This is an optimization exercise on Yosys and OpenROAD, whose aim is small area, a short achievable clock period and few clock cycles, not a production implementation.
Where RTL was checked, it was by simulation tests only, not by an equivalence proof against the original.
Some runs may be left out. An edit can pass the tests and still lose a function that they never use.
No functional check of the RTL was part of runs 5 to 8.
Power and IR drop assume default switching activity.

File: flow/design.v
module CVAE_top #(
    parameter ADDR_WIDTH = 16,
    parameter DATA_WIDTH = 32
)(
    input wire clk,
    input wire rst_n,
    input wire start,
    output reg finish,
    input wire [DATA_WIDTH-1:0] init_data,
    output reg sram_state_wea,
    output reg [ADDR_WIDTH-1:0] sram_state_addr,
    output wire [DATA_WIDTH-1:0] sram_state_wdata,
    output reg [ADDR_WIDTH-1:0] sram_weight_addr,
    input wire [DATA_WIDTH-1:0] sram_weight_rdata,
    output reg [ADDR_WIDTH-1:0] sram_bias_addr,
    input wire [DATA_WIDTH-1:0] sram_bias_rdata,
    output reg [5:0] seq_lens
);
    localparam PH_IDLE = 3'd0, PH_LOAD = 3'd1, PH_L2H = 3'd2, PH_NEUR = 3'd3,
               PH_TAIL = 3'd4, PH_CONF = 3'd5, PH_STATE = 3'd6, PH_DONE = 3'd7;
    localparam MS_HOLD = 3'd0, MS_X = 3'd1, MS_HA = 3'd2, MS_HB = 3'd3,
               MS_COR = 3'd5;
    localparam BS_MEM = 2'd0, BS_A = 2'd1, BS_G = 2'd2;
    localparam TG_A = 2'd0, TG_B = 2'd1, TG_H = 2'd2, TG_R = 2'd3;
    reg rst_q;
    always @(posedge clk) rst_q <= rst_n;
    wire rst = !rst_q;
    reg [2:0] phase;
    reg [8:0] cnt;
    reg [4:0] j;
    reg [9:0] jx19;
    reg       cur;           
    reg [4:0] hidx;          
    reg [4:0] xidx;          
    reg [2:0] ts;            
    reg [2:0] gcnt;
    reg       stop;
    reg [3:0] wrow;
    wire [4:0] hidx2 = hidx + 5'd2;
    wire [4:0] hidx4 = hidx + 5'd4;
    reg  [4:0] xidx2;        
    reg [15:0] row;          
    reg        row_x;        
    wire [15:0] row_addr = row + {11'd0, (row_x ? xidx2 : hidx2)};
    reg [19*32-1:0] xr;
    reg [32*32-1:0] ha;
    reg [32*32-1:0] hb;
    wire [31:0] x_head  = xr[31:0];
    wire [31:0] ha_head = ha[31:0];
    wire [31:0] hb_head = hb[31:0];
    wire [31:0] cur_head = cur ? hb_head : ha_head;
    reg [31:0] A, B, G, H;
    reg        o_valid;
    reg [2:0]  o_ms;
    reg [1:0]  o_bs;
    reg        o_bias;
    reg [1:0]  o_tg;
    reg        o_clr;
    reg        o_cun;     
    reg        o_gzm;     
    reg        o_clu;     
    reg        o_clt;     
    reg        o_hdn;     
    reg        o_rdn;     
    reg        o_cmp;     
    reg [15:0] o_wa;
    reg [15:0] o_ba;
    wire [2:0] ms_cur = cur ? MS_HB : MS_HA;
    wire [2:0] ms_new = cur ? MS_HA : MS_HB;
    wire [7:0] l2h_q = cnt[7:0] - 8'd26;
    wire [1:0] l2h_p = (l2h_q < 8'd33) ? 2'd0 : (l2h_q < 8'd66) ? 2'd1 : (l2h_q < 8'd99) ? 2'd2 : 2'd3;
    wire [5:0] l2h_r = l2h_q[5:0] - {l2h_p, 5'd0} - {4'd0, l2h_p};
    always @(*) begin
        o_valid = 1'b0; o_ms = MS_HOLD; o_bs = BS_MEM; o_bias = 1'b0;
        o_tg = TG_A; o_clr = 1'b0; o_cun = 1'b0; o_gzm = 1'b0;
        o_clu = 1'b0; o_clt = 1'b0; o_hdn = 1'b0; o_rdn = 1'b0; o_cmp = 1'b0;
        o_wa = 16'd0; o_ba = 16'd0;
        case (phase)
        PH_L2H: begin
            if (cnt <= 9'd157 && cnt >= 9'd26) begin
                if (l2h_r == 6'd0) begin
                    o_ms = MS_HB;
                end else begin
                    o_valid = 1'b1; o_tg = TG_R; o_clr = (l2h_p == 2'd0); o_bias = (l2h_p == 2'd0);
                    o_wa = {(11'd1347 + {6'd0, hidx4}), l2h_p};
                    o_ba = 16'd207 + {11'd0, hidx4};
                end
            end
        end
        PH_NEUR: begin
            o_valid = 1'b1;
            if (cnt < 9'd32) begin               
                o_ms = ms_cur; o_tg = TG_A; o_clr = (cnt == 9'd0); o_bias = (cnt == 9'd0);
                o_wa = row_addr; o_ba = 16'd160 + {11'd0, j};
            end else if (cnt < 9'd51) begin      
                o_ms = MS_X; o_tg = TG_A; o_bias = (cnt == 9'd32); o_clu = (cnt == 9'd50);
                o_wa = row_addr; o_ba = 16'd64 + {11'd0, j};
            end else if (cnt == 9'd51) begin     
                o_valid = (j != 5'd0);
                o_ms = MS_COR; o_bs = BS_G; o_tg = TG_H; o_hdn = (j != 5'd0);
            end else if (cnt < 9'd84) begin      
                o_ms = ms_cur; o_tg = TG_A; o_clr = (cnt == 9'd52); o_bias = (cnt == 9'd52);
                o_wa = row_addr; o_ba = 16'd128 + {11'd0, j};
            end else if (cnt < 9'd103) begin     
                o_ms = MS_X; o_tg = TG_A; o_bias = (cnt == 9'd84); o_clu = (cnt == 9'd102);
                o_wa = row_addr; o_ba = 16'd32 + {11'd0, j};
            end else if (cnt == 9'd103) begin    
                o_ms = MS_COR; o_bs = BS_G; o_tg = TG_H; o_clr = 1'b1; o_gzm = 1'b1;
            end else if (cnt < 9'd136) begin     
                o_ms = ms_cur; o_tg = TG_A; o_clr = (cnt == 9'd104); o_bias = (cnt == 9'd104);
                o_wa = row_addr; o_ba = 16'd96 + {11'd0, j};
            end else if (cnt < 9'd155) begin     
                o_ms = MS_X; o_tg = TG_B; o_clr = (cnt == 9'd136); o_bias = (cnt == 9'd136);
                o_wa = row_addr; o_ba = {11'd0, j};
            end else begin                       
                o_ms = MS_COR; o_cun = 1'b1; o_bs = BS_A; o_tg = TG_B; o_clt = 1'b1;
            end
        end
        PH_TAIL: begin
            case (ts)
            3'd0, 3'd2: if (cnt >= 9'd2 && xidx2 == 5'd13) begin
                o_valid = 1'b1; o_ms = MS_X; o_tg = ts[1] ? TG_B : TG_A; o_clr = 1'b1; o_bias = 1'b1;
                o_wa = row_addr; o_ba = ts[1] ? 16'd206 : 16'd205;
            end
            3'd1, 3'd3: begin
                o_valid = 1'b1; o_ms = MS_X; o_tg = ts[1] ? TG_B : TG_A;
                o_wa = row_addr;
            end
            3'd4: if (cnt >= 9'd43) begin
                o_valid = 1'b1; o_ms = MS_COR; o_bs = BS_G; o_tg = TG_H; o_hdn = 1'b1;
            end
            default: ;
            endcase
        end
        PH_CONF: begin
            o_valid = 1'b1; o_ms = ms_new;
            o_tg = cnt[5] ? TG_B : TG_A;
            o_wa = row_addr;
            o_cmp = (cnt == 9'd63);
        end
        PH_STATE: begin
            o_valid = 1'b1; o_ms = ms_new;
            o_tg = cnt[5] ? TG_A : TG_B;
            o_clr = (cnt[4:0] == 5'd0); o_bias = (cnt[4:0] == 5'd0);
            o_wa = row_addr;
            o_ba = 16'd192 + {12'd0, cnt[8:5]};
            o_rdn = (cnt[4:0] == 5'd31);
        end
        default: ;
        endcase
    end
    reg hpend; reg [4:0] hslot;
    reg xpend; reg [3:0] xslot; reg xsrc;
    wire h_ins = hpend && (hidx == hslot);
    wire x_ins = xpend && ({1'b0, xslot} == xidx);
    reg        t1_valid, t2_valid, t3_valid;
    reg [2:0]  t1_ms, t2_ms;
    reg [1:0]  t1_bs, t2_bs;
    reg        t1_bias, t2_bias;
    reg [1:0]  t1_tg, t2_tg, t3_tg;
    reg        t1_clr, t2_clr, t3_clr;
    reg        t1_cun, t2_cun;
    reg        t4_sa, t4_sb, t4_sh, t4_sr;       
    reg        t4_wa, t4_wb, t4_wh, t4_wr;       
    reg        t1_gzm, t2_gzm, t3_gzm;
    reg [4:0]  t1_ev, t2_ev, t3_ev, t4_ev, t5_ev;    
    always @(posedge clk) begin
        if (rst) begin
            t1_valid <= 1'b0; t2_valid <= 1'b0; t3_valid <= 1'b0;
            t1_ev <= 5'd0; t2_ev <= 5'd0; t3_ev <= 5'd0; t4_ev <= 5'd0; t5_ev <= 5'd0;
            t1_gzm <= 1'b0; t2_gzm <= 1'b0; t3_gzm <= 1'b0;
            t1_ms <= MS_HOLD; t2_ms <= MS_HOLD;
        end else begin
            t1_valid <= o_valid; t2_valid <= t1_valid; t3_valid <= t2_valid;
            t1_ev <= {o_cmp, o_rdn, o_hdn, o_clt, o_clu};
            t2_ev <= t1_ev; t3_ev <= t2_ev; t4_ev <= t3_ev; t5_ev <= t4_ev;
            t1_gzm <= o_gzm; t2_gzm <= t1_gzm; t3_gzm <= t2_gzm;
            t1_ms <= o_ms; t2_ms <= t1_ms;
        end
        t1_bs <= o_bs; t2_bs <= t1_bs;
        t1_bias <= o_bias; t2_bias <= t1_bias;
        t1_tg <= o_tg; t2_tg <= t1_tg; t3_tg <= t2_tg;
        t1_clr <= o_clr; t2_clr <= t1_clr; t3_clr <= t2_clr;
        t1_cun <= o_cun; t2_cun <= t1_cun;
        t4_sa <= !t3_clr && t3_tg == TG_A;
        t4_sb <= !t3_clr && t3_tg == TG_B;
        t4_sh <= !t3_clr && t3_tg == TG_H;
        t4_sr <= !t3_clr && t3_tg == TG_R;
        t4_wa <= t3_valid && t3_tg == TG_A;
        t4_wb <= t3_valid && t3_tg == TG_B;
        t4_wh <= t3_valid && t3_tg == TG_H;
        t4_wr <= t3_valid && t3_tg == TG_R;
    end
    reg [31:0] cx, cy, cz;
    reg [5:0]  cstep;       
    reg        ctanh;
    wire [23:0] c_t24  = cz[23:0];
    wire [31:0] zm_val = {24'h010000 - cz[23:0], 8'd0};
    reg [32:0] Mr;
    reg [15:0] bneg, bone, btwo;
    reg [31:0] biasr;
    reg [31:0] bsrc;
    always @(*) begin
        bsrc = ({32{t2_bs == BS_MEM}} & sram_weight_rdata) | ({32{t2_bs == BS_A}} & A) |
               ({32{t2_bs == BS_G}} & G);
    end
    wire [32:0] bsx = {bsrc, 1'b0};
    integer bi;
    always @(posedge clk) begin
        Mr <= ({33{t2_ms == MS_X}} & {x_head[31], x_head}) |
              ({33{t2_ms == MS_HA}} & {ha_head[31], ha_head}) |
              ({33{t2_ms == MS_HB}} & {hb_head[31], hb_head}) |
              ({33{t2_ms == MS_COR}} & {(~t2_cun & c_t24[23]), c_t24, 8'd0}) |
              ({33{t2_ms == MS_HOLD}} & Mr);
        for (bi = 0; bi < 16; bi = bi + 1) begin
            bneg[bi] <= bsx[2*bi+2];
            bone[bi] <= bsx[2*bi+1] ^ bsx[2*bi];
            btwo[bi] <= (bsx[2*bi+2] & ~bsx[2*bi+1] & ~bsx[2*bi]) | (~bsx[2*bi+2] & bsx[2*bi+1] & bsx[2*bi]);
        end
        biasr <= t2_bias ? sram_bias_rdata : 32'd0;
    end
    wire [55:0] tS, tC;
    mul_tree mt (.m(Mr), .neg(bneg), .one(bone), .two(btwo), .bias(biasr), .S(tS), .C(tC));
    wire [16:0] plo16 = {1'b0, tS[15:0]} + {1'b0, tC[15:0]};
    reg [55:16] pS, pC;
    reg         pc16;
    always @(posedge clk) begin
        pS <= tS[55:16];
        pC <= tC[55:16];
        pc16 <= plo16[16];
    end
    wire [31:0] acc_in = ({32{t4_sa}} & A) | ({32{t4_sb}} & B) | ({32{t4_sh}} & H) |
                         ({32{t4_sr}} & ha_head);
    wire [9:0] plo = {1'b0, pS[23:16], 1'b1} + {1'b0, pC[23:16], pc16};
    wire [31:0] q_s = acc_in ^ pS[55:24] ^ pC[55:24];
    wire [31:0] q_c = (acc_in & pS[55:24]) | (acc_in & pC[55:24]) | (pS[55:24] & pC[55:24]);
    wire [31:0] acc_out = q_s + {q_c[30:0], plo[9]};
    wire w_ring = t4_wr;
    always @(posedge clk) begin
        if (t4_wa) A <= acc_out;
        if (t4_wb) B <= acc_out;
        if (t4_wh) H <= acc_out;
    end
    wire g_cap = (phase == PH_NEUR) && (cnt >= 9'd54) && (cnt <= 9'd104) && (hidx == j);
    always @(posedge clk) begin
        if (t3_gzm) G <= zm_val;
        else if (g_cap) G <= cur_head;
    end
    wire ld_x = (phase == PH_LOAD) && (cnt < 9'd19);
    wire ld_z = (phase == PH_LOAD) && (cnt >= 9'd19);
    wire [31:0] x_tail = ld_x ? init_data : x_ins ? (xsrc ? A : B) : x_head;
    wire [31:0] ha_tail = w_ring ? acc_out : (h_ins && cur) ? H : ha_head;
    wire [31:0] hb_tail = ld_z ? init_data : (h_ins && !cur) ? H : hb_head;
    always @(posedge clk) begin
        xr <= {x_tail, xr[19*32-1:32]};
        ha <= {ha_tail, ha[32*32-1:32]};
        hb <= {hb_tail, hb[32*32-1:32]};
    end
    assign sram_state_wdata = xr[19*32-1:18*32];
    function [37:0] cctl;    
        input [5:0] st;
        input tnh;
        reg [4:0] sh; reg [18:0] cn; reg [2:0] cl;
        begin
            sh = 5'd0; cn = 19'd0; cl = 3'd0;
            case (st)
                6'd1: begin cn = 19'd386121; cl = 3'd1; end
                6'd2: begin cn = 19'd204353; cl = 3'd1; end
                6'd3: begin cn = 19'd112524; cl = 3'd1; end
                6'd4: begin cn = 19'd63763;  cl = 3'd1; end
                6'd5: begin sh = 5'd1;  cn = 19'd35999; cl = 3'd2; end
                6'd6: begin sh = 5'd2;  cn = 19'd16738; cl = 3'd2; end
                6'd7: begin sh = 5'd3;  cn = 19'd8235;  cl = 3'd2; end
                6'd8: begin sh = 5'd4;  cn = 19'd4101;  cl = 3'd2; end
                6'd9: begin sh = 5'd4;  cn = 19'd4101;  cl = 3'd2; end
                6'd10: begin sh = 5'd5;  cn = 19'd2048; cl = 3'd2; end
                6'd11: begin sh = 5'd6;  cn = 19'd1024; cl = 3'd2; end
                6'd12: begin sh = 5'd7;  cn = 19'd512;  cl = 3'd2; end
                6'd13: begin sh = 5'd8;  cn = 19'd256;  cl = 3'd2; end
                6'd14: begin sh = 5'd9;  cn = 19'd128;  cl = 3'd2; end
                6'd15: begin sh = 5'd10; cn = 19'd64;   cl = 3'd2; end
                6'd16: begin sh = 5'd11; cn = 19'd32;   cl = 3'd2; end
                6'd17: begin sh = 5'd12; cn = 19'd16;   cl = 3'd2; end
                6'd18: begin sh = 5'd13; cn = 19'd8;    cl = 3'd2; end
                6'd19: begin sh = 5'd13; cn = 19'd8;    cl = 3'd2; end
                6'd20: begin sh = 5'd14; cn = 19'd4;    cl = 3'd2; end
                6'd21: begin sh = 5'd15; cn = 19'd2;    cl = 3'd2; end
                6'd22, 6'd23: begin cl = 3'd3; end
                default: if (st >= 6'd24 && st <= 6'd40) begin
                    cn = (tnh ? 19'd131072 : 19'd65536) >> (st[4:0] - 5'd24);
                    cl = 3'd4;
                end
            endcase
            cctl = {11'd0, sh, cn, cl};
        end
    endfunction
    reg [4:0]  csh;
    reg [18:0] ccon;
    reg [2:0]  ccl;       
    reg [2:0]  cdsr;      
    wire c_ld_u = t5_ev[0];
    wire c_ld_t = t5_ev[1];
    wire [37:0] cnext = cctl((c_ld_u || c_ld_t) ? 6'd1 : cstep + 6'd1, ctanh);
    wire [31:0] csx = $signed(cx) >>> csh;
    wire [31:0] csy = $signed(cy) >>> csh;
    wire cdz = cz[31];
    wire cdy = cy[31];
    wire c_rot = (ccl == 3'd2);
    wire c_vec = (ccl == 3'd4);
    wire c_x22 = (ccl == 3'd3);
    wire       cx_sub = c_rot & cdz;
    wire [32:0] cx_add_w = {cx, 1'b1} + {(cx_sub ? ~csy : csy), cx_sub};
    wire [31:0] cx_add = cx_add_w[32:1];
    wire       cy_sub = c_rot ? cdz : ~cdy;
    wire [32:0] cy_add_w = {cy, 1'b1} + {(cy_sub ? ~csx : csx), cy_sub};
    wire [31:0] cy_add = cy_add_w[32:1];
    wire       cz_sub = c_vec ? (cdy ^ ctanh) : ~cdz;
    wire [32:0] cz_add_w = {cz, 1'b1} + {(cz_sub ? ~{13'd0, ccon} : {13'd0, ccon}), cz_sub};
    wire [31:0] cz_add = cz_add_w[32:1];
    reg [63:0] cnp;
    always @(*) begin
        case ({cdsr, cdz})
            4'd0:  cnp = {32'h5c52a2a0, 32'h5c52a2a0};
            4'd1:  cnp = {32'he89e173e, 32'he89e1738};
            4'd2:  cnp = {32'h092bf4c5, 32'h092bf4b1};
            4'd3:  cnp = {32'h014f6c61, 32'h014f6bd3};
            4'd4:  cnp = {32'h008e7130, 32'h008e6fe1};
            4'd5:  cnp = {32'h00145dce, 32'h001454a1};
            4'd6:  cnp = {32'h0004ac95, 32'h000483f8};
            4'd7:  cnp = {32'h00013631, 32'h000019e2};
            4'd8:  cnp = {32'h00013634, 32'hffffe620};
            4'd9:  cnp = {32'h0004ac96, 32'hfffb7c08};
            4'd10: cnp = {32'h00145dce, 32'hffebab5e};
            4'd11: cnp = {32'h008e7130, 32'hff71901e};
            4'd12: cnp = {32'h014f6c61, 32'hfeb0942c};
            4'd13: cnp = {32'h092bf4c5, 32'hf6d40b4e};
            4'd14: cnp = {32'he89e173d, 32'h1761e8c7};
            default: cnp = {32'h5c52a29d, 32'ha3ad5d63};
        endcase
    end
    wire [31:0] c_src = c_ld_t ? B : A;
    wire [31:0] c_d   = {{8{c_src[31]}}, c_src[31:8]};
    always @(posedge clk) begin
        if (rst) begin
            cstep <= 6'd0;
        end else if (c_ld_u || c_ld_t) begin
            cstep <= 6'd1;
        end else if (cstep != 6'd0) begin
            cstep <= (cstep == 6'd40) ? 6'd0 : cstep + 6'd1;
        end
        csh <= cnext[26:22];
        cx <= (ccl == 3'd1) ? cnp[63:32] : c_vec ? {cx[31], cx[31:1]} : cx_add;
        cy <= (ccl == 3'd1) ? cnp[31:0] : c_x22 ? 32'd65536 : cy_add;
        ccon <= cnext[21:3];
        ccl <= cnext[2:0];
        if (c_ld_u || c_ld_t) begin
            cz <= c_ld_t ? {c_d[30:0], 1'b0} : (~c_d + 32'd1);
            ctanh <= c_ld_t;
        end else if (cstep != 6'd0) begin
            if (ccl == 3'd1) cdsr <= {cdsr[1:0], cdz};
            cz <= c_x22 ? {15'd0, ctanh, 16'd0} : cz_add;
        end
    end
    always @(posedge clk) begin
        sram_weight_addr <= o_wa;
        sram_bias_addr <= o_ba;
    end
    always @(posedge clk) begin
        if (rst) begin
            phase <= PH_IDLE; cnt <= 9'd0; j <= 5'd0; jx19 <= 10'd0; cur <= 1'b0;
            ts <= 3'd0; gcnt <= 3'd0; stop <= 1'b0; wrow <= 4'd0;
            hpend <= 1'b0; xpend <= 1'b0;
            finish <= 1'b0; sram_state_wea <= 1'b0; seq_lens <= 6'd0;
            hidx <= 5'd0; xidx <= 5'd0; xidx2 <= 5'd2;
        end else begin
            if (phase == PH_IDLE) begin
                hidx <= 5'd0; xidx <= 5'd0; xidx2 <= 5'd2;
            end else begin
                hidx <= hidx + 5'd1;
                xidx <= (xidx == 5'd18) ? 5'd0 : xidx + 5'd1;
                xidx2 <= (xidx2 == 5'd18) ? 5'd0 : xidx2 + 5'd1;
            end
            if (t5_ev[2]) begin
                hpend <= 1'b1;
                hslot <= (phase == PH_TAIL) ? j : j - 5'd1;
            end else if (h_ins) hpend <= 1'b0;
            sram_state_wea <= x_ins;
            if (sram_state_wea) sram_state_addr <= sram_state_addr + 16'd1;
            if (t5_ev[3]) begin
                xpend <= 1'b1;
            end else if (x_ins) begin
                xpend <= 1'b0;
                xslot <= xslot + 4'd1;
                xsrc <= ~xsrc;
                wrow <= wrow + 4'd1;
            end
            if (t5_ev[4]) begin
                stop <= ($signed(A) < $signed(B));
                seq_lens <= seq_lens + 6'd1;
            end
            case (phase)
            PH_IDLE: if (start) begin
                phase <= PH_LOAD; cnt <= 9'd0;
                sram_state_addr <= 16'd13;
            end
            PH_LOAD: begin
                cnt <= cnt + 9'd1;
                if (cnt == 9'd22) begin phase <= PH_L2H; cnt <= 9'd0; end
            end
            PH_L2H: begin
                cnt <= cnt + 9'd1;
                row <= {11'd121, 5'd0}; row_x <= 1'b0;
                if (cnt == 9'd159) begin
                    phase <= PH_NEUR; cnt <= 9'd0; j <= 5'd0; jx19 <= 10'd0; cur <= 1'b0;
                end
            end
            PH_NEUR: begin
                cnt <= cnt + 9'd1;
                case (cnt)
                    9'd31:  begin row <= 16'd1216 + {6'd0, jx19}; row_x <= 1'b1; end
                    9'd51:  begin row <= {(11'd89 + {6'd0, j}), 5'd0}; row_x <= 1'b0; end
                    9'd83:  begin row <= 16'd608 + {6'd0, jx19}; row_x <= 1'b1; end
                    9'd103: begin row <= {(11'd57 + {6'd0, j}), 5'd0}; row_x <= 1'b0; end
                    9'd135: begin row <= {6'd0, jx19}; row_x <= 1'b1; end
                    9'd155: begin row <= (j == 5'd31) ? 16'd5331 : {(11'd122 + {6'd0, j}), 5'd0}; row_x <= (j == 5'd31); end
                    default: ;
                endcase
                if (cnt == 9'd155) begin
                    cnt <= 9'd0;
                    if (j == 5'd31) begin
                        phase <= PH_TAIL; ts <= 3'd0;
                    end else begin
                        j <= j + 5'd1; jx19 <= jx19 + 10'd19;
                    end
                end
            end
            PH_TAIL: begin
                cnt <= cnt + 9'd1;
                case (ts)
                3'd0, 3'd2: if (cnt >= 9'd2 && xidx2 == 5'd13) begin ts <= ts + 3'd1; gcnt <= 3'd1; end
                3'd1, 3'd3: begin
                    gcnt <= gcnt + 3'd1;
                    if (gcnt == 3'd5) begin ts <= ts + 3'd1; row <= 16'd5369; end
                end
                3'd4: if (cnt >= 9'd43) begin ts <= 3'd5; gcnt <= 3'd0; end
                3'd5: if (gcnt != 3'd7) gcnt <= gcnt + 3'd1;
                      else if (!hpend) begin
                    phase <= PH_CONF; cnt <= 9'd0; row <= 16'd5312; row_x <= 1'b0;
                end
                default: ;
                endcase
            end
            PH_CONF: begin
                cnt <= cnt + 9'd1;
                if (cnt == 9'd31) row <= 16'd5350;
                if (cnt == 9'd63) row <= {11'd153, 5'd0};
                if (cnt == 9'd63) begin
                    phase <= PH_STATE; cnt <= 9'd0;
                    wrow <= 4'd0; xslot <= 4'd0; xsrc <= 1'b0;
                end
            end
            PH_STATE: begin
                cnt <= cnt + 9'd1;
                if (cnt[4:0] == 5'd31) row <= row + 16'd32;
                if (cnt == 9'd415) begin
                    row <= {11'd121, 5'd0};
                    cnt <= 9'd0;
                    if (stop) begin
                        phase <= PH_DONE;
                    end else begin
                        phase <= PH_NEUR; j <= 5'd0; jx19 <= 10'd0; cur <= ~cur;
                    end
                end
            end
            PH_DONE: begin
                if (wrow == 4'd13) finish <= 1'b1;
            end
            default: phase <= PH_IDLE;
            endcase
        end
    end
endmodule
module mul_tree (
    input wire [32:0] m,
    input wire [15:0] neg, one, two,
    input wire [31:0] bias,
    output wire [55:0] S, C
);
    wire [33:0] mx = {m[32], m};
    wire [33:0] pp0 = (({34{one[0]}} & mx) | ({34{two[0]}} & {mx[32:0], 1'b0})) ^ {34{neg[0]}};
    wire [33:0] pp1 = (({34{one[1]}} & mx) | ({34{two[1]}} & {mx[32:0], 1'b0})) ^ {34{neg[1]}};
    wire [33:0] pp2 = (({34{one[2]}} & mx) | ({34{two[2]}} & {mx[32:0], 1'b0})) ^ {34{neg[2]}};
    wire [33:0] pp3 = (({34{one[3]}} & mx) | ({34{two[3]}} & {mx[32:0], 1'b0})) ^ {34{neg[3]}};
    wire [33:0] pp4 = (({34{one[4]}} & mx) | ({34{two[4]}} & {mx[32:0], 1'b0})) ^ {34{neg[4]}};
    wire [33:0] pp5 = (({34{one[5]}} & mx) | ({34{two[5]}} & {mx[32:0], 1'b0})) ^ {34{neg[5]}};
    wire [33:0] pp6 = (({34{one[6]}} & mx) | ({34{two[6]}} & {mx[32:0], 1'b0})) ^ {34{neg[6]}};
    wire [33:0] pp7 = (({34{one[7]}} & mx) | ({34{two[7]}} & {mx[32:0], 1'b0})) ^ {34{neg[7]}};
    wire [33:0] pp8 = (({34{one[8]}} & mx) | ({34{two[8]}} & {mx[32:0], 1'b0})) ^ {34{neg[8]}};
    wire [33:0] pp9 = (({34{one[9]}} & mx) | ({34{two[9]}} & {mx[32:0], 1'b0})) ^ {34{neg[9]}};
    wire [33:0] pp10 = (({34{one[10]}} & mx) | ({34{two[10]}} & {mx[32:0], 1'b0})) ^ {34{neg[10]}};
    wire [33:0] pp11 = (({34{one[11]}} & mx) | ({34{two[11]}} & {mx[32:0], 1'b0})) ^ {34{neg[11]}};
    wire [33:0] pp12 = (({34{one[12]}} & mx) | ({34{two[12]}} & {mx[32:0], 1'b0})) ^ {34{neg[12]}};
    wire [33:0] pp13 = (({34{one[13]}} & mx) | ({34{two[13]}} & {mx[32:0], 1'b0})) ^ {34{neg[13]}};
    wire [33:0] pp14 = (({34{one[14]}} & mx) | ({34{two[14]}} & {mx[32:0], 1'b0})) ^ {34{neg[14]}};
    wire [33:0] pp15 = (({34{one[15]}} & mx) | ({34{two[15]}} & {mx[32:0], 1'b0})) ^ {34{neg[15]}};
    wire hs1;
    wire hc1;
    wire hs2;
    wire hc2;
    wire hs3;
    wire hc3;
    wire fs4;
    wire fc4;
    wire hs5;
    wire hc5;
    wire fs6;
    wire fc6;
    wire hs7;
    wire hc7;
    wire fs8;
    wire fc8;
    wire fs9;
    wire fc9;
    wire hs10;
    wire hc10;
    wire fs11;
    wire fc11;
    wire fs12;
    wire fc12;
    wire hs13;
    wire hc13;
    wire fs14;
    wire fc14;
    wire fs15;
    wire fc15;
    wire fs16;
    wire fc16;
    wire hs17;
    wire hc17;
    wire fs18;
    wire fc18;
    wire fs19;
    wire fc19;
    wire fs20;
    wire fc20;
    wire hs21;
    wire hc21;
    wire fs22;
    wire fc22;
    wire fs23;
    wire fc23;
    wire fs24;
    wire fc24;
    wire fs25;
    wire fc25;
    wire hs26;
    wire hc26;
    wire fs27;
    wire fc27;
    wire fs28;
    wire fc28;
    wire fs29;
    wire fc29;
    wire fs30;
    wire fc30;
    wire hs31;
    wire hc31;
    wire fs32;
    wire fc32;
    wire fs33;
    wire fc33;
    wire fs34;
    wire fc34;
    wire fs35;
    wire fc35;
    wire fs36;
    wire fc36;
    wire hs37;
    wire hc37;
    wire fs38;
    wire fc38;
    wire fs39;
    wire fc39;
    wire fs40;
    wire fc40;
    wire fs41;
    wire fc41;
    wire fs42;
    wire fc42;
    wire hs43;
    wire hc43;
    wire fs44;
    wire fc44;
    wire fs45;
    wire fc45;
    wire fs46;
    wire fc46;
    wire fs47;
    wire fc47;
    wire fs48;
    wire fc48;
    wire fs49;
    wire fc49;
    wire hs50;
    wire hc50;
    wire fs51;
    wire fc51;
    wire fs52;
    wire fc52;
    wire fs53;
    wire fc53;
    wire fs54;
    wire fc54;
    wire fs55;
    wire fc55;
    wire fs56;
    wire fc56;
    wire hs57;
    wire hc57;
    wire fs58;
    wire fc58;
    wire fs59;
    wire fc59;
    wire fs60;
    wire fc60;
    wire fs61;
    wire fc61;
    wire fs62;
    wire fc62;
    wire fs63;
    wire fc63;
    wire fs64;
    wire fc64;
    wire hs65;
    wire hc65;
    wire fs66;
    wire fc66;
    wire fs67;
    wire fc67;
    wire fs68;
    wire fc68;
    wire fs69;
    wire fc69;
    wire fs70;
    wire fc70;
    wire fs71;
    wire fc71;
    wire fs72;
    wire fc72;
    wire hs73;
    wire hc73;
    wire fs74;
    wire fc74;
    wire fs75;
    wire fc75;
    wire fs76;
    wire fc76;
    wire fs77;
    wire fc77;
    wire fs78;
    wire fc78;
    wire fs79;
    wire fc79;
    wire fs80;
    wire fc80;
    wire fs81;
    wire fc81;
    wire hs82;
    wire hc82;
    wire fs83;
    wire fc83;
    wire fs84;
    wire fc84;
    wire fs85;
    wire fc85;
    wire fs86;
    wire fc86;
    wire fs87;
    wire fc87;
    wire fs88;
    wire fc88;
    wire fs89;
    wire fc89;
    wire fs90;
    wire fc90;
    wire hs91;
    wire hc91;
    wire fs92;
    wire fc92;
    wire fs93;
    wire fc93;
    wire fs94;
    wire fc94;
    wire fs95;
    wire fc95;
    wire fs96;
    wire fc96;
    wire fs97;
    wire fc97;
    wire fs98;
    wire fc98;
    wire fs99;
    wire fc99;
    wire fs100;
    wire fc100;
    wire hs101;
    wire hc101;
    wire fs102;
    wire fc102;
    wire fs103;
    wire fc103;
    wire fs104;
    wire fc104;
    wire fs105;
    wire fc105;
    wire fs106;
    wire fc106;
    wire fs107;
    wire fc107;
    wire fs108;
    wire fc108;
    wire fs109;
    wire fc109;
    wire fs110;
    wire fc110;
    wire hs111;
    wire hc111;
    wire fs112;
    wire fc112;
    wire fs113;
    wire fc113;
    wire fs114;
    wire fc114;
    wire fs115;
    wire fc115;
    wire fs116;
    wire fc116;
    wire fs117;
    wire fc117;
    wire fs118;
    wire fc118;
    wire fs119;
    wire fc119;
    wire fs120;
    wire fc120;
    wire fs121;
    wire fc121;
    wire hs122;
    wire hc122;
    wire fs123;
    wire fc123;
    wire fs124;
    wire fc124;
    wire fs125;
    wire fc125;
    wire fs126;
    wire fc126;
    wire fs127;
    wire fc127;
    wire fs128;
    wire fc128;
    wire fs129;
    wire fc129;
    wire fs130;
    wire fc130;
    wire fs131;
    wire fc131;
    wire fs132;
    wire fc132;
    wire fs133;
    wire fc133;
    wire fs134;
    wire fc134;
    wire fs135;
    wire fc135;
    wire fs136;
    wire fc136;
    wire fs137;
    wire fc137;
    wire fs138;
    wire fc138;
    wire fs139;
    wire fc139;
    wire fs140;
    wire fc140;
    wire fs141;
    wire fc141;
    wire fs142;
    wire fc142;
    wire fs143;
    wire fc143;
    wire fs144;
    wire fc144;
    wire fs145;
    wire fc145;
    wire fs146;
    wire fc146;
    wire fs147;
    wire fc147;
    wire fs148;
    wire fc148;
    wire fs149;
    wire fc149;
    wire fs150;
    wire fc150;
    wire fs151;
    wire fc151;
    wire fs152;
    wire fc152;
    wire fs153;
    wire fc153;
    wire fs154;
    wire fc154;
    wire fs155;
    wire fc155;
    wire fs156;
    wire fc156;
    wire fs157;
    wire fc157;
    wire fs158;
    wire fc158;
    wire fs159;
    wire fc159;
    wire fs160;
    wire fc160;
    wire fs161;
    wire fc161;
    wire fs162;
    wire fc162;
    wire fs163;
    wire fc163;
    wire fs164;
    wire fc164;
    wire fs165;
    wire fc165;
    wire fs166;
    wire fc166;
    wire fs167;
    wire fc167;
    wire fs168;
    wire fc168;
    wire fs169;
    wire fc169;
    wire fs170;
    wire fc170;
    wire fs171;
    wire fc171;
    wire fs172;
    wire fc172;
    wire fs173;
    wire fc173;
    wire fs174;
    wire fc174;
    wire fs175;
    wire fc175;
    wire fs176;
    wire fc176;
    wire fs177;
    wire fc177;
    wire fs178;
    wire fc178;
    wire fs179;
    wire fc179;
    wire fs180;
    wire fc180;
    wire fs181;
    wire fc181;
    wire fs182;
    wire fc182;
    wire fs183;
    wire fc183;
    wire fs184;
    wire fc184;
    wire fs185;
    wire fc185;
    wire fs186;
    wire fc186;
    wire fs187;
    wire fc187;
    wire fs188;
    wire fc188;
    wire fs189;
    wire fc189;
    wire fs190;
    wire fc190;
    wire fs191;
    wire fc191;
    wire fs192;
    wire fc192;
    wire fs193;
    wire fc193;
    wire fs194;
    wire fc194;
    wire fs195;
    wire fc195;
    wire fs196;
    wire fc196;
    wire fs197;
    wire fc197;
    wire fs198;
    wire fc198;
    wire fs199;
    wire fc199;
    wire fs200;
    wire fc200;
    wire fs201;
    wire fc201;
    wire fs202;
    wire fc202;
    wire fs203;
    wire fc203;
    wire fs204;
    wire fc204;
    wire fs205;
    wire fc205;
    wire fs206;
    wire fc206;
    wire fs207;
    wire fc207;
    wire fs208;
    wire fc208;
    wire fs209;
    wire fc209;
    wire fs210;
    wire fc210;
    wire fs211;
    wire fc211;
    wire fs212;
    wire fc212;
    wire fs213;
    wire fc213;
    wire fs214;
    wire fc214;
    wire fs215;
    wire fc215;
    wire fs216;
    wire fc216;
    wire fs217;
    wire fc217;
    wire fs218;
    wire fc218;
    wire fs219;
    wire fc219;
    wire fs220;
    wire fc220;
    wire fs221;
    wire fc221;
    wire fs222;
    wire fc222;
    wire fs223;
    wire fc223;
    wire fs224;
    wire fc224;
    wire fs225;
    wire fc225;
    wire fs226;
    wire fc226;
    wire fs227;
    wire fc227;
    wire fs228;
    wire fc228;
    wire fs229;
    wire fc229;
    wire fs230;
    wire fc230;
    wire fs231;
    wire fc231;
    wire fs232;
    wire fc232;
    wire fs233;
    wire fc233;
    wire fs234;
    wire fc234;
    wire fs235;
    wire fc235;
    wire fs236;
    wire fc236;
    wire fs237;
    wire fc237;
    wire fs238;
    wire fc238;
    wire fs239;
    wire fc239;
    wire fs240;
    wire fc240;
    wire fs241;
    wire fc241;
    wire fs242;
    wire fc242;
    wire fs243;
    wire fc243;
    wire fs244;
    wire fc244;
    wire fs245;
    wire fc245;
    wire fs246;
    wire fc246;
    wire fs247;
    wire fc247;
    wire fs248;
    wire fc248;
    wire fs249;
    wire fc249;
    wire fs250;
    wire fc250;
    wire fs251;
    wire fc251;
    wire fs252;
    wire fc252;
    wire fs253;
    wire fc253;
    wire fs254;
    wire fc254;
    wire fs255;
    wire fc255;
    wire hs256;
    wire hc256;
    wire fs257;
    wire fc257;
    wire fs258;
    wire fc258;
    wire fs259;
    wire fc259;
    wire fs260;
    wire fc260;
    wire fs261;
    wire fc261;
    wire fs262;
    wire fc262;
    wire fs263;
    wire fc263;
    wire fs264;
    wire fc264;
    wire fs265;
    wire fc265;
    wire fs266;
    wire fc266;
    wire fs267;
    wire fc267;
    wire fs268;
    wire fc268;
    wire fs269;
    wire fc269;
    wire fs270;
    wire fc270;
    wire fs271;
    wire fc271;
    wire hs272;
    wire hc272;
    wire fs273;
    wire fc273;
    wire fs274;
    wire fc274;
    wire fs275;
    wire fc275;
    wire fs276;
    wire fc276;
    wire fs277;
    wire fc277;
    wire fs278;
    wire fc278;
    wire fs279;
    wire fc279;
    wire fs280;
    wire fc280;
    wire fs281;
    wire fc281;
    wire fs282;
    wire fc282;
    wire fs283;
    wire fc283;
    wire fs284;
    wire fc284;
    wire fs285;
    wire fc285;
    wire fs286;
    wire fc286;
    wire fs287;
    wire fc287;
    wire fs288;
    wire fc288;
    wire fs289;
    wire fc289;
    wire fs290;
    wire fc290;
    wire fs291;
    wire fc291;
    wire fs292;
    wire fc292;
    wire fs293;
    wire fc293;
    wire fs294;
    wire fc294;
    wire fs295;
    wire fc295;
    wire fs296;
    wire fc296;
    wire fs297;
    wire fc297;
    wire fs298;
    wire fc298;
    wire fs299;
    wire fc299;
    wire fs300;
    wire fc300;
    wire fs301;
    wire fc301;
    wire fs302;
    wire fc302;
    wire hs303;
    wire hc303;
    wire fs304;
    wire fc304;
    wire fs305;
    wire fc305;
    wire fs306;
    wire fc306;
    wire fs307;
    wire fc307;
    wire fs308;
    wire fc308;
    wire fs309;
    wire fc309;
    wire fs310;
    wire fc310;
    wire fs311;
    wire fc311;
    wire fs312;
    wire fc312;
    wire fs313;
    wire fc313;
    wire fs314;
    wire fc314;
    wire fs315;
    wire fc315;
    wire fs316;
    wire fc316;
    wire fs317;
    wire fc317;
    wire fs318;
    wire fc318;
    wire fs319;
    wire fc319;
    wire fs320;
    wire fc320;
    wire fs321;
    wire fc321;
    wire fs322;
    wire fc322;
    wire fs323;
    wire fc323;
    wire fs324;
    wire fc324;
    wire fs325;
    wire fc325;
    wire fs326;
    wire fc326;
    wire fs327;
    wire fc327;
    wire fs328;
    wire fc328;
    wire fs329;
    wire fc329;
    wire fs330;
    wire fc330;
    wire fs331;
    wire fc331;
    wire hs332;
    wire hc332;
    wire fs333;
    wire fc333;
    wire fs334;
    wire fc334;
    wire fs335;
    wire fc335;
    wire fs336;
    wire fc336;
    wire fs337;
    wire fc337;
    wire fs338;
    wire fc338;
    wire fs339;
    wire fc339;
    wire fs340;
    wire fc340;
    wire fs341;
    wire fc341;
    wire fs342;
    wire fc342;
    wire fs343;
    wire fc343;
    wire fs344;
    wire fc344;
    wire fs345;
    wire fc345;
    wire fs346;
    wire fc346;
    wire fs347;
    wire fc347;
    wire fs348;
    wire fc348;
    wire fs349;
    wire fc349;
    wire fs350;
    wire fc350;
    wire fs351;
    wire fc351;
    wire fs352;
    wire fc352;
    wire fs353;
    wire fc353;
    wire fs354;
    wire fc354;
    wire fs355;
    wire fc355;
    wire fs356;
    wire fc356;
    wire fs357;
    wire fc357;
    wire fs358;
    wire fc358;
    wire hs359;
    wire hc359;
    wire fs360;
    wire fc360;
    wire fs361;
    wire fc361;
    wire fs362;
    wire fc362;
    wire fs363;
    wire fc363;
    wire fs364;
    wire fc364;
    wire fs365;
    wire fc365;
    wire fs366;
    wire fc366;
    wire fs367;
    wire fc367;
    wire fs368;
    wire fc368;
    wire fs369;
    wire fc369;
    wire fs370;
    wire fc370;
    wire fs371;
    wire fc371;
    wire fs372;
    wire fc372;
    wire fs373;
    wire fc373;
    wire fs374;
    wire fc374;
    wire fs375;
    wire fc375;
    wire fs376;
    wire fc376;
    wire fs377;
    wire fc377;
    wire fs378;
    wire fc378;
    wire fs379;
    wire fc379;
    wire fs380;
    wire fc380;
    wire fs381;
    wire fc381;
    wire fs382;
    wire fc382;
    wire fs383;
    wire fc383;
    wire hs384;
    wire hc384;
    wire fs385;
    wire fc385;
    wire fs386;
    wire fc386;
    wire fs387;
    wire fc387;
    wire fs388;
    wire fc388;
    wire fs389;
    wire fc389;
    wire fs390;
    wire fc390;
    wire fs391;
    wire fc391;
    wire fs392;
    wire fc392;
    wire fs393;
    wire fc393;
    wire fs394;
    wire fc394;
    wire fs395;
    wire fc395;
    wire fs396;
    wire fc396;
    wire fs397;
    wire fc397;
    wire fs398;
    wire fc398;
    wire fs399;
    wire fc399;
    wire fs400;
    wire fc400;
    wire fs401;
    wire fc401;
    wire fs402;
    wire fc402;
    wire fs403;
    wire fc403;
    wire fs404;
    wire fc404;
    wire fs405;
    wire fc405;
    wire fs406;
    wire fc406;
    wire hs407;
    wire hc407;
    wire fs408;
    wire fc408;
    wire fs409;
    wire fc409;
    wire fs410;
    wire fc410;
    wire fs411;
    wire fc411;
    wire fs412;
    wire fc412;
    wire fs413;
    wire fc413;
    wire fs414;
    wire fc414;
    wire fs415;
    wire fc415;
    wire fs416;
    wire fc416;
    wire fs417;
    wire fc417;
    wire fs418;
    wire fc418;
    wire fs419;
    wire fc419;
    wire fs420;
    wire fc420;
    wire fs421;
    wire fc421;
    wire fs422;
    wire fc422;
    wire fs423;
    wire fc423;
    wire fs424;
    wire fc424;
    wire fs425;
    wire fc425;
    wire fs426;
    wire fc426;
    wire fs427;
    wire fc427;
    wire hs428;
    wire hc428;
    wire fs429;
    wire fc429;
    wire fs430;
    wire fc430;
    wire fs431;
    wire fc431;
    wire fs432;
    wire fc432;
    wire fs433;
    wire fc433;
    wire fs434;
    wire fc434;
    wire fs435;
    wire fc435;
    wire fs436;
    wire fc436;
    wire fs437;
    wire fc437;
    wire fs438;
    wire fc438;
    wire fs439;
    wire fc439;
    wire fs440;
    wire fc440;
    wire fs441;
    wire fc441;
    wire fs442;
    wire fc442;
    wire fs443;
    wire fc443;
    wire fs444;
    wire fc444;
    wire fs445;
    wire fc445;
    wire fs446;
    wire fc446;
    wire hs447;
    wire hc447;
    wire fs448;
    wire fc448;
    wire fs449;
    wire fc449;
    wire fs450;
    wire fc450;
    wire fs451;
    wire fc451;
    wire fs452;
    wire fc452;
    wire fs453;
    wire fc453;
    wire fs454;
    wire fc454;
    wire fs455;
    wire fc455;
    wire fs456;
    wire fc456;
    wire fs457;
    wire fc457;
    wire fs458;
    wire fc458;
    wire fs459;
    wire fc459;
    wire fs460;
    wire fc460;
    wire fs461;
    wire fc461;
    wire fs462;
    wire fc462;
    wire fs463;
    wire fc463;
    wire hs464;
    wire hc464;
    wire fs465;
    wire fc465;
    wire fs466;
    wire fc466;
    wire fs467;
    wire fc467;
    wire fs468;
    wire fc468;
    wire fs469;
    wire fc469;
    wire fs470;
    wire fc470;
    wire fs471;
    wire fc471;
    wire fs472;
    wire fc472;
    wire fs473;
    wire fc473;
    wire fs474;
    wire fc474;
    wire fs475;
    wire fc475;
    wire fs476;
    wire fc476;
    wire fs477;
    wire fc477;
    wire fs478;
    wire fc478;
    wire hs479;
    wire hc479;
    wire fs480;
    wire fc480;
    wire fs481;
    wire fc481;
    wire fs482;
    wire fc482;
    wire fs483;
    wire fc483;
    wire fs484;
    wire fc484;
    wire fs485;
    wire fc485;
    wire fs486;
    wire fc486;
    wire fs487;
    wire fc487;
    wire fs488;
    wire fc488;
    wire fs489;
    wire fc489;
    wire fs490;
    wire fc490;
    wire fs491;
    wire fc491;
    wire hs492;
    wire hc492;
    wire fs493;
    wire fc493;
    wire fs494;
    wire fc494;
    wire fs495;
    wire fc495;
    wire fs496;
    wire fc496;
    wire fs497;
    wire fc497;
    wire fs498;
    wire fc498;
    wire fs499;
    wire fc499;
    wire fs500;
    wire fc500;
    wire fs501;
    wire fc501;
    wire fs502;
    wire fc502;
    assign hs1 = neg[1] ^ pp0[2];
    assign hc1 = neg[1] & pp0[2];
    assign hs2 = pp0[3] ^ pp1[1];
    assign hc2 = pp0[3] & pp1[1];
    assign hs3 = neg[2] ^ pp0[4];
    assign hc3 = neg[2] & pp0[4];
    assign fs4 = pp1[2] ^ pp2[0] ^ hc2;
    assign fc4 = (pp1[2] & pp2[0]) | (hc2 & (pp1[2] ^ pp2[0]));
    assign hs5 = pp0[5] ^ pp1[3];
    assign hc5 = pp0[5] & pp1[3];
    assign fs6 = pp2[1] ^ hc3 ^ hs5;
    assign fc6 = (pp2[1] & hc3) | (hs5 & (pp2[1] ^ hc3));
    assign hs7 = neg[3] ^ pp0[6];
    assign hc7 = neg[3] & pp0[6];
    assign fs8 = pp1[4] ^ pp2[2] ^ pp3[0];
    assign fc8 = (pp1[4] & pp2[2]) | (pp3[0] & (pp1[4] ^ pp2[2]));
    assign fs9 = hc5 ^ hs7 ^ fs8;
    assign fc9 = (hc5 & hs7) | (fs8 & (hc5 ^ hs7));
    assign hs10 = pp0[7] ^ pp1[5];
    assign hc10 = pp0[7] & pp1[5];
    assign fs11 = pp2[3] ^ pp3[1] ^ hc7;
    assign fc11 = (pp2[3] & pp3[1]) | (hc7 & (pp2[3] ^ pp3[1]));
    assign fs12 = hs10 ^ fc8 ^ fs11;
    assign fc12 = (hs10 & fc8) | (fs11 & (hs10 ^ fc8));
    assign hs13 = neg[4] ^ pp0[8];
    assign hc13 = neg[4] & pp0[8];
    assign fs14 = pp1[6] ^ pp2[4] ^ pp3[2];
    assign fc14 = (pp1[6] & pp2[4]) | (pp3[2] & (pp1[6] ^ pp2[4]));
    assign fs15 = pp4[0] ^ hc10 ^ hs13;
    assign fc15 = (pp4[0] & hc10) | (hs13 & (pp4[0] ^ hc10));
    assign fs16 = fs14 ^ fc11 ^ fs15;
    assign fc16 = (fs14 & fc11) | (fs15 & (fs14 ^ fc11));
    assign hs17 = pp0[9] ^ pp1[7];
    assign hc17 = pp0[9] & pp1[7];
    assign fs18 = pp2[5] ^ pp3[3] ^ pp4[1];
    assign fc18 = (pp2[5] & pp3[3]) | (pp4[1] & (pp2[5] ^ pp3[3]));
    assign fs19 = hc13 ^ hs17 ^ fc14;
    assign fc19 = (hc13 & hs17) | (fc14 & (hc13 ^ hs17));
    assign fs20 = fs18 ^ fc15 ^ fs19;
    assign fc20 = (fs18 & fc15) | (fs19 & (fs18 ^ fc15));
    assign hs21 = neg[5] ^ pp0[10];
    assign hc21 = neg[5] & pp0[10];
    assign fs22 = pp1[8] ^ pp2[6] ^ pp3[4];
    assign fc22 = (pp1[8] & pp2[6]) | (pp3[4] & (pp1[8] ^ pp2[6]));
    assign fs23 = pp4[2] ^ pp5[0] ^ hc17;
    assign fc23 = (pp4[2] & pp5[0]) | (hc17 & (pp4[2] ^ pp5[0]));
    assign fs24 = hs21 ^ fc18 ^ fs22;
    assign fc24 = (hs21 & fc18) | (fs22 & (hs21 ^ fc18));
    assign fs25 = fs23 ^ fc19 ^ fs24;
    assign fc25 = (fs23 & fc19) | (fs24 & (fs23 ^ fc19));
    assign hs26 = pp0[11] ^ pp1[9];
    assign hc26 = pp0[11] & pp1[9];
    assign fs27 = pp2[7] ^ pp3[5] ^ pp4[3];
    assign fc27 = (pp2[7] & pp3[5]) | (pp4[3] & (pp2[7] ^ pp3[5]));
    assign fs28 = pp5[1] ^ hc21 ^ hs26;
    assign fc28 = (pp5[1] & hc21) | (hs26 & (pp5[1] ^ hc21));
    assign fs29 = fc22 ^ fs27 ^ fc23;
    assign fc29 = (fc22 & fs27) | (fc23 & (fc22 ^ fs27));
    assign fs30 = fs28 ^ fc24 ^ fs29;
    assign fc30 = (fs28 & fc24) | (fs29 & (fs28 ^ fc24));
    assign hs31 = neg[6] ^ pp0[12];
    assign hc31 = neg[6] & pp0[12];
    assign fs32 = pp1[10] ^ pp2[8] ^ pp3[6];
    assign fc32 = (pp1[10] & pp2[8]) | (pp3[6] & (pp1[10] ^ pp2[8]));
    assign fs33 = pp4[4] ^ pp5[2] ^ pp6[0];
    assign fc33 = (pp4[4] & pp5[2]) | (pp6[0] & (pp4[4] ^ pp5[2]));
    assign fs34 = hc26 ^ hs31 ^ fc27;
    assign fc34 = (hc26 & hs31) | (fc27 & (hc26 ^ hs31));
    assign fs35 = fs32 ^ fs33 ^ fc28;
    assign fc35 = (fs32 & fs33) | (fc28 & (fs32 ^ fs33));
    assign fs36 = fs34 ^ fc29 ^ fs35;
    assign fc36 = (fs34 & fc29) | (fs35 & (fs34 ^ fc29));
    assign hs37 = pp0[13] ^ pp1[11];
    assign hc37 = pp0[13] & pp1[11];
    assign fs38 = pp2[9] ^ pp3[7] ^ pp4[5];
    assign fc38 = (pp2[9] & pp3[7]) | (pp4[5] & (pp2[9] ^ pp3[7]));
    assign fs39 = pp5[3] ^ pp6[1] ^ hc31;
    assign fc39 = (pp5[3] & pp6[1]) | (hc31 & (pp5[3] ^ pp6[1]));
    assign fs40 = hs37 ^ fc32 ^ fc33;
    assign fc40 = (hs37 & fc32) | (fc33 & (hs37 ^ fc32));
    assign fs41 = fs38 ^ fs39 ^ fc34;
    assign fc41 = (fs38 & fs39) | (fc34 & (fs38 ^ fs39));
    assign fs42 = fs40 ^ fc35 ^ fs41;
    assign fc42 = (fs40 & fc35) | (fs41 & (fs40 ^ fc35));
    assign hs43 = neg[7] ^ pp0[14];
    assign hc43 = neg[7] & pp0[14];
    assign fs44 = pp1[12] ^ pp2[10] ^ pp3[8];
    assign fc44 = (pp1[12] & pp2[10]) | (pp3[8] & (pp1[12] ^ pp2[10]));
    assign fs45 = pp4[6] ^ pp5[4] ^ pp6[2];
    assign fc45 = (pp4[6] & pp5[4]) | (pp6[2] & (pp4[6] ^ pp5[4]));
    assign fs46 = pp7[0] ^ hc37 ^ hs43;
    assign fc46 = (pp7[0] & hc37) | (hs43 & (pp7[0] ^ hc37));
    assign fs47 = fc38 ^ fs44 ^ fs45;
    assign fc47 = (fc38 & fs44) | (fs45 & (fc38 ^ fs44));
    assign fs48 = fc39 ^ fs46 ^ fc40;
    assign fc48 = (fc39 & fs46) | (fc40 & (fc39 ^ fs46));
    assign fs49 = fs47 ^ fc41 ^ fs48;
    assign fc49 = (fs47 & fc41) | (fs48 & (fs47 ^ fc41));
    assign hs50 = pp0[15] ^ pp1[13];
    assign hc50 = pp0[15] & pp1[13];
    assign fs51 = pp2[11] ^ pp3[9] ^ pp4[7];
    assign fc51 = (pp2[11] & pp3[9]) | (pp4[7] & (pp2[11] ^ pp3[9]));
    assign fs52 = pp5[5] ^ pp6[3] ^ pp7[1];
    assign fc52 = (pp5[5] & pp6[3]) | (pp7[1] & (pp5[5] ^ pp6[3]));
    assign fs53 = hc43 ^ hs50 ^ fc44;
    assign fc53 = (hc43 & hs50) | (fc44 & (hc43 ^ hs50));
    assign fs54 = fc45 ^ fs51 ^ fs52;
    assign fc54 = (fc45 & fs51) | (fs52 & (fc45 ^ fs51));
    assign fs55 = fc46 ^ fs53 ^ fc47;
    assign fc55 = (fc46 & fs53) | (fc47 & (fc46 ^ fs53));
    assign fs56 = fs54 ^ fc48 ^ fs55;
    assign fc56 = (fs54 & fc48) | (fs55 & (fs54 ^ fc48));
    assign hs57 = neg[8] ^ pp0[16];
    assign hc57 = neg[8] & pp0[16];
    assign fs58 = pp1[14] ^ pp2[12] ^ pp3[10];
    assign fc58 = (pp1[14] & pp2[12]) | (pp3[10] & (pp1[14] ^ pp2[12]));
    assign fs59 = pp4[8] ^ pp5[6] ^ pp6[4];
    assign fc59 = (pp4[8] & pp5[6]) | (pp6[4] & (pp4[8] ^ pp5[6]));
    assign fs60 = pp7[2] ^ pp8[0] ^ hc50;
    assign fc60 = (pp7[2] & pp8[0]) | (hc50 & (pp7[2] ^ pp8[0]));
    assign fs61 = hs57 ^ fc51 ^ fc52;
    assign fc61 = (hs57 & fc51) | (fc52 & (hs57 ^ fc51));
    assign fs62 = fs58 ^ fs59 ^ fs60;
    assign fc62 = (fs58 & fs59) | (fs60 & (fs58 ^ fs59));
    assign fs63 = fc53 ^ fc54 ^ fs61;
    assign fc63 = (fc53 & fc54) | (fs61 & (fc53 ^ fc54));
    assign fs64 = fs62 ^ fc55 ^ fs63;
    assign fc64 = (fs62 & fc55) | (fs63 & (fs62 ^ fc55));
    assign hs65 = pp0[17] ^ pp1[15];
    assign hc65 = pp0[17] & pp1[15];
    assign fs66 = pp2[13] ^ pp3[11] ^ pp4[9];
    assign fc66 = (pp2[13] & pp3[11]) | (pp4[9] & (pp2[13] ^ pp3[11]));
    assign fs67 = pp5[7] ^ pp6[5] ^ pp7[3];
    assign fc67 = (pp5[7] & pp6[5]) | (pp7[3] & (pp5[7] ^ pp6[5]));
    assign fs68 = pp8[1] ^ hc57 ^ hs65;
    assign fc68 = (pp8[1] & hc57) | (hs65 & (pp8[1] ^ hc57));
    assign fs69 = fc58 ^ fc59 ^ fs66;
    assign fc69 = (fc58 & fc59) | (fs66 & (fc58 ^ fc59));
    assign fs70 = fs67 ^ fc60 ^ fs68;
    assign fc70 = (fs67 & fc60) | (fs68 & (fs67 ^ fc60));
    assign fs71 = fc61 ^ fs69 ^ fc62;
    assign fc71 = (fc61 & fs69) | (fc62 & (fc61 ^ fs69));
    assign fs72 = fs70 ^ fc63 ^ fs71;
    assign fc72 = (fs70 & fc63) | (fs71 & (fs70 ^ fc63));
    assign hs73 = neg[9] ^ pp0[18];
    assign hc73 = neg[9] & pp0[18];
    assign fs74 = pp1[16] ^ pp2[14] ^ pp3[12];
    assign fc74 = (pp1[16] & pp2[14]) | (pp3[12] & (pp1[16] ^ pp2[14]));
    assign fs75 = pp4[10] ^ pp5[8] ^ pp6[6];
    assign fc75 = (pp4[10] & pp5[8]) | (pp6[6] & (pp4[10] ^ pp5[8]));
    assign fs76 = pp7[4] ^ pp8[2] ^ pp9[0];
    assign fc76 = (pp7[4] & pp8[2]) | (pp9[0] & (pp7[4] ^ pp8[2]));
    assign fs77 = hc65 ^ hs73 ^ fc66;
    assign fc77 = (hc65 & hs73) | (fc66 & (hc65 ^ hs73));
    assign fs78 = fc67 ^ fs74 ^ fs75;
    assign fc78 = (fc67 & fs74) | (fs75 & (fc67 ^ fs74));
    assign fs79 = fs76 ^ fc68 ^ fs77;
    assign fc79 = (fs76 & fc68) | (fs77 & (fs76 ^ fc68));
    assign fs80 = fc69 ^ fs78 ^ fc70;
    assign fc80 = (fc69 & fs78) | (fc70 & (fc69 ^ fs78));
    assign fs81 = fs79 ^ fc71 ^ fs80;
    assign fc81 = (fs79 & fc71) | (fs80 & (fs79 ^ fc71));
    assign hs82 = pp0[19] ^ pp1[17];
    assign hc82 = pp0[19] & pp1[17];
    assign fs83 = pp2[15] ^ pp3[13] ^ pp4[11];
    assign fc83 = (pp2[15] & pp3[13]) | (pp4[11] & (pp2[15] ^ pp3[13]));
    assign fs84 = pp5[9] ^ pp6[7] ^ pp7[5];
    assign fc84 = (pp5[9] & pp6[7]) | (pp7[5] & (pp5[9] ^ pp6[7]));
    assign fs85 = pp8[3] ^ pp9[1] ^ hc73;
    assign fc85 = (pp8[3] & pp9[1]) | (hc73 & (pp8[3] ^ pp9[1]));
    assign fs86 = hs82 ^ fc74 ^ fc75;
    assign fc86 = (hs82 & fc74) | (fc75 & (hs82 ^ fc74));
    assign fs87 = fc76 ^ fs83 ^ fs84;
    assign fc87 = (fc76 & fs83) | (fs84 & (fc76 ^ fs83));
    assign fs88 = fs85 ^ fc77 ^ fc78;
    assign fc88 = (fs85 & fc77) | (fc78 & (fs85 ^ fc77));
    assign fs89 = fs86 ^ fs87 ^ fc79;
    assign fc89 = (fs86 & fs87) | (fc79 & (fs86 ^ fs87));
    assign fs90 = fs88 ^ fc80 ^ fs89;
    assign fc90 = (fs88 & fc80) | (fs89 & (fs88 ^ fc80));
    assign hs91 = neg[10] ^ pp0[20];
    assign hc91 = neg[10] & pp0[20];
    assign fs92 = pp10[0] ^ pp1[18] ^ pp2[16];
    assign fc92 = (pp10[0] & pp1[18]) | (pp2[16] & (pp10[0] ^ pp1[18]));
    assign fs93 = pp3[14] ^ pp4[12] ^ pp5[10];
    assign fc93 = (pp3[14] & pp4[12]) | (pp5[10] & (pp3[14] ^ pp4[12]));
    assign fs94 = pp6[8] ^ pp7[6] ^ pp8[4];
    assign fc94 = (pp6[8] & pp7[6]) | (pp8[4] & (pp6[8] ^ pp7[6]));
    assign fs95 = pp9[2] ^ hc82 ^ hs91;
    assign fc95 = (pp9[2] & hc82) | (hs91 & (pp9[2] ^ hc82));
    assign fs96 = fc83 ^ fc84 ^ fs92;
    assign fc96 = (fc83 & fc84) | (fs92 & (fc83 ^ fc84));
    assign fs97 = fs93 ^ fs94 ^ fc85;
    assign fc97 = (fs93 & fs94) | (fc85 & (fs93 ^ fs94));
    assign fs98 = fs95 ^ fc86 ^ fc87;
    assign fc98 = (fs95 & fc86) | (fc87 & (fs95 ^ fc86));
    assign fs99 = fs96 ^ fs97 ^ fc88;
    assign fc99 = (fs96 & fs97) | (fc88 & (fs96 ^ fs97));
    assign fs100 = fs98 ^ fc89 ^ fs99;
    assign fc100 = (fs98 & fc89) | (fs99 & (fs98 ^ fc89));
    assign hs101 = pp0[21] ^ pp10[1];
    assign hc101 = pp0[21] & pp10[1];
    assign fs102 = pp1[19] ^ pp2[17] ^ pp3[15];
    assign fc102 = (pp1[19] & pp2[17]) | (pp3[15] & (pp1[19] ^ pp2[17]));
    assign fs103 = pp4[13] ^ pp5[11] ^ pp6[9];
    assign fc103 = (pp4[13] & pp5[11]) | (pp6[9] & (pp4[13] ^ pp5[11]));
    assign fs104 = pp7[7] ^ pp8[5] ^ pp9[3];
    assign fc104 = (pp7[7] & pp8[5]) | (pp9[3] & (pp7[7] ^ pp8[5]));
    assign fs105 = hc91 ^ hs101 ^ fc92;
    assign fc105 = (hc91 & hs101) | (fc92 & (hc91 ^ hs101));
    assign fs106 = fc93 ^ fc94 ^ fs102;
    assign fc106 = (fc93 & fc94) | (fs102 & (fc93 ^ fc94));
    assign fs107 = fs103 ^ fs104 ^ fc95;
    assign fc107 = (fs103 & fs104) | (fc95 & (fs103 ^ fs104));
    assign fs108 = fs105 ^ fc96 ^ fc97;
    assign fc108 = (fs105 & fc96) | (fc97 & (fs105 ^ fc96));
    assign fs109 = fs106 ^ fs107 ^ fc98;
    assign fc109 = (fs106 & fs107) | (fc98 & (fs106 ^ fs107));
    assign fs110 = fs108 ^ fc99 ^ fs109;
    assign fc110 = (fs108 & fc99) | (fs109 & (fs108 ^ fc99));
    assign hs111 = neg[11] ^ pp0[22];
    assign hc111 = neg[11] & pp0[22];
    assign fs112 = pp10[2] ^ pp11[0] ^ pp1[20];
    assign fc112 = (pp10[2] & pp11[0]) | (pp1[20] & (pp10[2] ^ pp11[0]));
    assign fs113 = pp2[18] ^ pp3[16] ^ pp4[14];
    assign fc113 = (pp2[18] & pp3[16]) | (pp4[14] & (pp2[18] ^ pp3[16]));
    assign fs114 = pp5[12] ^ pp6[10] ^ pp7[8];
    assign fc114 = (pp5[12] & pp6[10]) | (pp7[8] & (pp5[12] ^ pp6[10]));
    assign fs115 = pp8[6] ^ pp9[4] ^ hc101;
    assign fc115 = (pp8[6] & pp9[4]) | (hc101 & (pp8[6] ^ pp9[4]));
    assign fs116 = hs111 ^ fc102 ^ fc103;
    assign fc116 = (hs111 & fc102) | (fc103 & (hs111 ^ fc102));
    assign fs117 = fc104 ^ fs112 ^ fs113;
    assign fc117 = (fc104 & fs112) | (fs113 & (fc104 ^ fs112));
    assign fs118 = fs114 ^ fs115 ^ fc105;
    assign fc118 = (fs114 & fs115) | (fc105 & (fs114 ^ fs115));
    assign fs119 = fc106 ^ fs116 ^ fs117;
    assign fc119 = (fc106 & fs116) | (fs117 & (fc106 ^ fs116));
    assign fs120 = fc107 ^ fs118 ^ fc108;
    assign fc120 = (fc107 & fs118) | (fc108 & (fc107 ^ fs118));
    assign fs121 = fs119 ^ fc109 ^ fs120;
    assign fc121 = (fs119 & fc109) | (fs120 & (fs119 ^ fc109));
    assign hs122 = pp0[23] ^ pp10[3];
    assign hc122 = pp0[23] & pp10[3];
    assign fs123 = pp11[1] ^ pp1[21] ^ pp2[19];
    assign fc123 = (pp11[1] & pp1[21]) | (pp2[19] & (pp11[1] ^ pp1[21]));
    assign fs124 = pp3[17] ^ pp4[15] ^ pp5[13];
    assign fc124 = (pp3[17] & pp4[15]) | (pp5[13] & (pp3[17] ^ pp4[15]));
    assign fs125 = pp6[11] ^ pp7[9] ^ pp8[7];
    assign fc125 = (pp6[11] & pp7[9]) | (pp8[7] & (pp6[11] ^ pp7[9]));
    assign fs126 = pp9[5] ^ hc111 ^ hs122;
    assign fc126 = (pp9[5] & hc111) | (hs122 & (pp9[5] ^ hc111));
    assign fs127 = fc112 ^ fc113 ^ fc114;
    assign fc127 = (fc112 & fc113) | (fc114 & (fc112 ^ fc113));
    assign fs128 = fs123 ^ fs124 ^ fs125;
    assign fc128 = (fs123 & fs124) | (fs125 & (fs123 ^ fs124));
    assign fs129 = fc115 ^ fs126 ^ fc116;
    assign fc129 = (fc115 & fs126) | (fc116 & (fc115 ^ fs126));
    assign fs130 = fc117 ^ fs127 ^ fs128;
    assign fc130 = (fc117 & fs127) | (fs128 & (fc117 ^ fs127));
    assign fs131 = fc118 ^ fs129 ^ fc119;
    assign fc131 = (fc118 & fs129) | (fc119 & (fc118 ^ fs129));
    assign fs132 = fs130 ^ fc120 ^ fs131;
    assign fc132 = (fs130 & fc120) | (fs131 & (fs130 ^ fc120));
    assign fs133 = bias[0] ^ neg[12] ^ pp0[24];
    assign fc133 = (bias[0] & neg[12]) | (pp0[24] & (bias[0] ^ neg[12]));
    assign fs134 = pp10[4] ^ pp11[2] ^ pp12[0];
    assign fc134 = (pp10[4] & pp11[2]) | (pp12[0] & (pp10[4] ^ pp11[2]));
    assign fs135 = pp1[22] ^ pp2[20] ^ pp3[18];
    assign fc135 = (pp1[22] & pp2[20]) | (pp3[18] & (pp1[22] ^ pp2[20]));
    assign fs136 = pp4[16] ^ pp5[14] ^ pp6[12];
    assign fc136 = (pp4[16] & pp5[14]) | (pp6[12] & (pp4[16] ^ pp5[14]));
    assign fs137 = pp7[10] ^ pp8[8] ^ pp9[6];
    assign fc137 = (pp7[10] & pp8[8]) | (pp9[6] & (pp7[10] ^ pp8[8]));
    assign fs138 = hc122 ^ fs133 ^ fc123;
    assign fc138 = (hc122 & fs133) | (fc123 & (hc122 ^ fs133));
    assign fs139 = fc124 ^ fc125 ^ fs134;
    assign fc139 = (fc124 & fc125) | (fs134 & (fc124 ^ fc125));
    assign fs140 = fs135 ^ fs136 ^ fs137;
    assign fc140 = (fs135 & fs136) | (fs137 & (fs135 ^ fs136));
    assign fs141 = fc126 ^ fs138 ^ fc127;
    assign fc141 = (fc126 & fs138) | (fc127 & (fc126 ^ fs138));
    assign fs142 = fc128 ^ fs139 ^ fs140;
    assign fc142 = (fc128 & fs139) | (fs140 & (fc128 ^ fs139));
    assign fs143 = fc129 ^ fs141 ^ fc130;
    assign fc143 = (fc129 & fs141) | (fc130 & (fc129 ^ fs141));
    assign fs144 = fs142 ^ fc131 ^ fs143;
    assign fc144 = (fs142 & fc131) | (fs143 & (fs142 ^ fc131));
    assign fs145 = bias[1] ^ pp0[25] ^ pp10[5];
    assign fc145 = (bias[1] & pp0[25]) | (pp10[5] & (bias[1] ^ pp0[25]));
    assign fs146 = pp11[3] ^ pp12[1] ^ pp1[23];
    assign fc146 = (pp11[3] & pp12[1]) | (pp1[23] & (pp11[3] ^ pp12[1]));
    assign fs147 = pp2[21] ^ pp3[19] ^ pp4[17];
    assign fc147 = (pp2[21] & pp3[19]) | (pp4[17] & (pp2[21] ^ pp3[19]));
    assign fs148 = pp5[15] ^ pp6[13] ^ pp7[11];
    assign fc148 = (pp5[15] & pp6[13]) | (pp7[11] & (pp5[15] ^ pp6[13]));
    assign fs149 = pp8[9] ^ pp9[7] ^ fc133;
    assign fc149 = (pp8[9] & pp9[7]) | (fc133 & (pp8[9] ^ pp9[7]));
    assign fs150 = fc134 ^ fc135 ^ fc136;
    assign fc150 = (fc134 & fc135) | (fc136 & (fc134 ^ fc135));
    assign fs151 = fc137 ^ fs145 ^ fs146;
    assign fc151 = (fc137 & fs145) | (fs146 & (fc137 ^ fs145));
    assign fs152 = fs147 ^ fs148 ^ fs149;
    assign fc152 = (fs147 & fs148) | (fs149 & (fs147 ^ fs148));
    assign fs153 = fc138 ^ fc139 ^ fc140;
    assign fc153 = (fc138 & fc139) | (fc140 & (fc138 ^ fc139));
    assign fs154 = fs150 ^ fs151 ^ fs152;
    assign fc154 = (fs150 & fs151) | (fs152 & (fs150 ^ fs151));
    assign fs155 = fc141 ^ fc142 ^ fs153;
    assign fc155 = (fc141 & fc142) | (fs153 & (fc141 ^ fc142));
    assign fs156 = fs154 ^ fc143 ^ fs155;
    assign fc156 = (fs154 & fc143) | (fs155 & (fs154 ^ fc143));
    assign fs157 = bias[2] ^ neg[13] ^ pp0[26];
    assign fc157 = (bias[2] & neg[13]) | (pp0[26] & (bias[2] ^ neg[13]));
    assign fs158 = pp10[6] ^ pp11[4] ^ pp12[2];
    assign fc158 = (pp10[6] & pp11[4]) | (pp12[2] & (pp10[6] ^ pp11[4]));
    assign fs159 = pp13[0] ^ pp1[24] ^ pp2[22];
    assign fc159 = (pp13[0] & pp1[24]) | (pp2[22] & (pp13[0] ^ pp1[24]));
    assign fs160 = pp3[20] ^ pp4[18] ^ pp5[16];
    assign fc160 = (pp3[20] & pp4[18]) | (pp5[16] & (pp3[20] ^ pp4[18]));
    assign fs161 = pp6[14] ^ pp7[12] ^ pp8[10];
    assign fc161 = (pp6[14] & pp7[12]) | (pp8[10] & (pp6[14] ^ pp7[12]));
    assign fs162 = pp9[8] ^ fs157 ^ fc145;
    assign fc162 = (pp9[8] & fs157) | (fc145 & (pp9[8] ^ fs157));
    assign fs163 = fc146 ^ fc147 ^ fc148;
    assign fc163 = (fc146 & fc147) | (fc148 & (fc146 ^ fc147));
    assign fs164 = fs158 ^ fs159 ^ fs160;
    assign fc164 = (fs158 & fs159) | (fs160 & (fs158 ^ fs159));
    assign fs165 = fs161 ^ fc149 ^ fs162;
    assign fc165 = (fs161 & fc149) | (fs162 & (fs161 ^ fc149));
    assign fs166 = fc150 ^ fc151 ^ fs163;
    assign fc166 = (fc150 & fc151) | (fs163 & (fc150 ^ fc151));
    assign fs167 = fs164 ^ fc152 ^ fs165;
    assign fc167 = (fs164 & fc152) | (fs165 & (fs164 ^ fc152));
    assign fs168 = fc153 ^ fc154 ^ fs166;
    assign fc168 = (fc153 & fc154) | (fs166 & (fc153 ^ fc154));
    assign fs169 = fs167 ^ fc155 ^ fs168;
    assign fc169 = (fs167 & fc155) | (fs168 & (fs167 ^ fc155));
    assign fs170 = bias[3] ^ pp0[27] ^ pp10[7];
    assign fc170 = (bias[3] & pp0[27]) | (pp10[7] & (bias[3] ^ pp0[27]));
    assign fs171 = pp11[5] ^ pp12[3] ^ pp13[1];
    assign fc171 = (pp11[5] & pp12[3]) | (pp13[1] & (pp11[5] ^ pp12[3]));
    assign fs172 = pp1[25] ^ pp2[23] ^ pp3[21];
    assign fc172 = (pp1[25] & pp2[23]) | (pp3[21] & (pp1[25] ^ pp2[23]));
    assign fs173 = pp4[19] ^ pp5[17] ^ pp6[15];
    assign fc173 = (pp4[19] & pp5[17]) | (pp6[15] & (pp4[19] ^ pp5[17]));
    assign fs174 = pp7[13] ^ pp8[11] ^ pp9[9];
    assign fc174 = (pp7[13] & pp8[11]) | (pp9[9] & (pp7[13] ^ pp8[11]));
    assign fs175 = fc157 ^ fc158 ^ fc159;
    assign fc175 = (fc157 & fc158) | (fc159 & (fc157 ^ fc158));
    assign fs176 = fc160 ^ fc161 ^ fs170;
    assign fc176 = (fc160 & fc161) | (fs170 & (fc160 ^ fc161));
    assign fs177 = fs171 ^ fs172 ^ fs173;
    assign fc177 = (fs171 & fs172) | (fs173 & (fs171 ^ fs172));
    assign fs178 = fs174 ^ fc162 ^ fc163;
    assign fc178 = (fs174 & fc162) | (fc163 & (fs174 ^ fc162));
    assign fs179 = fc164 ^ fs175 ^ fs176;
    assign fc179 = (fc164 & fs175) | (fs176 & (fc164 ^ fs175));
    assign fs180 = fs177 ^ fc165 ^ fs178;
    assign fc180 = (fs177 & fc165) | (fs178 & (fs177 ^ fc165));
    assign fs181 = fc166 ^ fs179 ^ fc167;
    assign fc181 = (fc166 & fs179) | (fc167 & (fc166 ^ fs179));
    assign fs182 = fs180 ^ fc168 ^ fs181;
    assign fc182 = (fs180 & fc168) | (fs181 & (fs180 ^ fc168));
    assign fs183 = bias[4] ^ neg[14] ^ pp0[28];
    assign fc183 = (bias[4] & neg[14]) | (pp0[28] & (bias[4] ^ neg[14]));
    assign fs184 = pp10[8] ^ pp11[6] ^ pp12[4];
    assign fc184 = (pp10[8] & pp11[6]) | (pp12[4] & (pp10[8] ^ pp11[6]));
    assign fs185 = pp13[2] ^ pp14[0] ^ pp1[26];
    assign fc185 = (pp13[2] & pp14[0]) | (pp1[26] & (pp13[2] ^ pp14[0]));
    assign fs186 = pp2[24] ^ pp3[22] ^ pp4[20];
    assign fc186 = (pp2[24] & pp3[22]) | (pp4[20] & (pp2[24] ^ pp3[22]));
    assign fs187 = pp5[18] ^ pp6[16] ^ pp7[14];
    assign fc187 = (pp5[18] & pp6[16]) | (pp7[14] & (pp5[18] ^ pp6[16]));
    assign fs188 = pp8[12] ^ pp9[10] ^ fs183;
    assign fc188 = (pp8[12] & pp9[10]) | (fs183 & (pp8[12] ^ pp9[10]));
    assign fs189 = fc170 ^ fc171 ^ fc172;
    assign fc189 = (fc170 & fc171) | (fc172 & (fc170 ^ fc171));
    assign fs190 = fc173 ^ fc174 ^ fs184;
    assign fc190 = (fc173 & fc174) | (fs184 & (fc173 ^ fc174));
    assign fs191 = fs185 ^ fs186 ^ fs187;
    assign fc191 = (fs185 & fs186) | (fs187 & (fs185 ^ fs186));
    assign fs192 = fs188 ^ fc175 ^ fc176;
    assign fc192 = (fs188 & fc175) | (fc176 & (fs188 ^ fc175));
    assign fs193 = fc177 ^ fs189 ^ fs190;
    assign fc193 = (fc177 & fs189) | (fs190 & (fc177 ^ fs189));
    assign fs194 = fs191 ^ fc178 ^ fc179;
    assign fc194 = (fs191 & fc178) | (fc179 & (fs191 ^ fc178));
    assign fs195 = fs192 ^ fs193 ^ fc180;
    assign fc195 = (fs192 & fs193) | (fc180 & (fs192 ^ fs193));
    assign fs196 = fs194 ^ fc181 ^ fs195;
    assign fc196 = (fs194 & fc181) | (fs195 & (fs194 ^ fc181));
    assign fs197 = bias[5] ^ pp0[29] ^ pp10[9];
    assign fc197 = (bias[5] & pp0[29]) | (pp10[9] & (bias[5] ^ pp0[29]));
    assign fs198 = pp11[7] ^ pp12[5] ^ pp13[3];
    assign fc198 = (pp11[7] & pp12[5]) | (pp13[3] & (pp11[7] ^ pp12[5]));
    assign fs199 = pp14[1] ^ pp1[27] ^ pp2[25];
    assign fc199 = (pp14[1] & pp1[27]) | (pp2[25] & (pp14[1] ^ pp1[27]));
    assign fs200 = pp3[23] ^ pp4[21] ^ pp5[19];
    assign fc200 = (pp3[23] & pp4[21]) | (pp5[19] & (pp3[23] ^ pp4[21]));
    assign fs201 = pp6[17] ^ pp7[15] ^ pp8[13];
    assign fc201 = (pp6[17] & pp7[15]) | (pp8[13] & (pp6[17] ^ pp7[15]));
    assign fs202 = pp9[11] ^ fc183 ^ fc184;
    assign fc202 = (pp9[11] & fc183) | (fc184 & (pp9[11] ^ fc183));
    assign fs203 = fc185 ^ fc186 ^ fc187;
    assign fc203 = (fc185 & fc186) | (fc187 & (fc185 ^ fc186));
    assign fs204 = fs197 ^ fs198 ^ fs199;
    assign fc204 = (fs197 & fs198) | (fs199 & (fs197 ^ fs198));
    assign fs205 = fs200 ^ fs201 ^ fc188;
    assign fc205 = (fs200 & fs201) | (fc188 & (fs200 ^ fs201));
    assign fs206 = fs202 ^ fc189 ^ fc190;
    assign fc206 = (fs202 & fc189) | (fc190 & (fs202 ^ fc189));
    assign fs207 = fc191 ^ fs203 ^ fs204;
    assign fc207 = (fc191 & fs203) | (fs204 & (fc191 ^ fs203));
    assign fs208 = fs205 ^ fc192 ^ fc193;
    assign fc208 = (fs205 & fc192) | (fc193 & (fs205 ^ fc192));
    assign fs209 = fs206 ^ fs207 ^ fc194;
    assign fc209 = (fs206 & fs207) | (fc194 & (fs206 ^ fs207));
    assign fs210 = fs208 ^ fc195 ^ fs209;
    assign fc210 = (fs208 & fc195) | (fs209 & (fs208 ^ fc195));
    assign fs211 = bias[6] ^ neg[15] ^ pp0[30];
    assign fc211 = (bias[6] & neg[15]) | (pp0[30] & (bias[6] ^ neg[15]));
    assign fs212 = pp10[10] ^ pp11[8] ^ pp12[6];
    assign fc212 = (pp10[10] & pp11[8]) | (pp12[6] & (pp10[10] ^ pp11[8]));
    assign fs213 = pp13[4] ^ pp14[2] ^ pp15[0];
    assign fc213 = (pp13[4] & pp14[2]) | (pp15[0] & (pp13[4] ^ pp14[2]));
    assign fs214 = pp1[28] ^ pp2[26] ^ pp3[24];
    assign fc214 = (pp1[28] & pp2[26]) | (pp3[24] & (pp1[28] ^ pp2[26]));
    assign fs215 = pp4[22] ^ pp5[20] ^ pp6[18];
    assign fc215 = (pp4[22] & pp5[20]) | (pp6[18] & (pp4[22] ^ pp5[20]));
    assign fs216 = pp7[16] ^ pp8[14] ^ pp9[12];
    assign fc216 = (pp7[16] & pp8[14]) | (pp9[12] & (pp7[16] ^ pp8[14]));
    assign fs217 = fs211 ^ fc197 ^ fc198;
    assign fc217 = (fs211 & fc197) | (fc198 & (fs211 ^ fc197));
    assign fs218 = fc199 ^ fc200 ^ fc201;
    assign fc218 = (fc199 & fc200) | (fc201 & (fc199 ^ fc200));
    assign fs219 = fs212 ^ fs213 ^ fs214;
    assign fc219 = (fs212 & fs213) | (fs214 & (fs212 ^ fs213));
    assign fs220 = fs215 ^ fs216 ^ fc202;
    assign fc220 = (fs215 & fs216) | (fc202 & (fs215 ^ fs216));
    assign fs221 = fc203 ^ fc204 ^ fs217;
    assign fc221 = (fc203 & fc204) | (fs217 & (fc203 ^ fc204));
    assign fs222 = fs218 ^ fs219 ^ fc205;
    assign fc222 = (fs218 & fs219) | (fc205 & (fs218 ^ fs219));
    assign fs223 = fs220 ^ fc206 ^ fc207;
    assign fc223 = (fs220 & fc206) | (fc207 & (fs220 ^ fc206));
    assign fs224 = fs221 ^ fs222 ^ fc208;
    assign fc224 = (fs221 & fs222) | (fc208 & (fs221 ^ fs222));
    assign fs225 = fs223 ^ fc209 ^ fs224;
    assign fc225 = (fs223 & fc209) | (fs224 & (fs223 ^ fc209));
    assign fs226 = bias[7] ^ pp0[31] ^ pp10[11];
    assign fc226 = (bias[7] & pp0[31]) | (pp10[11] & (bias[7] ^ pp0[31]));
    assign fs227 = pp11[9] ^ pp12[7] ^ pp13[5];
    assign fc227 = (pp11[9] & pp12[7]) | (pp13[5] & (pp11[9] ^ pp12[7]));
    assign fs228 = pp14[3] ^ pp15[1] ^ pp1[29];
    assign fc228 = (pp14[3] & pp15[1]) | (pp1[29] & (pp14[3] ^ pp15[1]));
    assign fs229 = pp2[27] ^ pp3[25] ^ pp4[23];
    assign fc229 = (pp2[27] & pp3[25]) | (pp4[23] & (pp2[27] ^ pp3[25]));
    assign fs230 = pp5[21] ^ pp6[19] ^ pp7[17];
    assign fc230 = (pp5[21] & pp6[19]) | (pp7[17] & (pp5[21] ^ pp6[19]));
    assign fs231 = pp8[15] ^ pp9[13] ^ fc211;
    assign fc231 = (pp8[15] & pp9[13]) | (fc211 & (pp8[15] ^ pp9[13]));
    assign fs232 = fc212 ^ fc213 ^ fc214;
    assign fc232 = (fc212 & fc213) | (fc214 & (fc212 ^ fc213));
    assign fs233 = fc215 ^ fc216 ^ fs226;
    assign fc233 = (fc215 & fc216) | (fs226 & (fc215 ^ fc216));
    assign fs234 = fs227 ^ fs228 ^ fs229;
    assign fc234 = (fs227 & fs228) | (fs229 & (fs227 ^ fs228));
    assign fs235 = fs230 ^ fs231 ^ fc217;
    assign fc235 = (fs230 & fs231) | (fc217 & (fs230 ^ fs231));
    assign fs236 = fc218 ^ fc219 ^ fs232;
    assign fc236 = (fc218 & fc219) | (fs232 & (fc218 ^ fc219));
    assign fs237 = fs233 ^ fs234 ^ fc220;
    assign fc237 = (fs233 & fs234) | (fc220 & (fs233 ^ fs234));
    assign fs238 = fs235 ^ fc221 ^ fc222;
    assign fc238 = (fs235 & fc221) | (fc222 & (fs235 ^ fc221));
    assign fs239 = fs236 ^ fs237 ^ fc223;
    assign fc239 = (fs236 & fs237) | (fc223 & (fs236 ^ fs237));
    assign fs240 = fs238 ^ fc224 ^ fs239;
    assign fc240 = (fs238 & fc224) | (fs239 & (fs238 ^ fc224));
    assign fs241 = bias[8] ^ pp0[32] ^ pp10[12];
    assign fc241 = (bias[8] & pp0[32]) | (pp10[12] & (bias[8] ^ pp0[32]));
    assign fs242 = pp11[10] ^ pp12[8] ^ pp13[6];
    assign fc242 = (pp11[10] & pp12[8]) | (pp13[6] & (pp11[10] ^ pp12[8]));
    assign fs243 = pp14[4] ^ pp15[2] ^ pp1[30];
    assign fc243 = (pp14[4] & pp15[2]) | (pp1[30] & (pp14[4] ^ pp15[2]));
    assign fs244 = pp2[28] ^ pp3[26] ^ pp4[24];
    assign fc244 = (pp2[28] & pp3[26]) | (pp4[24] & (pp2[28] ^ pp3[26]));
    assign fs245 = pp5[22] ^ pp6[20] ^ pp7[18];
    assign fc245 = (pp5[22] & pp6[20]) | (pp7[18] & (pp5[22] ^ pp6[20]));
    assign fs246 = pp8[16] ^ pp9[14] ^ fc226;
    assign fc246 = (pp8[16] & pp9[14]) | (fc226 & (pp8[16] ^ pp9[14]));
    assign fs247 = fc227 ^ fc228 ^ fc229;
    assign fc247 = (fc227 & fc228) | (fc229 & (fc227 ^ fc228));
    assign fs248 = fc230 ^ fs241 ^ fs242;
    assign fc248 = (fc230 & fs241) | (fs242 & (fc230 ^ fs241));
    assign fs249 = fs243 ^ fs244 ^ fs245;
    assign fc249 = (fs243 & fs244) | (fs245 & (fs243 ^ fs244));
    assign fs250 = fc231 ^ fs246 ^ fc232;
    assign fc250 = (fc231 & fs246) | (fc232 & (fc231 ^ fs246));
    assign fs251 = fc233 ^ fc234 ^ fs247;
    assign fc251 = (fc233 & fc234) | (fs247 & (fc233 ^ fc234));
    assign fs252 = fs248 ^ fs249 ^ fc235;
    assign fc252 = (fs248 & fs249) | (fc235 & (fs248 ^ fs249));
    assign fs253 = fs250 ^ fc236 ^ fc237;
    assign fc253 = (fs250 & fc236) | (fc237 & (fs250 ^ fc236));
    assign fs254 = fs251 ^ fs252 ^ fc238;
    assign fc254 = (fs251 & fs252) | (fc238 & (fs251 ^ fs252));
    assign fs255 = fs253 ^ fc239 ^ fs254;
    assign fc255 = (fs253 & fc239) | (fs254 & (fs253 ^ fc239));
    assign hs256 = 1'b1 ^ bias[9];
    assign hc256 = 1'b1 & bias[9];
    assign fs257 = hs256 ^ pp10[13] ^ pp11[11];
    assign fc257 = (hs256 & pp10[13]) | (pp11[11] & (hs256 ^ pp10[13]));
    assign fs258 = pp12[9] ^ pp13[7] ^ pp14[5];
    assign fc258 = (pp12[9] & pp13[7]) | (pp14[5] & (pp12[9] ^ pp13[7]));
    assign fs259 = pp15[3] ^ pp1[31] ^ pp2[29];
    assign fc259 = (pp15[3] & pp1[31]) | (pp2[29] & (pp15[3] ^ pp1[31]));
    assign fs260 = pp3[27] ^ pp4[25] ^ pp5[23];
    assign fc260 = (pp3[27] & pp4[25]) | (pp5[23] & (pp3[27] ^ pp4[25]));
    assign fs261 = pp6[21] ^ pp7[19] ^ pp8[17];
    assign fc261 = (pp6[21] & pp7[19]) | (pp8[17] & (pp6[21] ^ pp7[19]));
    assign fs262 = pp9[15] ^ ~pp0[33] ^ fc241;
    assign fc262 = (pp9[15] & ~pp0[33]) | (fc241 & (pp9[15] ^ ~pp0[33]));
    assign fs263 = fc242 ^ fc243 ^ fc244;
    assign fc263 = (fc242 & fc243) | (fc244 & (fc242 ^ fc243));
    assign fs264 = fc245 ^ fs257 ^ fs258;
    assign fc264 = (fc245 & fs257) | (fs258 & (fc245 ^ fs257));
    assign fs265 = fs259 ^ fs260 ^ fs261;
    assign fc265 = (fs259 & fs260) | (fs261 & (fs259 ^ fs260));
    assign fs266 = fc246 ^ fs262 ^ fc247;
    assign fc266 = (fc246 & fs262) | (fc247 & (fc246 ^ fs262));
    assign fs267 = fc248 ^ fc249 ^ fs263;
    assign fc267 = (fc248 & fc249) | (fs263 & (fc248 ^ fc249));
    assign fs268 = fs264 ^ fs265 ^ fc250;
    assign fc268 = (fs264 & fs265) | (fc250 & (fs264 ^ fs265));
    assign fs269 = fs266 ^ fc251 ^ fs267;
    assign fc269 = (fs266 & fc251) | (fs267 & (fs266 ^ fc251));
    assign fs270 = fc252 ^ fs268 ^ fc253;
    assign fc270 = (fc252 & fs268) | (fc253 & (fc252 ^ fs268));
    assign fs271 = fs269 ^ fc254 ^ fs270;
    assign fc271 = (fs269 & fc254) | (fs270 & (fs269 ^ fc254));
    assign hs272 = 1'b1 ^ bias[10];
    assign hc272 = 1'b1 & bias[10];
    assign fs273 = hc256 ^ hs272 ^ pp10[14];
    assign fc273 = (hc256 & hs272) | (pp10[14] & (hc256 ^ hs272));
    assign fs274 = pp11[12] ^ pp12[10] ^ pp13[8];
    assign fc274 = (pp11[12] & pp12[10]) | (pp13[8] & (pp11[12] ^ pp12[10]));
    assign fs275 = pp14[6] ^ pp15[4] ^ pp1[32];
    assign fc275 = (pp14[6] & pp15[4]) | (pp1[32] & (pp14[6] ^ pp15[4]));
    assign fs276 = pp2[30] ^ pp3[28] ^ pp4[26];
    assign fc276 = (pp2[30] & pp3[28]) | (pp4[26] & (pp2[30] ^ pp3[28]));
    assign fs277 = pp5[24] ^ pp6[22] ^ pp7[20];
    assign fc277 = (pp5[24] & pp6[22]) | (pp7[20] & (pp5[24] ^ pp6[22]));
    assign fs278 = pp8[18] ^ pp9[16] ^ fs273;
    assign fc278 = (pp8[18] & pp9[16]) | (fs273 & (pp8[18] ^ pp9[16]));
    assign fs279 = fc257 ^ fc258 ^ fc259;
    assign fc279 = (fc257 & fc258) | (fc259 & (fc257 ^ fc258));
    assign fs280 = fc260 ^ fc261 ^ fs274;
    assign fc280 = (fc260 & fc261) | (fs274 & (fc260 ^ fc261));
    assign fs281 = fs275 ^ fs276 ^ fs277;
    assign fc281 = (fs275 & fs276) | (fs277 & (fs275 ^ fs276));
    assign fs282 = fs278 ^ fc262 ^ fc263;
    assign fc282 = (fs278 & fc262) | (fc263 & (fs278 ^ fc262));
    assign fs283 = fc264 ^ fc265 ^ fs279;
    assign fc283 = (fc264 & fc265) | (fs279 & (fc264 ^ fc265));
    assign fs284 = fs280 ^ fs281 ^ fc266;
    assign fc284 = (fs280 & fs281) | (fc266 & (fs280 ^ fs281));
    assign fs285 = fs282 ^ fc267 ^ fs283;
    assign fc285 = (fs282 & fc267) | (fs283 & (fs282 ^ fc267));
    assign fs286 = fc268 ^ fs284 ^ fc269;
    assign fc286 = (fc268 & fs284) | (fc269 & (fc268 ^ fs284));
    assign fs287 = fs285 ^ fc270 ^ fs286;
    assign fc287 = (fs285 & fc270) | (fs286 & (fs285 ^ fc270));
    assign fs288 = bias[11] ^ hc272 ^ pp10[15];
    assign fc288 = (bias[11] & hc272) | (pp10[15] & (bias[11] ^ hc272));
    assign fs289 = pp11[13] ^ pp12[11] ^ pp13[9];
    assign fc289 = (pp11[13] & pp12[11]) | (pp13[9] & (pp11[13] ^ pp12[11]));
    assign fs290 = pp14[7] ^ pp15[5] ^ pp2[31];
    assign fc290 = (pp14[7] & pp15[5]) | (pp2[31] & (pp14[7] ^ pp15[5]));
    assign fs291 = pp3[29] ^ pp4[27] ^ pp5[25];
    assign fc291 = (pp3[29] & pp4[27]) | (pp5[25] & (pp3[29] ^ pp4[27]));
    assign fs292 = pp6[23] ^ pp7[21] ^ pp8[19];
    assign fc292 = (pp6[23] & pp7[21]) | (pp8[19] & (pp6[23] ^ pp7[21]));
    assign fs293 = pp9[17] ^ ~pp1[33] ^ fc273;
    assign fc293 = (pp9[17] & ~pp1[33]) | (fc273 & (pp9[17] ^ ~pp1[33]));
    assign fs294 = fs288 ^ fc274 ^ fc275;
    assign fc294 = (fs288 & fc274) | (fc275 & (fs288 ^ fc274));
    assign fs295 = fc276 ^ fc277 ^ fs289;
    assign fc295 = (fc276 & fc277) | (fs289 & (fc276 ^ fc277));
    assign fs296 = fs290 ^ fs291 ^ fs292;
    assign fc296 = (fs290 & fs291) | (fs292 & (fs290 ^ fs291));
    assign fs297 = fc278 ^ fs293 ^ fc279;
    assign fc297 = (fc278 & fs293) | (fc279 & (fc278 ^ fs293));
    assign fs298 = fc280 ^ fc281 ^ fs294;
    assign fc298 = (fc280 & fc281) | (fs294 & (fc280 ^ fc281));
    assign fs299 = fs295 ^ fs296 ^ fc282;
    assign fc299 = (fs295 & fs296) | (fc282 & (fs295 ^ fs296));
    assign fs300 = fs297 ^ fc283 ^ fs298;
    assign fc300 = (fs297 & fc283) | (fs298 & (fs297 ^ fc283));
    assign fs301 = fc284 ^ fs299 ^ fc285;
    assign fc301 = (fc284 & fs299) | (fc285 & (fc284 ^ fs299));
    assign fs302 = fs300 ^ fc286 ^ fs301;
    assign fc302 = (fs300 & fc286) | (fs301 & (fs300 ^ fc286));
    assign hs303 = 1'b1 ^ bias[12];
    assign hc303 = 1'b1 & bias[12];
    assign fs304 = hs303 ^ pp10[16] ^ pp11[14];
    assign fc304 = (hs303 & pp10[16]) | (pp11[14] & (hs303 ^ pp10[16]));
    assign fs305 = pp12[12] ^ pp13[10] ^ pp14[8];
    assign fc305 = (pp12[12] & pp13[10]) | (pp14[8] & (pp12[12] ^ pp13[10]));
    assign fs306 = pp15[6] ^ pp2[32] ^ pp3[30];
    assign fc306 = (pp15[6] & pp2[32]) | (pp3[30] & (pp15[6] ^ pp2[32]));
    assign fs307 = pp4[28] ^ pp5[26] ^ pp6[24];
    assign fc307 = (pp4[28] & pp5[26]) | (pp6[24] & (pp4[28] ^ pp5[26]));
    assign fs308 = pp7[22] ^ pp8[20] ^ pp9[18];
    assign fc308 = (pp7[22] & pp8[20]) | (pp9[18] & (pp7[22] ^ pp8[20]));
    assign fs309 = fc288 ^ fc289 ^ fc290;
    assign fc309 = (fc288 & fc289) | (fc290 & (fc288 ^ fc289));
    assign fs310 = fc291 ^ fc292 ^ fs304;
    assign fc310 = (fc291 & fc292) | (fs304 & (fc291 ^ fc292));
    assign fs311 = fs305 ^ fs306 ^ fs307;
    assign fc311 = (fs305 & fs306) | (fs307 & (fs305 ^ fs306));
    assign fs312 = fs308 ^ fc293 ^ fc294;
    assign fc312 = (fs308 & fc293) | (fc294 & (fs308 ^ fc293));
    assign fs313 = fc295 ^ fc296 ^ fs309;
    assign fc313 = (fc295 & fc296) | (fs309 & (fc295 ^ fc296));
    assign fs314 = fs310 ^ fs311 ^ fc297;
    assign fc314 = (fs310 & fs311) | (fc297 & (fs310 ^ fs311));
    assign fs315 = fs312 ^ fc298 ^ fs313;
    assign fc315 = (fs312 & fc298) | (fs313 & (fs312 ^ fc298));
    assign fs316 = fc299 ^ fs314 ^ fc300;
    assign fc316 = (fc299 & fs314) | (fc300 & (fc299 ^ fs314));
    assign fs317 = fs315 ^ fc301 ^ fs316;
    assign fc317 = (fs315 & fc301) | (fs316 & (fs315 ^ fc301));
    assign fs318 = bias[13] ^ hc303 ^ pp10[17];
    assign fc318 = (bias[13] & hc303) | (pp10[17] & (bias[13] ^ hc303));
    assign fs319 = pp11[15] ^ pp12[13] ^ pp13[11];
    assign fc319 = (pp11[15] & pp12[13]) | (pp13[11] & (pp11[15] ^ pp12[13]));
    assign fs320 = pp14[9] ^ pp15[7] ^ pp3[31];
    assign fc320 = (pp14[9] & pp15[7]) | (pp3[31] & (pp14[9] ^ pp15[7]));
    assign fs321 = pp4[29] ^ pp5[27] ^ pp6[25];
    assign fc321 = (pp4[29] & pp5[27]) | (pp6[25] & (pp4[29] ^ pp5[27]));
    assign fs322 = pp7[23] ^ pp8[21] ^ pp9[19];
    assign fc322 = (pp7[23] & pp8[21]) | (pp9[19] & (pp7[23] ^ pp8[21]));
    assign fs323 = ~pp2[33] ^ fs318 ^ fc304;
    assign fc323 = (~pp2[33] & fs318) | (fc304 & (~pp2[33] ^ fs318));
    assign fs324 = fc305 ^ fc306 ^ fc307;
    assign fc324 = (fc305 & fc306) | (fc307 & (fc305 ^ fc306));
    assign fs325 = fc308 ^ fs319 ^ fs320;
    assign fc325 = (fc308 & fs319) | (fs320 & (fc308 ^ fs319));
    assign fs326 = fs321 ^ fs322 ^ fs323;
    assign fc326 = (fs321 & fs322) | (fs323 & (fs321 ^ fs322));
    assign fs327 = fc309 ^ fc310 ^ fc311;
    assign fc327 = (fc309 & fc310) | (fc311 & (fc309 ^ fc310));
    assign fs328 = fs324 ^ fs325 ^ fc312;
    assign fc328 = (fs324 & fs325) | (fc312 & (fs324 ^ fs325));
    assign fs329 = fs326 ^ fc313 ^ fs327;
    assign fc329 = (fs326 & fc313) | (fs327 & (fs326 ^ fc313));
    assign fs330 = fc314 ^ fs328 ^ fc315;
    assign fc330 = (fc314 & fs328) | (fc315 & (fc314 ^ fs328));
    assign fs331 = fs329 ^ fc316 ^ fs330;
    assign fc331 = (fs329 & fc316) | (fs330 & (fs329 ^ fc316));
    assign hs332 = 1'b1 ^ bias[14];
    assign hc332 = 1'b1 & bias[14];
    assign fs333 = hs332 ^ pp10[18] ^ pp11[16];
    assign fc333 = (hs332 & pp10[18]) | (pp11[16] & (hs332 ^ pp10[18]));
    assign fs334 = pp12[14] ^ pp13[12] ^ pp14[10];
    assign fc334 = (pp12[14] & pp13[12]) | (pp14[10] & (pp12[14] ^ pp13[12]));
    assign fs335 = pp15[8] ^ pp3[32] ^ pp4[30];
    assign fc335 = (pp15[8] & pp3[32]) | (pp4[30] & (pp15[8] ^ pp3[32]));
    assign fs336 = pp5[28] ^ pp6[26] ^ pp7[24];
    assign fc336 = (pp5[28] & pp6[26]) | (pp7[24] & (pp5[28] ^ pp6[26]));
    assign fs337 = pp8[22] ^ pp9[20] ^ fc318;
    assign fc337 = (pp8[22] & pp9[20]) | (fc318 & (pp8[22] ^ pp9[20]));
    assign fs338 = fc319 ^ fc320 ^ fc321;
    assign fc338 = (fc319 & fc320) | (fc321 & (fc319 ^ fc320));
    assign fs339 = fc322 ^ fs333 ^ fs334;
    assign fc339 = (fc322 & fs333) | (fs334 & (fc322 ^ fs333));
    assign fs340 = fs335 ^ fs336 ^ fs337;
    assign fc340 = (fs335 & fs336) | (fs337 & (fs335 ^ fs336));
    assign fs341 = fc323 ^ fc324 ^ fc325;
    assign fc341 = (fc323 & fc324) | (fc325 & (fc323 ^ fc324));
    assign fs342 = fs338 ^ fs339 ^ fs340;
    assign fc342 = (fs338 & fs339) | (fs340 & (fs338 ^ fs339));
    assign fs343 = fc326 ^ fc327 ^ fs341;
    assign fc343 = (fc326 & fc327) | (fs341 & (fc326 ^ fc327));
    assign fs344 = fs342 ^ fc328 ^ fc329;
    assign fc344 = (fs342 & fc328) | (fc329 & (fs342 ^ fc328));
    assign fs345 = fs343 ^ fc330 ^ fs344;
    assign fc345 = (fs343 & fc330) | (fs344 & (fs343 ^ fc330));
    assign fs346 = bias[15] ^ hc332 ^ pp10[19];
    assign fc346 = (bias[15] & hc332) | (pp10[19] & (bias[15] ^ hc332));
    assign fs347 = pp11[17] ^ pp12[15] ^ pp13[13];
    assign fc347 = (pp11[17] & pp12[15]) | (pp13[13] & (pp11[17] ^ pp12[15]));
    assign fs348 = pp14[11] ^ pp15[9] ^ pp4[31];
    assign fc348 = (pp14[11] & pp15[9]) | (pp4[31] & (pp14[11] ^ pp15[9]));
    assign fs349 = pp5[29] ^ pp6[27] ^ pp7[25];
    assign fc349 = (pp5[29] & pp6[27]) | (pp7[25] & (pp5[29] ^ pp6[27]));
    assign fs350 = pp8[23] ^ pp9[21] ^ ~pp3[33];
    assign fc350 = (pp8[23] & pp9[21]) | (~pp3[33] & (pp8[23] ^ pp9[21]));
    assign fs351 = fs346 ^ fc333 ^ fc334;
    assign fc351 = (fs346 & fc333) | (fc334 & (fs346 ^ fc333));
    assign fs352 = fc335 ^ fc336 ^ fs347;
    assign fc352 = (fc335 & fc336) | (fs347 & (fc335 ^ fc336));
    assign fs353 = fs348 ^ fs349 ^ fs350;
    assign fc353 = (fs348 & fs349) | (fs350 & (fs348 ^ fs349));
    assign fs354 = fc337 ^ fc338 ^ fc339;
    assign fc354 = (fc337 & fc338) | (fc339 & (fc337 ^ fc338));
    assign fs355 = fs351 ^ fs352 ^ fs353;
    assign fc355 = (fs351 & fs352) | (fs353 & (fs351 ^ fs352));
    assign fs356 = fc340 ^ fc341 ^ fs354;
    assign fc356 = (fc340 & fc341) | (fs354 & (fc340 ^ fc341));
    assign fs357 = fc342 ^ fs355 ^ fc343;
    assign fc357 = (fc342 & fs355) | (fc343 & (fc342 ^ fs355));
    assign fs358 = fs356 ^ fc344 ^ fs357;
    assign fc358 = (fs356 & fc344) | (fs357 & (fs356 ^ fc344));
    assign hs359 = 1'b1 ^ bias[16];
    assign hc359 = 1'b1 & bias[16];
    assign fs360 = hs359 ^ pp10[20] ^ pp11[18];
    assign fc360 = (hs359 & pp10[20]) | (pp11[18] & (hs359 ^ pp10[20]));
    assign fs361 = pp12[16] ^ pp13[14] ^ pp14[12];
    assign fc361 = (pp12[16] & pp13[14]) | (pp14[12] & (pp12[16] ^ pp13[14]));
    assign fs362 = pp15[10] ^ pp4[32] ^ pp5[30];
    assign fc362 = (pp15[10] & pp4[32]) | (pp5[30] & (pp15[10] ^ pp4[32]));
    assign fs363 = pp6[28] ^ pp7[26] ^ pp8[24];
    assign fc363 = (pp6[28] & pp7[26]) | (pp8[24] & (pp6[28] ^ pp7[26]));
    assign fs364 = pp9[22] ^ fc346 ^ fc347;
    assign fc364 = (pp9[22] & fc346) | (fc347 & (pp9[22] ^ fc346));
    assign fs365 = fc348 ^ fc349 ^ fc350;
    assign fc365 = (fc348 & fc349) | (fc350 & (fc348 ^ fc349));
    assign fs366 = fs360 ^ fs361 ^ fs362;
    assign fc366 = (fs360 & fs361) | (fs362 & (fs360 ^ fs361));
    assign fs367 = fs363 ^ fs364 ^ fc351;
    assign fc367 = (fs363 & fs364) | (fc351 & (fs363 ^ fs364));
    assign fs368 = fc352 ^ fc353 ^ fs365;
    assign fc368 = (fc352 & fc353) | (fs365 & (fc352 ^ fc353));
    assign fs369 = fs366 ^ fc354 ^ fs367;
    assign fc369 = (fs366 & fc354) | (fs367 & (fs366 ^ fc354));
    assign fs370 = fc355 ^ fs368 ^ fc356;
    assign fc370 = (fc355 & fs368) | (fc356 & (fc355 ^ fs368));
    assign fs371 = fs369 ^ fc357 ^ fs370;
    assign fc371 = (fs369 & fc357) | (fs370 & (fs369 ^ fc357));
    assign fs372 = bias[17] ^ hc359 ^ pp10[21];
    assign fc372 = (bias[17] & hc359) | (pp10[21] & (bias[17] ^ hc359));
    assign fs373 = pp11[19] ^ pp12[17] ^ pp13[15];
    assign fc373 = (pp11[19] & pp12[17]) | (pp13[15] & (pp11[19] ^ pp12[17]));
    assign fs374 = pp14[13] ^ pp15[11] ^ pp5[31];
    assign fc374 = (pp14[13] & pp15[11]) | (pp5[31] & (pp14[13] ^ pp15[11]));
    assign fs375 = pp6[29] ^ pp7[27] ^ pp8[25];
    assign fc375 = (pp6[29] & pp7[27]) | (pp8[25] & (pp6[29] ^ pp7[27]));
    assign fs376 = pp9[23] ^ ~pp4[33] ^ fs372;
    assign fc376 = (pp9[23] & ~pp4[33]) | (fs372 & (pp9[23] ^ ~pp4[33]));
    assign fs377 = fc360 ^ fc361 ^ fc362;
    assign fc377 = (fc360 & fc361) | (fc362 & (fc360 ^ fc361));
    assign fs378 = fc363 ^ fs373 ^ fs374;
    assign fc378 = (fc363 & fs373) | (fs374 & (fc363 ^ fs373));
    assign fs379 = fs375 ^ fs376 ^ fc364;
    assign fc379 = (fs375 & fs376) | (fc364 & (fs375 ^ fs376));
    assign fs380 = fc365 ^ fc366 ^ fs377;
    assign fc380 = (fc365 & fc366) | (fs377 & (fc365 ^ fc366));
    assign fs381 = fs378 ^ fs379 ^ fc367;
    assign fc381 = (fs378 & fs379) | (fc367 & (fs378 ^ fs379));
    assign fs382 = fc368 ^ fs380 ^ fc369;
    assign fc382 = (fc368 & fs380) | (fc369 & (fc368 ^ fs380));
    assign fs383 = fs381 ^ fc370 ^ fs382;
    assign fc383 = (fs381 & fc370) | (fs382 & (fs381 ^ fc370));
    assign hs384 = 1'b1 ^ bias[18];
    assign hc384 = 1'b1 & bias[18];
    assign fs385 = hs384 ^ pp10[22] ^ pp11[20];
    assign fc385 = (hs384 & pp10[22]) | (pp11[20] & (hs384 ^ pp10[22]));
    assign fs386 = pp12[18] ^ pp13[16] ^ pp14[14];
    assign fc386 = (pp12[18] & pp13[16]) | (pp14[14] & (pp12[18] ^ pp13[16]));
    assign fs387 = pp15[12] ^ pp5[32] ^ pp6[30];
    assign fc387 = (pp15[12] & pp5[32]) | (pp6[30] & (pp15[12] ^ pp5[32]));
    assign fs388 = pp7[28] ^ pp8[26] ^ pp9[24];
    assign fc388 = (pp7[28] & pp8[26]) | (pp9[24] & (pp7[28] ^ pp8[26]));
    assign fs389 = fc372 ^ fc373 ^ fc374;
    assign fc389 = (fc372 & fc373) | (fc374 & (fc372 ^ fc373));
    assign fs390 = fc375 ^ fs385 ^ fs386;
    assign fc390 = (fc375 & fs385) | (fs386 & (fc375 ^ fs385));
    assign fs391 = fs387 ^ fs388 ^ fc376;
    assign fc391 = (fs387 & fs388) | (fc376 & (fs387 ^ fs388));
    assign fs392 = fc377 ^ fc378 ^ fs389;
    assign fc392 = (fc377 & fc378) | (fs389 & (fc377 ^ fc378));
    assign fs393 = fs390 ^ fs391 ^ fc379;
    assign fc393 = (fs390 & fs391) | (fc379 & (fs390 ^ fs391));
    assign fs394 = fc380 ^ fs392 ^ fs393;
    assign fc394 = (fc380 & fs392) | (fs393 & (fc380 ^ fs392));
    assign fs395 = fc381 ^ fs394 ^ fc382;
    assign fc395 = (fc381 & fs394) | (fc382 & (fc381 ^ fs394));
    assign fs396 = bias[19] ^ hc384 ^ pp10[23];
    assign fc396 = (bias[19] & hc384) | (pp10[23] & (bias[19] ^ hc384));
    assign fs397 = pp11[21] ^ pp12[19] ^ pp13[17];
    assign fc397 = (pp11[21] & pp12[19]) | (pp13[17] & (pp11[21] ^ pp12[19]));
    assign fs398 = pp14[15] ^ pp15[13] ^ pp6[31];
    assign fc398 = (pp14[15] & pp15[13]) | (pp6[31] & (pp14[15] ^ pp15[13]));
    assign fs399 = pp7[29] ^ pp8[27] ^ pp9[25];
    assign fc399 = (pp7[29] & pp8[27]) | (pp9[25] & (pp7[29] ^ pp8[27]));
    assign fs400 = ~pp5[33] ^ fs396 ^ fc385;
    assign fc400 = (~pp5[33] & fs396) | (fc385 & (~pp5[33] ^ fs396));
    assign fs401 = fc386 ^ fc387 ^ fc388;
    assign fc401 = (fc386 & fc387) | (fc388 & (fc386 ^ fc387));
    assign fs402 = fs397 ^ fs398 ^ fs399;
    assign fc402 = (fs397 & fs398) | (fs399 & (fs397 ^ fs398));
    assign fs403 = fs400 ^ fc389 ^ fc390;
    assign fc403 = (fs400 & fc389) | (fc390 & (fs400 ^ fc389));
    assign fs404 = fs401 ^ fs402 ^ fc391;
    assign fc404 = (fs401 & fs402) | (fc391 & (fs401 ^ fs402));
    assign fs405 = fc392 ^ fs403 ^ fs404;
    assign fc405 = (fc392 & fs403) | (fs404 & (fc392 ^ fs403));
    assign fs406 = fc393 ^ fs405 ^ fc394;
    assign fc406 = (fc393 & fs405) | (fc394 & (fc393 ^ fs405));
    assign hs407 = 1'b1 ^ bias[20];
    assign hc407 = 1'b1 & bias[20];
    assign fs408 = hs407 ^ pp10[24] ^ pp11[22];
    assign fc408 = (hs407 & pp10[24]) | (pp11[22] & (hs407 ^ pp10[24]));
    assign fs409 = pp12[20] ^ pp13[18] ^ pp14[16];
    assign fc409 = (pp12[20] & pp13[18]) | (pp14[16] & (pp12[20] ^ pp13[18]));
    assign fs410 = pp15[14] ^ pp6[32] ^ pp7[30];
    assign fc410 = (pp15[14] & pp6[32]) | (pp7[30] & (pp15[14] ^ pp6[32]));
    assign fs411 = pp8[28] ^ pp9[26] ^ fc396;
    assign fc411 = (pp8[28] & pp9[26]) | (fc396 & (pp8[28] ^ pp9[26]));
    assign fs412 = fc397 ^ fc398 ^ fc399;
    assign fc412 = (fc397 & fc398) | (fc399 & (fc397 ^ fc398));
    assign fs413 = fs408 ^ fs409 ^ fs410;
    assign fc413 = (fs408 & fs409) | (fs410 & (fs408 ^ fs409));
    assign fs414 = fs411 ^ fc400 ^ fc401;
    assign fc414 = (fs411 & fc400) | (fc401 & (fs411 ^ fc400));
    assign fs415 = fc402 ^ fs412 ^ fs413;
    assign fc415 = (fc402 & fs412) | (fs413 & (fc402 ^ fs412));
    assign fs416 = fs414 ^ fc403 ^ fc404;
    assign fc416 = (fs414 & fc403) | (fc404 & (fs414 ^ fc403));
    assign fs417 = fs415 ^ fc405 ^ fs416;
    assign fc417 = (fs415 & fc405) | (fs416 & (fs415 ^ fc405));
    assign fs418 = bias[21] ^ hc407 ^ pp10[25];
    assign fc418 = (bias[21] & hc407) | (pp10[25] & (bias[21] ^ hc407));
    assign fs419 = pp11[23] ^ pp12[21] ^ pp13[19];
    assign fc419 = (pp11[23] & pp12[21]) | (pp13[19] & (pp11[23] ^ pp12[21]));
    assign fs420 = pp14[17] ^ pp15[15] ^ pp7[31];
    assign fc420 = (pp14[17] & pp15[15]) | (pp7[31] & (pp14[17] ^ pp15[15]));
    assign fs421 = pp8[29] ^ pp9[27] ^ ~pp6[33];
    assign fc421 = (pp8[29] & pp9[27]) | (~pp6[33] & (pp8[29] ^ pp9[27]));
    assign fs422 = fs418 ^ fc408 ^ fc409;
    assign fc422 = (fs418 & fc408) | (fc409 & (fs418 ^ fc408));
    assign fs423 = fc410 ^ fs419 ^ fs420;
    assign fc423 = (fc410 & fs419) | (fs420 & (fc410 ^ fs419));
    assign fs424 = fs421 ^ fc411 ^ fc412;
    assign fc424 = (fs421 & fc411) | (fc412 & (fs421 ^ fc411));
    assign fs425 = fc413 ^ fs422 ^ fs423;
    assign fc425 = (fc413 & fs422) | (fs423 & (fc413 ^ fs422));
    assign fs426 = fc414 ^ fs424 ^ fc415;
    assign fc426 = (fc414 & fs424) | (fc415 & (fc414 ^ fs424));
    assign fs427 = fs425 ^ fc416 ^ fs426;
    assign fc427 = (fs425 & fc416) | (fs426 & (fs425 ^ fc416));
    assign hs428 = 1'b1 ^ bias[22];
    assign hc428 = 1'b1 & bias[22];
    assign fs429 = hs428 ^ pp10[26] ^ pp11[24];
    assign fc429 = (hs428 & pp10[26]) | (pp11[24] & (hs428 ^ pp10[26]));
    assign fs430 = pp12[22] ^ pp13[20] ^ pp14[18];
    assign fc430 = (pp12[22] & pp13[20]) | (pp14[18] & (pp12[22] ^ pp13[20]));
    assign fs431 = pp15[16] ^ pp7[32] ^ pp8[30];
    assign fc431 = (pp15[16] & pp7[32]) | (pp8[30] & (pp15[16] ^ pp7[32]));
    assign fs432 = pp9[28] ^ fc418 ^ fc419;
    assign fc432 = (pp9[28] & fc418) | (fc419 & (pp9[28] ^ fc418));
    assign fs433 = fc420 ^ fc421 ^ fs429;
    assign fc433 = (fc420 & fc421) | (fs429 & (fc420 ^ fc421));
    assign fs434 = fs430 ^ fs431 ^ fs432;
    assign fc434 = (fs430 & fs431) | (fs432 & (fs430 ^ fs431));
    assign fs435 = fc422 ^ fc423 ^ fs433;
    assign fc435 = (fc422 & fc423) | (fs433 & (fc422 ^ fc423));
    assign fs436 = fc424 ^ fs434 ^ fc425;
    assign fc436 = (fc424 & fs434) | (fc425 & (fc424 ^ fs434));
    assign fs437 = fs435 ^ fc426 ^ fs436;
    assign fc437 = (fs435 & fc426) | (fs436 & (fs435 ^ fc426));
    assign fs438 = bias[23] ^ hc428 ^ pp10[27];
    assign fc438 = (bias[23] & hc428) | (pp10[27] & (bias[23] ^ hc428));
    assign fs439 = pp11[25] ^ pp12[23] ^ pp13[21];
    assign fc439 = (pp11[25] & pp12[23]) | (pp13[21] & (pp11[25] ^ pp12[23]));
    assign fs440 = pp14[19] ^ pp15[17] ^ pp8[31];
    assign fc440 = (pp14[19] & pp15[17]) | (pp8[31] & (pp14[19] ^ pp15[17]));
    assign fs441 = pp9[29] ^ ~pp7[33] ^ fs438;
    assign fc441 = (pp9[29] & ~pp7[33]) | (fs438 & (pp9[29] ^ ~pp7[33]));
    assign fs442 = fc429 ^ fc430 ^ fc431;
    assign fc442 = (fc429 & fc430) | (fc431 & (fc429 ^ fc430));
    assign fs443 = fs439 ^ fs440 ^ fs441;
    assign fc443 = (fs439 & fs440) | (fs441 & (fs439 ^ fs440));
    assign fs444 = fc432 ^ fc433 ^ fs442;
    assign fc444 = (fc432 & fc433) | (fs442 & (fc432 ^ fc433));
    assign fs445 = fs443 ^ fc434 ^ fc435;
    assign fc445 = (fs443 & fc434) | (fc435 & (fs443 ^ fc434));
    assign fs446 = fs444 ^ fc436 ^ fs445;
    assign fc446 = (fs444 & fc436) | (fs445 & (fs444 ^ fc436));
    assign hs447 = 1'b1 ^ bias[24];
    assign hc447 = 1'b1 & bias[24];
    assign fs448 = hs447 ^ pp10[28] ^ pp11[26];
    assign fc448 = (hs447 & pp10[28]) | (pp11[26] & (hs447 ^ pp10[28]));
    assign fs449 = pp12[24] ^ pp13[22] ^ pp14[20];
    assign fc449 = (pp12[24] & pp13[22]) | (pp14[20] & (pp12[24] ^ pp13[22]));
    assign fs450 = pp15[18] ^ pp8[32] ^ pp9[30];
    assign fc450 = (pp15[18] & pp8[32]) | (pp9[30] & (pp15[18] ^ pp8[32]));
    assign fs451 = fc438 ^ fc439 ^ fc440;
    assign fc451 = (fc438 & fc439) | (fc440 & (fc438 ^ fc439));
    assign fs452 = fs448 ^ fs449 ^ fs450;
    assign fc452 = (fs448 & fs449) | (fs450 & (fs448 ^ fs449));
    assign fs453 = fc441 ^ fc442 ^ fs451;
    assign fc453 = (fc441 & fc442) | (fs451 & (fc441 ^ fc442));
    assign fs454 = fs452 ^ fc443 ^ fc444;
    assign fc454 = (fs452 & fc443) | (fc444 & (fs452 ^ fc443));
    assign fs455 = fs453 ^ fc445 ^ fs454;
    assign fc455 = (fs453 & fc445) | (fs454 & (fs453 ^ fc445));
    assign fs456 = bias[25] ^ hc447 ^ pp10[29];
    assign fc456 = (bias[25] & hc447) | (pp10[29] & (bias[25] ^ hc447));
    assign fs457 = pp11[27] ^ pp12[25] ^ pp13[23];
    assign fc457 = (pp11[27] & pp12[25]) | (pp13[23] & (pp11[27] ^ pp12[25]));
    assign fs458 = pp14[21] ^ pp15[19] ^ pp9[31];
    assign fc458 = (pp14[21] & pp15[19]) | (pp9[31] & (pp14[21] ^ pp15[19]));
    assign fs459 = ~pp8[33] ^ fs456 ^ fc448;
    assign fc459 = (~pp8[33] & fs456) | (fc448 & (~pp8[33] ^ fs456));
    assign fs460 = fc449 ^ fc450 ^ fs457;
    assign fc460 = (fc449 & fc450) | (fs457 & (fc449 ^ fc450));
    assign fs461 = fs458 ^ fs459 ^ fc451;
    assign fc461 = (fs458 & fs459) | (fc451 & (fs458 ^ fs459));
    assign fs462 = fc452 ^ fs460 ^ fc453;
    assign fc462 = (fc452 & fs460) | (fc453 & (fc452 ^ fs460));
    assign fs463 = fs461 ^ fc454 ^ fs462;
    assign fc463 = (fs461 & fc454) | (fs462 & (fs461 ^ fc454));
    assign hs464 = 1'b1 ^ bias[26];
    assign hc464 = 1'b1 & bias[26];
    assign fs465 = hs464 ^ pp10[30] ^ pp11[28];
    assign fc465 = (hs464 & pp10[30]) | (pp11[28] & (hs464 ^ pp10[30]));
    assign fs466 = pp12[26] ^ pp13[24] ^ pp14[22];
    assign fc466 = (pp12[26] & pp13[24]) | (pp14[22] & (pp12[26] ^ pp13[24]));
    assign fs467 = pp15[20] ^ pp9[32] ^ fc456;
    assign fc467 = (pp15[20] & pp9[32]) | (fc456 & (pp15[20] ^ pp9[32]));
    assign fs468 = fc457 ^ fc458 ^ fs465;
    assign fc468 = (fc457 & fc458) | (fs465 & (fc457 ^ fc458));
    assign fs469 = fs466 ^ fs467 ^ fc459;
    assign fc469 = (fs466 & fs467) | (fc459 & (fs466 ^ fs467));
    assign fs470 = fc460 ^ fs468 ^ fs469;
    assign fc470 = (fc460 & fs468) | (fs469 & (fc460 ^ fs468));
    assign fs471 = fc461 ^ fs470 ^ fc462;
    assign fc471 = (fc461 & fs470) | (fc462 & (fc461 ^ fs470));
    assign fs472 = bias[27] ^ hc464 ^ pp10[31];
    assign fc472 = (bias[27] & hc464) | (pp10[31] & (bias[27] ^ hc464));
    assign fs473 = pp11[29] ^ pp12[27] ^ pp13[25];
    assign fc473 = (pp11[29] & pp12[27]) | (pp13[25] & (pp11[29] ^ pp12[27]));
    assign fs474 = pp14[23] ^ pp15[21] ^ ~pp9[33];
    assign fc474 = (pp14[23] & pp15[21]) | (~pp9[33] & (pp14[23] ^ pp15[21]));
    assign fs475 = fs472 ^ fc465 ^ fc466;
    assign fc475 = (fs472 & fc465) | (fc466 & (fs472 ^ fc465));
    assign fs476 = fs473 ^ fs474 ^ fc467;
    assign fc476 = (fs473 & fs474) | (fc467 & (fs473 ^ fs474));
    assign fs477 = fc468 ^ fs475 ^ fs476;
    assign fc477 = (fc468 & fs475) | (fs476 & (fc468 ^ fs475));
    assign fs478 = fc469 ^ fs477 ^ fc470;
    assign fc478 = (fc469 & fs477) | (fc470 & (fc469 ^ fs477));
    assign hs479 = 1'b1 ^ bias[28];
    assign hc479 = 1'b1 & bias[28];
    assign fs480 = hs479 ^ pp10[32] ^ pp11[30];
    assign fc480 = (hs479 & pp10[32]) | (pp11[30] & (hs479 ^ pp10[32]));
    assign fs481 = pp12[28] ^ pp13[26] ^ pp14[24];
    assign fc481 = (pp12[28] & pp13[26]) | (pp14[24] & (pp12[28] ^ pp13[26]));
    assign fs482 = pp15[22] ^ fc472 ^ fc473;
    assign fc482 = (pp15[22] & fc472) | (fc473 & (pp15[22] ^ fc472));
    assign fs483 = fc474 ^ fs480 ^ fs481;
    assign fc483 = (fc474 & fs480) | (fs481 & (fc474 ^ fs480));
    assign fs484 = fs482 ^ fc475 ^ fs483;
    assign fc484 = (fs482 & fc475) | (fs483 & (fs482 ^ fc475));
    assign fs485 = fc476 ^ fc477 ^ fs484;
    assign fc485 = (fc476 & fc477) | (fs484 & (fc476 ^ fc477));
    assign fs486 = bias[29] ^ hc479 ^ pp11[31];
    assign fc486 = (bias[29] & hc479) | (pp11[31] & (bias[29] ^ hc479));
    assign fs487 = pp12[29] ^ pp13[27] ^ pp14[25];
    assign fc487 = (pp12[29] & pp13[27]) | (pp14[25] & (pp12[29] ^ pp13[27]));
    assign fs488 = pp15[23] ^ ~pp10[33] ^ fs486;
    assign fc488 = (pp15[23] & ~pp10[33]) | (fs486 & (pp15[23] ^ ~pp10[33]));
    assign fs489 = fc480 ^ fc481 ^ fs487;
    assign fc489 = (fc480 & fc481) | (fs487 & (fc480 ^ fc481));
    assign fs490 = fs488 ^ fc482 ^ fc483;
    assign fc490 = (fs488 & fc482) | (fc483 & (fs488 ^ fc482));
    assign fs491 = fs489 ^ fc484 ^ fs490;
    assign fc491 = (fs489 & fc484) | (fs490 & (fs489 ^ fc484));
    assign hs492 = 1'b1 ^ bias[30];
    assign hc492 = 1'b1 & bias[30];
    assign fs493 = hs492 ^ pp11[32] ^ pp12[30];
    assign fc493 = (hs492 & pp11[32]) | (pp12[30] & (hs492 ^ pp11[32]));
    assign fs494 = pp13[28] ^ pp14[26] ^ pp15[24];
    assign fc494 = (pp13[28] & pp14[26]) | (pp15[24] & (pp13[28] ^ pp14[26]));
    assign fs495 = fc486 ^ fc487 ^ fs493;
    assign fc495 = (fc486 & fc487) | (fs493 & (fc486 ^ fc487));
    assign fs496 = fs494 ^ fc488 ^ fc489;
    assign fc496 = (fs494 & fc488) | (fc489 & (fs494 ^ fc488));
    assign fs497 = fs495 ^ fc490 ^ fs496;
    assign fc497 = (fs495 & fc490) | (fs496 & (fs495 ^ fc490));
    assign fs498 = bias[31] ^ hc492 ^ pp12[31];
    assign fc498 = (bias[31] & hc492) | (pp12[31] & (bias[31] ^ hc492));
    assign fs499 = pp13[29] ^ pp14[27] ^ pp15[25];
    assign fc499 = (pp13[29] & pp14[27]) | (pp15[25] & (pp13[29] ^ pp14[27]));
    assign fs500 = ~pp11[33] ^ fs498 ^ fc493;
    assign fc500 = (~pp11[33] & fs498) | (fc493 & (~pp11[33] ^ fs498));
    assign fs501 = fc494 ^ fs499 ^ fs500;
    assign fc501 = (fc494 & fs499) | (fs500 & (fc494 ^ fs499));
    assign fs502 = fc495 ^ fc496 ^ fs501;
    assign fc502 = (fc495 & fc496) | (fs501 & (fc495 ^ fc496));
    assign S = {fc497, fc491, fc485, fc478, fs478, fc463, fc455, fc446, fc437, fc427, fc417, fc406, fs406, fs395, fc371, fc358, fc345, fc331, fc317, fc302, fc287, fc271, fc255, fc240, fc225, fc210, fc196, fc182, fc169, fc156, fc144, fc132, fc121, fc110, fc100, fc90, fc81, fc72, fc64, fc56, fc49, fc42, fc36, fc30, fc25, fc20, fc16, fc12, fc9, fc6, fc4, hs3, hc1, pp1[0], pp0[1], neg[0]};
    assign C = {fs502, fs497, fs491, fs485, fc471, fs471, fs463, fs455, fs446, fs437, fs427, fs417, fc395, fc383, fs383, fs371, fs358, fs345, fs331, fs317, fs302, fs287, fs271, fs255, fs240, fs225, fs210, fs196, fs182, fs169, fs156, fs144, fs132, fs121, fs110, fs100, fs90, fs81, fs72, fs64, fs56, fs49, fs42, fs36, fs30, fs25, fs20, fs16, fs12, fs9, fs6, fs4, hs2, hs1, 1'b0, pp0[0]};
endmodule
File: flow/flow/run.sh
#!/bin/bash
# Standard layout (standard.sh, all steps unchanged) with a larger
# setup-slack target for the resizer's repair_timing passes, so that it
# works on paths well inside the clock period. The SDC is not touched.
set -euo pipefail
bash standard.sh SETUP_SLACK_MARGIN=9 finish > standard_make.log 2>&1
File: flow/standard.sh
#!/bin/bash
# synth_recipe.tcl (not shown) runs the flow's synth.tcl, then flattens the netlist and writes it again
# the make line also repeats each setting of config.mk as NAME=value (left out here)
make -C /OpenROAD-flow-scripts/flow DESIGN_CONFIG=/design/flow/config.mk WORK_HOME=/design/flow/orfs CLKGATE_MAP_FILE= SYNTH_SCRIPT=/design/flow/synth_recipe.tcl "${@:-finish}"
File: flow/config.mk
export PLATFORM = sky130hd
export DESIGN_NAME = CVAE_top
export DESIGN_NICKNAME = CVAE_top
export VERILOG_FILES = /design/flow/design.v
export SDC_FILE = /design/flow/constraint.sdc
export NUM_CORES = 8
export LEC_CHECK = 0
export CAP_MARGIN = 20
export CORE_MARGIN = 2
export CORE_UTILIZATION = 40
export CTS_CLUSTER_DIAMETER = 80
export CTS_CLUSTER_SIZE = 30
export SLEW_MARGIN = 20
File: flow/constraint.sdc
create_clock -name core_clock -period 13.0 [get_ports {clk}]
set_input_delay 2.6000 -clock core_clock [delete_from_list [all_inputs] [get_ports {clk}]]
set_output_delay 2.6000 -clock core_clock [all_outputs]
set_load 0.01 [all_outputs]
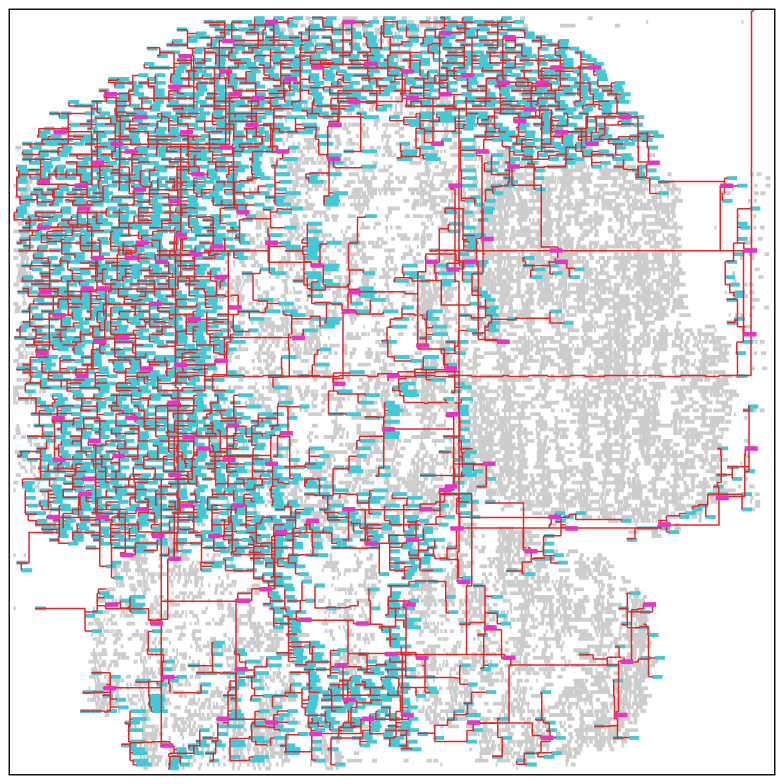
Run 1: clock network drawn from the DEF
Key: red = clock wires [length 31.7 mm]; cyan = flip-flops [count 3304]; magenta = clock drivers [count 163]
There are 164 routed clock nets.

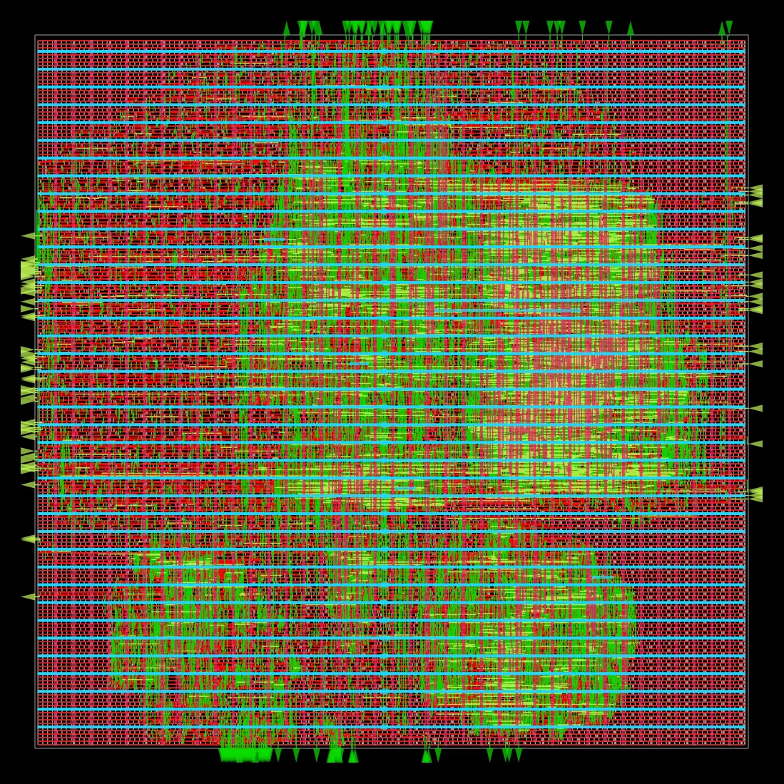
Run 1: finished layout with every layer on
post-route insts no fill: 14170
die width: 545.7 µm
final WL: 359.6 mm

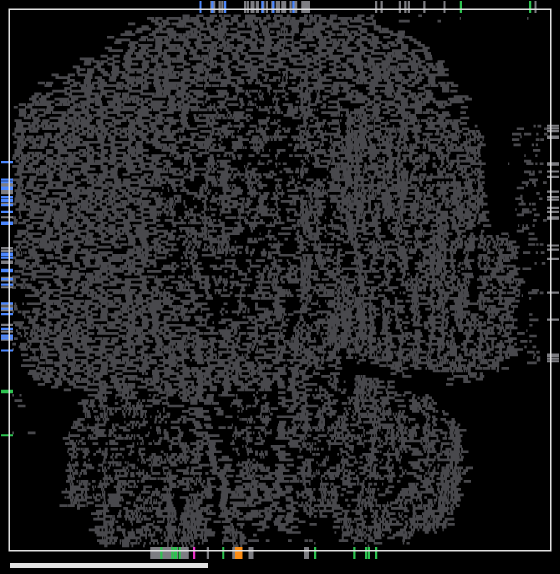
Run 1: pin placement
The bar under the picture is 200 µm long. Pins as bars across the die edge, other pins in gray.
Key: magenta = `sram_state_wea` [pins 1, direction output, edge bottom]; blue = `sram_state_wdata` [pins 32, direction output, edge 26 left, 6 top]; orange = `seq_lens` [pins 6, direction output, edge bottom]; green = `sram_bias_addr` [pins 16, direction output, edge 11 bottom, 3 left, 2 top]
All pins by edge: 63 bottom, 51 left, 48 top, 25 right.

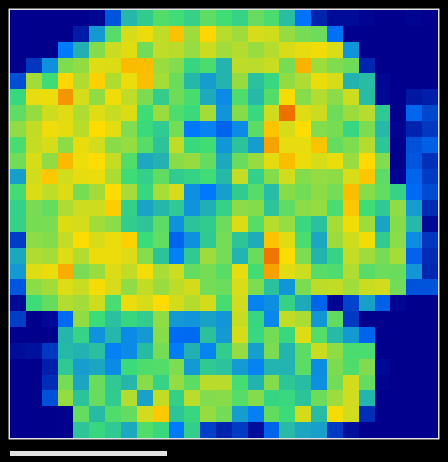
Run 1: placement density heat map
The bar under the picture is 200 µm long. 27 x 27 tiles, from dark blue (low) to red (high), 0 to 100% covered.
The fullest tile reaches 87%. 14% of the tiles are nearly empty. The mean over all tiles is 45%. 4.0% of the tiles are over 75% full. The densest ninth of the die: middle left. The emptiest ninth of the die: lower right.

==> run summary, run 1 <==
crit path kind - reg -> reg
switching share of power - 35.58%
total power - 0.03001 W
crit path launch - csh[3]$_DFF_P_
Slew HR - 10.38%
core box area - 291300 µm²
register area - 68480 µm²
site row count - 198
total global-route track usage - 23.24%
biggest regs - ha (1024), hb (1024), xr (608)
Slew Viols, Final - 0
Comb power frac - 38.9%
io pins - 187
number of stages on the worst setup path - 17
CTS Buffer Depth - 4
top cell type's share of synthesized area - 52.94%
Pwr top - sequential cells
maximum VDD drop - 0.1626 mV
worst-skew pair later-pin latency - 920 ps
Synth Register Bits - 3304
top cell type by total area after synthesis - dfxtp_1
Tcrit/Tclk final - 33.68%
Pleak - 53.57 nW
CP startpoint kind - flip-flop
synth-to-layout area growth - 17.58%
Yosys warnings - 1
Syn Area/Cell - 11.93 µm²
power per cell area - 217.4 nW/µm²
hold wc startpoint - ha[682]$_DFF_P_
drt drc - 0
drt via density - 5.359
placed cells - 13440
crit path time final - 4378 ps
sequential share of the synthesized area - 58.06%
dpl cell area - 122800 µm²
Layout Skew - 95.29 ps
hold slack - 265.0 ps
Global Route met2 Usage - 34.94%
setup TNS - 0 ps
reg2reg end - cx[30]$_DFF_P_
Starting DRT DRC Count - 8102
power share of the clock group - 19.4%
most common cell in the synthesized netlist - dfxtp_1
Synth top cells by count - dfxtp_1 (3104), inv_1 (569), nand2_1 (545)
Yosys cell types - 94
Root Driver - clkbuf_16
post-route setup slack - 8622 ps
Max Freq - 228.4 MHz
largest net degree at the start of global routing - 83
Pre-antenna DRT Iters - 7
Hold WC Path Type - reg -> reg
share of cells above drive strength 1 - 17.82%
detailed placer's ending HPWL - 225.0 mm
gr busiest metal - met2
number of synthesized flops with an enable pin - 200
Final Setup Violations - 0
fillers - 26050
final hold violations - 0
Layout Nets - 11070
Main synth FF type - dfxtp_1
arrival time worst endpoint - 5120 ps
first-pass GRT wire length - 513.9 mm
worst path bufs/invs - 3
Synth area leaders - dfxtp_1 (53%), fa_1 (8.5%), edfxtp_1 (5.1%), a22oi_1 (3.5%), xor2_1 (3.4%)
RSZ-0062 raised after global routing - yes
H-tree depth - 4
slowest cell on the critical path - mux4_2
final core occ - 47.37%
Async SR Flop Fraction - 0%
TritonCTS clock tree - done
fin area - 138000 µm²
TritonCTS Buffers - 163
Critical Path End - cx[30]$_DFF_P_
Clk power - 0.00582 W
pre-CTS setup slack - 7634 ps
P_seq - 0.0125 W
via count of the first global-routing pass - 74980
Post-Synthesis Cell Area - 117400 µm²
max incr delay on CP - 540 ps
antenna violations before repair - 26
Int Power - 0.01933 W
Switching Power - 0.01067 W
Remaining Overflow, GRT - 0
die area - 297800 µm²
IO buf count - 178
outcome - complete, no violations
R2R Setup Slk - 8620 ps
critical-path cell list - buf_12 -> buf_6 -> mux4_2 -> mux4_2 -> xnor2_2 -> ha_1 -> nand3_1 -> o211ai_1 -> a221o_1 -> a21oi_2 -> nand2b_4 -> o41ai_4 -> a221o_1 -> buf_6 -> o2111ai_4 -> mux2i_1 -> nor3_1
Worst EP required - 13740 ps
power of the combinational group - 0.0117 W
Reg-to-Reg Start - csh[3]$_DFF_P_
wire length per cell - 25.38 µm
gpl congestion - 0.9356
CTS clock-pin slew for the worst setup and hold paths - 100 ps
remaining antenna violation count - 0
clock sink total - 3304
delay-heaviest family, CP - compound AO/OA/AOI/OAI gates
worst hold stages - 0
via count - 75930
Initial Util - 40.29%
MaxCap Viol Count - 0
WHS Endpoint - ha[650]$_DFF_P_
Crit Path Max Fanout - 4
Cells after Synth - 9840
routing usage on met3 - 6.302%
endpoint class of the critical path - flip-flop
R2R depth - 17
routing usage on met1 - 31.26%
area of the multi-input gates - 48320 µm²
Seq pwr share - 41.7%
Least-Margin Pin Slew - 1307 ps
Testbench counts for the RTL of run 1, summed over its fixed seeds: cycles 9,161,276.
run 1: metal layers:
layer / share of wire (%) / vias to the layer above
li1: - / 33590
met1: 42 / 37480
met2: 43 / 3859
met3: 10 / 998
met4: 5.3 / 10
met5: 0.045 / -
run 1: repair_timing:
item                                    4_1_cts  5_1_grt
hold endpoints to repair                      0        0
pin swaps                                   195      330
cloned                                       41        7
hold buffers                                  0        0
endpoints found under the setup margin      350      255
gates resized for setup                    1018      522
buffers inserted                            285      150
run 1: cell usage in the layout, fill, tap and decap left out, types with 44 or more instances in the layout:
cell type | synthesis | final
a21o_1 | 107 | 107
a21oi_1 | 289 | 232
a21oi_2 | 1 | 52
a22oi_1 | 543 | 445
a22oi_2 | 0 | 98
a31oi_1 | 59 | 49
and2_1 | 77 | 75
buf_12 | 0 | 105
buf_2 | 8 | 54
buf_4 | 41 | 392
buf_6 | 1 | 71
clkbuf_16 | 0 | 177
clkdlybuf4s50_1 | 0 | 98
dfxtp_1 | 3104 | 2968
dfxtp_2 | 0 | 72
dfxtp_4 | 0 | 64
edfxtp_1 | 200 | 200
fa_1 | 496 | 404
fa_2 | 0 | 92
ha_1 | 288 | 236
inv_1 | 569 | 522
inv_2 | 4 | 44
mux2i_1 | 249 | 230
mux4_2 | 53 | 53
nand2_1 | 545 | 532
nand3_1 | 88 | 85
nor2_1 | 382 | 365
nor2b_1 | 60 | 51
nor3_1 | 95 | 84
o21ai_0 | 385 | 313
o21ai_1 | 23 | 58
o22ai_1 | 56 | 55
xnor2_1 | 441 | 389
xor2_1 | 459 | 429
run 1: worst register-to-register path, delay by kind of cell, from the launching register on:
family          cells  cell delay, ps
compound gates      6            1510
xor+xnor            1             160
fa+ha+maj           1             300
buf+inv             3             370
flops               1             390
mux                 3            1220
simple gates        3             310
run 1: cells by family after synthesis:
logic type               share of synthesized area [%]
AO/OA/AOI/OAI                                    10.32
adder cells (fa/ha/maj)                          11.53
multiplexers                                     3.479
AND/OR/NAND/NOR                                  5.933
flip-flops                                       58.06
XOR/XNOR                                         6.715
buffers and inverters                            3.967
other                                         0.003195
run 1: final cells by class:
class | count | share of cell area, %
flip-flops and latches | 3304 | 49.62
multi-input cells | 5350 | 35.01
repair buffers | 794 | 6.503
well taps | 3900 | 3.536
clock buffers | 181 | 3.134
inverters | 575 | 1.583
clock inverters | 56 | 0.5974
diodes | 8 | 0.01451
repair inverters | 1 | 0.005440
Run 1, where the registers sit:
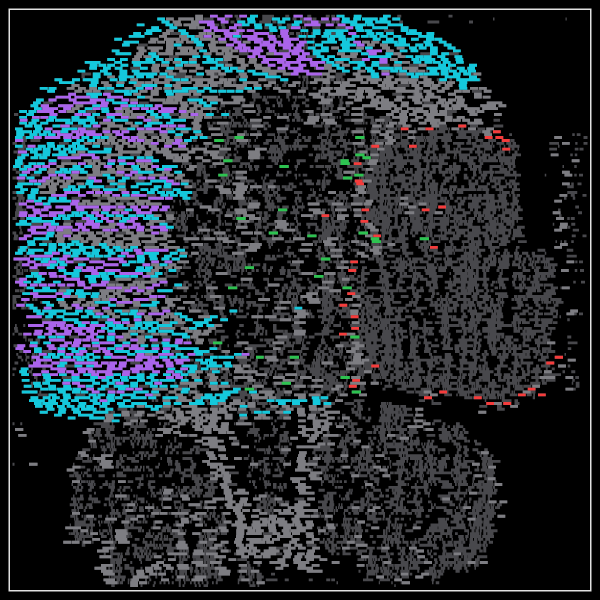

--- run 2 (diff from run 1) ---
--- a/flow/config.mk
+++ b/flow/config.mk
@@ -10,4 +10,2 @@
 export CORE_UTILIZATION = 40
-export CTS_CLUSTER_DIAMETER = 80
-export CTS_CLUSTER_SIZE = 30
 export SLEW_MARGIN = 20
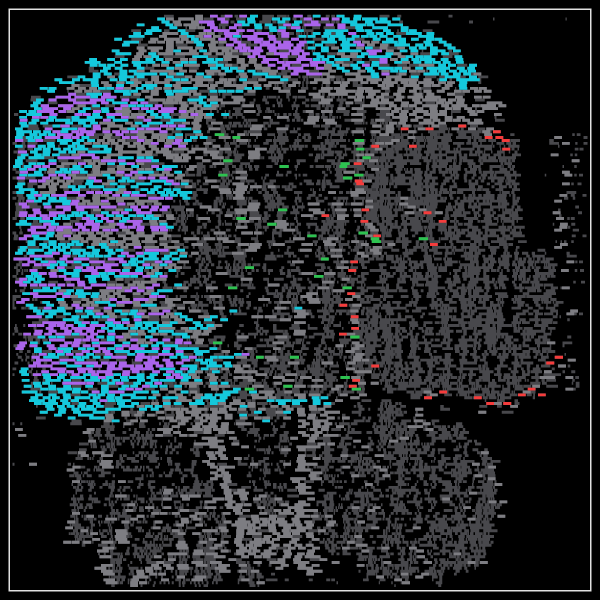
Run 2: where the registers sit
Key: cyan = `hb` [placed flops 1024]; green = `Mr` [placed flops 33]; red = `pC` [placed flops 40]; purple = `xr` [placed flops 608]
Another 1599 sequential cells are not colored.

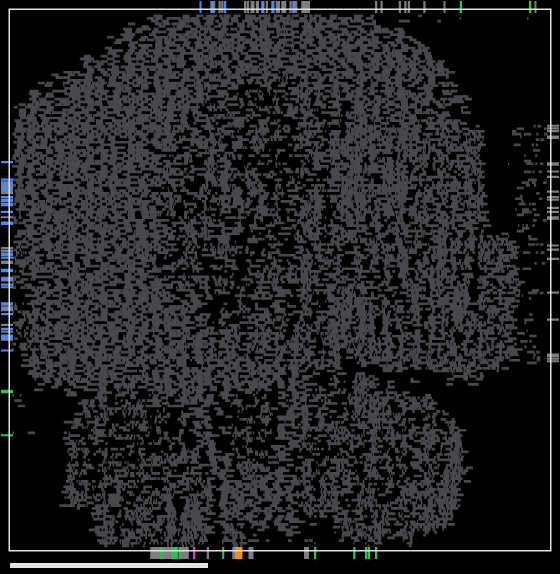
Run 2: pin placement
The bar under the picture is 200 µm long. Pins as bars across the die edge, other pins in gray.
Key: magenta = `sram_state_wea` [pins 1, direction output, edge bottom]; blue = `sram_state_wdata` [pins 32, direction output, edge 26 left, 6 top]; green = `sram_bias_addr` [pins 16, direction output, edge 11 bottom, 3 left, 2 top]; orange = `seq_lens` [pins 6, direction output, edge bottom]
All pins by edge: 63 bottom, 51 left, 48 top, 25 right.

==> run summary, run 2 <==
die width - 545.7 µm (unchanged)
remaining antenna violation count - 0 (unchanged)
Hold WC Path Type - reg -> reg (unchanged)
fin area - 143600 µm² (was 138000 µm²)
number of synthesized flops with an enable pin - 200 (unchanged)
Main synth FF type - dfxtp_1 (unchanged)
pre-CTS setup slack - 7634 ps (unchanged)
Slew Viols, Final - 0 (unchanged)
TritonCTS clock tree - done (unchanged)
Layout Skew - 81.80 ps (was 95.29 ps)
Initial Util - 40.29% (unchanged)
arrival time worst endpoint - 5230 ps (was 5120 ps)
P_seq - 0.0125 W (about the same)
antenna violations before repair - 22 (was 26)
Cells after Synth - 9840 (unchanged)
IO buf count - 178 (unchanged)
clock sink total - 3304 (unchanged)
total global-route track usage - 23.48% (was 23.24%)
final WL - 362.5 mm (was 359.6 mm)
top cell type's share of synthesized area - 52.94% (unchanged)
Critical Path End - cx[18]$_DFF_P_ (was cx[30]$_DFF_P_)
CTS Buffer Depth - 4 (unchanged)
largest net degree at the start of global routing - 83 (unchanged)
crit path time final - 4460 ps (was 4378 ps)
Remaining Overflow, GRT - 0 (unchanged)
Pleak - 56.48 nW (was 53.57 nW)
Yosys warnings - 1 (unchanged)
most common cell in the synthesized netlist - dfxtp_1 (unchanged)
drt drc - 0 (unchanged)
post-route setup slack - 8540 ps (was 8622 ps)
CTS clock-pin slew for the worst setup and hold paths - 70 ps (was 100 ps)
Final Setup Violations - 0 (unchanged)
Int Power - 0.02230 W (was 0.01933 W)
Pre-antenna DRT Iters - 9 (was 7)
power share of the clock group - 28.4% (was 19.4%)
final hold violations - 0 (unchanged)
Starting DRT DRC Count - 7522 (was 8102)
site row count - 198 (unchanged)
dpl cell area - 122800 µm² (unchanged)
Syn Area/Cell - 11.93 µm² (unchanged)
power per cell area - 233.9 nW/µm² (was 217.4 nW/µm²)
post-route insts no fill - 14520 (was 14170)
endpoint class of the critical path - flip-flop (unchanged)
Clk power - 0.00956 W (was 0.00582 W)
Slew HR - 19.57% (was 10.38%)
Comb power frac - 34.2% (was 38.9%)
synth-to-layout area growth - 22.37% (was 17.58%)
Least-Margin Pin Slew - 1206 ps (was 1307 ps)
biggest regs - ha (1024), hb (1024), xr (608) (unchanged)
Async SR Flop Fraction - 0% (unchanged)
crit path launch - csh[0]$_DFF_P_ (was csh[3]$_DFF_P_)
power of the combinational group - 0.0115 W (was 0.0117 W)
RSZ-0062 raised after global routing - yes (unchanged)
R2R depth - 17 (unchanged)
Crit Path Max Fanout - 5 (was 4)
via count of the first global-routing pass - 77290 (was 74980)
CTS Hold Bufs - 0 (unchanged)
Synth top cells by count - dfxtp_1 (3104), inv_1 (569), nand2_1 (545) (unchanged)
outcome - complete, no violations (unchanged)
Tcrit/Tclk final - 34.30% (was 33.68%)
Yosys cell types - 94 (unchanged)
top cell type by total area after synthesis - dfxtp_1 (unchanged)
commonest cells after routing, fill and taps aside - dfxtp_1 (2975), inv_1 (530), nand2_1 (529), a22oi_1 (448), xor2_1 (436) (was dfxtp_1 (2968), nand2_1 (532), inv_1 (522), a22oi_1 (445), xor2_1 (429))
detailed placer's ending HPWL - 225.0 mm (unchanged)
via count - 77090 (was 75930)
maximum VDD drop - 0.1996 mV (was 0.1626 mV)
placed cells - 13440 (unchanged)
reg2reg end - cx[18]$_DFF_P_ (was cx[30]$_DFF_P_)
Worst EP required - 13770 ps (was 13740 ps)
wire length per cell - 24.96 µm (was 25.38 µm)
worst-skew pair later-pin latency - 930 ps (was 920 ps)
gpl congestion - 0.9356 (unchanged)
Max Freq - 224.2 MHz (was 228.4 MHz)
Synth area leaders - dfxtp_1 (53%), fa_1 (8.5%), edfxtp_1 (5.1%), a22oi_1 (3.5%), xor2_1 (3.4%) (unchanged)
crit path kind - reg -> reg (unchanged)
setup TNS - 0 ps (unchanged)
Die Y - 545.7 µm (unchanged)
Post-Synthesis Cell Area - 117400 µm² (unchanged)
Switching Power - 0.01129 W (was 0.01067 W)
MaxCap Viol Count - 0 (unchanged)
core box area - 291300 µm² (unchanged)
CP startpoint kind - flip-flop (unchanged)
Root Driver - clkbuf_16 (unchanged)
R2R Setup Slk - 8540 ps (was 8620 ps)
TritonCTS Buffers - 320 (was 163)
switching share of power - 33.62% (was 35.58%)
first-pass GRT wire length - 521.1 mm (was 513.9 mm)
H-tree depth - 5 (was 4)
Synth Register Bits - 3304 (unchanged)
share of cells above drive strength 1 - 19.46% (was 17.82%)
most common cell after layout, fill and taps aside - dfxtp_1 (unchanged)
Seq pwr share - 37.3% (was 41.7%)
sequential share of the synthesized area - 58.06% (unchanged)
Reg-to-Reg Start - csh[0]$_DFF_P_ (was csh[3]$_DFF_P_)
drt via density - 5.308 (was 5.359)
Layout Nets - 11230 (was 11070)
Pwr top - sequential cells (unchanged)
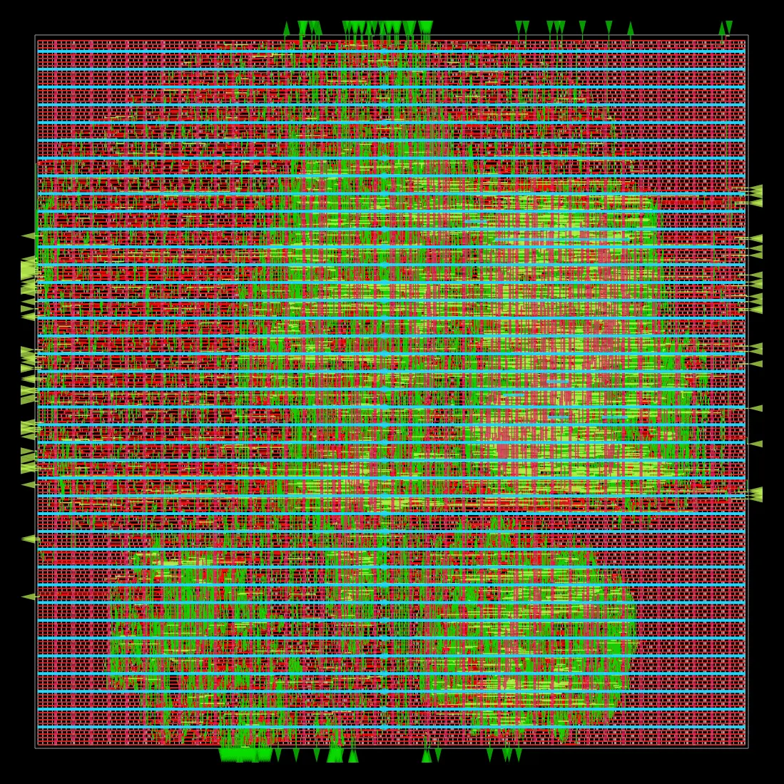
Run 2: finished layout with every layer on
final core occ: 49.30%
die area: 297800 µm²
io pins: 187

-- run 2: cell counts after synthesis --
Identical to the previous run, type by type.
-- run 2: worst min path at each step --
stage	start	to	slack, ps	depth (start not counted)
after floorplan	ha[32]$_DFF_P_	ha[0]$_DFF_P_	310	0
after CTS	hb[490]$_DFF_P_	hb[458]$_DFF_P_	250	0
after global routing	ha[619]$_DFF_P_	ha[587]$_DFF_P_	270	0
after global placement	hb[297]$_DFF_P_	hb[265]$_DFF_P_	310	0
after detailed placement	ha[177]$_DFF_P_	ha[145]$_DFF_P_	310	0
final	xr[489]$_DFF_P_	xr[457]$_DFF_P_	260	0
-- run 2: cells by family after synthesis --
logic type,count (synthesis),synth area share (%)
simple gates,1498,5.933
buf+inv,1195,3.967
other cells,1,0.003195
xor+xnor,900,6.715
fa+ha+maj,784,11.53
flops,3304,58.06
mux,337,3.479
compound gates,1821,10.32
-- run 2: critical path: stages, from the launching register on --
cell       delay, ps
dfxtp_4          380
buf_12           110
buf_12           100
buf_16           110
mux4_2           570
mux4_2           530
xnor2_2          210
ha_4             240
a21o_1           180
a221o_1          420
a2111oi_4        430
nor3_2           110
a221oi_2         360
buf_4            180
xnor2_1          130
nor2_1            80
a211oi_2         170
a21oi_1           60
-- run 2: repair_timing --
action | 4_1_cts | 5_1_grt
gates resized for setup | 1033 | 425
pin swaps | 241 | 296
buffers inserted | 314 | 124
setup endpoints to repair | 347 | 247
cloned | 37 | 9
-- run 2: per-stage QoR --
step | power, W | hold slack, ps | utilization, %
6_report | 0.03359 | 257.1 | 49.30
4_1_cts | 0.03272 | 246.7 | 48.21
3_3_place_gp | 0.02149 | 309.6 | 42.16
2_1_floorplan | 0.01848 | 309.6 | -
5_1_grt | 0.03526 | 267.1 | 49.29
3_5_place_dp | 0.02155 | 312.1 | 42.16
-- run 2: cell type report --
type | count | area [µm²]
repair inverters | 1 | 7.507
clock buffers | 449 | 9316
inverters | 575 | 2181
repair buffers | 795 | 9044
diodes | 18 | 45.04
flip-flops and latches | 3304 | 68470
multi-input cells | 5350 | 47890
clock inverters | 131 | 1808
well taps | 3900 | 4880
fillers | 25470 | 147700
-- run 2: metal layers --
metal / track usage (%) / share of wire [%] / vias up
met4: 10.82 / 5.5 / 12
met3: 6.838 / 10 / 1053
met5: 0 / 0.048 / -
met1: 31.15 / 41 / 37880
met2: 35.25 / 43 / 3975
li1: - / - / 34170
Run 2, wires after detailed routing:
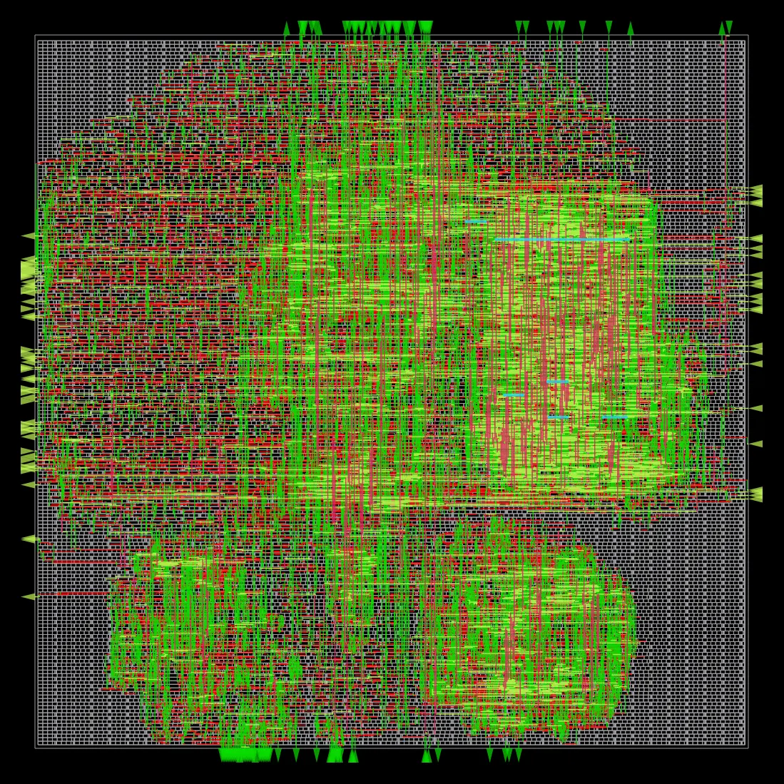

--- run 3 (diff from run 2) ---
--- a/flow/config.mk
+++ b/flow/config.mk
@@ -10,2 +10,4 @@
 export CORE_UTILIZATION = 40
+export CTS_CLUSTER_DIAMETER = 60
+export CTS_CLUSTER_SIZE = 24
 export SLEW_MARGIN = 20
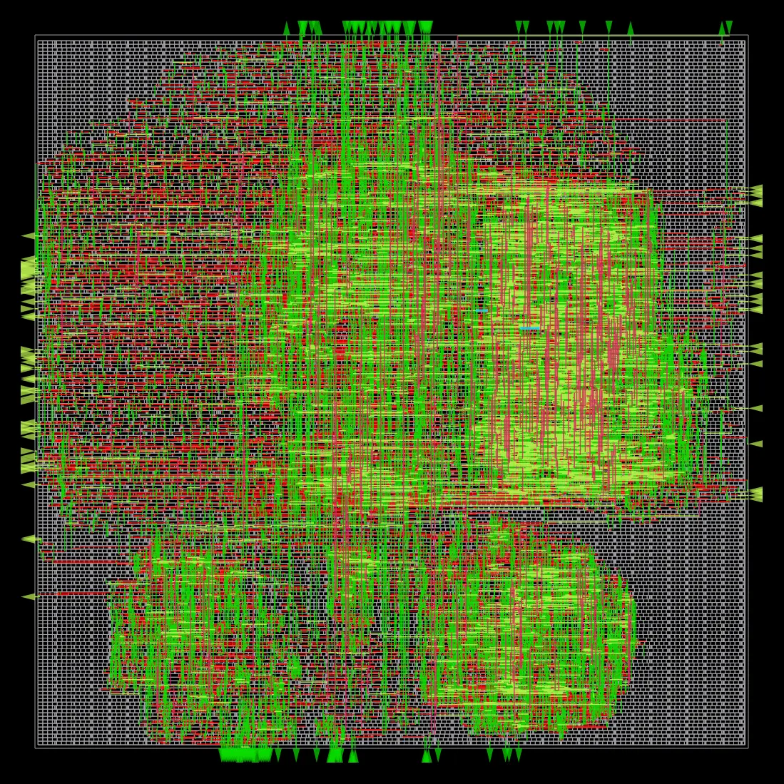
Run 3: wires after detailed routing
metal3 WL: 36.51 mm
Max Used Layer: met5
total global-route track usage: 23.30%

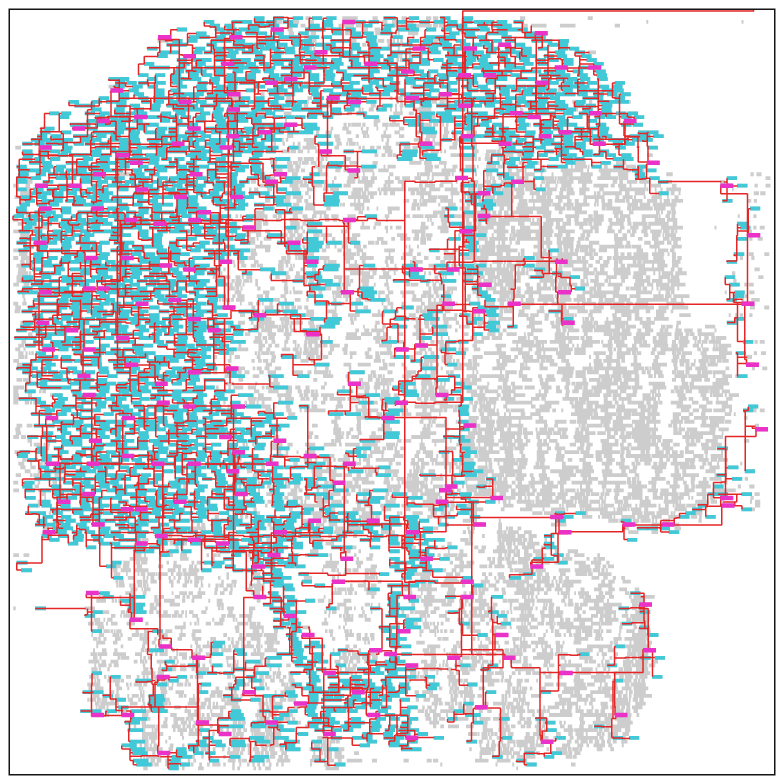
Run 3: clock network drawn from the DEF
Key: red = clock wires [length 32.8 mm]; magenta = clock drivers [count 217]; cyan = flip-flops [count 3304]
There are 218 routed clock nets.

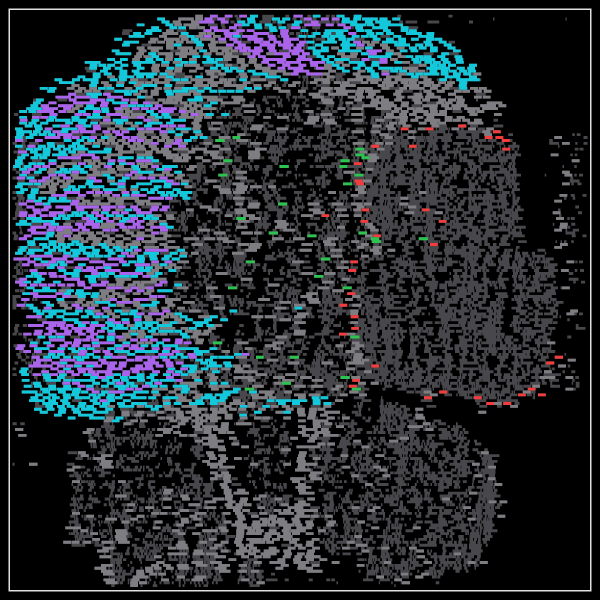
Run 3: where the registers sit
Key: cyan = `hb` [placed flops 1024]; red = `pC` [placed flops 40]; purple = `xr` [placed flops 608]; green = `Mr` [placed flops 33]
Another 1599 sequential cells are not colored.

==> run summary, run 3 <==
outcome - complete, no violations (unchanged)
endpoint class of the critical path - flip-flop (unchanged)
P_seq - 0.0125 W (about the same)
Clk power - 0.00701 W (was 0.00956 W)
Synth area leaders - dfxtp_1 (53%), fa_1 (8.5%), edfxtp_1 (5.1%), a22oi_1 (3.5%), xor2_1 (3.4%) (unchanged)
Seq pwr share - 40.3% (was 37.3%)
Worst EP required - 13750 ps (was 13770 ps)
largest net degree at the start of global routing - 83 (unchanged)
Synth Register Bits - 3304 (unchanged)
die area - 297800 µm² (unchanged)
io pins - 187 (unchanged)
MaxCap Viol Count - 0 (unchanged)
setup TNS - 0 ps (unchanged)
arrival time worst endpoint - 5040 ps (was 5230 ps)
Hold WC Path Type - reg -> reg (unchanged)
Final Setup Violations - 0 (unchanged)
Tcrit/Tclk final - 32.99% (was 34.30%)
Pleak - 54.50 nW (was 56.48 nW)
Starting DRT DRC Count - 7781 (was 7522)
Yosys warnings - 1 (unchanged)
power per cell area - 221.7 nW/µm² (was 233.9 nW/µm²)
top cell type's share of synthesized area - 52.94% (unchanged)
first-pass GRT wire length - 516.3 mm (was 521.1 mm)
number of synthesized flops with an enable pin - 200 (unchanged)
share of cells above drive strength 1 - 18.57% (was 19.46%)
Pre-antenna DRT Iters - 8 (was 9)
biggest regs - ha (1024), hb (1024), xr (608) (unchanged)
fillers - 25840 (was 25470)
critical-path cell list - buf_12 -> buf_12 -> mux4_2 -> mux4_2 -> xnor2_2 -> ha_4 -> a21o_1 -> a221o_1 -> a21oi_2 -> nand2b_4 -> o41ai_4 -> a221o_1 -> buf_6 -> o2111ai_4 -> mux2i_1 -> nor3_1 (was buf_12 -> buf_12 -> buf_16 -> mux4_2 -> mux4_2 -> xnor2_2 -> ha_4 -> a21o_1 -> a221o_1 -> a2111oi_4 -> nor3_2 -> a221oi_2 -> buf_4 -> xnor2_1 -> nor2_1 -> a211oi_2 -> a21oi_1)
Post-Synthesis Cell Area - 117400 µm² (unchanged)
final hold violations - 0 (unchanged)
Slew HR - 5.034% (was 19.57%)
met2 wire length - 154.6 mm (was 154.8 mm)
most common cell after layout, fill and taps aside - dfxtp_1 (unchanged)
Layout Nets - 11120 (was 11230)
commonest cells after routing, fill and taps aside - dfxtp_1 (2964), nand2_1 (527), inv_1 (517), a22oi_1 (448), xor2_1 (433) (was dfxtp_1 (2975), inv_1 (530), nand2_1 (529), a22oi_1 (448), xor2_1 (436))
final WL - 360.4 mm (was 362.5 mm)
maximum VDD drop - 0.1813 mV (was 0.1996 mV)
sequential share of the synthesized area - 58.06% (unchanged)
area of the multi-input gates - 48200 µm² (was 47890 µm²)
synth-to-layout area growth - 19.27% (was 22.37%)
Synth top cells by count - dfxtp_1 (3104), inv_1 (569), nand2_1 (545) (unchanged)
die width - 545.7 µm (unchanged)
gpl congestion - 0.9356 (unchanged)
final core occ - 48.05% (was 49.30%)
top cell type by total area after synthesis - dfxtp_1 (unchanged)
CP startpoint kind - flip-flop (unchanged)
Int Power - 0.02007 W (was 0.02230 W)
CTS Buffer Depth - 4 (unchanged)
CTS clock-pin slew for the worst setup and hold paths - 90 ps (was 70 ps)
via count - 76310 (was 77090)
Main synth FF type - dfxtp_1 (unchanged)
H-tree depth - 4 (was 5)
Die Y - 545.7 µm (unchanged)
clock sink total - 3304 (unchanged)
Async SR Flop Fraction - 0% (unchanged)
crit path time final - 4289 ps (was 4460 ps)
slowest cell on the critical path - mux4_2 (unchanged)
wire length per cell - 25.26 µm (was 24.96 µm)
detailed placer's ending HPWL - 225.0 mm (unchanged)
Max Freq - 233.1 MHz (was 224.2 MHz)
dpl cell area - 122800 µm² (unchanged)
register area - 68490 µm² (was 68470 µm²)
RSZ-0062 raised after global routing - yes (unchanged)
TritonCTS Buffers - 217 (was 320)
Cells after Synth - 9840 (unchanged)
power share of the clock group - 22.6% (was 28.4%)
IO buf count - 178 (unchanged)
most common cell in the synthesized netlist - dfxtp_1 (unchanged)
Layout Skew - 135.2 ps (was 81.80 ps)
Initial Util - 40.29% (unchanged)
Crit Path Max Fanout - 6 (was 5)
TritonCTS clock tree - done (unchanged)
antenna violations before repair - 19 (was 22)
fin area - 140000 µm² (was 143600 µm²)
Comb power frac - 37.1% (was 34.2%)
Syn Area/Cell - 11.93 µm² (unchanged)
drt drc - 0 (unchanged)
core box area - 291300 µm² (unchanged)
Switching Power - 0.01096 W (was 0.01129 W)
Yosys cell types - 94 (unchanged)
power of the combinational group - 0.0115 W (about the same)
max incr delay on CP - 560 ps (was 570 ps)
drt via density - 5.348 (was 5.308)
remaining antenna violation count - 0 (unchanged)
met1 wire length - 150.6 mm (was 149.8 mm)
hold slack - 280.6 ps (was 257.1 ps)
Root Driver - clkbuf_16 (unchanged)
total power - 0.03104 W (was 0.03359 W)
via count of the first global-routing pass - 75560 (was 77290)
crit path kind - reg -> reg (unchanged)
Pwr top - sequential cells (unchanged)
Least-Margin Pin Slew - 1385 ps (was 1206 ps)
switching share of power - 35.32% (was 33.62%)
Slew Viols, Final - 0 (unchanged)
Remaining Overflow, GRT - 0 (unchanged)
worst-skew pair later-pin latency - 940 ps (was 930 ps)
site row count - 198 (unchanged)
## run 3: cell count changes in the layout (fill, tap and decap cells not counted), moves of 12 or more
| cell | delta |
|---|---|
| clkbuf_8 | -55 |
| clkbuf_16 | -105 |
| clkinv_2 | -33 |
| inv_2 | +13 |
| inv_6 | -12 |
| buf_2 | -24 |
| inv_1 | -13 |
| inv_12 | +15 |
| clkbuf_1 | -46 |
| buf_12 | -12 |
| bufinv_16 | -20 |
## run 3: logic make-up after synthesis
kind of cell,after synthesis,synth area share [%]
adders and majority gates,784,11.53
muxes,337,3.479
and+or+nand+nor,1498,5.933
AOI/OAI and AO/OA,1821,10.32
DFF,3304,58.06
xor gates and xnor gates,900,6.715
buffers and inverters,1195,3.967
other,1,0.003195
## run 3: final timing paths
path	startpoint	endpoint	slack, ps	depth (start not counted)
max	csh[0]$_DFF_P_	cx[30]$_DFF_P_	8710	16
min	ha[682]$_DFF_P_	ha[650]$_DFF_P_	280	0
max reg2reg	csh[0]$_DFF_P_	cx[30]$_DFF_P_	8710	16
min reg2reg	ha[682]$_DFF_P_	ha[650]$_DFF_P_	280	0
## run 3: critical path, delay by kind of cell, from the launching register on
family | cells | cell delay [ps]
flip-flops | 1 | 370
buffers and inverters | 3 | 410
AND/OR/NAND/NOR | 2 | 230
AO/OA/AOI/OAI | 6 | 1450
XOR/XNOR | 1 | 190
multiplexers | 3 | 1310
adder cells (fa/ha/maj) | 1 | 240
## run 3: layer usage
layer	GRT usage (%)	up-vias
li1	-	33800
met1	31.59	37550
met2	35.14	3928
met3	5.844	1030
met4	10.19	4
met5	0	-
## run 3: per-stage QoR
step           std cells  setup WS, ps
4_1_cts            14080          8504
2_1_floorplan       9847          9001
3_5_place_dp       13440          7634
5_1_grt            14260          8557
3_3_place_gp       13440          7519
6_report           14270          8711
## run 3: final cells by class
class / instances / area share [%]
flip-flops and latches: 3304 / 48.92
multi-input cells: 5350 / 34.43
repair buffers: 789 / 6.530
clock buffers: 237 / 4.007
well taps: 3900 / 3.486
inverters: 575 / 1.558
clock inverters: 100 / 1.042
diodes: 11 / 0.01966
repair inverters: 2 / 0.01073
## run 3: repair_timing
action,in CTS,in global routing
buffers inserted,269,158
hold buffers,0,0
endpoints found under the setup margin,351,257
resized for setup,1061,497
pin swaps,207,305
cloned,37,16
Run 3, finished layout with every layer on:
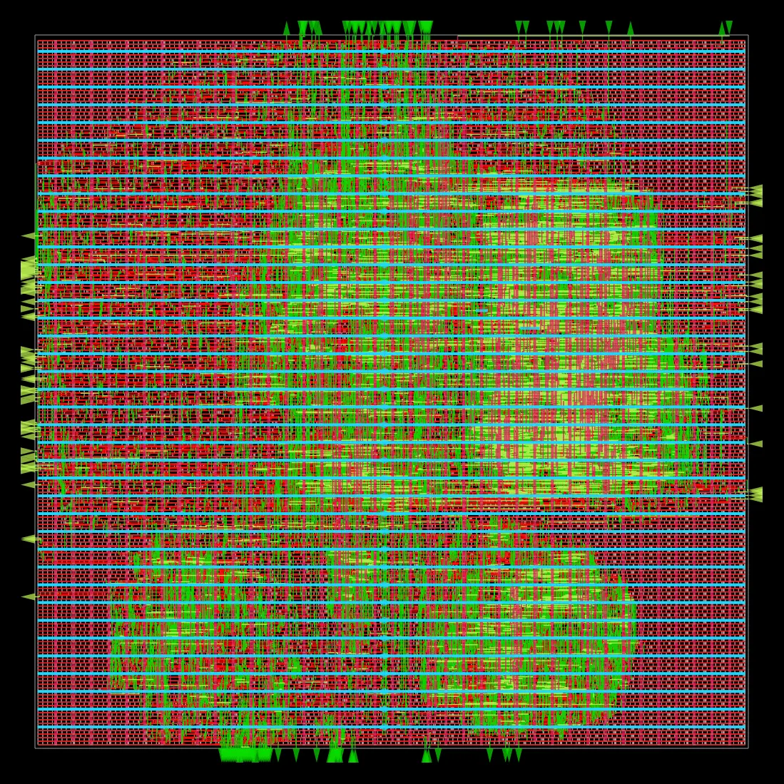

--- run 4 (diff from run 3) ---
--- a/flow/flow/run.sh
+++ b/flow/flow/run.sh
@@ -5,2 +5,2 @@
 set -euo pipefail
-bash standard.sh SETUP_SLACK_MARGIN=9 finish > standard_make.log 2>&1
+bash standard.sh SETUP_SLACK_MARGIN=8.6 finish > standard_make.log 2>&1
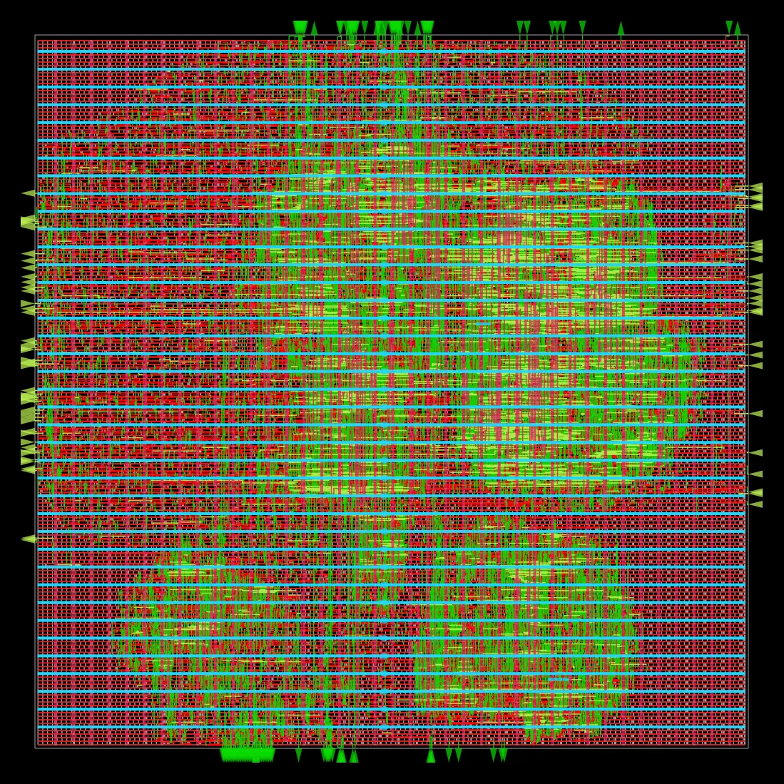
Run 4: finished layout with every layer on
site row count: 198
final core occ: 45.47%
Die Y: 545.7 µm
post-route insts no fill: 13890
final WL: 336.2 mm

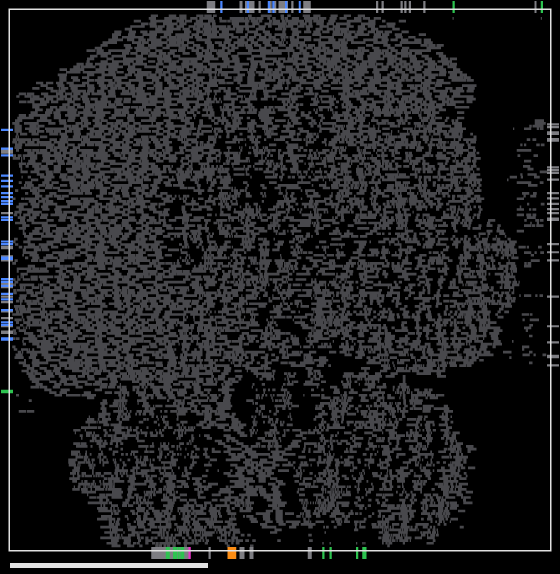
Run 4: pin placement
The bar under the picture is 200 µm long. Pins as bars across the die edge, other pins in gray.
Key: magenta = `sram_state_wea` [pins 1, direction output, edge bottom]; orange = `seq_lens` [pins 6, direction output, edge bottom]; blue = `sram_state_wdata` [pins 32, direction output, edge 26 left, 6 top]; green = `sram_bias_addr` [pins 16, direction output, edge 12 bottom, 2 top, 2 left]
All pins by edge: 63 bottom, 52 top, 46 left, 26 right.

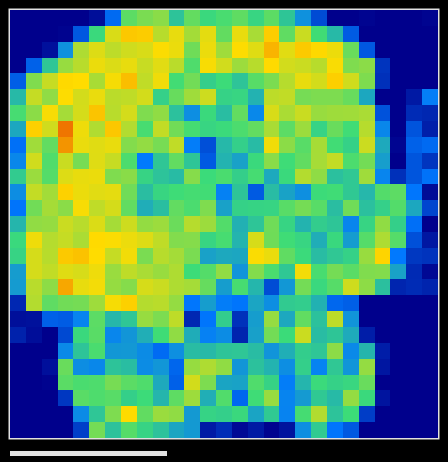
Run 4: placement density heat map
The bar under the picture is 200 µm long. 27 x 27 tiles, from dark blue (low) to red (high), 0 to 100% covered.
The fullest tile reaches 87%. The mean over all tiles is 43%. 3.3% of the tiles are over 75% full. 14% of the tiles are nearly empty. The emptiest ninth of the die: lower right.

==> run summary, run 4 <==
outcome - complete, no violations (unchanged)
Final Setup Violations - 0 (unchanged)
RSZ-0062 raised after global routing - yes (unchanged)
detailed placer's ending HPWL - 222.6 mm (was 225.0 mm)
Max Used Layer - met5 (unchanged)
Layout Skew - 170.3 ps (was 135.2 ps)
endpoint class of the critical path - flip-flop (unchanged)
core box area - 291300 µm² (unchanged)
first-pass GRT wire length - 481.5 mm (was 516.3 mm)
Root Driver - clkbuf_16 (unchanged)
CTS Buffer Depth - 4 (unchanged)
Post-Synthesis Cell Area - 117400 µm² (unchanged)
synth-to-layout area growth - 12.86% (was 19.27%)
most common cell after layout, fill and taps aside - dfxtp_1 (unchanged)
number of synthesized flops with an enable pin - 200 (unchanged)
Max Freq - 229.2 MHz (was 233.1 MHz)
final hold violations - 0 (unchanged)
Slew Viols, Final - 0 (unchanged)
Tcrit/Tclk final - 33.56% (was 32.99%)
top cell type by total area after synthesis - dfxtp_1 (unchanged)
largest net degree at the start of global routing - 83 (unchanged)
Synth area leaders - dfxtp_1 (53%), fa_1 (8.5%), edfxtp_1 (5.1%), a22oi_1 (3.5%), xor2_1 (3.4%) (unchanged)
fin area - 132500 µm² (was 140000 µm²)
remaining antenna violation count - 0 (unchanged)
antenna violations before repair - 23 (was 19)
crit path kind - reg -> reg (unchanged)
Pleak - 51.58 nW (was 54.50 nW)
Layout Nets - 10750 (was 11120)
Yosys cell types - 94 (unchanged)
Async SR Flop Fraction - 0% (unchanged)
via count of the first global-routing pass - 72670 (was 75560)
Post-Synth Simple-Gate Area - 5.933% (unchanged)
wire length per cell - 24.21 µm (was 25.26 µm)
Worst EP required - 13710 ps (was 13750 ps)
Yosys warnings - 1 (unchanged)
die area - 297800 µm² (unchanged)
Pre-antenna DRT Iters - 7 (was 8)
met2 wire length - 143.2 mm (was 154.6 mm)
Synth Area in Compound Gates - 10.32% (unchanged)
metal3 WL - 29.86 mm (was 36.51 mm)
commonest cells after routing, fill and taps aside - dfxtp_1 (3027), inv_1 (564), nand2_1 (541), a22oi_1 (536), fa_1 (493) (was dfxtp_1 (2964), nand2_1 (527), inv_1 (517), a22oi_1 (448), xor2_1 (433))
post-synthesis mux area share - 3.479% (unchanged)
power per cell area - 220.1 nW/µm² (was 221.7 nW/µm²)
clock sink total - 3304 (unchanged)
gpl congestion - 0.9263 (was 0.9356)
CTS clock-pin slew for the worst setup and hold paths - 80 ps (was 90 ps)
Hold WC Path Type - reg -> reg (unchanged)
Reg-to-Reg Start - Mr[25]$_DFF_P_ (was csh[0]$_DFF_P_)
via count - 73410 (was 76310)
hold wc startpoint - ha[355]$_DFF_P_ (was ha[682]$_DFF_P_)
Initial Util - 40.29% (unchanged)
TritonCTS Buffers - 216 (was 217)
share of cells above drive strength 1 - 9.278% (was 18.57%)
met1 wire length - 146.6 mm (was 150.6 mm)
Syn Area/Cell - 11.93 µm² (unchanged)
adder-cell share of the synthesized area - 11.53% (unchanged)
largest family of logic cells by synthesized area - adder cells (unchanged)
io pins - 187 (unchanged)
Main synth FF type - dfxtp_1 (unchanged)
XOR/XNOR share of the synthesized area - 6.715% (unchanged)
Starting DRT DRC Count - 7440 (was 7781)
IO buf count - 178 (unchanged)
TritonCTS clock tree - done (unchanged)
arrival time worst endpoint - 5080 ps (was 5040 ps)
total global-route track usage - 21.50% (was 23.30%)
most common cell in the synthesized netlist - dfxtp_1 (unchanged)
top cell type's share of synthesized area - 52.94% (unchanged)
biggest regs - ha (1024), hb (1024), xr (608) (unchanged)
Synth top cells by count - dfxtp_1 (3104), inv_1 (569), nand2_1 (545) (unchanged)
die width - 545.7 µm (unchanged)
CTS Hold Bufs - 0 (unchanged)
setup TNS - 0 ps (unchanged)
drt via density - 5.285 (was 5.348)
Cells after Synth - 9840 (unchanged)
H-tree depth - 4 (unchanged)
==> run 4: per-layer routing <==
| layer | vias up | GRT usage (%) |
|---|---|---|
| li1 | 33040 | - |
| met1 | 36060 | 29.99 |
| met2 | 3432 | 32.50 |
| met3 | 867 | 4.222 |
| met4 | 4 | 9.039 |
| met5 | - | 0 |
==> run 4: cell families (layout without fill, tap and decap cells) <==
kind of cell | Yosys count | after routing
AO/OA/AOI/OAI | 1821 | 1821
other | 1 | 16
adder cells (fa/ha/maj) | 784 | 784
multiplexers | 337 | 337
flip-flops | 3304 | 3304
AND/OR/NAND/NOR | 1498 | 1498
XOR/XNOR | 900 | 900
buffers and inverters | 1195 | 1329
==> run 4: power breakdown <==
group | internal, W | leakage, nW | total, W | switching (W)
registers | 0.0118 | 27.1 | 0.0125 | 0.000765
clock network | 0.00332 | 3.35 | 0.00693 | 0.00361
logic | 0.00381 | 21.1 | 0.00969 | 0.00588
total | 0.0189 | 51.6 | 0.0292 | 0.0103
==> run 4: layout make-up <==
class	instances	area, µm²
inverters	575	2176
multi-input cells	5348	45600
clock inverters	98	1290
fillers	26570	158900
clock buffers	238	5665
diodes	8	20.02
well taps	3900	4880
repair inverters	1	7.507
flip-flops and latches	3304	68320
repair buffers	417	4512
==> run 4: metrics by stage <==
step                      worst slack [ps]  power [W]  std cells  util [%]  hold slack (ps)
final                                 8638    0.02916      13890     45.47            238.9
after floorplan                       8581    0.01844       9847         -            309.6
after global placement                7276    0.02150      13430     42.12            309.5
after CTS                             8493    0.02879      13810     44.83            222.5
after detailed placement              7239    0.02154      13430     42.12            312.1
after global routing                  8478    0.03072      13880     45.46            232.6
==> run 4: final timing paths <==
| path | endpoint | cells after the start |
|---|---|---|
| hold reg to reg | ha[323]$_DFF_P_ | 0 |
| hold / removal | ha[323]$_DFF_P_ | 0 |
| setup reg to reg | pC[37]$_DFF_P_ | 12 |
| setup / recovery | pC[37]$_DFF_P_ | 12 |
==> run 4: worst max-delay path, cell delays in order, from the launching register on <==
cell and delay, ps:
dfxtp_2 340, clkbuf_8 270, a22oi_1 330, xor2_1 210, fa_1 480, fa_1 440
fa_1 530, inv_1 60, fa_1 360, inv_1 80, fa_1 430, inv_1 100
fa_2 490
==> run 4: repair_timing <==
item                       CTS  global route
gates cloned                 4            14
buffers inserted            37            56
setup endpoints to repair  254           127
pin swaps                   28            57
resized for setup          232           231
Run 4, where the registers sit:
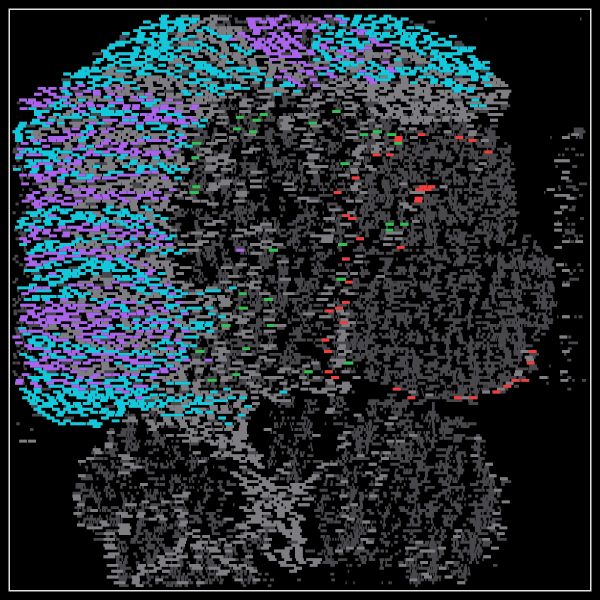

--- run 5 (diff from run 4) ---
--- a/flow/design.v
+++ b/flow/design.v
@@ -40,6 +40,3 @@
     wire [4:0] hidx4 = hidx + 5'd4;
-    reg  [4:0] xidx2;        
-    reg [15:0] row;          
-    reg        row_x;        
-    wire [15:0] row_addr = row + {11'd0, (row_x ? xidx2 : hidx2)};
+    wire [4:0] xidx2 = (xidx >= 5'd17) ? xidx - 5'd17 : xidx + 5'd2;
     reg [19*32-1:0] xr;
@@ -93,6 +90,6 @@
                 o_ms = ms_cur; o_tg = TG_A; o_clr = (cnt == 9'd0); o_bias = (cnt == 9'd0);
-                o_wa = row_addr; o_ba = 16'd160 + {11'd0, j};
+                o_wa = {(11'd121 + {6'd0, j}), hidx2}; o_ba = 16'd160 + {11'd0, j};
             end else if (cnt < 9'd51) begin      
                 o_ms = MS_X; o_tg = TG_A; o_bias = (cnt == 9'd32); o_clu = (cnt == 9'd50);
-                o_wa = row_addr; o_ba = 16'd64 + {11'd0, j};
+                o_wa = 16'd1216 + {6'd0, jx19} + {11'd0, xidx2}; o_ba = 16'd64 + {11'd0, j};
             end else if (cnt == 9'd51) begin     
@@ -102,6 +99,6 @@
                 o_ms = ms_cur; o_tg = TG_A; o_clr = (cnt == 9'd52); o_bias = (cnt == 9'd52);
-                o_wa = row_addr; o_ba = 16'd128 + {11'd0, j};
+                o_wa = {(11'd89 + {6'd0, j}), hidx2}; o_ba = 16'd128 + {11'd0, j};
             end else if (cnt < 9'd103) begin     
                 o_ms = MS_X; o_tg = TG_A; o_bias = (cnt == 9'd84); o_clu = (cnt == 9'd102);
-                o_wa = row_addr; o_ba = 16'd32 + {11'd0, j};
+                o_wa = 16'd608 + {6'd0, jx19} + {11'd0, xidx2}; o_ba = 16'd32 + {11'd0, j};
             end else if (cnt == 9'd103) begin    
@@ -110,6 +107,6 @@
                 o_ms = ms_cur; o_tg = TG_A; o_clr = (cnt == 9'd104); o_bias = (cnt == 9'd104);
-                o_wa = row_addr; o_ba = 16'd96 + {11'd0, j};
+                o_wa = {(11'd57 + {6'd0, j}), hidx2}; o_ba = 16'd96 + {11'd0, j};
             end else if (cnt < 9'd155) begin     
                 o_ms = MS_X; o_tg = TG_B; o_clr = (cnt == 9'd136); o_bias = (cnt == 9'd136);
-                o_wa = row_addr; o_ba = {11'd0, j};
+                o_wa = {6'd0, jx19} + {11'd0, xidx2}; o_ba = {11'd0, j};
             end else begin                       
@@ -122,3 +119,3 @@
                 o_valid = 1'b1; o_ms = MS_X; o_tg = ts[1] ? TG_B : TG_A; o_clr = 1'b1; o_bias = 1'b1;
-                o_wa = row_addr; o_ba = ts[1] ? 16'd206 : 16'd205;
+                o_wa = ts[1] ? 16'd5382 : 16'd5344; o_ba = ts[1] ? 16'd206 : 16'd205;
             end
@@ -126,3 +123,3 @@
                 o_valid = 1'b1; o_ms = MS_X; o_tg = ts[1] ? TG_B : TG_A;
-                o_wa = row_addr;
+                o_wa = (ts[1] ? 16'd5369 : 16'd5331) + {11'd0, xidx2};
             end
@@ -137,3 +134,3 @@
             o_tg = cnt[5] ? TG_B : TG_A;
-            o_wa = row_addr;
+            o_wa = (cnt[5] ? 16'd5350 : 16'd5312) + {11'd0, hidx2};
             o_cmp = (cnt == 9'd63);
@@ -144,3 +141,3 @@
             o_clr = (cnt[4:0] == 5'd0); o_bias = (cnt[4:0] == 5'd0);
-            o_wa = row_addr;
+            o_wa = {(11'd153 + {7'd0, cnt[8:5]}), hidx2};
             o_ba = 16'd192 + {12'd0, cnt[8:5]};
@@ -223,9 +220,6 @@
     mul_tree mt (.m(Mr), .neg(bneg), .one(bone), .two(btwo), .bias(biasr), .S(tS), .C(tC));
-    wire [16:0] plo16 = {1'b0, tS[15:0]} + {1'b0, tC[15:0]};
-    reg [55:16] pS, pC;
-    reg         pc16;
+    reg [55:0] pS, pC;
     always @(posedge clk) begin
-        pS <= tS[55:16];
-        pC <= tC[55:16];
-        pc16 <= plo16[16];
+        pS <= tS;
+        pC <= tC;
     end
@@ -233,6 +227,6 @@
                          ({32{t4_sr}} & ha_head);
-    wire [9:0] plo = {1'b0, pS[23:16], 1'b1} + {1'b0, pC[23:16], pc16};
+    wire [24:0] plo = {1'b0, pS[23:0]} + {1'b0, pC[23:0]};
     wire [31:0] q_s = acc_in ^ pS[55:24] ^ pC[55:24];
     wire [31:0] q_c = (acc_in & pS[55:24]) | (acc_in & pC[55:24]) | (pS[55:24] & pC[55:24]);
-    wire [31:0] acc_out = q_s + {q_c[30:0], plo[9]};
+    wire [31:0] acc_out = q_s + {q_c[30:0], plo[24]};
     wire w_ring = t4_wr;
@@ -351,4 +345,2 @@
         csh <= cnext[26:22];
-        cx <= (ccl == 3'd1) ? cnp[63:32] : c_vec ? {cx[31], cx[31:1]} : cx_add;
-        cy <= (ccl == 3'd1) ? cnp[31:0] : c_x22 ? 32'd65536 : cy_add;
         ccon <= cnext[21:3];
@@ -359,3 +351,13 @@
         end else if (cstep != 6'd0) begin
-            if (ccl == 3'd1) cdsr <= {cdsr[1:0], cdz};
+            if (ccl == 3'd1) begin
+                cdsr <= {cdsr[1:0], cdz};
+                if (cstep == 6'd4) begin
+                    cx <= cnp[63:32];
+                    cy <= cnp[31:0];
+                end
+            end
+            if (c_rot || c_x22) cx <= cx_add;
+            if (c_vec) cx <= {cx[31], cx[31:1]};
+            if (c_rot || c_vec) cy <= cy_add;
+            if (c_x22) cy <= 32'd65536;
             cz <= c_x22 ? {15'd0, ctanh, 16'd0} : cz_add;
@@ -373,6 +375,6 @@
             finish <= 1'b0; sram_state_wea <= 1'b0; seq_lens <= 6'd0;
-            hidx <= 5'd0; xidx <= 5'd0; xidx2 <= 5'd2;
+            hidx <= 5'd0; xidx <= 5'd0;
         end else begin
             if (phase == PH_IDLE) begin
-                hidx <= 5'd0; xidx <= 5'd0; xidx2 <= 5'd2;
+                hidx <= 5'd0; xidx <= 5'd0;
             end else begin
@@ -380,3 +382,2 @@
                 xidx <= (xidx == 5'd18) ? 5'd0 : xidx + 5'd1;
-                xidx2 <= (xidx2 == 5'd18) ? 5'd0 : xidx2 + 5'd1;
             end
@@ -411,3 +412,2 @@
                 cnt <= cnt + 9'd1;
-                row <= {11'd121, 5'd0}; row_x <= 1'b0;
                 if (cnt == 9'd159) begin
@@ -418,11 +418,2 @@
                 cnt <= cnt + 9'd1;
-                case (cnt)
-                    9'd31:  begin row <= 16'd1216 + {6'd0, jx19}; row_x <= 1'b1; end
-                    9'd51:  begin row <= {(11'd89 + {6'd0, j}), 5'd0}; row_x <= 1'b0; end
-                    9'd83:  begin row <= 16'd608 + {6'd0, jx19}; row_x <= 1'b1; end
-                    9'd103: begin row <= {(11'd57 + {6'd0, j}), 5'd0}; row_x <= 1'b0; end
-                    9'd135: begin row <= {6'd0, jx19}; row_x <= 1'b1; end
-                    9'd155: begin row <= (j == 5'd31) ? 16'd5331 : {(11'd122 + {6'd0, j}), 5'd0}; row_x <= (j == 5'd31); end
-                    default: ;
-                endcase
                 if (cnt == 9'd155) begin
@@ -442,3 +433,3 @@
                     gcnt <= gcnt + 3'd1;
-                    if (gcnt == 3'd5) begin ts <= ts + 3'd1; row <= 16'd5369; end
+                    if (gcnt == 3'd5) ts <= ts + 3'd1;
                 end
@@ -447,3 +438,3 @@
                       else if (!hpend) begin
-                    phase <= PH_CONF; cnt <= 9'd0; row <= 16'd5312; row_x <= 1'b0;
+                    phase <= PH_CONF; cnt <= 9'd0;
                 end
@@ -454,4 +445,2 @@
                 cnt <= cnt + 9'd1;
-                if (cnt == 9'd31) row <= 16'd5350;
-                if (cnt == 9'd63) row <= {11'd153, 5'd0};
                 if (cnt == 9'd63) begin
@@ -463,5 +452,3 @@
                 cnt <= cnt + 9'd1;
-                if (cnt[4:0] == 5'd31) row <= row + 16'd32;
                 if (cnt == 9'd415) begin
-                    row <= {11'd121, 5'd0};
                     cnt <= 9'd0;
==> flow/run.sh (new file) <==
#!/bin/bash
# synth_recipe.tcl (not shown) runs the flow's synth.tcl, then flattens the netlist and writes it again
# the make line also repeats each setting of config.mk as NAME=value (left out here)
make -C /OpenROAD-flow-scripts/flow DESIGN_CONFIG=/design/flow/config.mk WORK_HOME=/design/flow/orfs CLKGATE_MAP_FILE= SYNTH_SCRIPT=/design/flow/synth_recipe.tcl finish
--- a/flow/config.mk
+++ b/flow/config.mk
@@ -7,7 +7,6 @@
 export LEC_CHECK = 0
-export CAP_MARGIN = 20
+export CAP_MARGIN = 70
 export CORE_MARGIN = 2
 export CORE_UTILIZATION = 40
-export CTS_CLUSTER_DIAMETER = 60
-export CTS_CLUSTER_SIZE = 24
-export SLEW_MARGIN = 20
+export SETUP_SLACK_MARGIN = 5
+export SLEW_MARGIN = 70
removed: flow/flow/run.sh
removed: flow/standard.sh
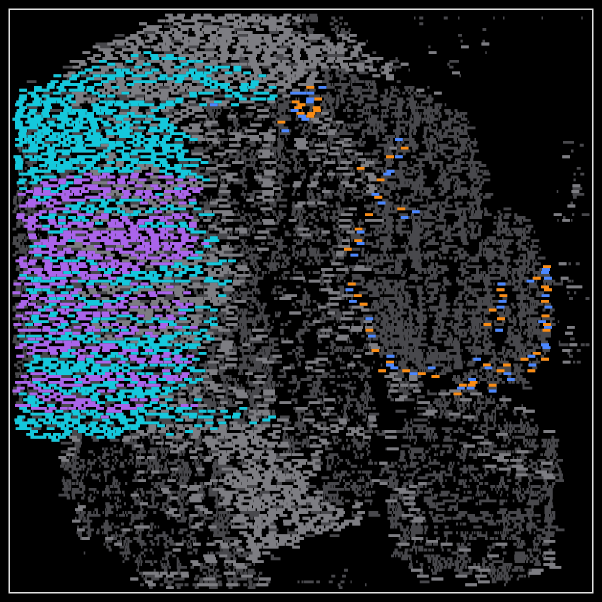
Run 5: where the registers sit
Key: orange = `pS` [placed flops 56]; blue = `pC` [placed flops 55]; cyan = `hb` [placed flops 1024]; purple = `xr` [placed flops 608, where middle left]
Another 1566 sequential cells are not colored.

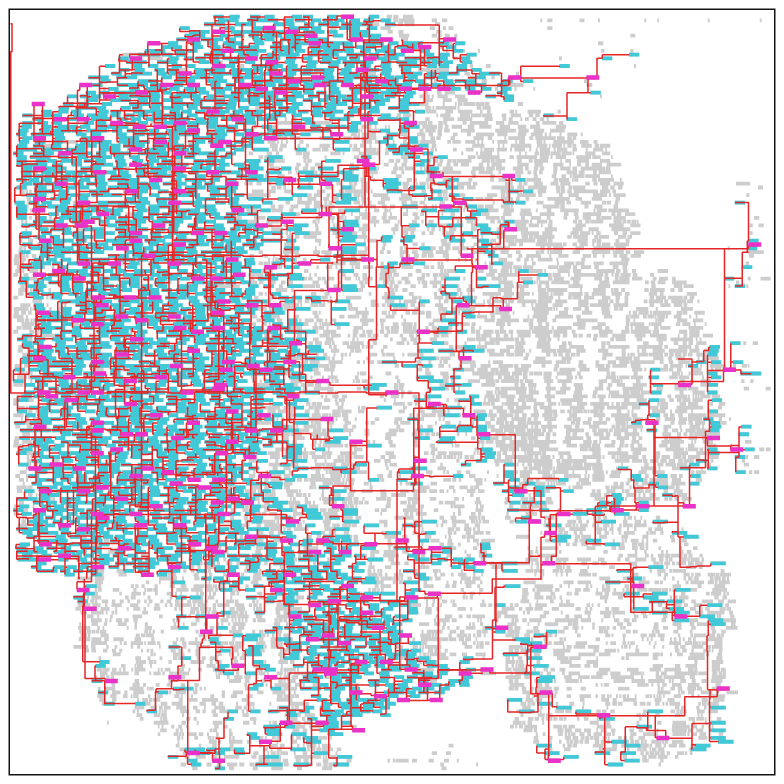
Run 5: clock network drawn from the DEF
Key: cyan = flip-flops [count 3309]; red = clock wires [length 34.9 mm]; magenta = clock drivers [count 318]
There are 319 routed clock nets.

==> run summary, run 5 <==
wire length per cell - 23.62 µm (was 24.21 µm)
H-tree depth - 5 (was 4)
Crit Path Max Fanout - 4 (was 31)
fin area - 138200 µm² (was 132500 µm²)
Synth area leaders - dfxtp_1 (52%), fa_1 (8.4%), edfxtp_1 (6.3%), xor2_1 (3.5%), a22oi_1 (3.5%) (was dfxtp_1 (53%), fa_1 (8.5%), edfxtp_1 (5.1%), a22oi_1 (3.5%), xor2_1 (3.4%))
slowest cell on the critical path - a221o_1 (was fa_1)
maximum VDD drop - 0.1271 mV (was 0.1198 mV)
Layout Skew - 103.6 ps (was 170.3 ps)
share of cells above drive strength 1 - 11.66% (was 9.278%)
critical-path cell list - ha_1 -> a41o_1 -> a21oi_1 -> nor2b_1 -> o21ai_0 -> a21oi_1 -> nor4_1 -> o31a_1 -> a211oi_1 -> o31ai_2 -> a21oi_4 -> ha_1 -> inv_1 -> fa_1 -> nor2b_1 -> o21a_1 -> nor2_1 -> o21ai_1 -> a221o_1 -> a211o_1 -> a21oi_2 -> o21ai_0 -> a31o_2 -> and2_1 (was clkbuf_8 -> a22oi_1 -> xor2_1 -> fa_1 -> fa_1 -> fa_1 -> inv_1 -> fa_1 -> inv_1 -> fa_1 -> inv_1 -> fa_2)
Layout Nets - 10880 (was 10750)
total global-route track usage - 21.97% (was 21.50%)
Cells after Synth - 9858 (was 9840)
top cell type's share of synthesized area - 51.91% (was 52.94%)
Slew Viols, Final - 0 (unchanged)
top cell type by total area after synthesis - dfxtp_1 (unchanged)
die area - 299700 µm² (was 297800 µm²)
Remaining Overflow, GRT - 0 (unchanged)
pre-CTS setup slack - 7288 ps (was 7239 ps)
Pleak - 53.54 nW (was 51.58 nW)
IO buf count - 175 (was 178)
total power - 0.03098 W (was 0.02916 W)
worst-skew pair later-pin latency - 940 ps (was 970 ps)
final hold violations - 0 (unchanged)
R2R depth - 24 (was 12)
Post-Synthesis Cell Area - 118100 µm² (was 117400 µm²)
most common cell in the synthesized netlist - dfxtp_1 (unchanged)
drt via density - 5.203 (was 5.285)
largest net degree at the start of global routing - 65 (was 83)
crit path kind - reg -> reg (unchanged)
biggest regs - ha (1024), hb (1024), xr (608) (unchanged)
power per cell area - 224.1 nW/µm² (was 220.1 nW/µm²)
arrival time worst endpoint - 6410 ps (was 5080 ps)
CTS Hold Bufs - 0 (unchanged)
detailed placer's ending HPWL - 235.7 mm (was 222.6 mm)
antenna violations before repair - 20 (was 23)
final WL - 334.8 mm (was 336.2 mm)
post-route setup slack - 7208 ps (was 8638 ps)
TritonCTS clock tree - done (unchanged)
sequential share of the synthesized area - 58.16% (was 58.06%)
Yosys cell types - 94 (unchanged)
core box area - 293800 µm² (was 291300 µm²)
Hold WC Path Type - reg -> reg (unchanged)
Main synth FF type - dfxtp_1 (unchanged)
crit path time final - 5792 ps (was 4362 ps)
Tcrit/Tclk final - 44.56% (was 33.56%)
outcome - complete, no violations (unchanged)
Post-CTS Repair Setup Buffers - 0 (was 37)
clock sink total - 3309 (was 3304)
site row count - 199 (was 198)
CP startpoint kind - flip-flop (unchanged)
number of synthesized flops with an enable pin - 246 (was 200)
worst hold stages - 0 (unchanged)
setup TNS - 0 ps (unchanged)
synth-to-layout area growth - 17.03% (was 12.86%)
fillers - 26170 (was 26570)
via count - 73770 (was 73410)
Starting DRT DRC Count - 6680 (was 7440)
CTS clock-pin slew for the worst setup and hold paths - 60 ps (was 80 ps)
die width - 547.4 µm (was 545.7 µm)
CTS Buffer Depth - 4 (unchanged)
Die Y - 547.4 µm (was 545.7 µm)
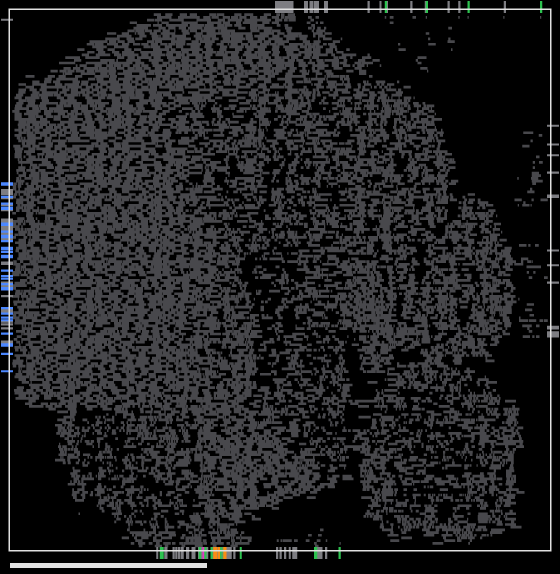
Run 5: pin placement
The bar under the picture is 200 µm long. Pins as bars across the die edge, other pins in gray.
Key: green = `sram_bias_addr` [pins 16, direction output, edge 12 bottom, 4 top]; magenta = `sram_state_wea` [pins 1, direction output, edge bottom]; blue = `sram_state_wdata` [pins 32, direction output, edge left]; orange = `seq_lens` [pins 6, direction output, edge bottom]
All pins by edge: 66 bottom, 65 left, 41 top, 15 right.

[run 5: cell count changes after synthesis, sizes merged, moves of 26 or more]
cell / before / now
a21oi: 290 / 350
edfxtp: 200 / 246
dfxtp: 3104 / 3063
xnor2: 441 / 403
clkbuf: 484 / 513
nor3: 96 / 70
o211ai: 17 / 43
[run 5: final timing paths]
| kind | start | end | slack [ps] |
|---|---|---|---|
| worst max-delay path | pS[2]$_DFF_P_ | H[28]$_DFFE_PP_ | 7210 |
| worst min-delay path | hb[459]$_DFF_P_ | hb[427]$_DFF_P_ | 260 |
| worst max register to register | pS[2]$_DFF_P_ | H[28]$_DFFE_PP_ | 7210 |
| worst min register to register | hb[459]$_DFF_P_ | hb[427]$_DFF_P_ | 260 |
[run 5: power breakdown]
group / switching [W] / internal (W)
combinational: 0.00566 / 0.00358
clock: 0.00386 / 0.00536
sequential: 0.000626 / 0.0119
[run 5: routing by layer]
metal,track usage [%],wire (µm)
met5,0,46
met4,8.588,13520
met3,4.849,28130
met2,33.73,147100
met1,30.15,146000
[run 5: through the flow]
stage	std cells	hold WS [ps]	utilization [%]
after floorplan	9868	309.6	-
after global placement	13460	309.6	42.00
after detailed placement	13570	312.0	43.19
after CTS	14140	256.2	46.83
after global routing	14170	257.7	47.04
final	14180	259.5	47.05
[run 5: worst max-delay path: cells and delay by family (launching register included)]
kind                       cells  cell delay (ps)
DFF                            1              300
AOI/OAI and AO/OA             15             3630
and+or+nand+nor                5              710
buffers and inverters          1               90
adders and majority gates      3              760
[run 5: cell type report]
type                       instances  area, µm²  share of cell area, %
sequential                      3309      68890                  49.83
clock inverter                   100       1400                  1.013
timing repair buffer             437       5094                  3.685
clock buffer                     469       9310                  6.735
multi-input combinational       5349      46410                  33.57
antenna                           14      35.03                0.02534
tap                             3919       4903                  3.547
inverter                         581       2200                  1.591
[run 5: cells by family after synthesis]
family                   Yosys count  share of synthesized area (%)
adder cells (fa/ha/maj)          788                          11.51
XOR/XNOR                         879                          6.517
AO/OA/AOI/OAI                   1856                          10.43
multiplexers                     336                          3.499
flip-flops                      3309                          58.16
other                              1                       0.003175
buffers and inverters           1210                          3.993
AND/OR/NAND/NOR                 1479                          5.879
Run 5, wires after detailed routing:
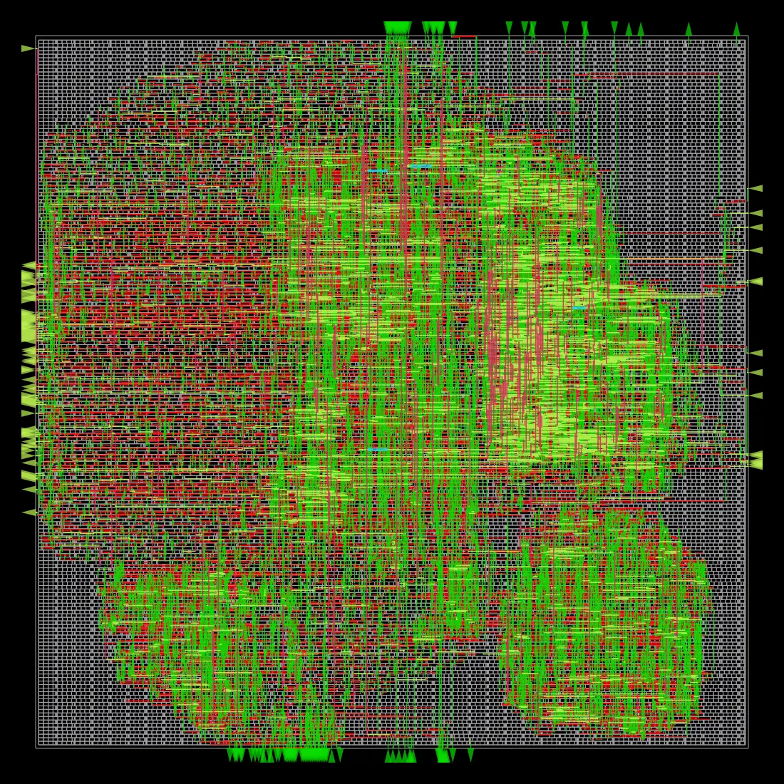

--- run 6 (diff from run 5) ---
==> flow/flow/run.sh (new file) <==
#!/bin/bash
# Standard layout (standard.sh, all steps unchanged) with a larger
# setup-slack target for the resizer's repair_timing passes, so that it
# works on paths well inside the clock period. The SDC is not touched.
set -euo pipefail
bash standard.sh SETUP_SLACK_MARGIN=9 finish > standard_make.log 2>&1
==> flow/standard.sh (new file) <==
#!/bin/bash
# synth_recipe.tcl (not shown) runs the flow's synth.tcl, then flattens the netlist and writes it again
# the make line also repeats each setting of config.mk as NAME=value (left out here)
make -C /OpenROAD-flow-scripts/flow DESIGN_CONFIG=/design/flow/config.mk WORK_HOME=/design/flow/orfs CLKGATE_MAP_FILE= SYNTH_SCRIPT=/design/flow/synth_recipe.tcl "${@:-finish}"
--- a/flow/config.mk
+++ b/flow/config.mk
@@ -7,6 +7,5 @@
 export LEC_CHECK = 0
-export CAP_MARGIN = 70
+export CAP_MARGIN = 20
 export CORE_MARGIN = 2
 export CORE_UTILIZATION = 40
-export SETUP_SLACK_MARGIN = 5
-export SLEW_MARGIN = 70
+export SLEW_MARGIN = 20
removed: flow/run.sh
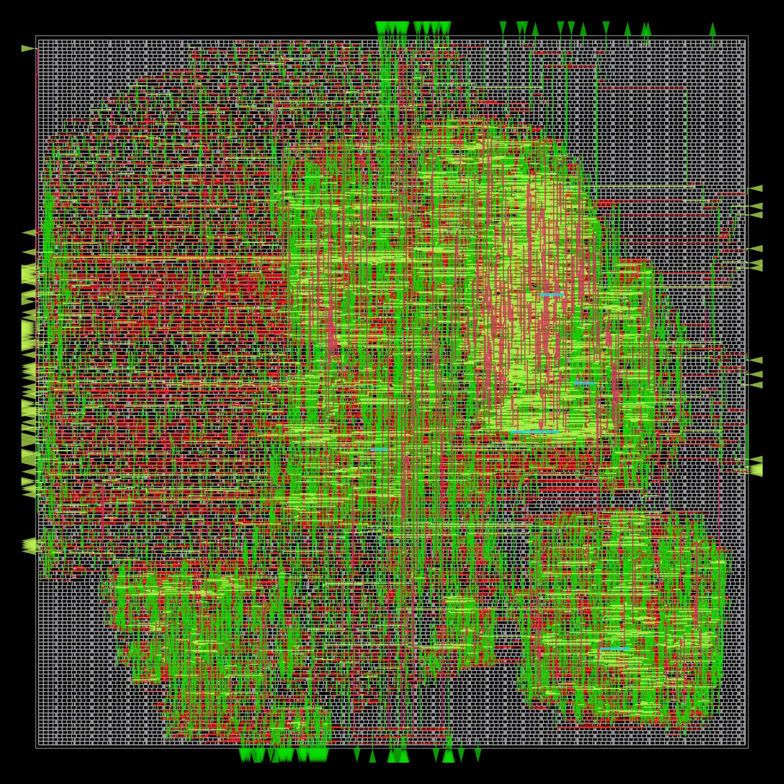
Run 6: wires after detailed routing
final WL: 356.1 mm
via count: 76200
wire length per cell: 24.62 µm
total global-route track usage: 22.68%

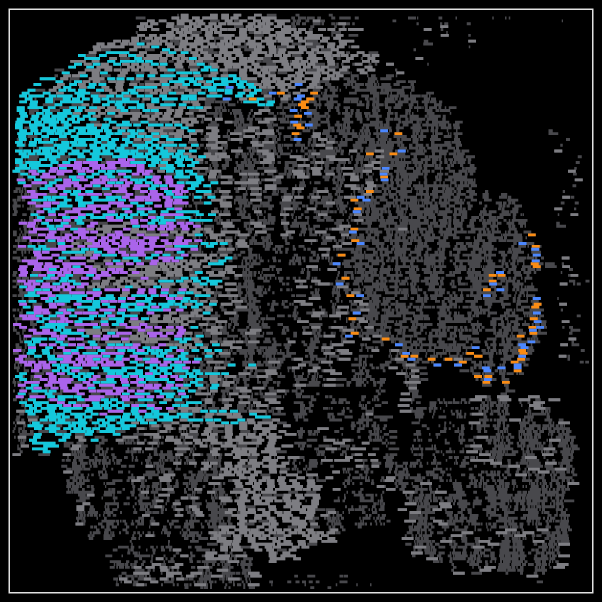
Run 6: where the registers sit
Key: orange = `pS` [placed flops 56]; cyan = `hb` [placed flops 1024]; purple = `xr` [placed flops 608, where middle left]; blue = `pC` [placed flops 55]
Another 1566 sequential cells are not colored.

==> run summary, run 6 <==
Least-Margin Pin Slew - 1188 ps (was 542.2 ps)
Layout Skew - 115.6 ps (was 103.6 ps)
Slew HR - 20.77% (was 63.86%)
CTS Hold Bufs - 0 (unchanged)
reg2reg end - H[28]$_DFFE_PP_ (unchanged)
Reg-to-Reg Start - pS[2]$_DFF_P_ (unchanged)
IO buf count - 175 (unchanged)
site row count - 199 (unchanged)
via count of the first global-routing pass - 75480 (was 74740)
routing usage on met1 - 30.75% (was 30.15%)
largest net degree at the start of global routing - 86 (was 65)
adder-cell share of the synthesized area - 11.51% (unchanged)
delay-heaviest family, CP - compound AO/OA/AOI/OAI gates (unchanged)
outcome - complete, no violations (unchanged)
Root Driver - clkbuf_16 (unchanged)
Tcrit/Tclk final - 37.64% (was 44.56%)
Yosys warnings - 1 (unchanged)
worst path bufs/invs - 1 (unchanged)
Cells after Synth - 9858 (unchanged)
Pleak - 55.87 nW (was 53.54 nW)
commonest cells after routing, fill and taps aside - dfxtp_1 (2915), inv_1 (536), nand2_1 (510), a22oi_1 (489), xor2_1 (450) (was dfxtp_1 (2971), inv_1 (570), a22oi_1 (544), nand2_1 (524), fa_1 (498))
XOR/XNOR share of the synthesized area - 6.517% (unchanged)
detailed placer's ending HPWL - 227.2 mm (was 235.7 mm)
setup TNS - 0 ps (unchanged)
post-synthesis mux area share - 3.499% (unchanged)
most common cell in the synthesized netlist - dfxtp_1 (unchanged)
Initial Util - 40.20% (unchanged)
Synth Area in Compound Gates - 10.43% (unchanged)
Crit Path Max Fanout - 4 (unchanged)
Synth area leaders - dfxtp_1 (52%), fa_1 (8.4%), edfxtp_1 (6.3%), xor2_1 (3.5%), a22oi_1 (3.5%) (unchanged)
Hold WC Path Type - reg -> reg (unchanged)
arrival time worst endpoint - 5540 ps (was 6410 ps)
CTS Buffer Depth - 4 (unchanged)
number of synthesized flops with an enable pin - 246 (unchanged)
endpoint class of the critical path - flip-flop (unchanged)
Worst EP required - 13640 ps (was 13620 ps)
critical-path cell list - ha_4 -> a41o_1 -> a21oi_2 -> nor2b_1 -> o21ai_1 -> a21oi_2 -> nor4_2 -> o31a_1 -> a211oi_2 -> o31ai_4 -> a21oi_4 -> ha_4 -> inv_2 -> fa_2 -> nor2b_1 -> o21a_1 -> nor2_2 -> o21ai_2 -> a221o_2 -> a211o_4 -> a21oi_4 -> o21ai_2 -> a31o_2 -> and2_4 (was ha_1 -> a41o_1 -> a21oi_1 -> nor2b_1 -> o21ai_0 -> a21oi_1 -> nor4_1 -> o31a_1 -> a211oi_1 -> o31ai_2 -> a21oi_4 -> ha_1 -> inv_1 -> fa_1 -> nor2b_1 -> o21a_1 -> nor2_1 -> o21ai_1 -> a221o_1 -> a211o_1 -> a21oi_2 -> o21ai_0 -> a31o_2 -> and2_1)
Layout Nets - 11150 (was 10880)
total power - 0.03306 W (was 0.03098 W)
crit path launch - pS[2]$_DFF_P_ (unchanged)
io pins - 187 (unchanged)
H-tree depth - 5 (unchanged)
R2R depth - 24 (unchanged)
TritonCTS clock tree - done (unchanged)
worst-skew pair later-pin latency - 950 ps (was 940 ps)
share of cells above drive strength 1 - 18.16% (was 11.66%)
Synth Register Bits - 3309 (unchanged)
Max Freq - 204.4 MHz (was 172.6 MHz)
Async SR Flop Fraction - 0% (unchanged)
number of stages on the worst setup path - 24 (unchanged)
Pre-antenna DRT Iters - 19 (was 17)
Synth top cells by count - dfxtp_1 (3063), inv_1 (573), a22oi_1 (545) (unchanged)
Slew Viols, Final - 0 (unchanged)
CTS clock-pin slew for the worst setup and hold paths - 60 ps (about the same)
routing usage on met3 - 5.269% (was 4.849%)
core box area - 293800 µm² (unchanged)
Global Route met2 Usage - 34.36% (was 33.73%)
max incr delay on CP - 430 ps (was 440 ps)
sequential share of the synthesized area - 58.16% (unchanged)
drt drc - 0 (unchanged)
Remaining Overflow, GRT - 0 (unchanged)
top cell type's share of synthesized area - 51.91% (unchanged)
die area - 299700 µm² (unchanged)
Post-Synth Simple-Gate Area - 5.879% (unchanged)
crit path kind - reg -> reg (unchanged)
CP startpoint kind - flip-flop (unchanged)
largest family of logic cells by synthesized area - adder cells (unchanged)
Post-Synthesis Cell Area - 118100 µm² (unchanged)
crit path time final - 4893 ps (was 5792 ps)
MaxCap Viol Count - 0 (unchanged)
most common cell after layout, fill and taps aside - dfxtp_1 (unchanged)
antenna violations before repair - 20 (unchanged)
power per cell area - 231.8 nW/µm² (was 224.1 nW/µm²)
drt via density - 5.269 (was 5.203)
RSZ-0062 raised after global routing - yes (was no)
Starting DRT DRC Count - 7828 (was 6680)
clock sink total - 3309 (unchanged)
synth-to-layout area growth - 20.73% (was 17.03%)
gr busiest metal - met2 (unchanged)
biggest regs - ha (1024), hb (1024), xr (608) (unchanged)
slowest cell on the critical path - a221o_2 (was a221o_1)
final hold violations - 0 (unchanged)
gpl congestion - 0.9171 (was 0.9404)
TritonCTS Buffers - 318 (unchanged)
Yosys cell types - 94 (unchanged)
top cell type by total area after synthesis - dfxtp_1 (unchanged)
maximum VDD drop - 0.1570 mV (was 0.1271 mV)
Die Y - 547.4 µm (unchanged)
Main synth FF type - dfxtp_1 (unchanged)
remaining antenna violation count - 0 (unchanged)
R2R Setup Slk - 8110 ps (was 7210 ps)
first-pass GRT wire length - 506.0 mm (was 493.6 mm)
die width - 547.4 µm (unchanged)
Critical Path End - H[28]$_DFFE_PP_ (unchanged)
Syn Area/Cell - 11.98 µm² (unchanged)
Final Setup Violations - 0 (unchanged)
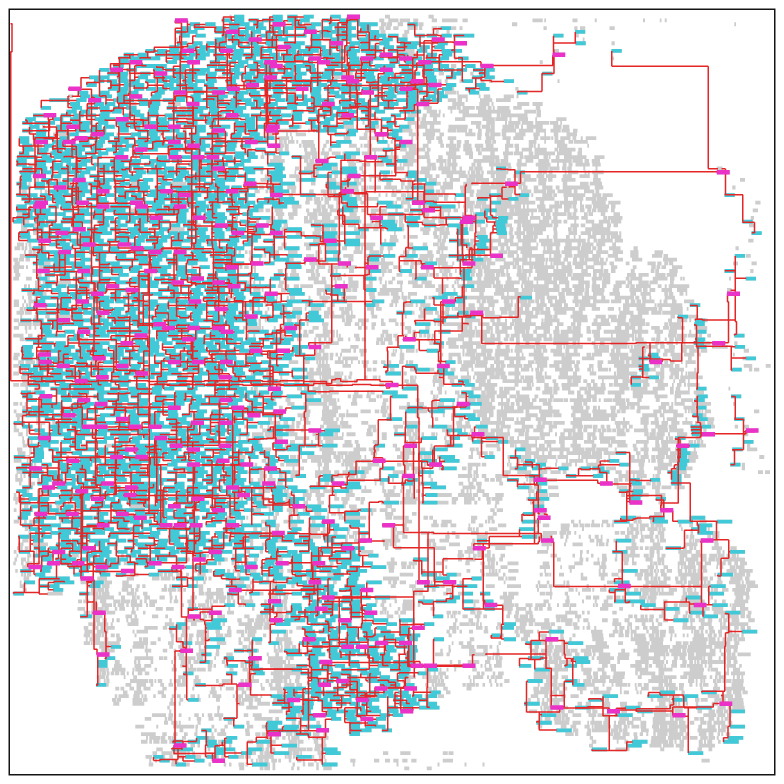
Run 6: clock network drawn from the DEF
Key: red = clock wires [length 35.4 mm]; magenta = clock drivers [count 318]; cyan = flip-flops [count 3309]
There are 319 routed clock nets.

-- run 6: worst min-delay path by stage --
stage / from / endpoint / slack, ps / cells past startpoint
2_1_floorplan: ha[32]$_DFF_P_ / ha[0]$_DFF_P_ / 310 / 0
3_3_place_gp: hb[443]$_DFF_P_ / hb[411]$_DFF_P_ / 310 / 0
3_5_place_dp: ha[476]$_DFF_P_ / ha[444]$_DFF_P_ / 310 / 0
4_1_cts: hb[747]$_DFF_P_ / hb[715]$_DFF_P_ / 280 / 0
5_1_grt: hb[107]$_DFF_P_ / hb[75]$_DFF_P_ / 290 / 0
6_report: hb[107]$_DFF_P_ / hb[75]$_DFF_P_ / 270 / 0
-- run 6: power by group --
part	switching, W	internal [W]	total (W)	leakage [nW]
Clock	0.00393	0.00525	0.00918	5.20
Sequential	0.000680	0.0119	0.0126	27.3
Combinational	0.00649	0.00481	0.0113	23.4
-- run 6: kinds of logic (layout without fill, tap and decap cells) --
logic type / count (synthesis) / in the layout
DFF: 3309 / 3309
AOI/OAI and AO/OA: 1856 / 1856
and+or+nand+nor: 1479 / 1479
buffers and inverters: 1210 / 1861
xor gates and xnor gates: 879 / 879
adders and majority gates: 788 / 788
muxes: 336 / 336
other: 1 / 36
-- run 6: metrics by stage --
step	utilization, %	cell area (µm²)	hold WS [ps]	setup WS, ps	instances
2_1_floorplan	-	118400	309.6	8719	9868
3_3_place_gp	42.02	123500	309.6	7328	13460
3_5_place_dp	42.02	123500	312.1	7413	13460
4_1_cts	47.27	138900	284.1	8055	14260
5_1_grt	48.52	142600	288.0	7906	14440
6_report	48.54	142600	273.7	8107	14460
-- run 6: what timing repair did --
item	in CTS	in global routing
cloned	25	19
pin swaps	199	299
setup buffers	201	162
setup endpoints to repair	380	253
gates resized for setup	988	431
-- run 6: area by class of cell --
class                           instances  area (µm²)
Antenna cell                           25       62.56
Clock buffer                          438        9064
Clock inverter                        135        1555
Fill cell                           25650      151200
Inverter                              581        2241
Multi-Input combinational cell       5349       47630
Sequential cell                      3309       69070
Tap cell                             3919        4903
Timing Repair Buffer                  707        8078
-- run 6: routing by layer --
metal | share of wire (%) | up-vias
li1 | - | 34100
met1 | 42 | 37180
met2 | 43 | 3836
met3 | 9.5 | 1073
met4 | 5.3 | 10
met5 | 0.027 | -
Run 6, placement density heat map:
The bar under the picture is 200 µm long. 27 x 27 tiles, from dark blue (low) to red (high), 0 to 100% covered.
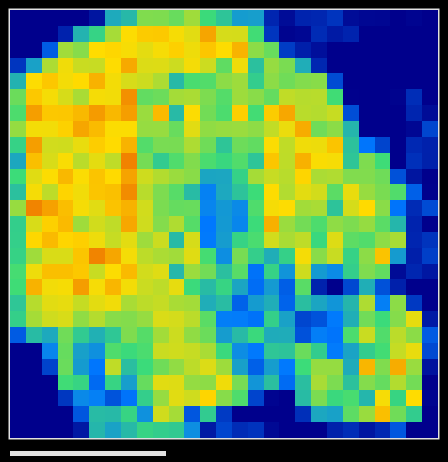

--- run 7 (diff from run 6) ---
--- a/flow/design.v
+++ b/flow/design.v
@@ -35,2 +35,12 @@
     reg [2:0] ts;            
+    localparam P_HZ = 4'd0, P_IZ = 4'd1, P_TC = 4'd2, P_HR = 4'd3, P_IR = 4'd4,
+               P_ZC = 4'd5, P_HN = 4'd6, P_IN = 4'd7, P_N = 4'd8;
+    reg [3:0] part;
+    reg [4:0] pcnt;
+    reg       pfirst;
+    wire      plast = (pcnt == 5'd0);
+    reg [1:0] lp;            
+    reg [5:0] lq;            
+    reg       l2h_on;
+    reg       tge2, tge43;
     reg [2:0] gcnt;
@@ -40,3 +50,6 @@
     wire [4:0] hidx4 = hidx + 5'd4;
-    wire [4:0] xidx2 = (xidx >= 5'd17) ? xidx - 5'd17 : xidx + 5'd2;
+    reg  [4:0] xidx2;        
+    reg [15:0] row;          
+    reg        row_x;        
+    wire [15:0] row_addr = row + {11'd0, (row_x ? xidx2 : hidx2)};
     reg [19*32-1:0] xr;
@@ -66,5 +79,2 @@
     wire [2:0] ms_new = cur ? MS_HA : MS_HB;
-    wire [7:0] l2h_q = cnt[7:0] - 8'd26;
-    wire [1:0] l2h_p = (l2h_q < 8'd33) ? 2'd0 : (l2h_q < 8'd66) ? 2'd1 : (l2h_q < 8'd99) ? 2'd2 : 2'd3;
-    wire [5:0] l2h_r = l2h_q[5:0] - {l2h_p, 5'd0} - {4'd0, l2h_p};
     always @(*) begin
@@ -76,8 +86,8 @@
         PH_L2H: begin
-            if (cnt <= 9'd157 && cnt >= 9'd26) begin
-                if (l2h_r == 6'd0) begin
+            if (l2h_on) begin
+                if (lq == 6'd0) begin
                     o_ms = MS_HB;
                 end else begin
-                    o_valid = 1'b1; o_tg = TG_R; o_clr = (l2h_p == 2'd0); o_bias = (l2h_p == 2'd0);
-                    o_wa = {(11'd1347 + {6'd0, hidx4}), l2h_p};
+                    o_valid = 1'b1; o_tg = TG_R; o_clr = (lp == 2'd0); o_bias = (lp == 2'd0);
+                    o_wa = {(11'd1347 + {6'd0, hidx4}), lp};
                     o_ba = 16'd207 + {11'd0, hidx4};
@@ -88,28 +98,38 @@
             o_valid = 1'b1;
-            if (cnt < 9'd32) begin               
-                o_ms = ms_cur; o_tg = TG_A; o_clr = (cnt == 9'd0); o_bias = (cnt == 9'd0);
-                o_wa = {(11'd121 + {6'd0, j}), hidx2}; o_ba = 16'd160 + {11'd0, j};
-            end else if (cnt < 9'd51) begin      
-                o_ms = MS_X; o_tg = TG_A; o_bias = (cnt == 9'd32); o_clu = (cnt == 9'd50);
-                o_wa = 16'd1216 + {6'd0, jx19} + {11'd0, xidx2}; o_ba = 16'd64 + {11'd0, j};
-            end else if (cnt == 9'd51) begin     
+            case (part)
+            P_HZ: begin
+                o_ms = ms_cur; o_tg = TG_A; o_clr = pfirst; o_bias = pfirst;
+                o_wa = row_addr; o_ba = 16'd160 + {11'd0, j};
+            end
+            P_IZ: begin
+                o_ms = MS_X; o_tg = TG_A; o_bias = pfirst; o_clu = plast;
+                o_wa = row_addr; o_ba = 16'd64 + {11'd0, j};
+            end
+            P_TC: begin                          
                 o_valid = (j != 5'd0);
                 o_ms = MS_COR; o_bs = BS_G; o_tg = TG_H; o_hdn = (j != 5'd0);
-            end else if (cnt < 9'd84) begin      
-                o_ms = ms_cur; o_tg = TG_A; o_clr = (cnt == 9'd52); o_bias = (cnt == 9'd52);
-                o_wa = {(11'd89 + {6'd0, j}), hidx2}; o_ba = 16'd128 + {11'd0, j};
-            end else if (cnt < 9'd103) begin     
-                o_ms = MS_X; o_tg = TG_A; o_bias = (cnt == 9'd84); o_clu = (cnt == 9'd102);
-                o_wa = 16'd608 + {6'd0, jx19} + {11'd0, xidx2}; o_ba = 16'd32 + {11'd0, j};
-            end else if (cnt == 9'd103) begin    
+            end
+            P_HR: begin
+                o_ms = ms_cur; o_tg = TG_A; o_clr = pfirst; o_bias = pfirst;
+                o_wa = row_addr; o_ba = 16'd128 + {11'd0, j};
+            end
+            P_IR: begin
+                o_ms = MS_X; o_tg = TG_A; o_bias = pfirst; o_clu = plast;
+                o_wa = row_addr; o_ba = 16'd32 + {11'd0, j};
+            end
+            P_ZC: begin                          
                 o_ms = MS_COR; o_bs = BS_G; o_tg = TG_H; o_clr = 1'b1; o_gzm = 1'b1;
-            end else if (cnt < 9'd136) begin     
-                o_ms = ms_cur; o_tg = TG_A; o_clr = (cnt == 9'd104); o_bias = (cnt == 9'd104);
-                o_wa = {(11'd57 + {6'd0, j}), hidx2}; o_ba = 16'd96 + {11'd0, j};
-            end else if (cnt < 9'd155) begin     
-                o_ms = MS_X; o_tg = TG_B; o_clr = (cnt == 9'd136); o_bias = (cnt == 9'd136);
-                o_wa = {6'd0, jx19} + {11'd0, xidx2}; o_ba = {11'd0, j};
-            end else begin                       
+            end
+            P_HN: begin
+                o_ms = ms_cur; o_tg = TG_A; o_clr = pfirst; o_bias = pfirst;
+                o_wa = row_addr; o_ba = 16'd96 + {11'd0, j};
+            end
+            P_IN: begin
+                o_ms = MS_X; o_tg = TG_B; o_clr = pfirst; o_bias = pfirst;
+                o_wa = row_addr; o_ba = {11'd0, j};
+            end
+            default: begin                       
                 o_ms = MS_COR; o_cun = 1'b1; o_bs = BS_A; o_tg = TG_B; o_clt = 1'b1;
             end
+            endcase
         end
@@ -117,5 +137,5 @@
             case (ts)
-            3'd0, 3'd2: if (cnt >= 9'd2 && xidx2 == 5'd13) begin
+            3'd0, 3'd2: if (tge2 && xidx2 == 5'd13) begin
                 o_valid = 1'b1; o_ms = MS_X; o_tg = ts[1] ? TG_B : TG_A; o_clr = 1'b1; o_bias = 1'b1;
-                o_wa = ts[1] ? 16'd5382 : 16'd5344; o_ba = ts[1] ? 16'd206 : 16'd205;
+                o_wa = row_addr; o_ba = ts[1] ? 16'd206 : 16'd205;
             end
@@ -123,5 +143,5 @@
                 o_valid = 1'b1; o_ms = MS_X; o_tg = ts[1] ? TG_B : TG_A;
-                o_wa = (ts[1] ? 16'd5369 : 16'd5331) + {11'd0, xidx2};
+                o_wa = row_addr;
             end
-            3'd4: if (cnt >= 9'd43) begin
+            3'd4: if (tge43) begin
                 o_valid = 1'b1; o_ms = MS_COR; o_bs = BS_G; o_tg = TG_H; o_hdn = 1'b1;
@@ -134,3 +154,3 @@
             o_tg = cnt[5] ? TG_B : TG_A;
-            o_wa = (cnt[5] ? 16'd5350 : 16'd5312) + {11'd0, hidx2};
+            o_wa = row_addr;
             o_cmp = (cnt == 9'd63);
@@ -141,3 +161,3 @@
             o_clr = (cnt[4:0] == 5'd0); o_bias = (cnt[4:0] == 5'd0);
-            o_wa = {(11'd153 + {7'd0, cnt[8:5]}), hidx2};
+            o_wa = row_addr;
             o_ba = 16'd192 + {12'd0, cnt[8:5]};
@@ -220,6 +240,9 @@
     mul_tree mt (.m(Mr), .neg(bneg), .one(bone), .two(btwo), .bias(biasr), .S(tS), .C(tC));
-    reg [55:0] pS, pC;
+    wire [16:0] plo16 = {1'b0, tS[15:0]} + {1'b0, tC[15:0]};
+    reg [55:16] pS, pC;
+    reg         pc16;
     always @(posedge clk) begin
-        pS <= tS;
-        pC <= tC;
+        pS <= tS[55:16];
+        pC <= tC[55:16];
+        pc16 <= plo16[16];
     end
@@ -227,6 +250,6 @@
                          ({32{t4_sr}} & ha_head);
-    wire [24:0] plo = {1'b0, pS[23:0]} + {1'b0, pC[23:0]};
+    wire [9:0] plo = {1'b0, pS[23:16], 1'b1} + {1'b0, pC[23:16], pc16};
     wire [31:0] q_s = acc_in ^ pS[55:24] ^ pC[55:24];
     wire [31:0] q_c = (acc_in & pS[55:24]) | (acc_in & pC[55:24]) | (pS[55:24] & pC[55:24]);
-    wire [31:0] acc_out = q_s + {q_c[30:0], plo[24]};
+    wire [31:0] acc_out = q_s + {q_c[30:0], plo[9]};
     wire w_ring = t4_wr;
@@ -237,3 +260,3 @@
     end
-    wire g_cap = (phase == PH_NEUR) && (cnt >= 9'd54) && (cnt <= 9'd104) && (hidx == j);
+    wire g_cap = (phase == PH_NEUR) && ((part == P_HR && pcnt < 5'd30) || part == P_IR) && (hidx == j);
     always @(posedge clk) begin
@@ -297,16 +320,14 @@
     wire [37:0] cnext = cctl((c_ld_u || c_ld_t) ? 6'd1 : cstep + 6'd1, ctanh);
-    wire [31:0] csx = $signed(cx) >>> csh;
-    wire [31:0] csy = $signed(cy) >>> csh;
     wire cdz = cz[31];
     wire cdy = cy[31];
-    wire c_rot = (ccl == 3'd2);
-    wire c_vec = (ccl == 3'd4);
-    wire c_x22 = (ccl == 3'd3);
+    reg c_np, c_rot, c_vec, c_x22;       
     wire       cx_sub = c_rot & cdz;
-    wire [32:0] cx_add_w = {cx, 1'b1} + {(cx_sub ? ~csy : csy), cx_sub};
+    wire       cy_sub = (c_rot & cdz) | (~c_rot & ~cdy);
+    wire [31:0] csx = $signed(cx ^ {32{cy_sub}}) >>> csh;
+    wire [31:0] csy = $signed(cy ^ {32{cx_sub}}) >>> csh;
+    wire [32:0] cx_add_w = {cx, 1'b1} + {csy, cx_sub};
     wire [31:0] cx_add = cx_add_w[32:1];
-    wire       cy_sub = c_rot ? cdz : ~cdy;
-    wire [32:0] cy_add_w = {cy, 1'b1} + {(cy_sub ? ~csx : csx), cy_sub};
+    wire [32:0] cy_add_w = {cy, 1'b1} + {csx, cy_sub};
     wire [31:0] cy_add = cy_add_w[32:1];
-    wire       cz_sub = c_vec ? (cdy ^ ctanh) : ~cdz;
+    wire       cz_sub = (c_vec & (cdy ^ ctanh)) | (~c_vec & ~cdz);
     wire [32:0] cz_add_w = {cz, 1'b1} + {(cz_sub ? ~{13'd0, ccon} : {13'd0, ccon}), cz_sub};
@@ -345,4 +366,10 @@
         csh <= cnext[26:22];
+        cx <= c_np ? cnp[63:32] : c_vec ? {cx[31], cx[31:1]} : cx_add;
+        cy <= c_np ? cnp[31:0] : c_x22 ? 32'd65536 : cy_add;
         ccon <= cnext[21:3];
         ccl <= cnext[2:0];
+        c_np  <= (cnext[2:0] == 3'd1);
+        c_rot <= (cnext[2:0] == 3'd2);
+        c_x22 <= (cnext[2:0] == 3'd3);
+        c_vec <= (cnext[2:0] == 3'd4);
         if (c_ld_u || c_ld_t) begin
@@ -351,13 +378,3 @@
         end else if (cstep != 6'd0) begin
-            if (ccl == 3'd1) begin
-                cdsr <= {cdsr[1:0], cdz};
-                if (cstep == 6'd4) begin
-                    cx <= cnp[63:32];
-                    cy <= cnp[31:0];
-                end
-            end
-            if (c_rot || c_x22) cx <= cx_add;
-            if (c_vec) cx <= {cx[31], cx[31:1]};
-            if (c_rot || c_vec) cy <= cy_add;
-            if (c_x22) cy <= 32'd65536;
+            if (c_np) cdsr <= {cdsr[1:0], cdz};
             cz <= c_x22 ? {15'd0, ctanh, 16'd0} : cz_add;
@@ -373,8 +390,9 @@
             ts <= 3'd0; gcnt <= 3'd0; stop <= 1'b0; wrow <= 4'd0;
+            l2h_on <= 1'b0; part <= P_HZ; pcnt <= 5'd31; pfirst <= 1'b1;
             hpend <= 1'b0; xpend <= 1'b0;
             finish <= 1'b0; sram_state_wea <= 1'b0; seq_lens <= 6'd0;
-            hidx <= 5'd0; xidx <= 5'd0;
+            hidx <= 5'd0; xidx <= 5'd0; xidx2 <= 5'd2;
         end else begin
             if (phase == PH_IDLE) begin
-                hidx <= 5'd0; xidx <= 5'd0;
+                hidx <= 5'd0; xidx <= 5'd0; xidx2 <= 5'd2;
             end else begin
@@ -382,2 +400,3 @@
                 xidx <= (xidx == 5'd18) ? 5'd0 : xidx + 5'd1;
+                xidx2 <= (xidx2 == 5'd18) ? 5'd0 : xidx2 + 5'd1;
             end
@@ -402,5 +421,6 @@
             case (phase)
-            PH_IDLE: if (start) begin
-                phase <= PH_LOAD; cnt <= 9'd0;
+            PH_IDLE: begin
+                cnt <= 9'd0;
                 sram_state_addr <= 16'd13;
+                if (start) phase <= PH_LOAD;
             end
@@ -412,2 +432,12 @@
                 cnt <= cnt + 9'd1;
+                row <= {11'd121, 5'd0}; row_x <= 1'b0;
+                part <= P_HZ; pcnt <= 5'd31; pfirst <= 1'b1;
+                if (cnt == 9'd25) begin l2h_on <= 1'b1; lp <= 2'd0; lq <= 6'd0; end
+                if (l2h_on) begin
+                    lq <= (lq == 6'd32) ? 6'd0 : lq + 6'd1;
+                    if (lq == 6'd32) begin
+                        lp <= lp + 2'd1;
+                        if (lp == 2'd3) l2h_on <= 1'b0;
+                    end
+                end
                 if (cnt == 9'd159) begin
@@ -417,10 +447,27 @@
             PH_NEUR: begin
-                cnt <= cnt + 9'd1;
-                if (cnt == 9'd155) begin
-                    cnt <= 9'd0;
-                    if (j == 5'd31) begin
-                        phase <= PH_TAIL; ts <= 3'd0;
-                    end else begin
-                        j <= j + 5'd1; jx19 <= jx19 + 10'd19;
+                pcnt <= pcnt - 5'd1;
+                pfirst <= 1'b0;
+                if (plast) begin
+                    pfirst <= 1'b1;
+                    case (part)
+                    P_HZ: begin part <= P_IZ; pcnt <= 5'd18; row <= 16'd1216 + {6'd0, jx19}; row_x <= 1'b1; end
+                    P_IZ: begin part <= P_TC; pcnt <= 5'd0; row <= {(11'd89 + {6'd0, j}), 5'd0}; row_x <= 1'b0; end
+                    P_TC: begin part <= P_HR; pcnt <= 5'd31; end
+                    P_HR: begin part <= P_IR; pcnt <= 5'd18; row <= 16'd608 + {6'd0, jx19}; row_x <= 1'b1; end
+                    P_IR: begin part <= P_ZC; pcnt <= 5'd0; row <= {(11'd57 + {6'd0, j}), 5'd0}; row_x <= 1'b0; end
+                    P_ZC: begin part <= P_HN; pcnt <= 5'd31; end
+                    P_HN: begin part <= P_IN; pcnt <= 5'd18; row <= {6'd0, jx19}; row_x <= 1'b1; end
+                    P_IN: begin part <= P_N; pcnt <= 5'd0;
+                          row <= (j == 5'd31) ? 16'd5331 : {(11'd122 + {6'd0, j}), 5'd0}; row_x <= (j == 5'd31); end
+                    default: begin
+                        part <= P_HZ; pcnt <= 5'd31;
+                        cnt <= 9'd0;
+                        tge2 <= 1'b0; tge43 <= 1'b0;
+                        if (j == 5'd31) begin
+                            phase <= PH_TAIL; ts <= 3'd0;
+                        end else begin
+                            j <= j + 5'd1; jx19 <= jx19 + 10'd19;
+                        end
                     end
+                    endcase
                 end
@@ -429,2 +476,4 @@
                 cnt <= cnt + 9'd1;
+                if (cnt == 9'd1) tge2 <= 1'b1;
+                if (cnt == 9'd42) tge43 <= 1'b1;
                 case (ts)
@@ -433,3 +482,3 @@
                     gcnt <= gcnt + 3'd1;
-                    if (gcnt == 3'd5) ts <= ts + 3'd1;
+                    if (gcnt == 3'd5) begin ts <= ts + 3'd1; row <= 16'd5369; end
                 end
@@ -438,3 +487,3 @@
                       else if (!hpend) begin
-                    phase <= PH_CONF; cnt <= 9'd0;
+                    phase <= PH_CONF; cnt <= 9'd0; row <= 16'd5312; row_x <= 1'b0;
                 end
@@ -445,2 +494,4 @@
                 cnt <= cnt + 9'd1;
+                if (cnt == 9'd31) row <= 16'd5350;
+                if (cnt == 9'd63) row <= {11'd153, 5'd0};
                 if (cnt == 9'd63) begin
@@ -452,4 +503,7 @@
                 cnt <= cnt + 9'd1;
+                if (cnt[4:0] == 5'd31) row <= row + 16'd32;
                 if (cnt == 9'd415) begin
+                    row <= {11'd121, 5'd0};
                     cnt <= 9'd0;
+                    part <= P_HZ; pcnt <= 5'd31; pfirst <= 1'b1;
                     if (stop) begin
--- a/flow/flow/run.sh
+++ b/flow/flow/run.sh
@@ -5,2 +5,2 @@
 set -euo pipefail
-bash standard.sh SETUP_SLACK_MARGIN=9 finish > standard_make.log 2>&1
+bash standard.sh SETUP_SLACK_MARGIN=8.6 finish > standard_make.log 2>&1
--- a/flow/config.mk
+++ b/flow/config.mk
@@ -10,2 +10,4 @@
 export CORE_UTILIZATION = 40
+export CTS_CLUSTER_DIAMETER = 60
+export CTS_CLUSTER_SIZE = 24
 export SLEW_MARGIN = 20
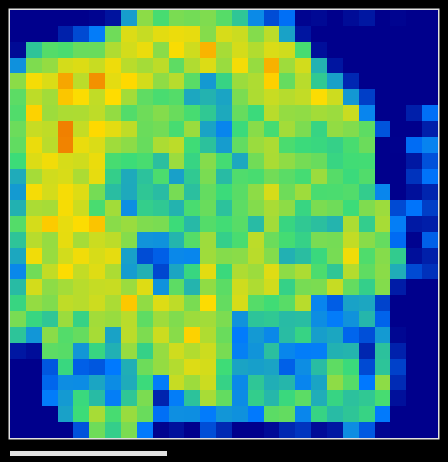
Run 7: placement density heat map
The bar under the picture is 200 µm long. 27 x 27 tiles, from dark blue (low) to red (high), 0 to 100% covered.
14% of the tiles are nearly empty. The fullest tile reaches 86%. The emptiest ninth of the die: upper right. The mean over all tiles is 43%. 2.1% of the tiles are over 75% full.

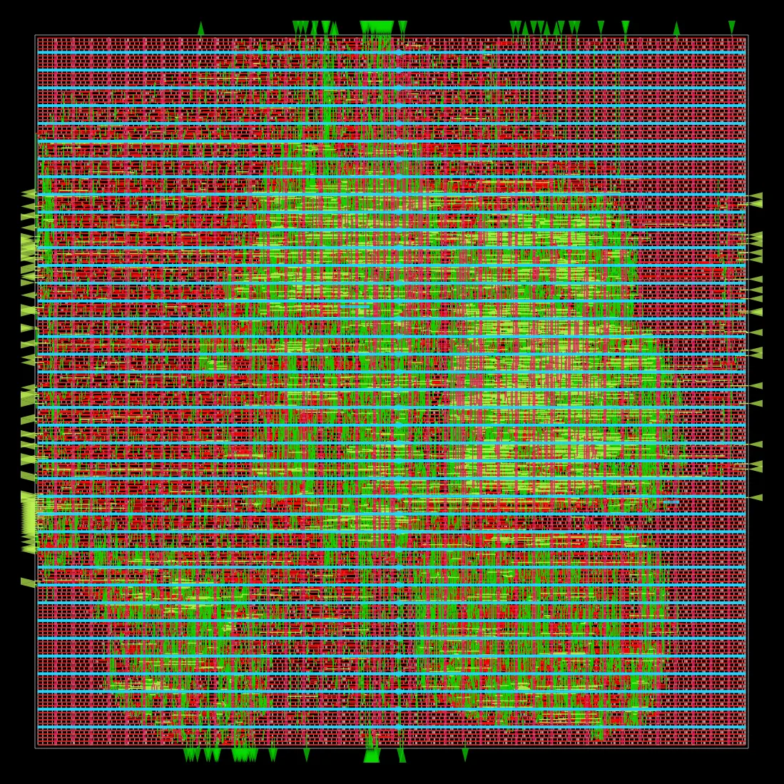
Run 7: finished layout with every layer on
die width: 546.5 µm
final core occ: 45.22%
post-route insts no fill: 13900

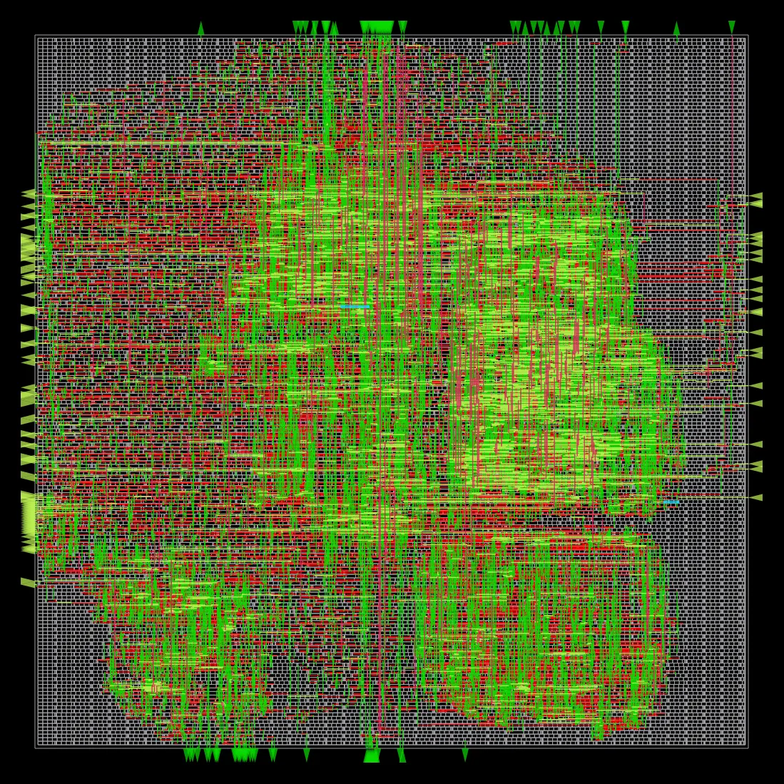
Run 7: wires after detailed routing
met2 wire length: 140.6 mm
wire length per cell: 23.90 µm
total global-route track usage: 21.52%
metal3 WL: 31.14 mm

==> run summary, run 7 <==
outcome - complete, no violations (unchanged)
area of the multi-input gates - 45250 µm² (was 47630 µm²)
Worst EP required - 13720 ps (was 13640 ps)
site row count - 199 (unchanged)
Post-Synthesis Cell Area - 117700 µm² (was 118100 µm²)
Seq pwr share - 42.6% (was 38.1%)
share of cells above drive strength 1 - 8.837% (was 18.16%)
Starting DRT DRC Count - 6861 (was 7828)
Main synth FF type - dfxtp_1 (unchanged)
Pleak - 51.54 nW (was 55.87 nW)
gpl congestion - 0.9402 (was 0.9171)
final hold violations - 0 (unchanged)
most common cell after layout, fill and taps aside - dfxtp_1 (unchanged)
crit path kind - reg -> reg (unchanged)
Slew HR - 18.77% (was 20.77%)
Max Freq - 225.2 MHz (was 204.4 MHz)
drt via density - 5.275 (was 5.269)
TritonCTS Buffers - 217 (was 318)
via count - 73330 (was 76200)
antenna violations before repair - 23 (was 20)
R2R depth - 16 (was 24)
Clk power - 0.00710 W (was 0.00918 W)
power per cell area - 224.2 nW/µm² (was 231.8 nW/µm²)
Synth Register Bits - 3326 (was 3309)
hold slack - 269.0 ps (was 273.7 ps)
IO buf count - 178 (was 175)
Synth top cells by count - dfxtp_1 (3116), inv_1 (561), a22oi_1 (559) (was dfxtp_1 (3063), inv_1 (573), a22oi_1 (545))
routing usage on met3 - 4.741% (was 5.269%)
CTS clock-pin slew for the worst setup and hold paths - 90 ps (was 60 ps)
commonest cells after routing, fill and taps aside - dfxtp_1 (3053), inv_1 (560), a22oi_1 (557), nand2_1 (503), fa_1 (495) (was dfxtp_1 (2915), inv_1 (536), nand2_1 (510), a22oi_1 (489), xor2_1 (450))
switching share of power - 35.13% (was 33.56%)
clock sink total - 3326 (was 3309)
Int Power - 0.01929 W (was 0.02196 W)
final WL - 332.3 mm (was 356.1 mm)
routing usage on met1 - 30.51% (was 30.75%)
Initial Util - 40.13% (was 40.20%)
Final Setup Violations - 0 (unchanged)
Root Driver - clkbuf_16 (unchanged)
Reg-to-Reg Start - csh[0]$_DFF_P_ (was pS[2]$_DFF_P_)
drt drc - 0 (unchanged)
core box area - 293300 µm² (was 293800 µm²)
Switching Power - 0.01045 W (was 0.01110 W)
Syn Area/Cell - 11.99 µm² (was 11.98 µm²)
first-pass GRT wire length - 483.3 mm (was 506.0 mm)
Slew Viols, Final - 0 (unchanged)
Critical Path End - cy[31]$_DFF_P_ (was H[28]$_DFFE_PP_)
post-route setup slack - 8560 ps (was 8107 ps)
H-tree depth - 4 (was 5)
Layout Skew - 126.0 ps (was 115.6 ps)
gr busiest metal - met2 (unchanged)
Synth area leaders - dfxtp_1 (53%), fa_1 (8.5%), edfxtp_1 (5.4%), a22oi_1 (3.6%), xor2_1 (3.4%) (was dfxtp_1 (52%), fa_1 (8.4%), edfxtp_1 (6.3%), xor2_1 (3.5%), a22oi_1 (3.5%))
Remaining Overflow, GRT - 0 (unchanged)
CTS Hold Bufs - 0 (unchanged)
placed cells - 13450 (was 13460)
via count of the first global-routing pass - 73240 (was 75480)
CTS Buffer Depth - 4 (unchanged)
pre-CTS setup slack - 7251 ps (was 7413 ps)
P_seq - 0.0127 W (was 0.0126 W)
R2R Setup Slk - 8560 ps (was 8110 ps)
Hold WC Path Type - reg -> reg (unchanged)
crit path launch - csh[0]$_DFF_P_ (was pS[2]$_DFF_P_)
MaxCap Viol Count - 0 (unchanged)
Tcrit/Tclk final - 34.15% (was 37.64%)
Cells after Synth - 9819 (was 9858)
power of the combinational group - 0.00995 W (was 0.0113 W)
largest net degree at the start of global routing - 66 (was 86)
Async SR Flop Fraction - 0% (unchanged)
power share of the clock group - 23.9% (was 27.8%)
detailed placer's ending HPWL - 219.1 mm (was 227.2 mm)
most common cell in the synthesized netlist - dfxtp_1 (unchanged)
worst-skew pair later-pin latency - 950 ps (about the same)
Yosys cell types - 93 (was 94)
maximum VDD drop - 0.1287 mV (was 0.1570 mV)
sequential share of the synthesized area - 58.35% (was 58.16%)
Comb power frac - 33.5% (was 34.2%)
arrival time worst endpoint - 5160 ps (was 5540 ps)
top cell type by total area after synthesis - dfxtp_1 (unchanged)
Pwr top - sequential cells (unchanged)
top cell type's share of synthesized area - 52.99% (was 51.91%)
fillers - 26840 (was 25650)
remaining antenna violation count - 0 (unchanged)
register area - 68810 µm² (was 69070 µm²)
reg2reg end - cy[31]$_DFF_P_ (was H[28]$_DFFE_PP_)
Least-Margin Pin Slew - 1208 ps (was 1188 ps)
io pins - 187 (unchanged)
crit path time final - 4440 ps (was 4893 ps)
synth-to-layout area growth - 12.68% (was 20.73%)
die area - 298600 µm² (was 299700 µm²)
endpoint class of the critical path - flip-flop (unchanged)
CP startpoint kind - flip-flop (unchanged)
biggest regs - ha (1024), hb (1024), xr (608) (unchanged)
fin area - 132600 µm² (was 142600 µm²)
Yosys warnings - 1 (unchanged)
Layout Nets - 10730 (was 11150)
total power - 0.02973 W (was 0.03306 W)
TritonCTS clock tree - done (unchanged)
RSZ-0062 raised after global routing - yes (unchanged)
Global Route met2 Usage - 31.86% (was 34.36%)
setup TNS - 0 ps (unchanged)
Pre-antenna DRT Iters - 7 (was 19)
run 7: cell count changes in the layout (fill, tap and decap cells not counted), sizes merged, moves of 25 or more:
cell	before	now
mux2i	246	278
edfxtp	246	210
dfxtp	3063	3116
nand2	531	506
clkbuf	457	251
dlygate4sd2	0	80
buf	571	208
xnor2	403	436
clkinv	83	53
run 7: cell type report:
class / instances / share of cell area [%]
antenna: 12 / 0.02264
inverter: 573 / 1.639
clock buffer: 237 / 4.204
sequential: 3326 / 51.88
multi-input combinational: 5321 / 34.12
tap: 3919 / 3.697
clock inverter: 107 / 1.253
timing repair inverter: 1 / 0.01226
timing repair buffer: 405 / 3.172
run 7: what timing repair did:
item,4_1_cts,5_1_grt
resized for setup,214,204
setup buffers,36,40
gates cloned,8,7
pin swaps,34,34
endpoints found under the setup margin,233,102
run 7: routing by layer:
metal / part of all wire, % / wire, µm
met1: 44 / 146600
met3: 9.4 / 31140
met4: 4.2 / 13930
met5: 0.0090 / 30
met2: 42 / 140600
run 7: logic make-up after synthesis:
logic type | count (synthesis) | synth area share [%]
compound gates | 1814 | 10.15
xor+xnor | 898 | 6.682
fa+ha+maj | 782 | 11.49
buf+inv | 1179 | 3.904
flops | 3326 | 58.35
mux | 357 | 3.541
other cells | 1 | 0.003186
simple gates | 1462 | 5.879
run 7: critical path, stage by stage, from the launching register on:
cell       delay, ps
dfxtp_4          430
buf_16           170
buf_4            130
mux4_2           490
xnor2_1          190
mux2i_1          150
mux2i_2          340
ha_4             280
and3_1           200
and2_1           170
and3_1           200
a221oi_4         370
o2bb2ai_4        110
a21oi_2          180
o21ai_2          110
a2111oi_4        390
mux2_4           330
run 7: worst min path at each step:
| stage | start | endpoint | slack [ps] | cells past startpoint |
|---|---|---|---|---|
| global route | hb[911]$_DFF_P_ | hb[879]$_DFF_P_ | 260 | 0 |
| CTS | hb[591]$_DFF_P_ | hb[559]$_DFF_P_ | 250 | 0 |
| detailed placement | ha[215]$_DFF_P_ | ha[183]$_DFF_P_ | 310 | 0 |
| global placement | xr[172]$_DFF_P_ | xr[140]$_DFF_P_ | 310 | 0 |
| finish | hb[591]$_DFF_P_ | hb[559]$_DFF_P_ | 270 | 0 |
| floorplan | ha[32]$_DFF_P_ | ha[0]$_DFF_P_ | 310 | 0 |
Run 7, clock network drawn from the DEF:
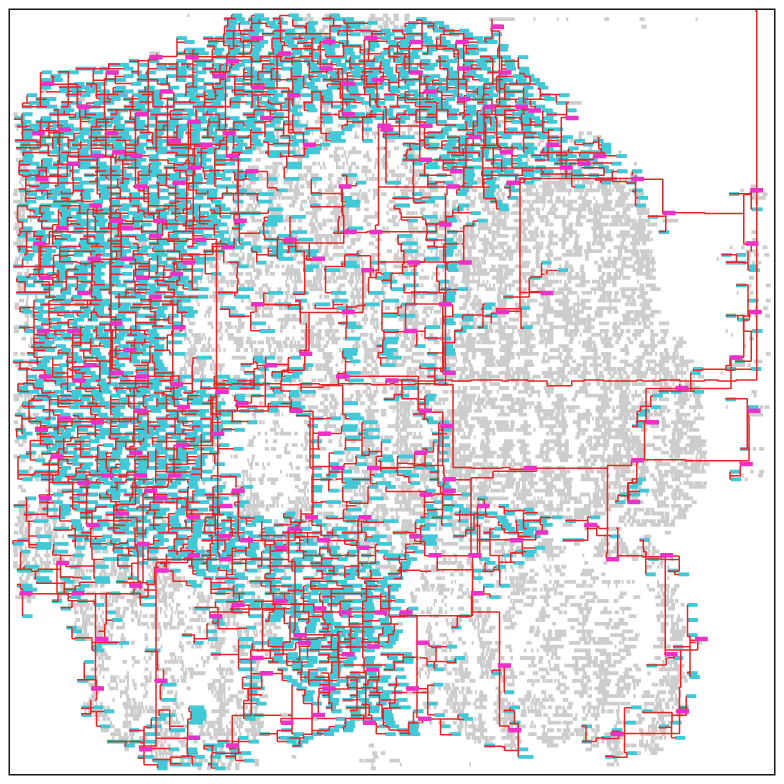

--- run 8 (diff from run 7) ---
--- a/flow/flow/run.sh
+++ b/flow/flow/run.sh
@@ -5,2 +5,2 @@
 set -euo pipefail
-bash standard.sh SETUP_SLACK_MARGIN=8.6 finish > standard_make.log 2>&1
+bash standard.sh SETUP_SLACK_MARGIN=8.4 finish > standard_make.log 2>&1
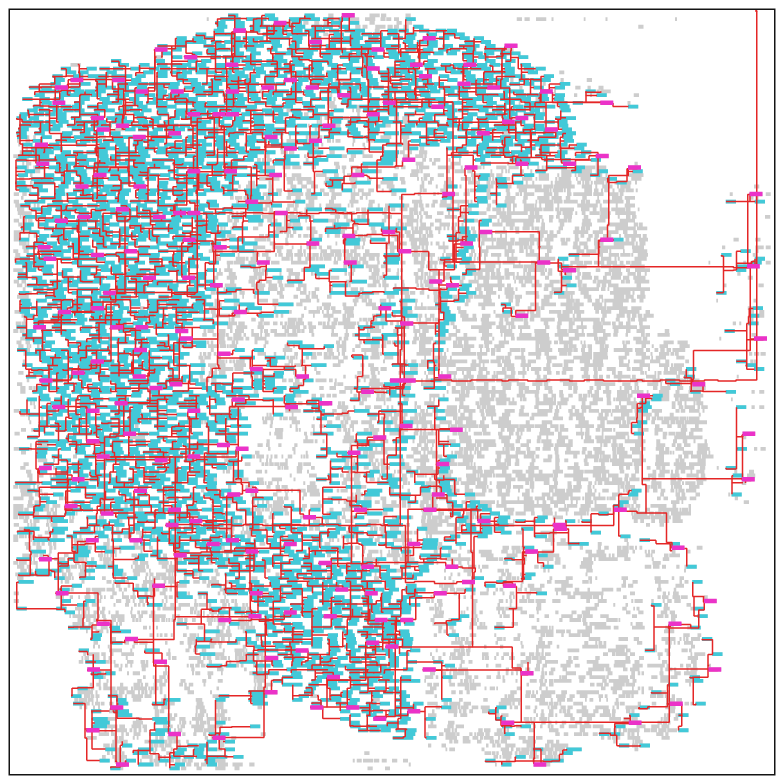
Run 8: clock network drawn from the DEF
Key: red = clock wires [length 33.3 mm]; cyan = flip-flops [count 3326]; magenta = clock drivers [count 220]
There are 221 routed clock nets.

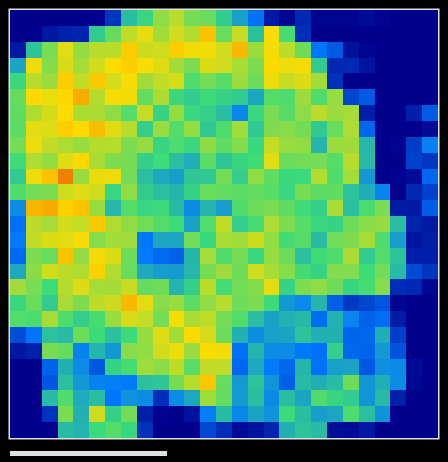
Run 8: placement density heat map
The bar under the picture is 200 µm long. 27 x 27 tiles, from dark blue (low) to red (high), 0 to 100% covered.
3.7% of the tiles are over 75% full. The emptiest ninth of the die: upper right. The mean over all tiles is 42%. The fullest tile reaches 86%. 13% of the tiles are nearly empty.

==> run summary, run 8 <==
via count of the first global-routing pass - 73030 (was 73240)
first-pass GRT wire length - 480.2 mm (was 483.3 mm)
TritonCTS clock tree - done (unchanged)
worst path bufs/invs - 2 (unchanged)
MaxCap Viol Count - 0 (unchanged)
met2 wire length - 139.8 mm (was 140.6 mm)
H-tree depth - 4 (unchanged)
Reg-to-Reg Start - Mr[15]$_DFF_P_ (was csh[0]$_DFF_P_)
metal3 WL - 28.87 mm (was 31.14 mm)
Synth top cells by count - dfxtp_1 (3116), inv_1 (561), a22oi_1 (559) (unchanged)
wire length per cell - 23.63 µm (was 23.90 µm)
reg2reg end - pC[37]$_DFF_P_ (was cy[31]$_DFF_P_)
Post-Synthesis Cell Area - 117700 µm² (unchanged)
CTS Buffer Depth - 4 (unchanged)
critical-path cell list - buf_4 -> a22oi_1 -> xor2_1 -> fa_1 -> fa_1 -> fa_1 -> fa_1 -> fa_1 -> inv_1 -> fa_1 (was buf_16 -> buf_4 -> mux4_2 -> xnor2_1 -> mux2i_1 -> mux2i_2 -> ha_4 -> and3_1 -> and2_1 -> and3_1 -> a221oi_4 -> o2bb2ai_4 -> a21oi_2 -> o21ai_2 -> a2111oi_4 -> mux2_4)
Tcrit/Tclk final - 35.20% (was 34.15%)
Final Setup Violations - 0 (unchanged)
top cell type's share of synthesized area - 52.99% (unchanged)
worst hold stages - 0 (unchanged)
clock sink total - 3326 (unchanged)
number of synthesized flops with an enable pin - 210 (unchanged)
share of cells above drive strength 1 - 8.027% (was 8.837%)
commonest cells after routing, fill and taps aside - dfxtp_1 (3054), inv_1 (561), a22oi_1 (559), nand2_1 (503), fa_1 (497) (was dfxtp_1 (3053), inv_1 (560), a22oi_1 (557), nand2_1 (503), fa_1 (495))
remaining antenna violation count - 0 (unchanged)
max incr delay on CP - 580 ps (was 490 ps)
register area - 68800 µm² (was 68810 µm²)
core box area - 293300 µm² (unchanged)
CTS clock-pin slew for the worst setup and hold paths - 90 ps (about the same)
delay-heaviest family, CP - adder cells (was multiplexers)
CTS Hold Bufs - 0 (unchanged)
Worst EP required - 13760 ps (was 13720 ps)
Slew HR - 20.13% (was 18.77%)
RSZ-0062 raised after global routing - yes (unchanged)
Max Freq - 218.5 MHz (was 225.2 MHz)
WHS Endpoint - xr[105]$_DFF_P_ (was hb[559]$_DFF_P_)
crit path time final - 4576 ps (was 4440 ps)
TritonCTS Buffers - 220 (was 217)
Cells after Synth - 9819 (unchanged)
Main synth FF type - dfxtp_1 (unchanged)
Yosys warnings - 1 (unchanged)
die area - 298600 µm² (unchanged)
Least-Margin Pin Slew - 1198 ps (was 1208 ps)
maximum VDD drop - 0.1909 mV (was 0.1287 mV)
Pleak - 50.81 nW (was 51.54 nW)
Remaining Overflow, GRT - 0 (unchanged)
Hold WC Path Type - reg -> reg (unchanged)
top cell type by total area after synthesis - dfxtp_1 (unchanged)
total power - 0.02970 W (was 0.02973 W)
hold wc startpoint - xr[137]$_DFF_P_ (was hb[591]$_DFF_P_)
Syn Area/Cell - 11.99 µm² (unchanged)
most common cell in the synthesized netlist - dfxtp_1 (unchanged)
R2R depth - 10 (was 16)
area of the multi-input gates - 45110 µm² (was 45250 µm²)
arrival time worst endpoint - 5340 ps (was 5160 ps)
Yosys cell types - 93 (unchanged)
site row count - 199 (unchanged)
synth-to-layout area growth - 11.88% (was 12.68%)
final hold violations - 0 (unchanged)
most common cell after layout, fill and taps aside - dfxtp_1 (unchanged)
crit path kind - reg -> reg (unchanged)
R2R Setup Slk - 8420 ps (was 8560 ps)
post-route setup slack - 8424 ps (was 8560 ps)
detailed placer's ending HPWL - 217.3 mm (was 219.1 mm)
die width - 546.5 µm (unchanged)
drt drc - 0 (unchanged)
gpl congestion - 0.9183 (was 0.9402)
endpoint class of the critical path - flip-flop (unchanged)
setup TNS - 0 ps (unchanged)
drt via density - 5.255 (was 5.275)
io pins - 187 (unchanged)
Crit Path Max Fanout - 32 (was 15)
Most Frequent Cell on Critical Path - fa_1 (was and3_1)
Die Y - 546.5 µm (unchanged)
sequential share of the synthesized area - 58.35% (unchanged)
CP startpoint kind - flip-flop (unchanged)
Initial Util - 40.13% (unchanged)
Synth Register Bits - 3326 (unchanged)
Layout Nets - 10680 (was 10730)
biggest regs - ha (1024), hb (1024), xr (608) (unchanged)
pre-CTS setup slack - 6383 ps (was 7251 ps)
antenna violations before repair - 19 (was 23)
outcome - complete, no violations (unchanged)
worst-skew pair later-pin latency - 920 ps (was 950 ps)
largest net degree at the start of global routing - 66 (unchanged)
slowest cell on the critical path - fa_1 (was mux4_2)
Slew Viols, Final - 0 (unchanged)
power per cell area - 225.5 nW/µm² (was 224.2 nW/µm²)
Root Driver - clkbuf_16 (unchanged)
Layout Skew - 72.11 ps (was 126.0 ps)
IO buf count - 178 (unchanged)
Async SR Flop Fraction - 0% (unchanged)
via count - 72780 (was 73330)
Synth area leaders - dfxtp_1 (53%), fa_1 (8.5%), edfxtp_1 (5.4%), a22oi_1 (3.6%), xor2_1 (3.4%) (unchanged)
Max Used Layer - met4 (was met5)
Pre-antenna DRT Iters - 8 (was 7)
Starting DRT DRC Count - 6793 (was 6861)
fillers - 26920 (was 26840)
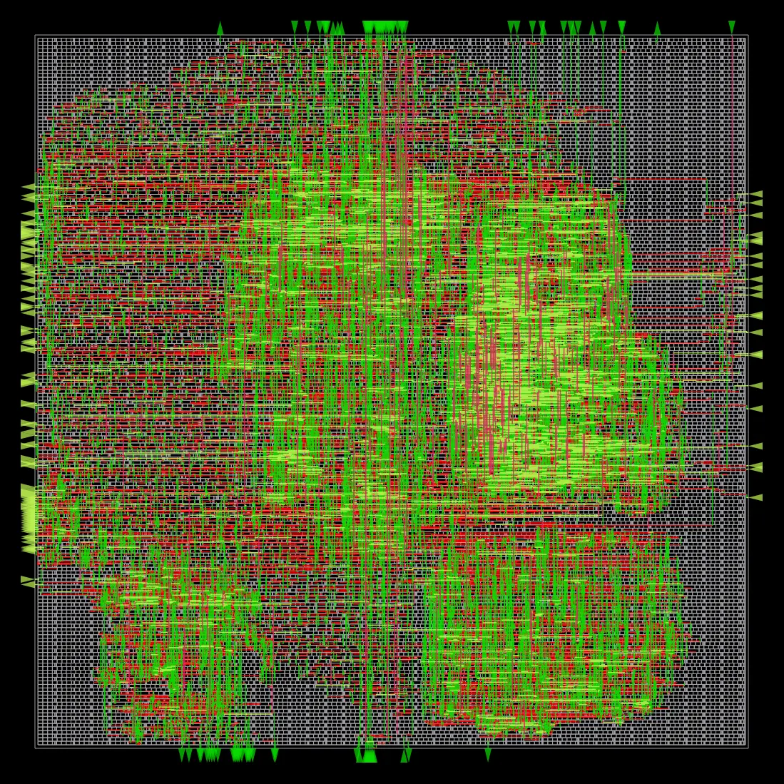
Run 8: wires after detailed routing
final WL: 327.2 mm
met1 wire length: 146.3 mm
total global-route track usage: 21.34%

==> run 8: cell counts after synthesis <==
No cell type changed its count.
==> run 8: cell families after synthesis <==
logic type	share of synthesized area (%)
xor+xnor	6.682
buf+inv	3.904
flops	58.35
compound gates	10.15
other cells	0.003186
fa+ha+maj	11.49
mux	3.541
simple gates	5.879
==> run 8: worst max path at each step <==
stage | to | startpoint | depth (start not counted)
5_1_grt | cy[31]$_DFF_P_ | csh[0]$_DFF_P_ | 16
3_3_place_gp | cy[31]$_DFF_P_ | cz[31]$_DFFE_PP_ | 16
6_report | pC[37]$_DFF_P_ | Mr[15]$_DFF_P_ | 10
2_1_floorplan | cy[31]$_DFF_P_ | cz[31]$_DFFE_PP_ | 20
4_1_cts | cy[31]$_DFF_P_ | cz[31]$_DFFE_PP_ | 18
3_5_place_dp | cy[31]$_DFF_P_ | cz[31]$_DFFE_PP_ | 16
==> run 8: where the power goes <==
part           internal (W)  switching, W  total (W)  leakage [nW]
combinational       0.00385       0.00613    0.00997          20.1
clock               0.00343       0.00367    0.00710          3.45
sequential           0.0119      0.000712     0.0126          27.3
==> run 8: stage by stage <==
step | utilization, % | hold slack, ps | instances | cell area, µm²
finish | 44.90 | 280.2 | 13850 | 131700
global route | 44.89 | 291.9 | 13840 | 131700
CTS | 44.62 | 282.2 | 13820 | 130900
detailed placement | 41.99 | 312.1 | 13460 | 123200
global placement | 41.98 | 309.6 | 13450 | 123100
floorplan | - | 309.6 | 9826 | 117800
==> run 8: layer usage <==
| layer | global-route usage [%] | vias up |
|---|---|---|
| met1 | 30.21 | 35940 |
| met3 | 4.734 | 741 |
| met5 | 0 | - |
| li1 | - | 32870 |
| met4 | 7.427 | 0 |
| met2 | 32.02 | 3231 |
==> run 8: repair_timing <==
action                                  4_1_cts  5_1_grt
endpoints found under the hold margin         0        0
gates cloned                                  5        4
endpoints found under the setup margin      145       99
setup buffers                                17       13
resized for setup                            86      134
pin swaps                                    21       28
==> run 8: layout make-up <==
cell class,instances,area share [%]
tap,3919,3.723
sequential,3326,52.24
clock inverter,99,1.111
timing repair inverter,1,0.004750
inverter,573,1.649
clock buffer,241,4.309
antenna,14,0.02660
multi-input combinational,5322,34.25
timing repair buffer,354,2.686
Run 8, pin placement:
The bar under the picture is 200 µm long. Pins as bars across the die edge, other pins in gray.
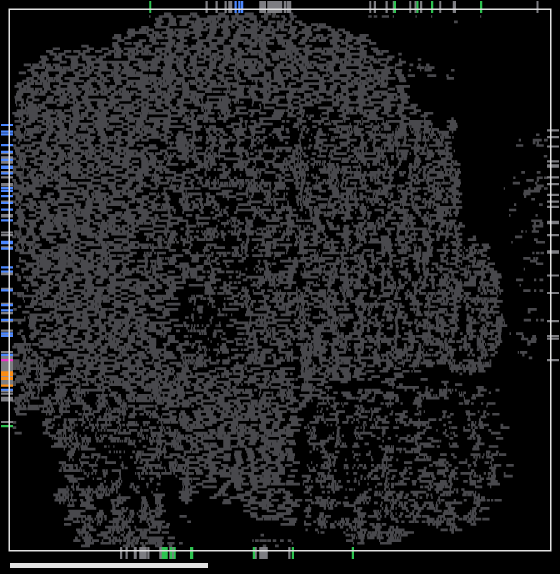

--- run 9 (diff from run 8) ---
--- a/flow/design.v
+++ b/flow/design.v
@@ -21,3 +21,3 @@
     localparam MS_HOLD = 3'd0, MS_X = 3'd1, MS_HA = 3'd2, MS_HB = 3'd3,
-               MS_COR = 3'd5;
+               MS_COR = 3'd5, MS_H = 3'd6;
     localparam BS_MEM = 2'd0, BS_A = 2'd1, BS_G = 2'd2;
@@ -152,3 +152,3 @@
         PH_CONF: begin
-            o_valid = 1'b1; o_ms = ms_new;
+            o_valid = 1'b1; o_ms = (hidx2 == 5'd31) ? MS_H : ms_new;
             o_tg = cnt[5] ? TG_B : TG_A;
@@ -158,3 +158,3 @@
         PH_STATE: begin
-            o_valid = 1'b1; o_ms = ms_new;
+            o_valid = 1'b1; o_ms = (hidx2 == 5'd31) ? MS_H : ms_new;
             o_tg = cnt[5] ? TG_A : TG_B;
@@ -230,2 +230,3 @@
               ({33{t2_ms == MS_COR}} & {(~t2_cun & c_t24[23]), c_t24, 8'd0}) |
+              ({33{t2_ms == MS_H}} & {H[31], H}) |
               ({33{t2_ms == MS_HOLD}} & Mr);
@@ -404,3 +405,3 @@
                 hpend <= 1'b1;
-                hslot <= (phase == PH_TAIL) ? j : j - 5'd1;
+                hslot <= (phase == PH_NEUR) ? j - 5'd1 : 5'd31;
             end else if (h_ins) hpend <= 1'b0;
@@ -453,3 +454,3 @@
                     P_HZ: begin part <= P_IZ; pcnt <= 5'd18; row <= 16'd1216 + {6'd0, jx19}; row_x <= 1'b1; end
-                    P_IZ: begin part <= P_TC; pcnt <= 5'd0; row <= {(11'd89 + {6'd0, j}), 5'd0}; row_x <= 1'b0; end
+                    P_IZ: begin part <= (j == 5'd0) ? P_HR : P_TC; pcnt <= (j == 5'd0) ? 5'd31 : 5'd0; row <= {(11'd89 + {6'd0, j}), 5'd0}; row_x <= 1'b0; end
                     P_TC: begin part <= P_HR; pcnt <= 5'd31; end
@@ -485,4 +486,4 @@
                 3'd4: if (cnt >= 9'd43) begin ts <= 3'd5; gcnt <= 3'd0; end
-                3'd5: if (gcnt != 3'd7) gcnt <= gcnt + 3'd1;
-                      else if (!hpend) begin
+                3'd5: if (gcnt != 3'd2) gcnt <= gcnt + 3'd1;
+                      else begin
                     phase <= PH_CONF; cnt <= 9'd0; row <= 16'd5312; row_x <= 1'b0;
--- a/flow/flow/run.sh
+++ b/flow/flow/run.sh
@@ -5,2 +5,2 @@
 set -euo pipefail
-bash standard.sh SETUP_SLACK_MARGIN=8.4 finish > standard_make.log 2>&1
+bash standard.sh SETUP_SLACK_MARGIN=8.6 finish > standard_make.log 2>&1
--- a/flow/config.mk
+++ b/flow/config.mk
@@ -9,5 +9,6 @@
 export CORE_MARGIN = 2
-export CORE_UTILIZATION = 40
+export CORE_UTILIZATION = 55
 export CTS_CLUSTER_DIAMETER = 60
 export CTS_CLUSTER_SIZE = 24
+export PLACE_DENSITY = 0.75
 export SLEW_MARGIN = 20
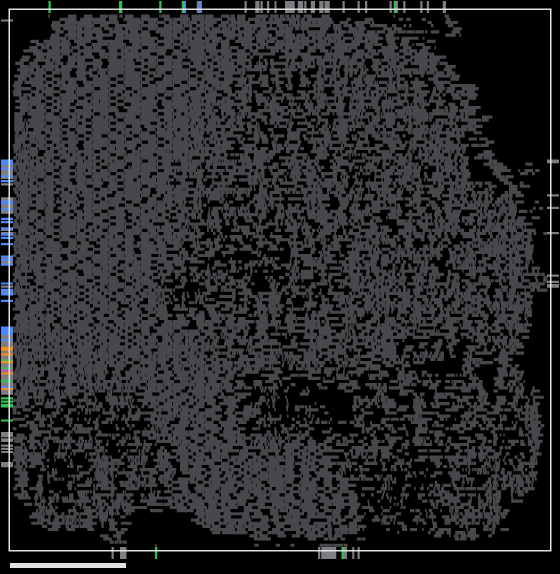
Run 9: pin placement
The bar under the picture is 100 µm long. Pins as bars across the die edge, other pins in gray.
Key: orange = `seq_lens` [pins 6, direction output, edge left]; blue = `sram_state_wdata` [pins 32, direction output, edge 30 left, 2 top]; green = `sram_bias_addr` [pins 16, direction output, edge 8 left, 6 top, 2 bottom]; magenta = `sram_state_wea` [pins 1, direction output, edge left]
All pins by edge: 105 left, 49 top, 24 bottom, 9 right.

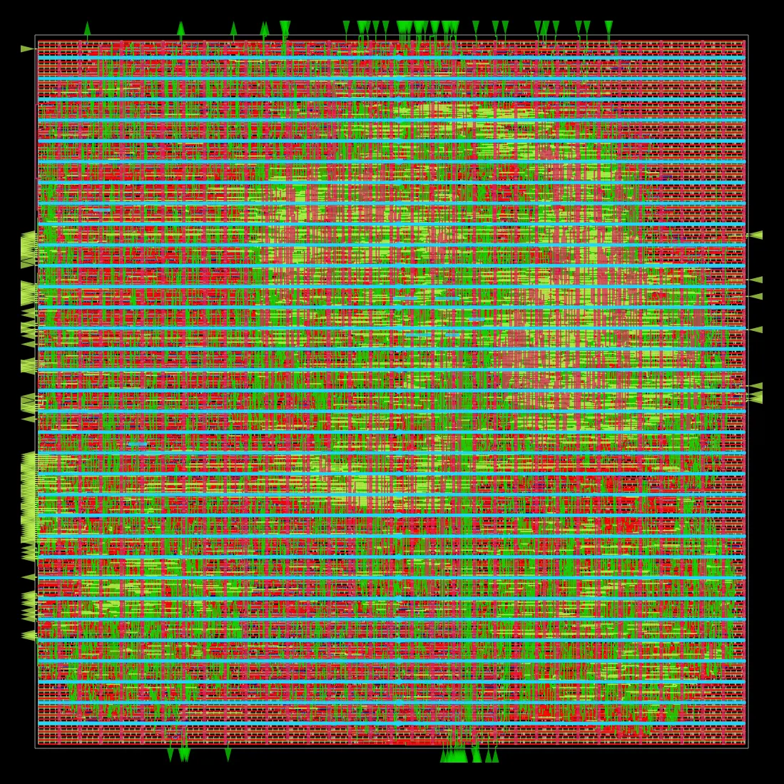
Run 9: finished layout with every layer on
die width: 466.4 µm
final WL: 332.6 mm
Die Y: 466.4 µm
post-route insts no fill: 12730

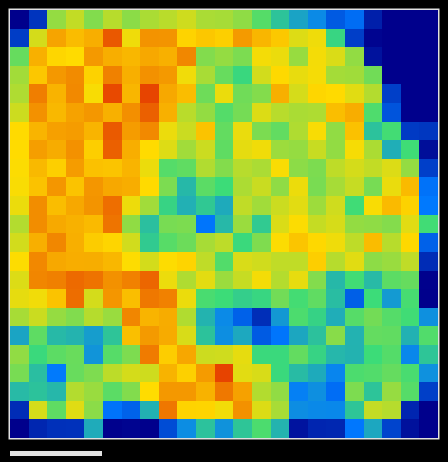
Run 9: placement density heat map
The bar under the picture is 100 µm long. 23 x 23 tiles, from dark blue (low) to red (high), 0 to 100% covered.
The mean over all tiles is 58%. The fullest tile reaches 92%. 4.9% of the tiles are nearly empty. 28% of the tiles are over 75% full.

==> run summary, run 9 <==
Remaining Overflow, GRT - 0 (unchanged)
Post-Synthesis Cell Area - 117600 µm² (was 117700 µm²)
R2R depth - 13 (was 10)
Synth area leaders - dfxtp_1 (53%), fa_1 (8.5%), edfxtp_1 (5.4%), a22oi_1 (3.8%), xor2_1 (3.6%) (was dfxtp_1 (53%), fa_1 (8.5%), edfxtp_1 (5.4%), a22oi_1 (3.6%), xor2_1 (3.4%))
worst-skew pair later-pin latency - 930 ps (was 920 ps)
dpl cell area - 121600 µm² (was 123200 µm²)
core box area - 212300 µm² (was 293300 µm²)
Pre-antenna DRT Iters - 7 (was 8)
Layout Nets - 10680 (about the same)
endpoint class of the critical path - flip-flop (unchanged)
detailed placer's ending HPWL - 215.4 mm (was 217.3 mm)
via count of the first global-routing pass - 76080 (was 73030)
Synth top cells by count - dfxtp_1 (3116), a22oi_1 (601), inv_1 (564) (was dfxtp_1 (3116), inv_1 (561), a22oi_1 (559))
final hold violations - 0 (unchanged)
Non-clock buffers - 371 (was 354)
fillers - 16450 (was 26920)
post-route setup slack - 8519 ps (was 8424 ps)
top cell type's share of synthesized area - 53.05% (was 52.99%)
TritonCTS Buffers - 198 (was 220)
CTS Buffer Depth - 3 (was 4)
power per cell area - 238.0 nW/µm² (was 225.5 nW/µm²)
Initial Util - 55.39% (was 40.13%)
MaxCap Viol Count - 0 (unchanged)
first-pass GRT wire length - 485.9 mm (was 480.2 mm)
biggest regs - ha (1024), hb (1024), xr (608) (unchanged)
CTS clock-pin slew for the worst setup and hold paths - 90 ps (about the same)
drt via density - 5.865 (was 5.255)
Root Driver - clkbuf_16 (unchanged)
register area - 68840 µm² (was 68800 µm²)
Clock buf/inv share - 4.942% (was 5.420%)
crit path time final - 4481 ps (was 4576 ps)
placed cells - 12350 (was 13460)
outcome - complete, no violations (unchanged)
Least-Margin Pin Slew - 1279 ps (was 1198 ps)
Final Setup Violations - 0 (unchanged)
fin area - 130100 µm² (was 131700 µm²)
maximum VDD drop - 0.2166 mV (was 0.1909 mV)
Testbench counts for the RTL of run 9, summed over its fixed seeds: cycles 9,131,180.
## run 9: changes by cell type after synthesis, sizes merged, moves of 14 or more
cell / delta
a22oi: +43
mux2i: -39
nand3: +29
clkbuf: +22
mux2: -22
nand2: -19
a21o: +16
nand2b: -15
xor2: +15
nor3: +14
o22ai: -14
## run 9: logic make-up (layout without fill, tap and decap cells)
| group | Yosys count | after routing | synth area share, % |
|---|---|---|---|
| and+or+nand+nor | 1450 | 1451 | 5.703 |
| DFF | 3326 | 3326 | 58.41 |
| AOI/OAI and AO/OA | 1876 | 1876 | 10.55 |
| buffers and inverters | 1196 | 1245 | 3.946 |
| adders and majority gates | 784 | 784 | 11.52 |
| muxes | 304 | 304 | 3.155 |
| xor gates and xnor gates | 901 | 901 | 6.711 |
| other | 1 | 18 | 0.003189 |
## run 9: timing repair
item                                    CTS  global route
resized for setup                       196           188
pin swaps                                10            25
cloned                                    5             8
endpoints found under the setup margin  275           111
hold buffers                              0             0
setup buffers                            15            38
## run 9: report_power, final
part	internal, W	leakage (nW)	total, W	switching [W]
Sequential	0.0120	27.3	0.0128	0.000787
Combinational	0.00457	20.6	0.0116	0.00701
Clock	0.00298	3.09	0.00663	0.00365
Total	0.0195	51.0	0.0310	0.0115
## run 9: layer usage
layer  vias up  part of all wire [%]  wire length, µm  GRT usage, %
met3      1127                    11            35620         8.079
li1      32890                     -                -             -
met2      4268                    44           147300         46.27
met1     36340                    39           131300         39.31
met4        14                   5.5            18420         13.88
met5         -                 0.023               77             0
## run 9: path summary, 6_finish.rpt
check	start	to	slack [ps]
worst min register to register	ha[270]$_DFF_P_	ha[238]$_DFF_P_	250
worst max register to register	A[26]$_DFFE_PP_	ha[1021]$_DFF_P_	8520
worst max-delay path	A[26]$_DFFE_PP_	ha[1021]$_DFF_P_	8520
worst min-delay path	ha[270]$_DFF_P_	ha[238]$_DFF_P_	250
## run 9: critical path, stage by stage (launching register included)
cell and delay, ps:
edfxtp_1 560, a22o_1 260, a221oi_1 820, fa_1 550, inv_1 70, ha_1 340, nand2_1 130, nor3_1 280
nor2b_1 190, o21a_1 290, o41ai_4 130, xnor2_2 390, nand2_1 90, o21ai_0 240

## what the ideal ports hide
The results above use ideal ports. As a check the final layouts listed here were re-extracted and re-timed, cells and wires unchanged.
Step 1, drivers: a clkbuf_16 drives clk and a buf_2 each remaining input, both assumed.
Step 2 moves the port delays by t, midway between the first and last clock arrival at a register: inputs arrive t later, outputs are due t later. That takes back most of the time a late clock gives input paths.
Slacks: ideal ports / drivers / drivers and shift; pairs: ideal ports / drivers.
run	t, ns	slack for setup (ns)	latest minus earliest clock arrival (ns)
run 1	0.962	8.622 / 8.622 / 8.153	0.099 / 0.100
run 2	0.996	8.540 / 8.540 / 8.165	0.093 / 0.093
run 3	0.977	8.711 / 8.711 / 8.204	0.139 / 0.139
run 4	0.988	8.638 / 8.596 / 8.190	0.170 / 0.171
run 5	0.984	7.208 / 7.208 / 7.208	0.104 / 0.105
run 6	0.989	8.107 / 8.107 / 8.107	0.122 / 0.122
run 7	0.989	8.560 / 8.560 / 8.418	0.131 / 0.131
run 8	0.998	8.424 / 8.375 / 8.401	0.080 / 0.080
run 9	0.964	8.519 / 8.519 / 8.404	0.116 / 0.115
After both steps every run listed still meets setup and hold. The setup slack of run 3, which loses most, moves by 0.000 ns with the drivers and by -0.507 ns with both steps.
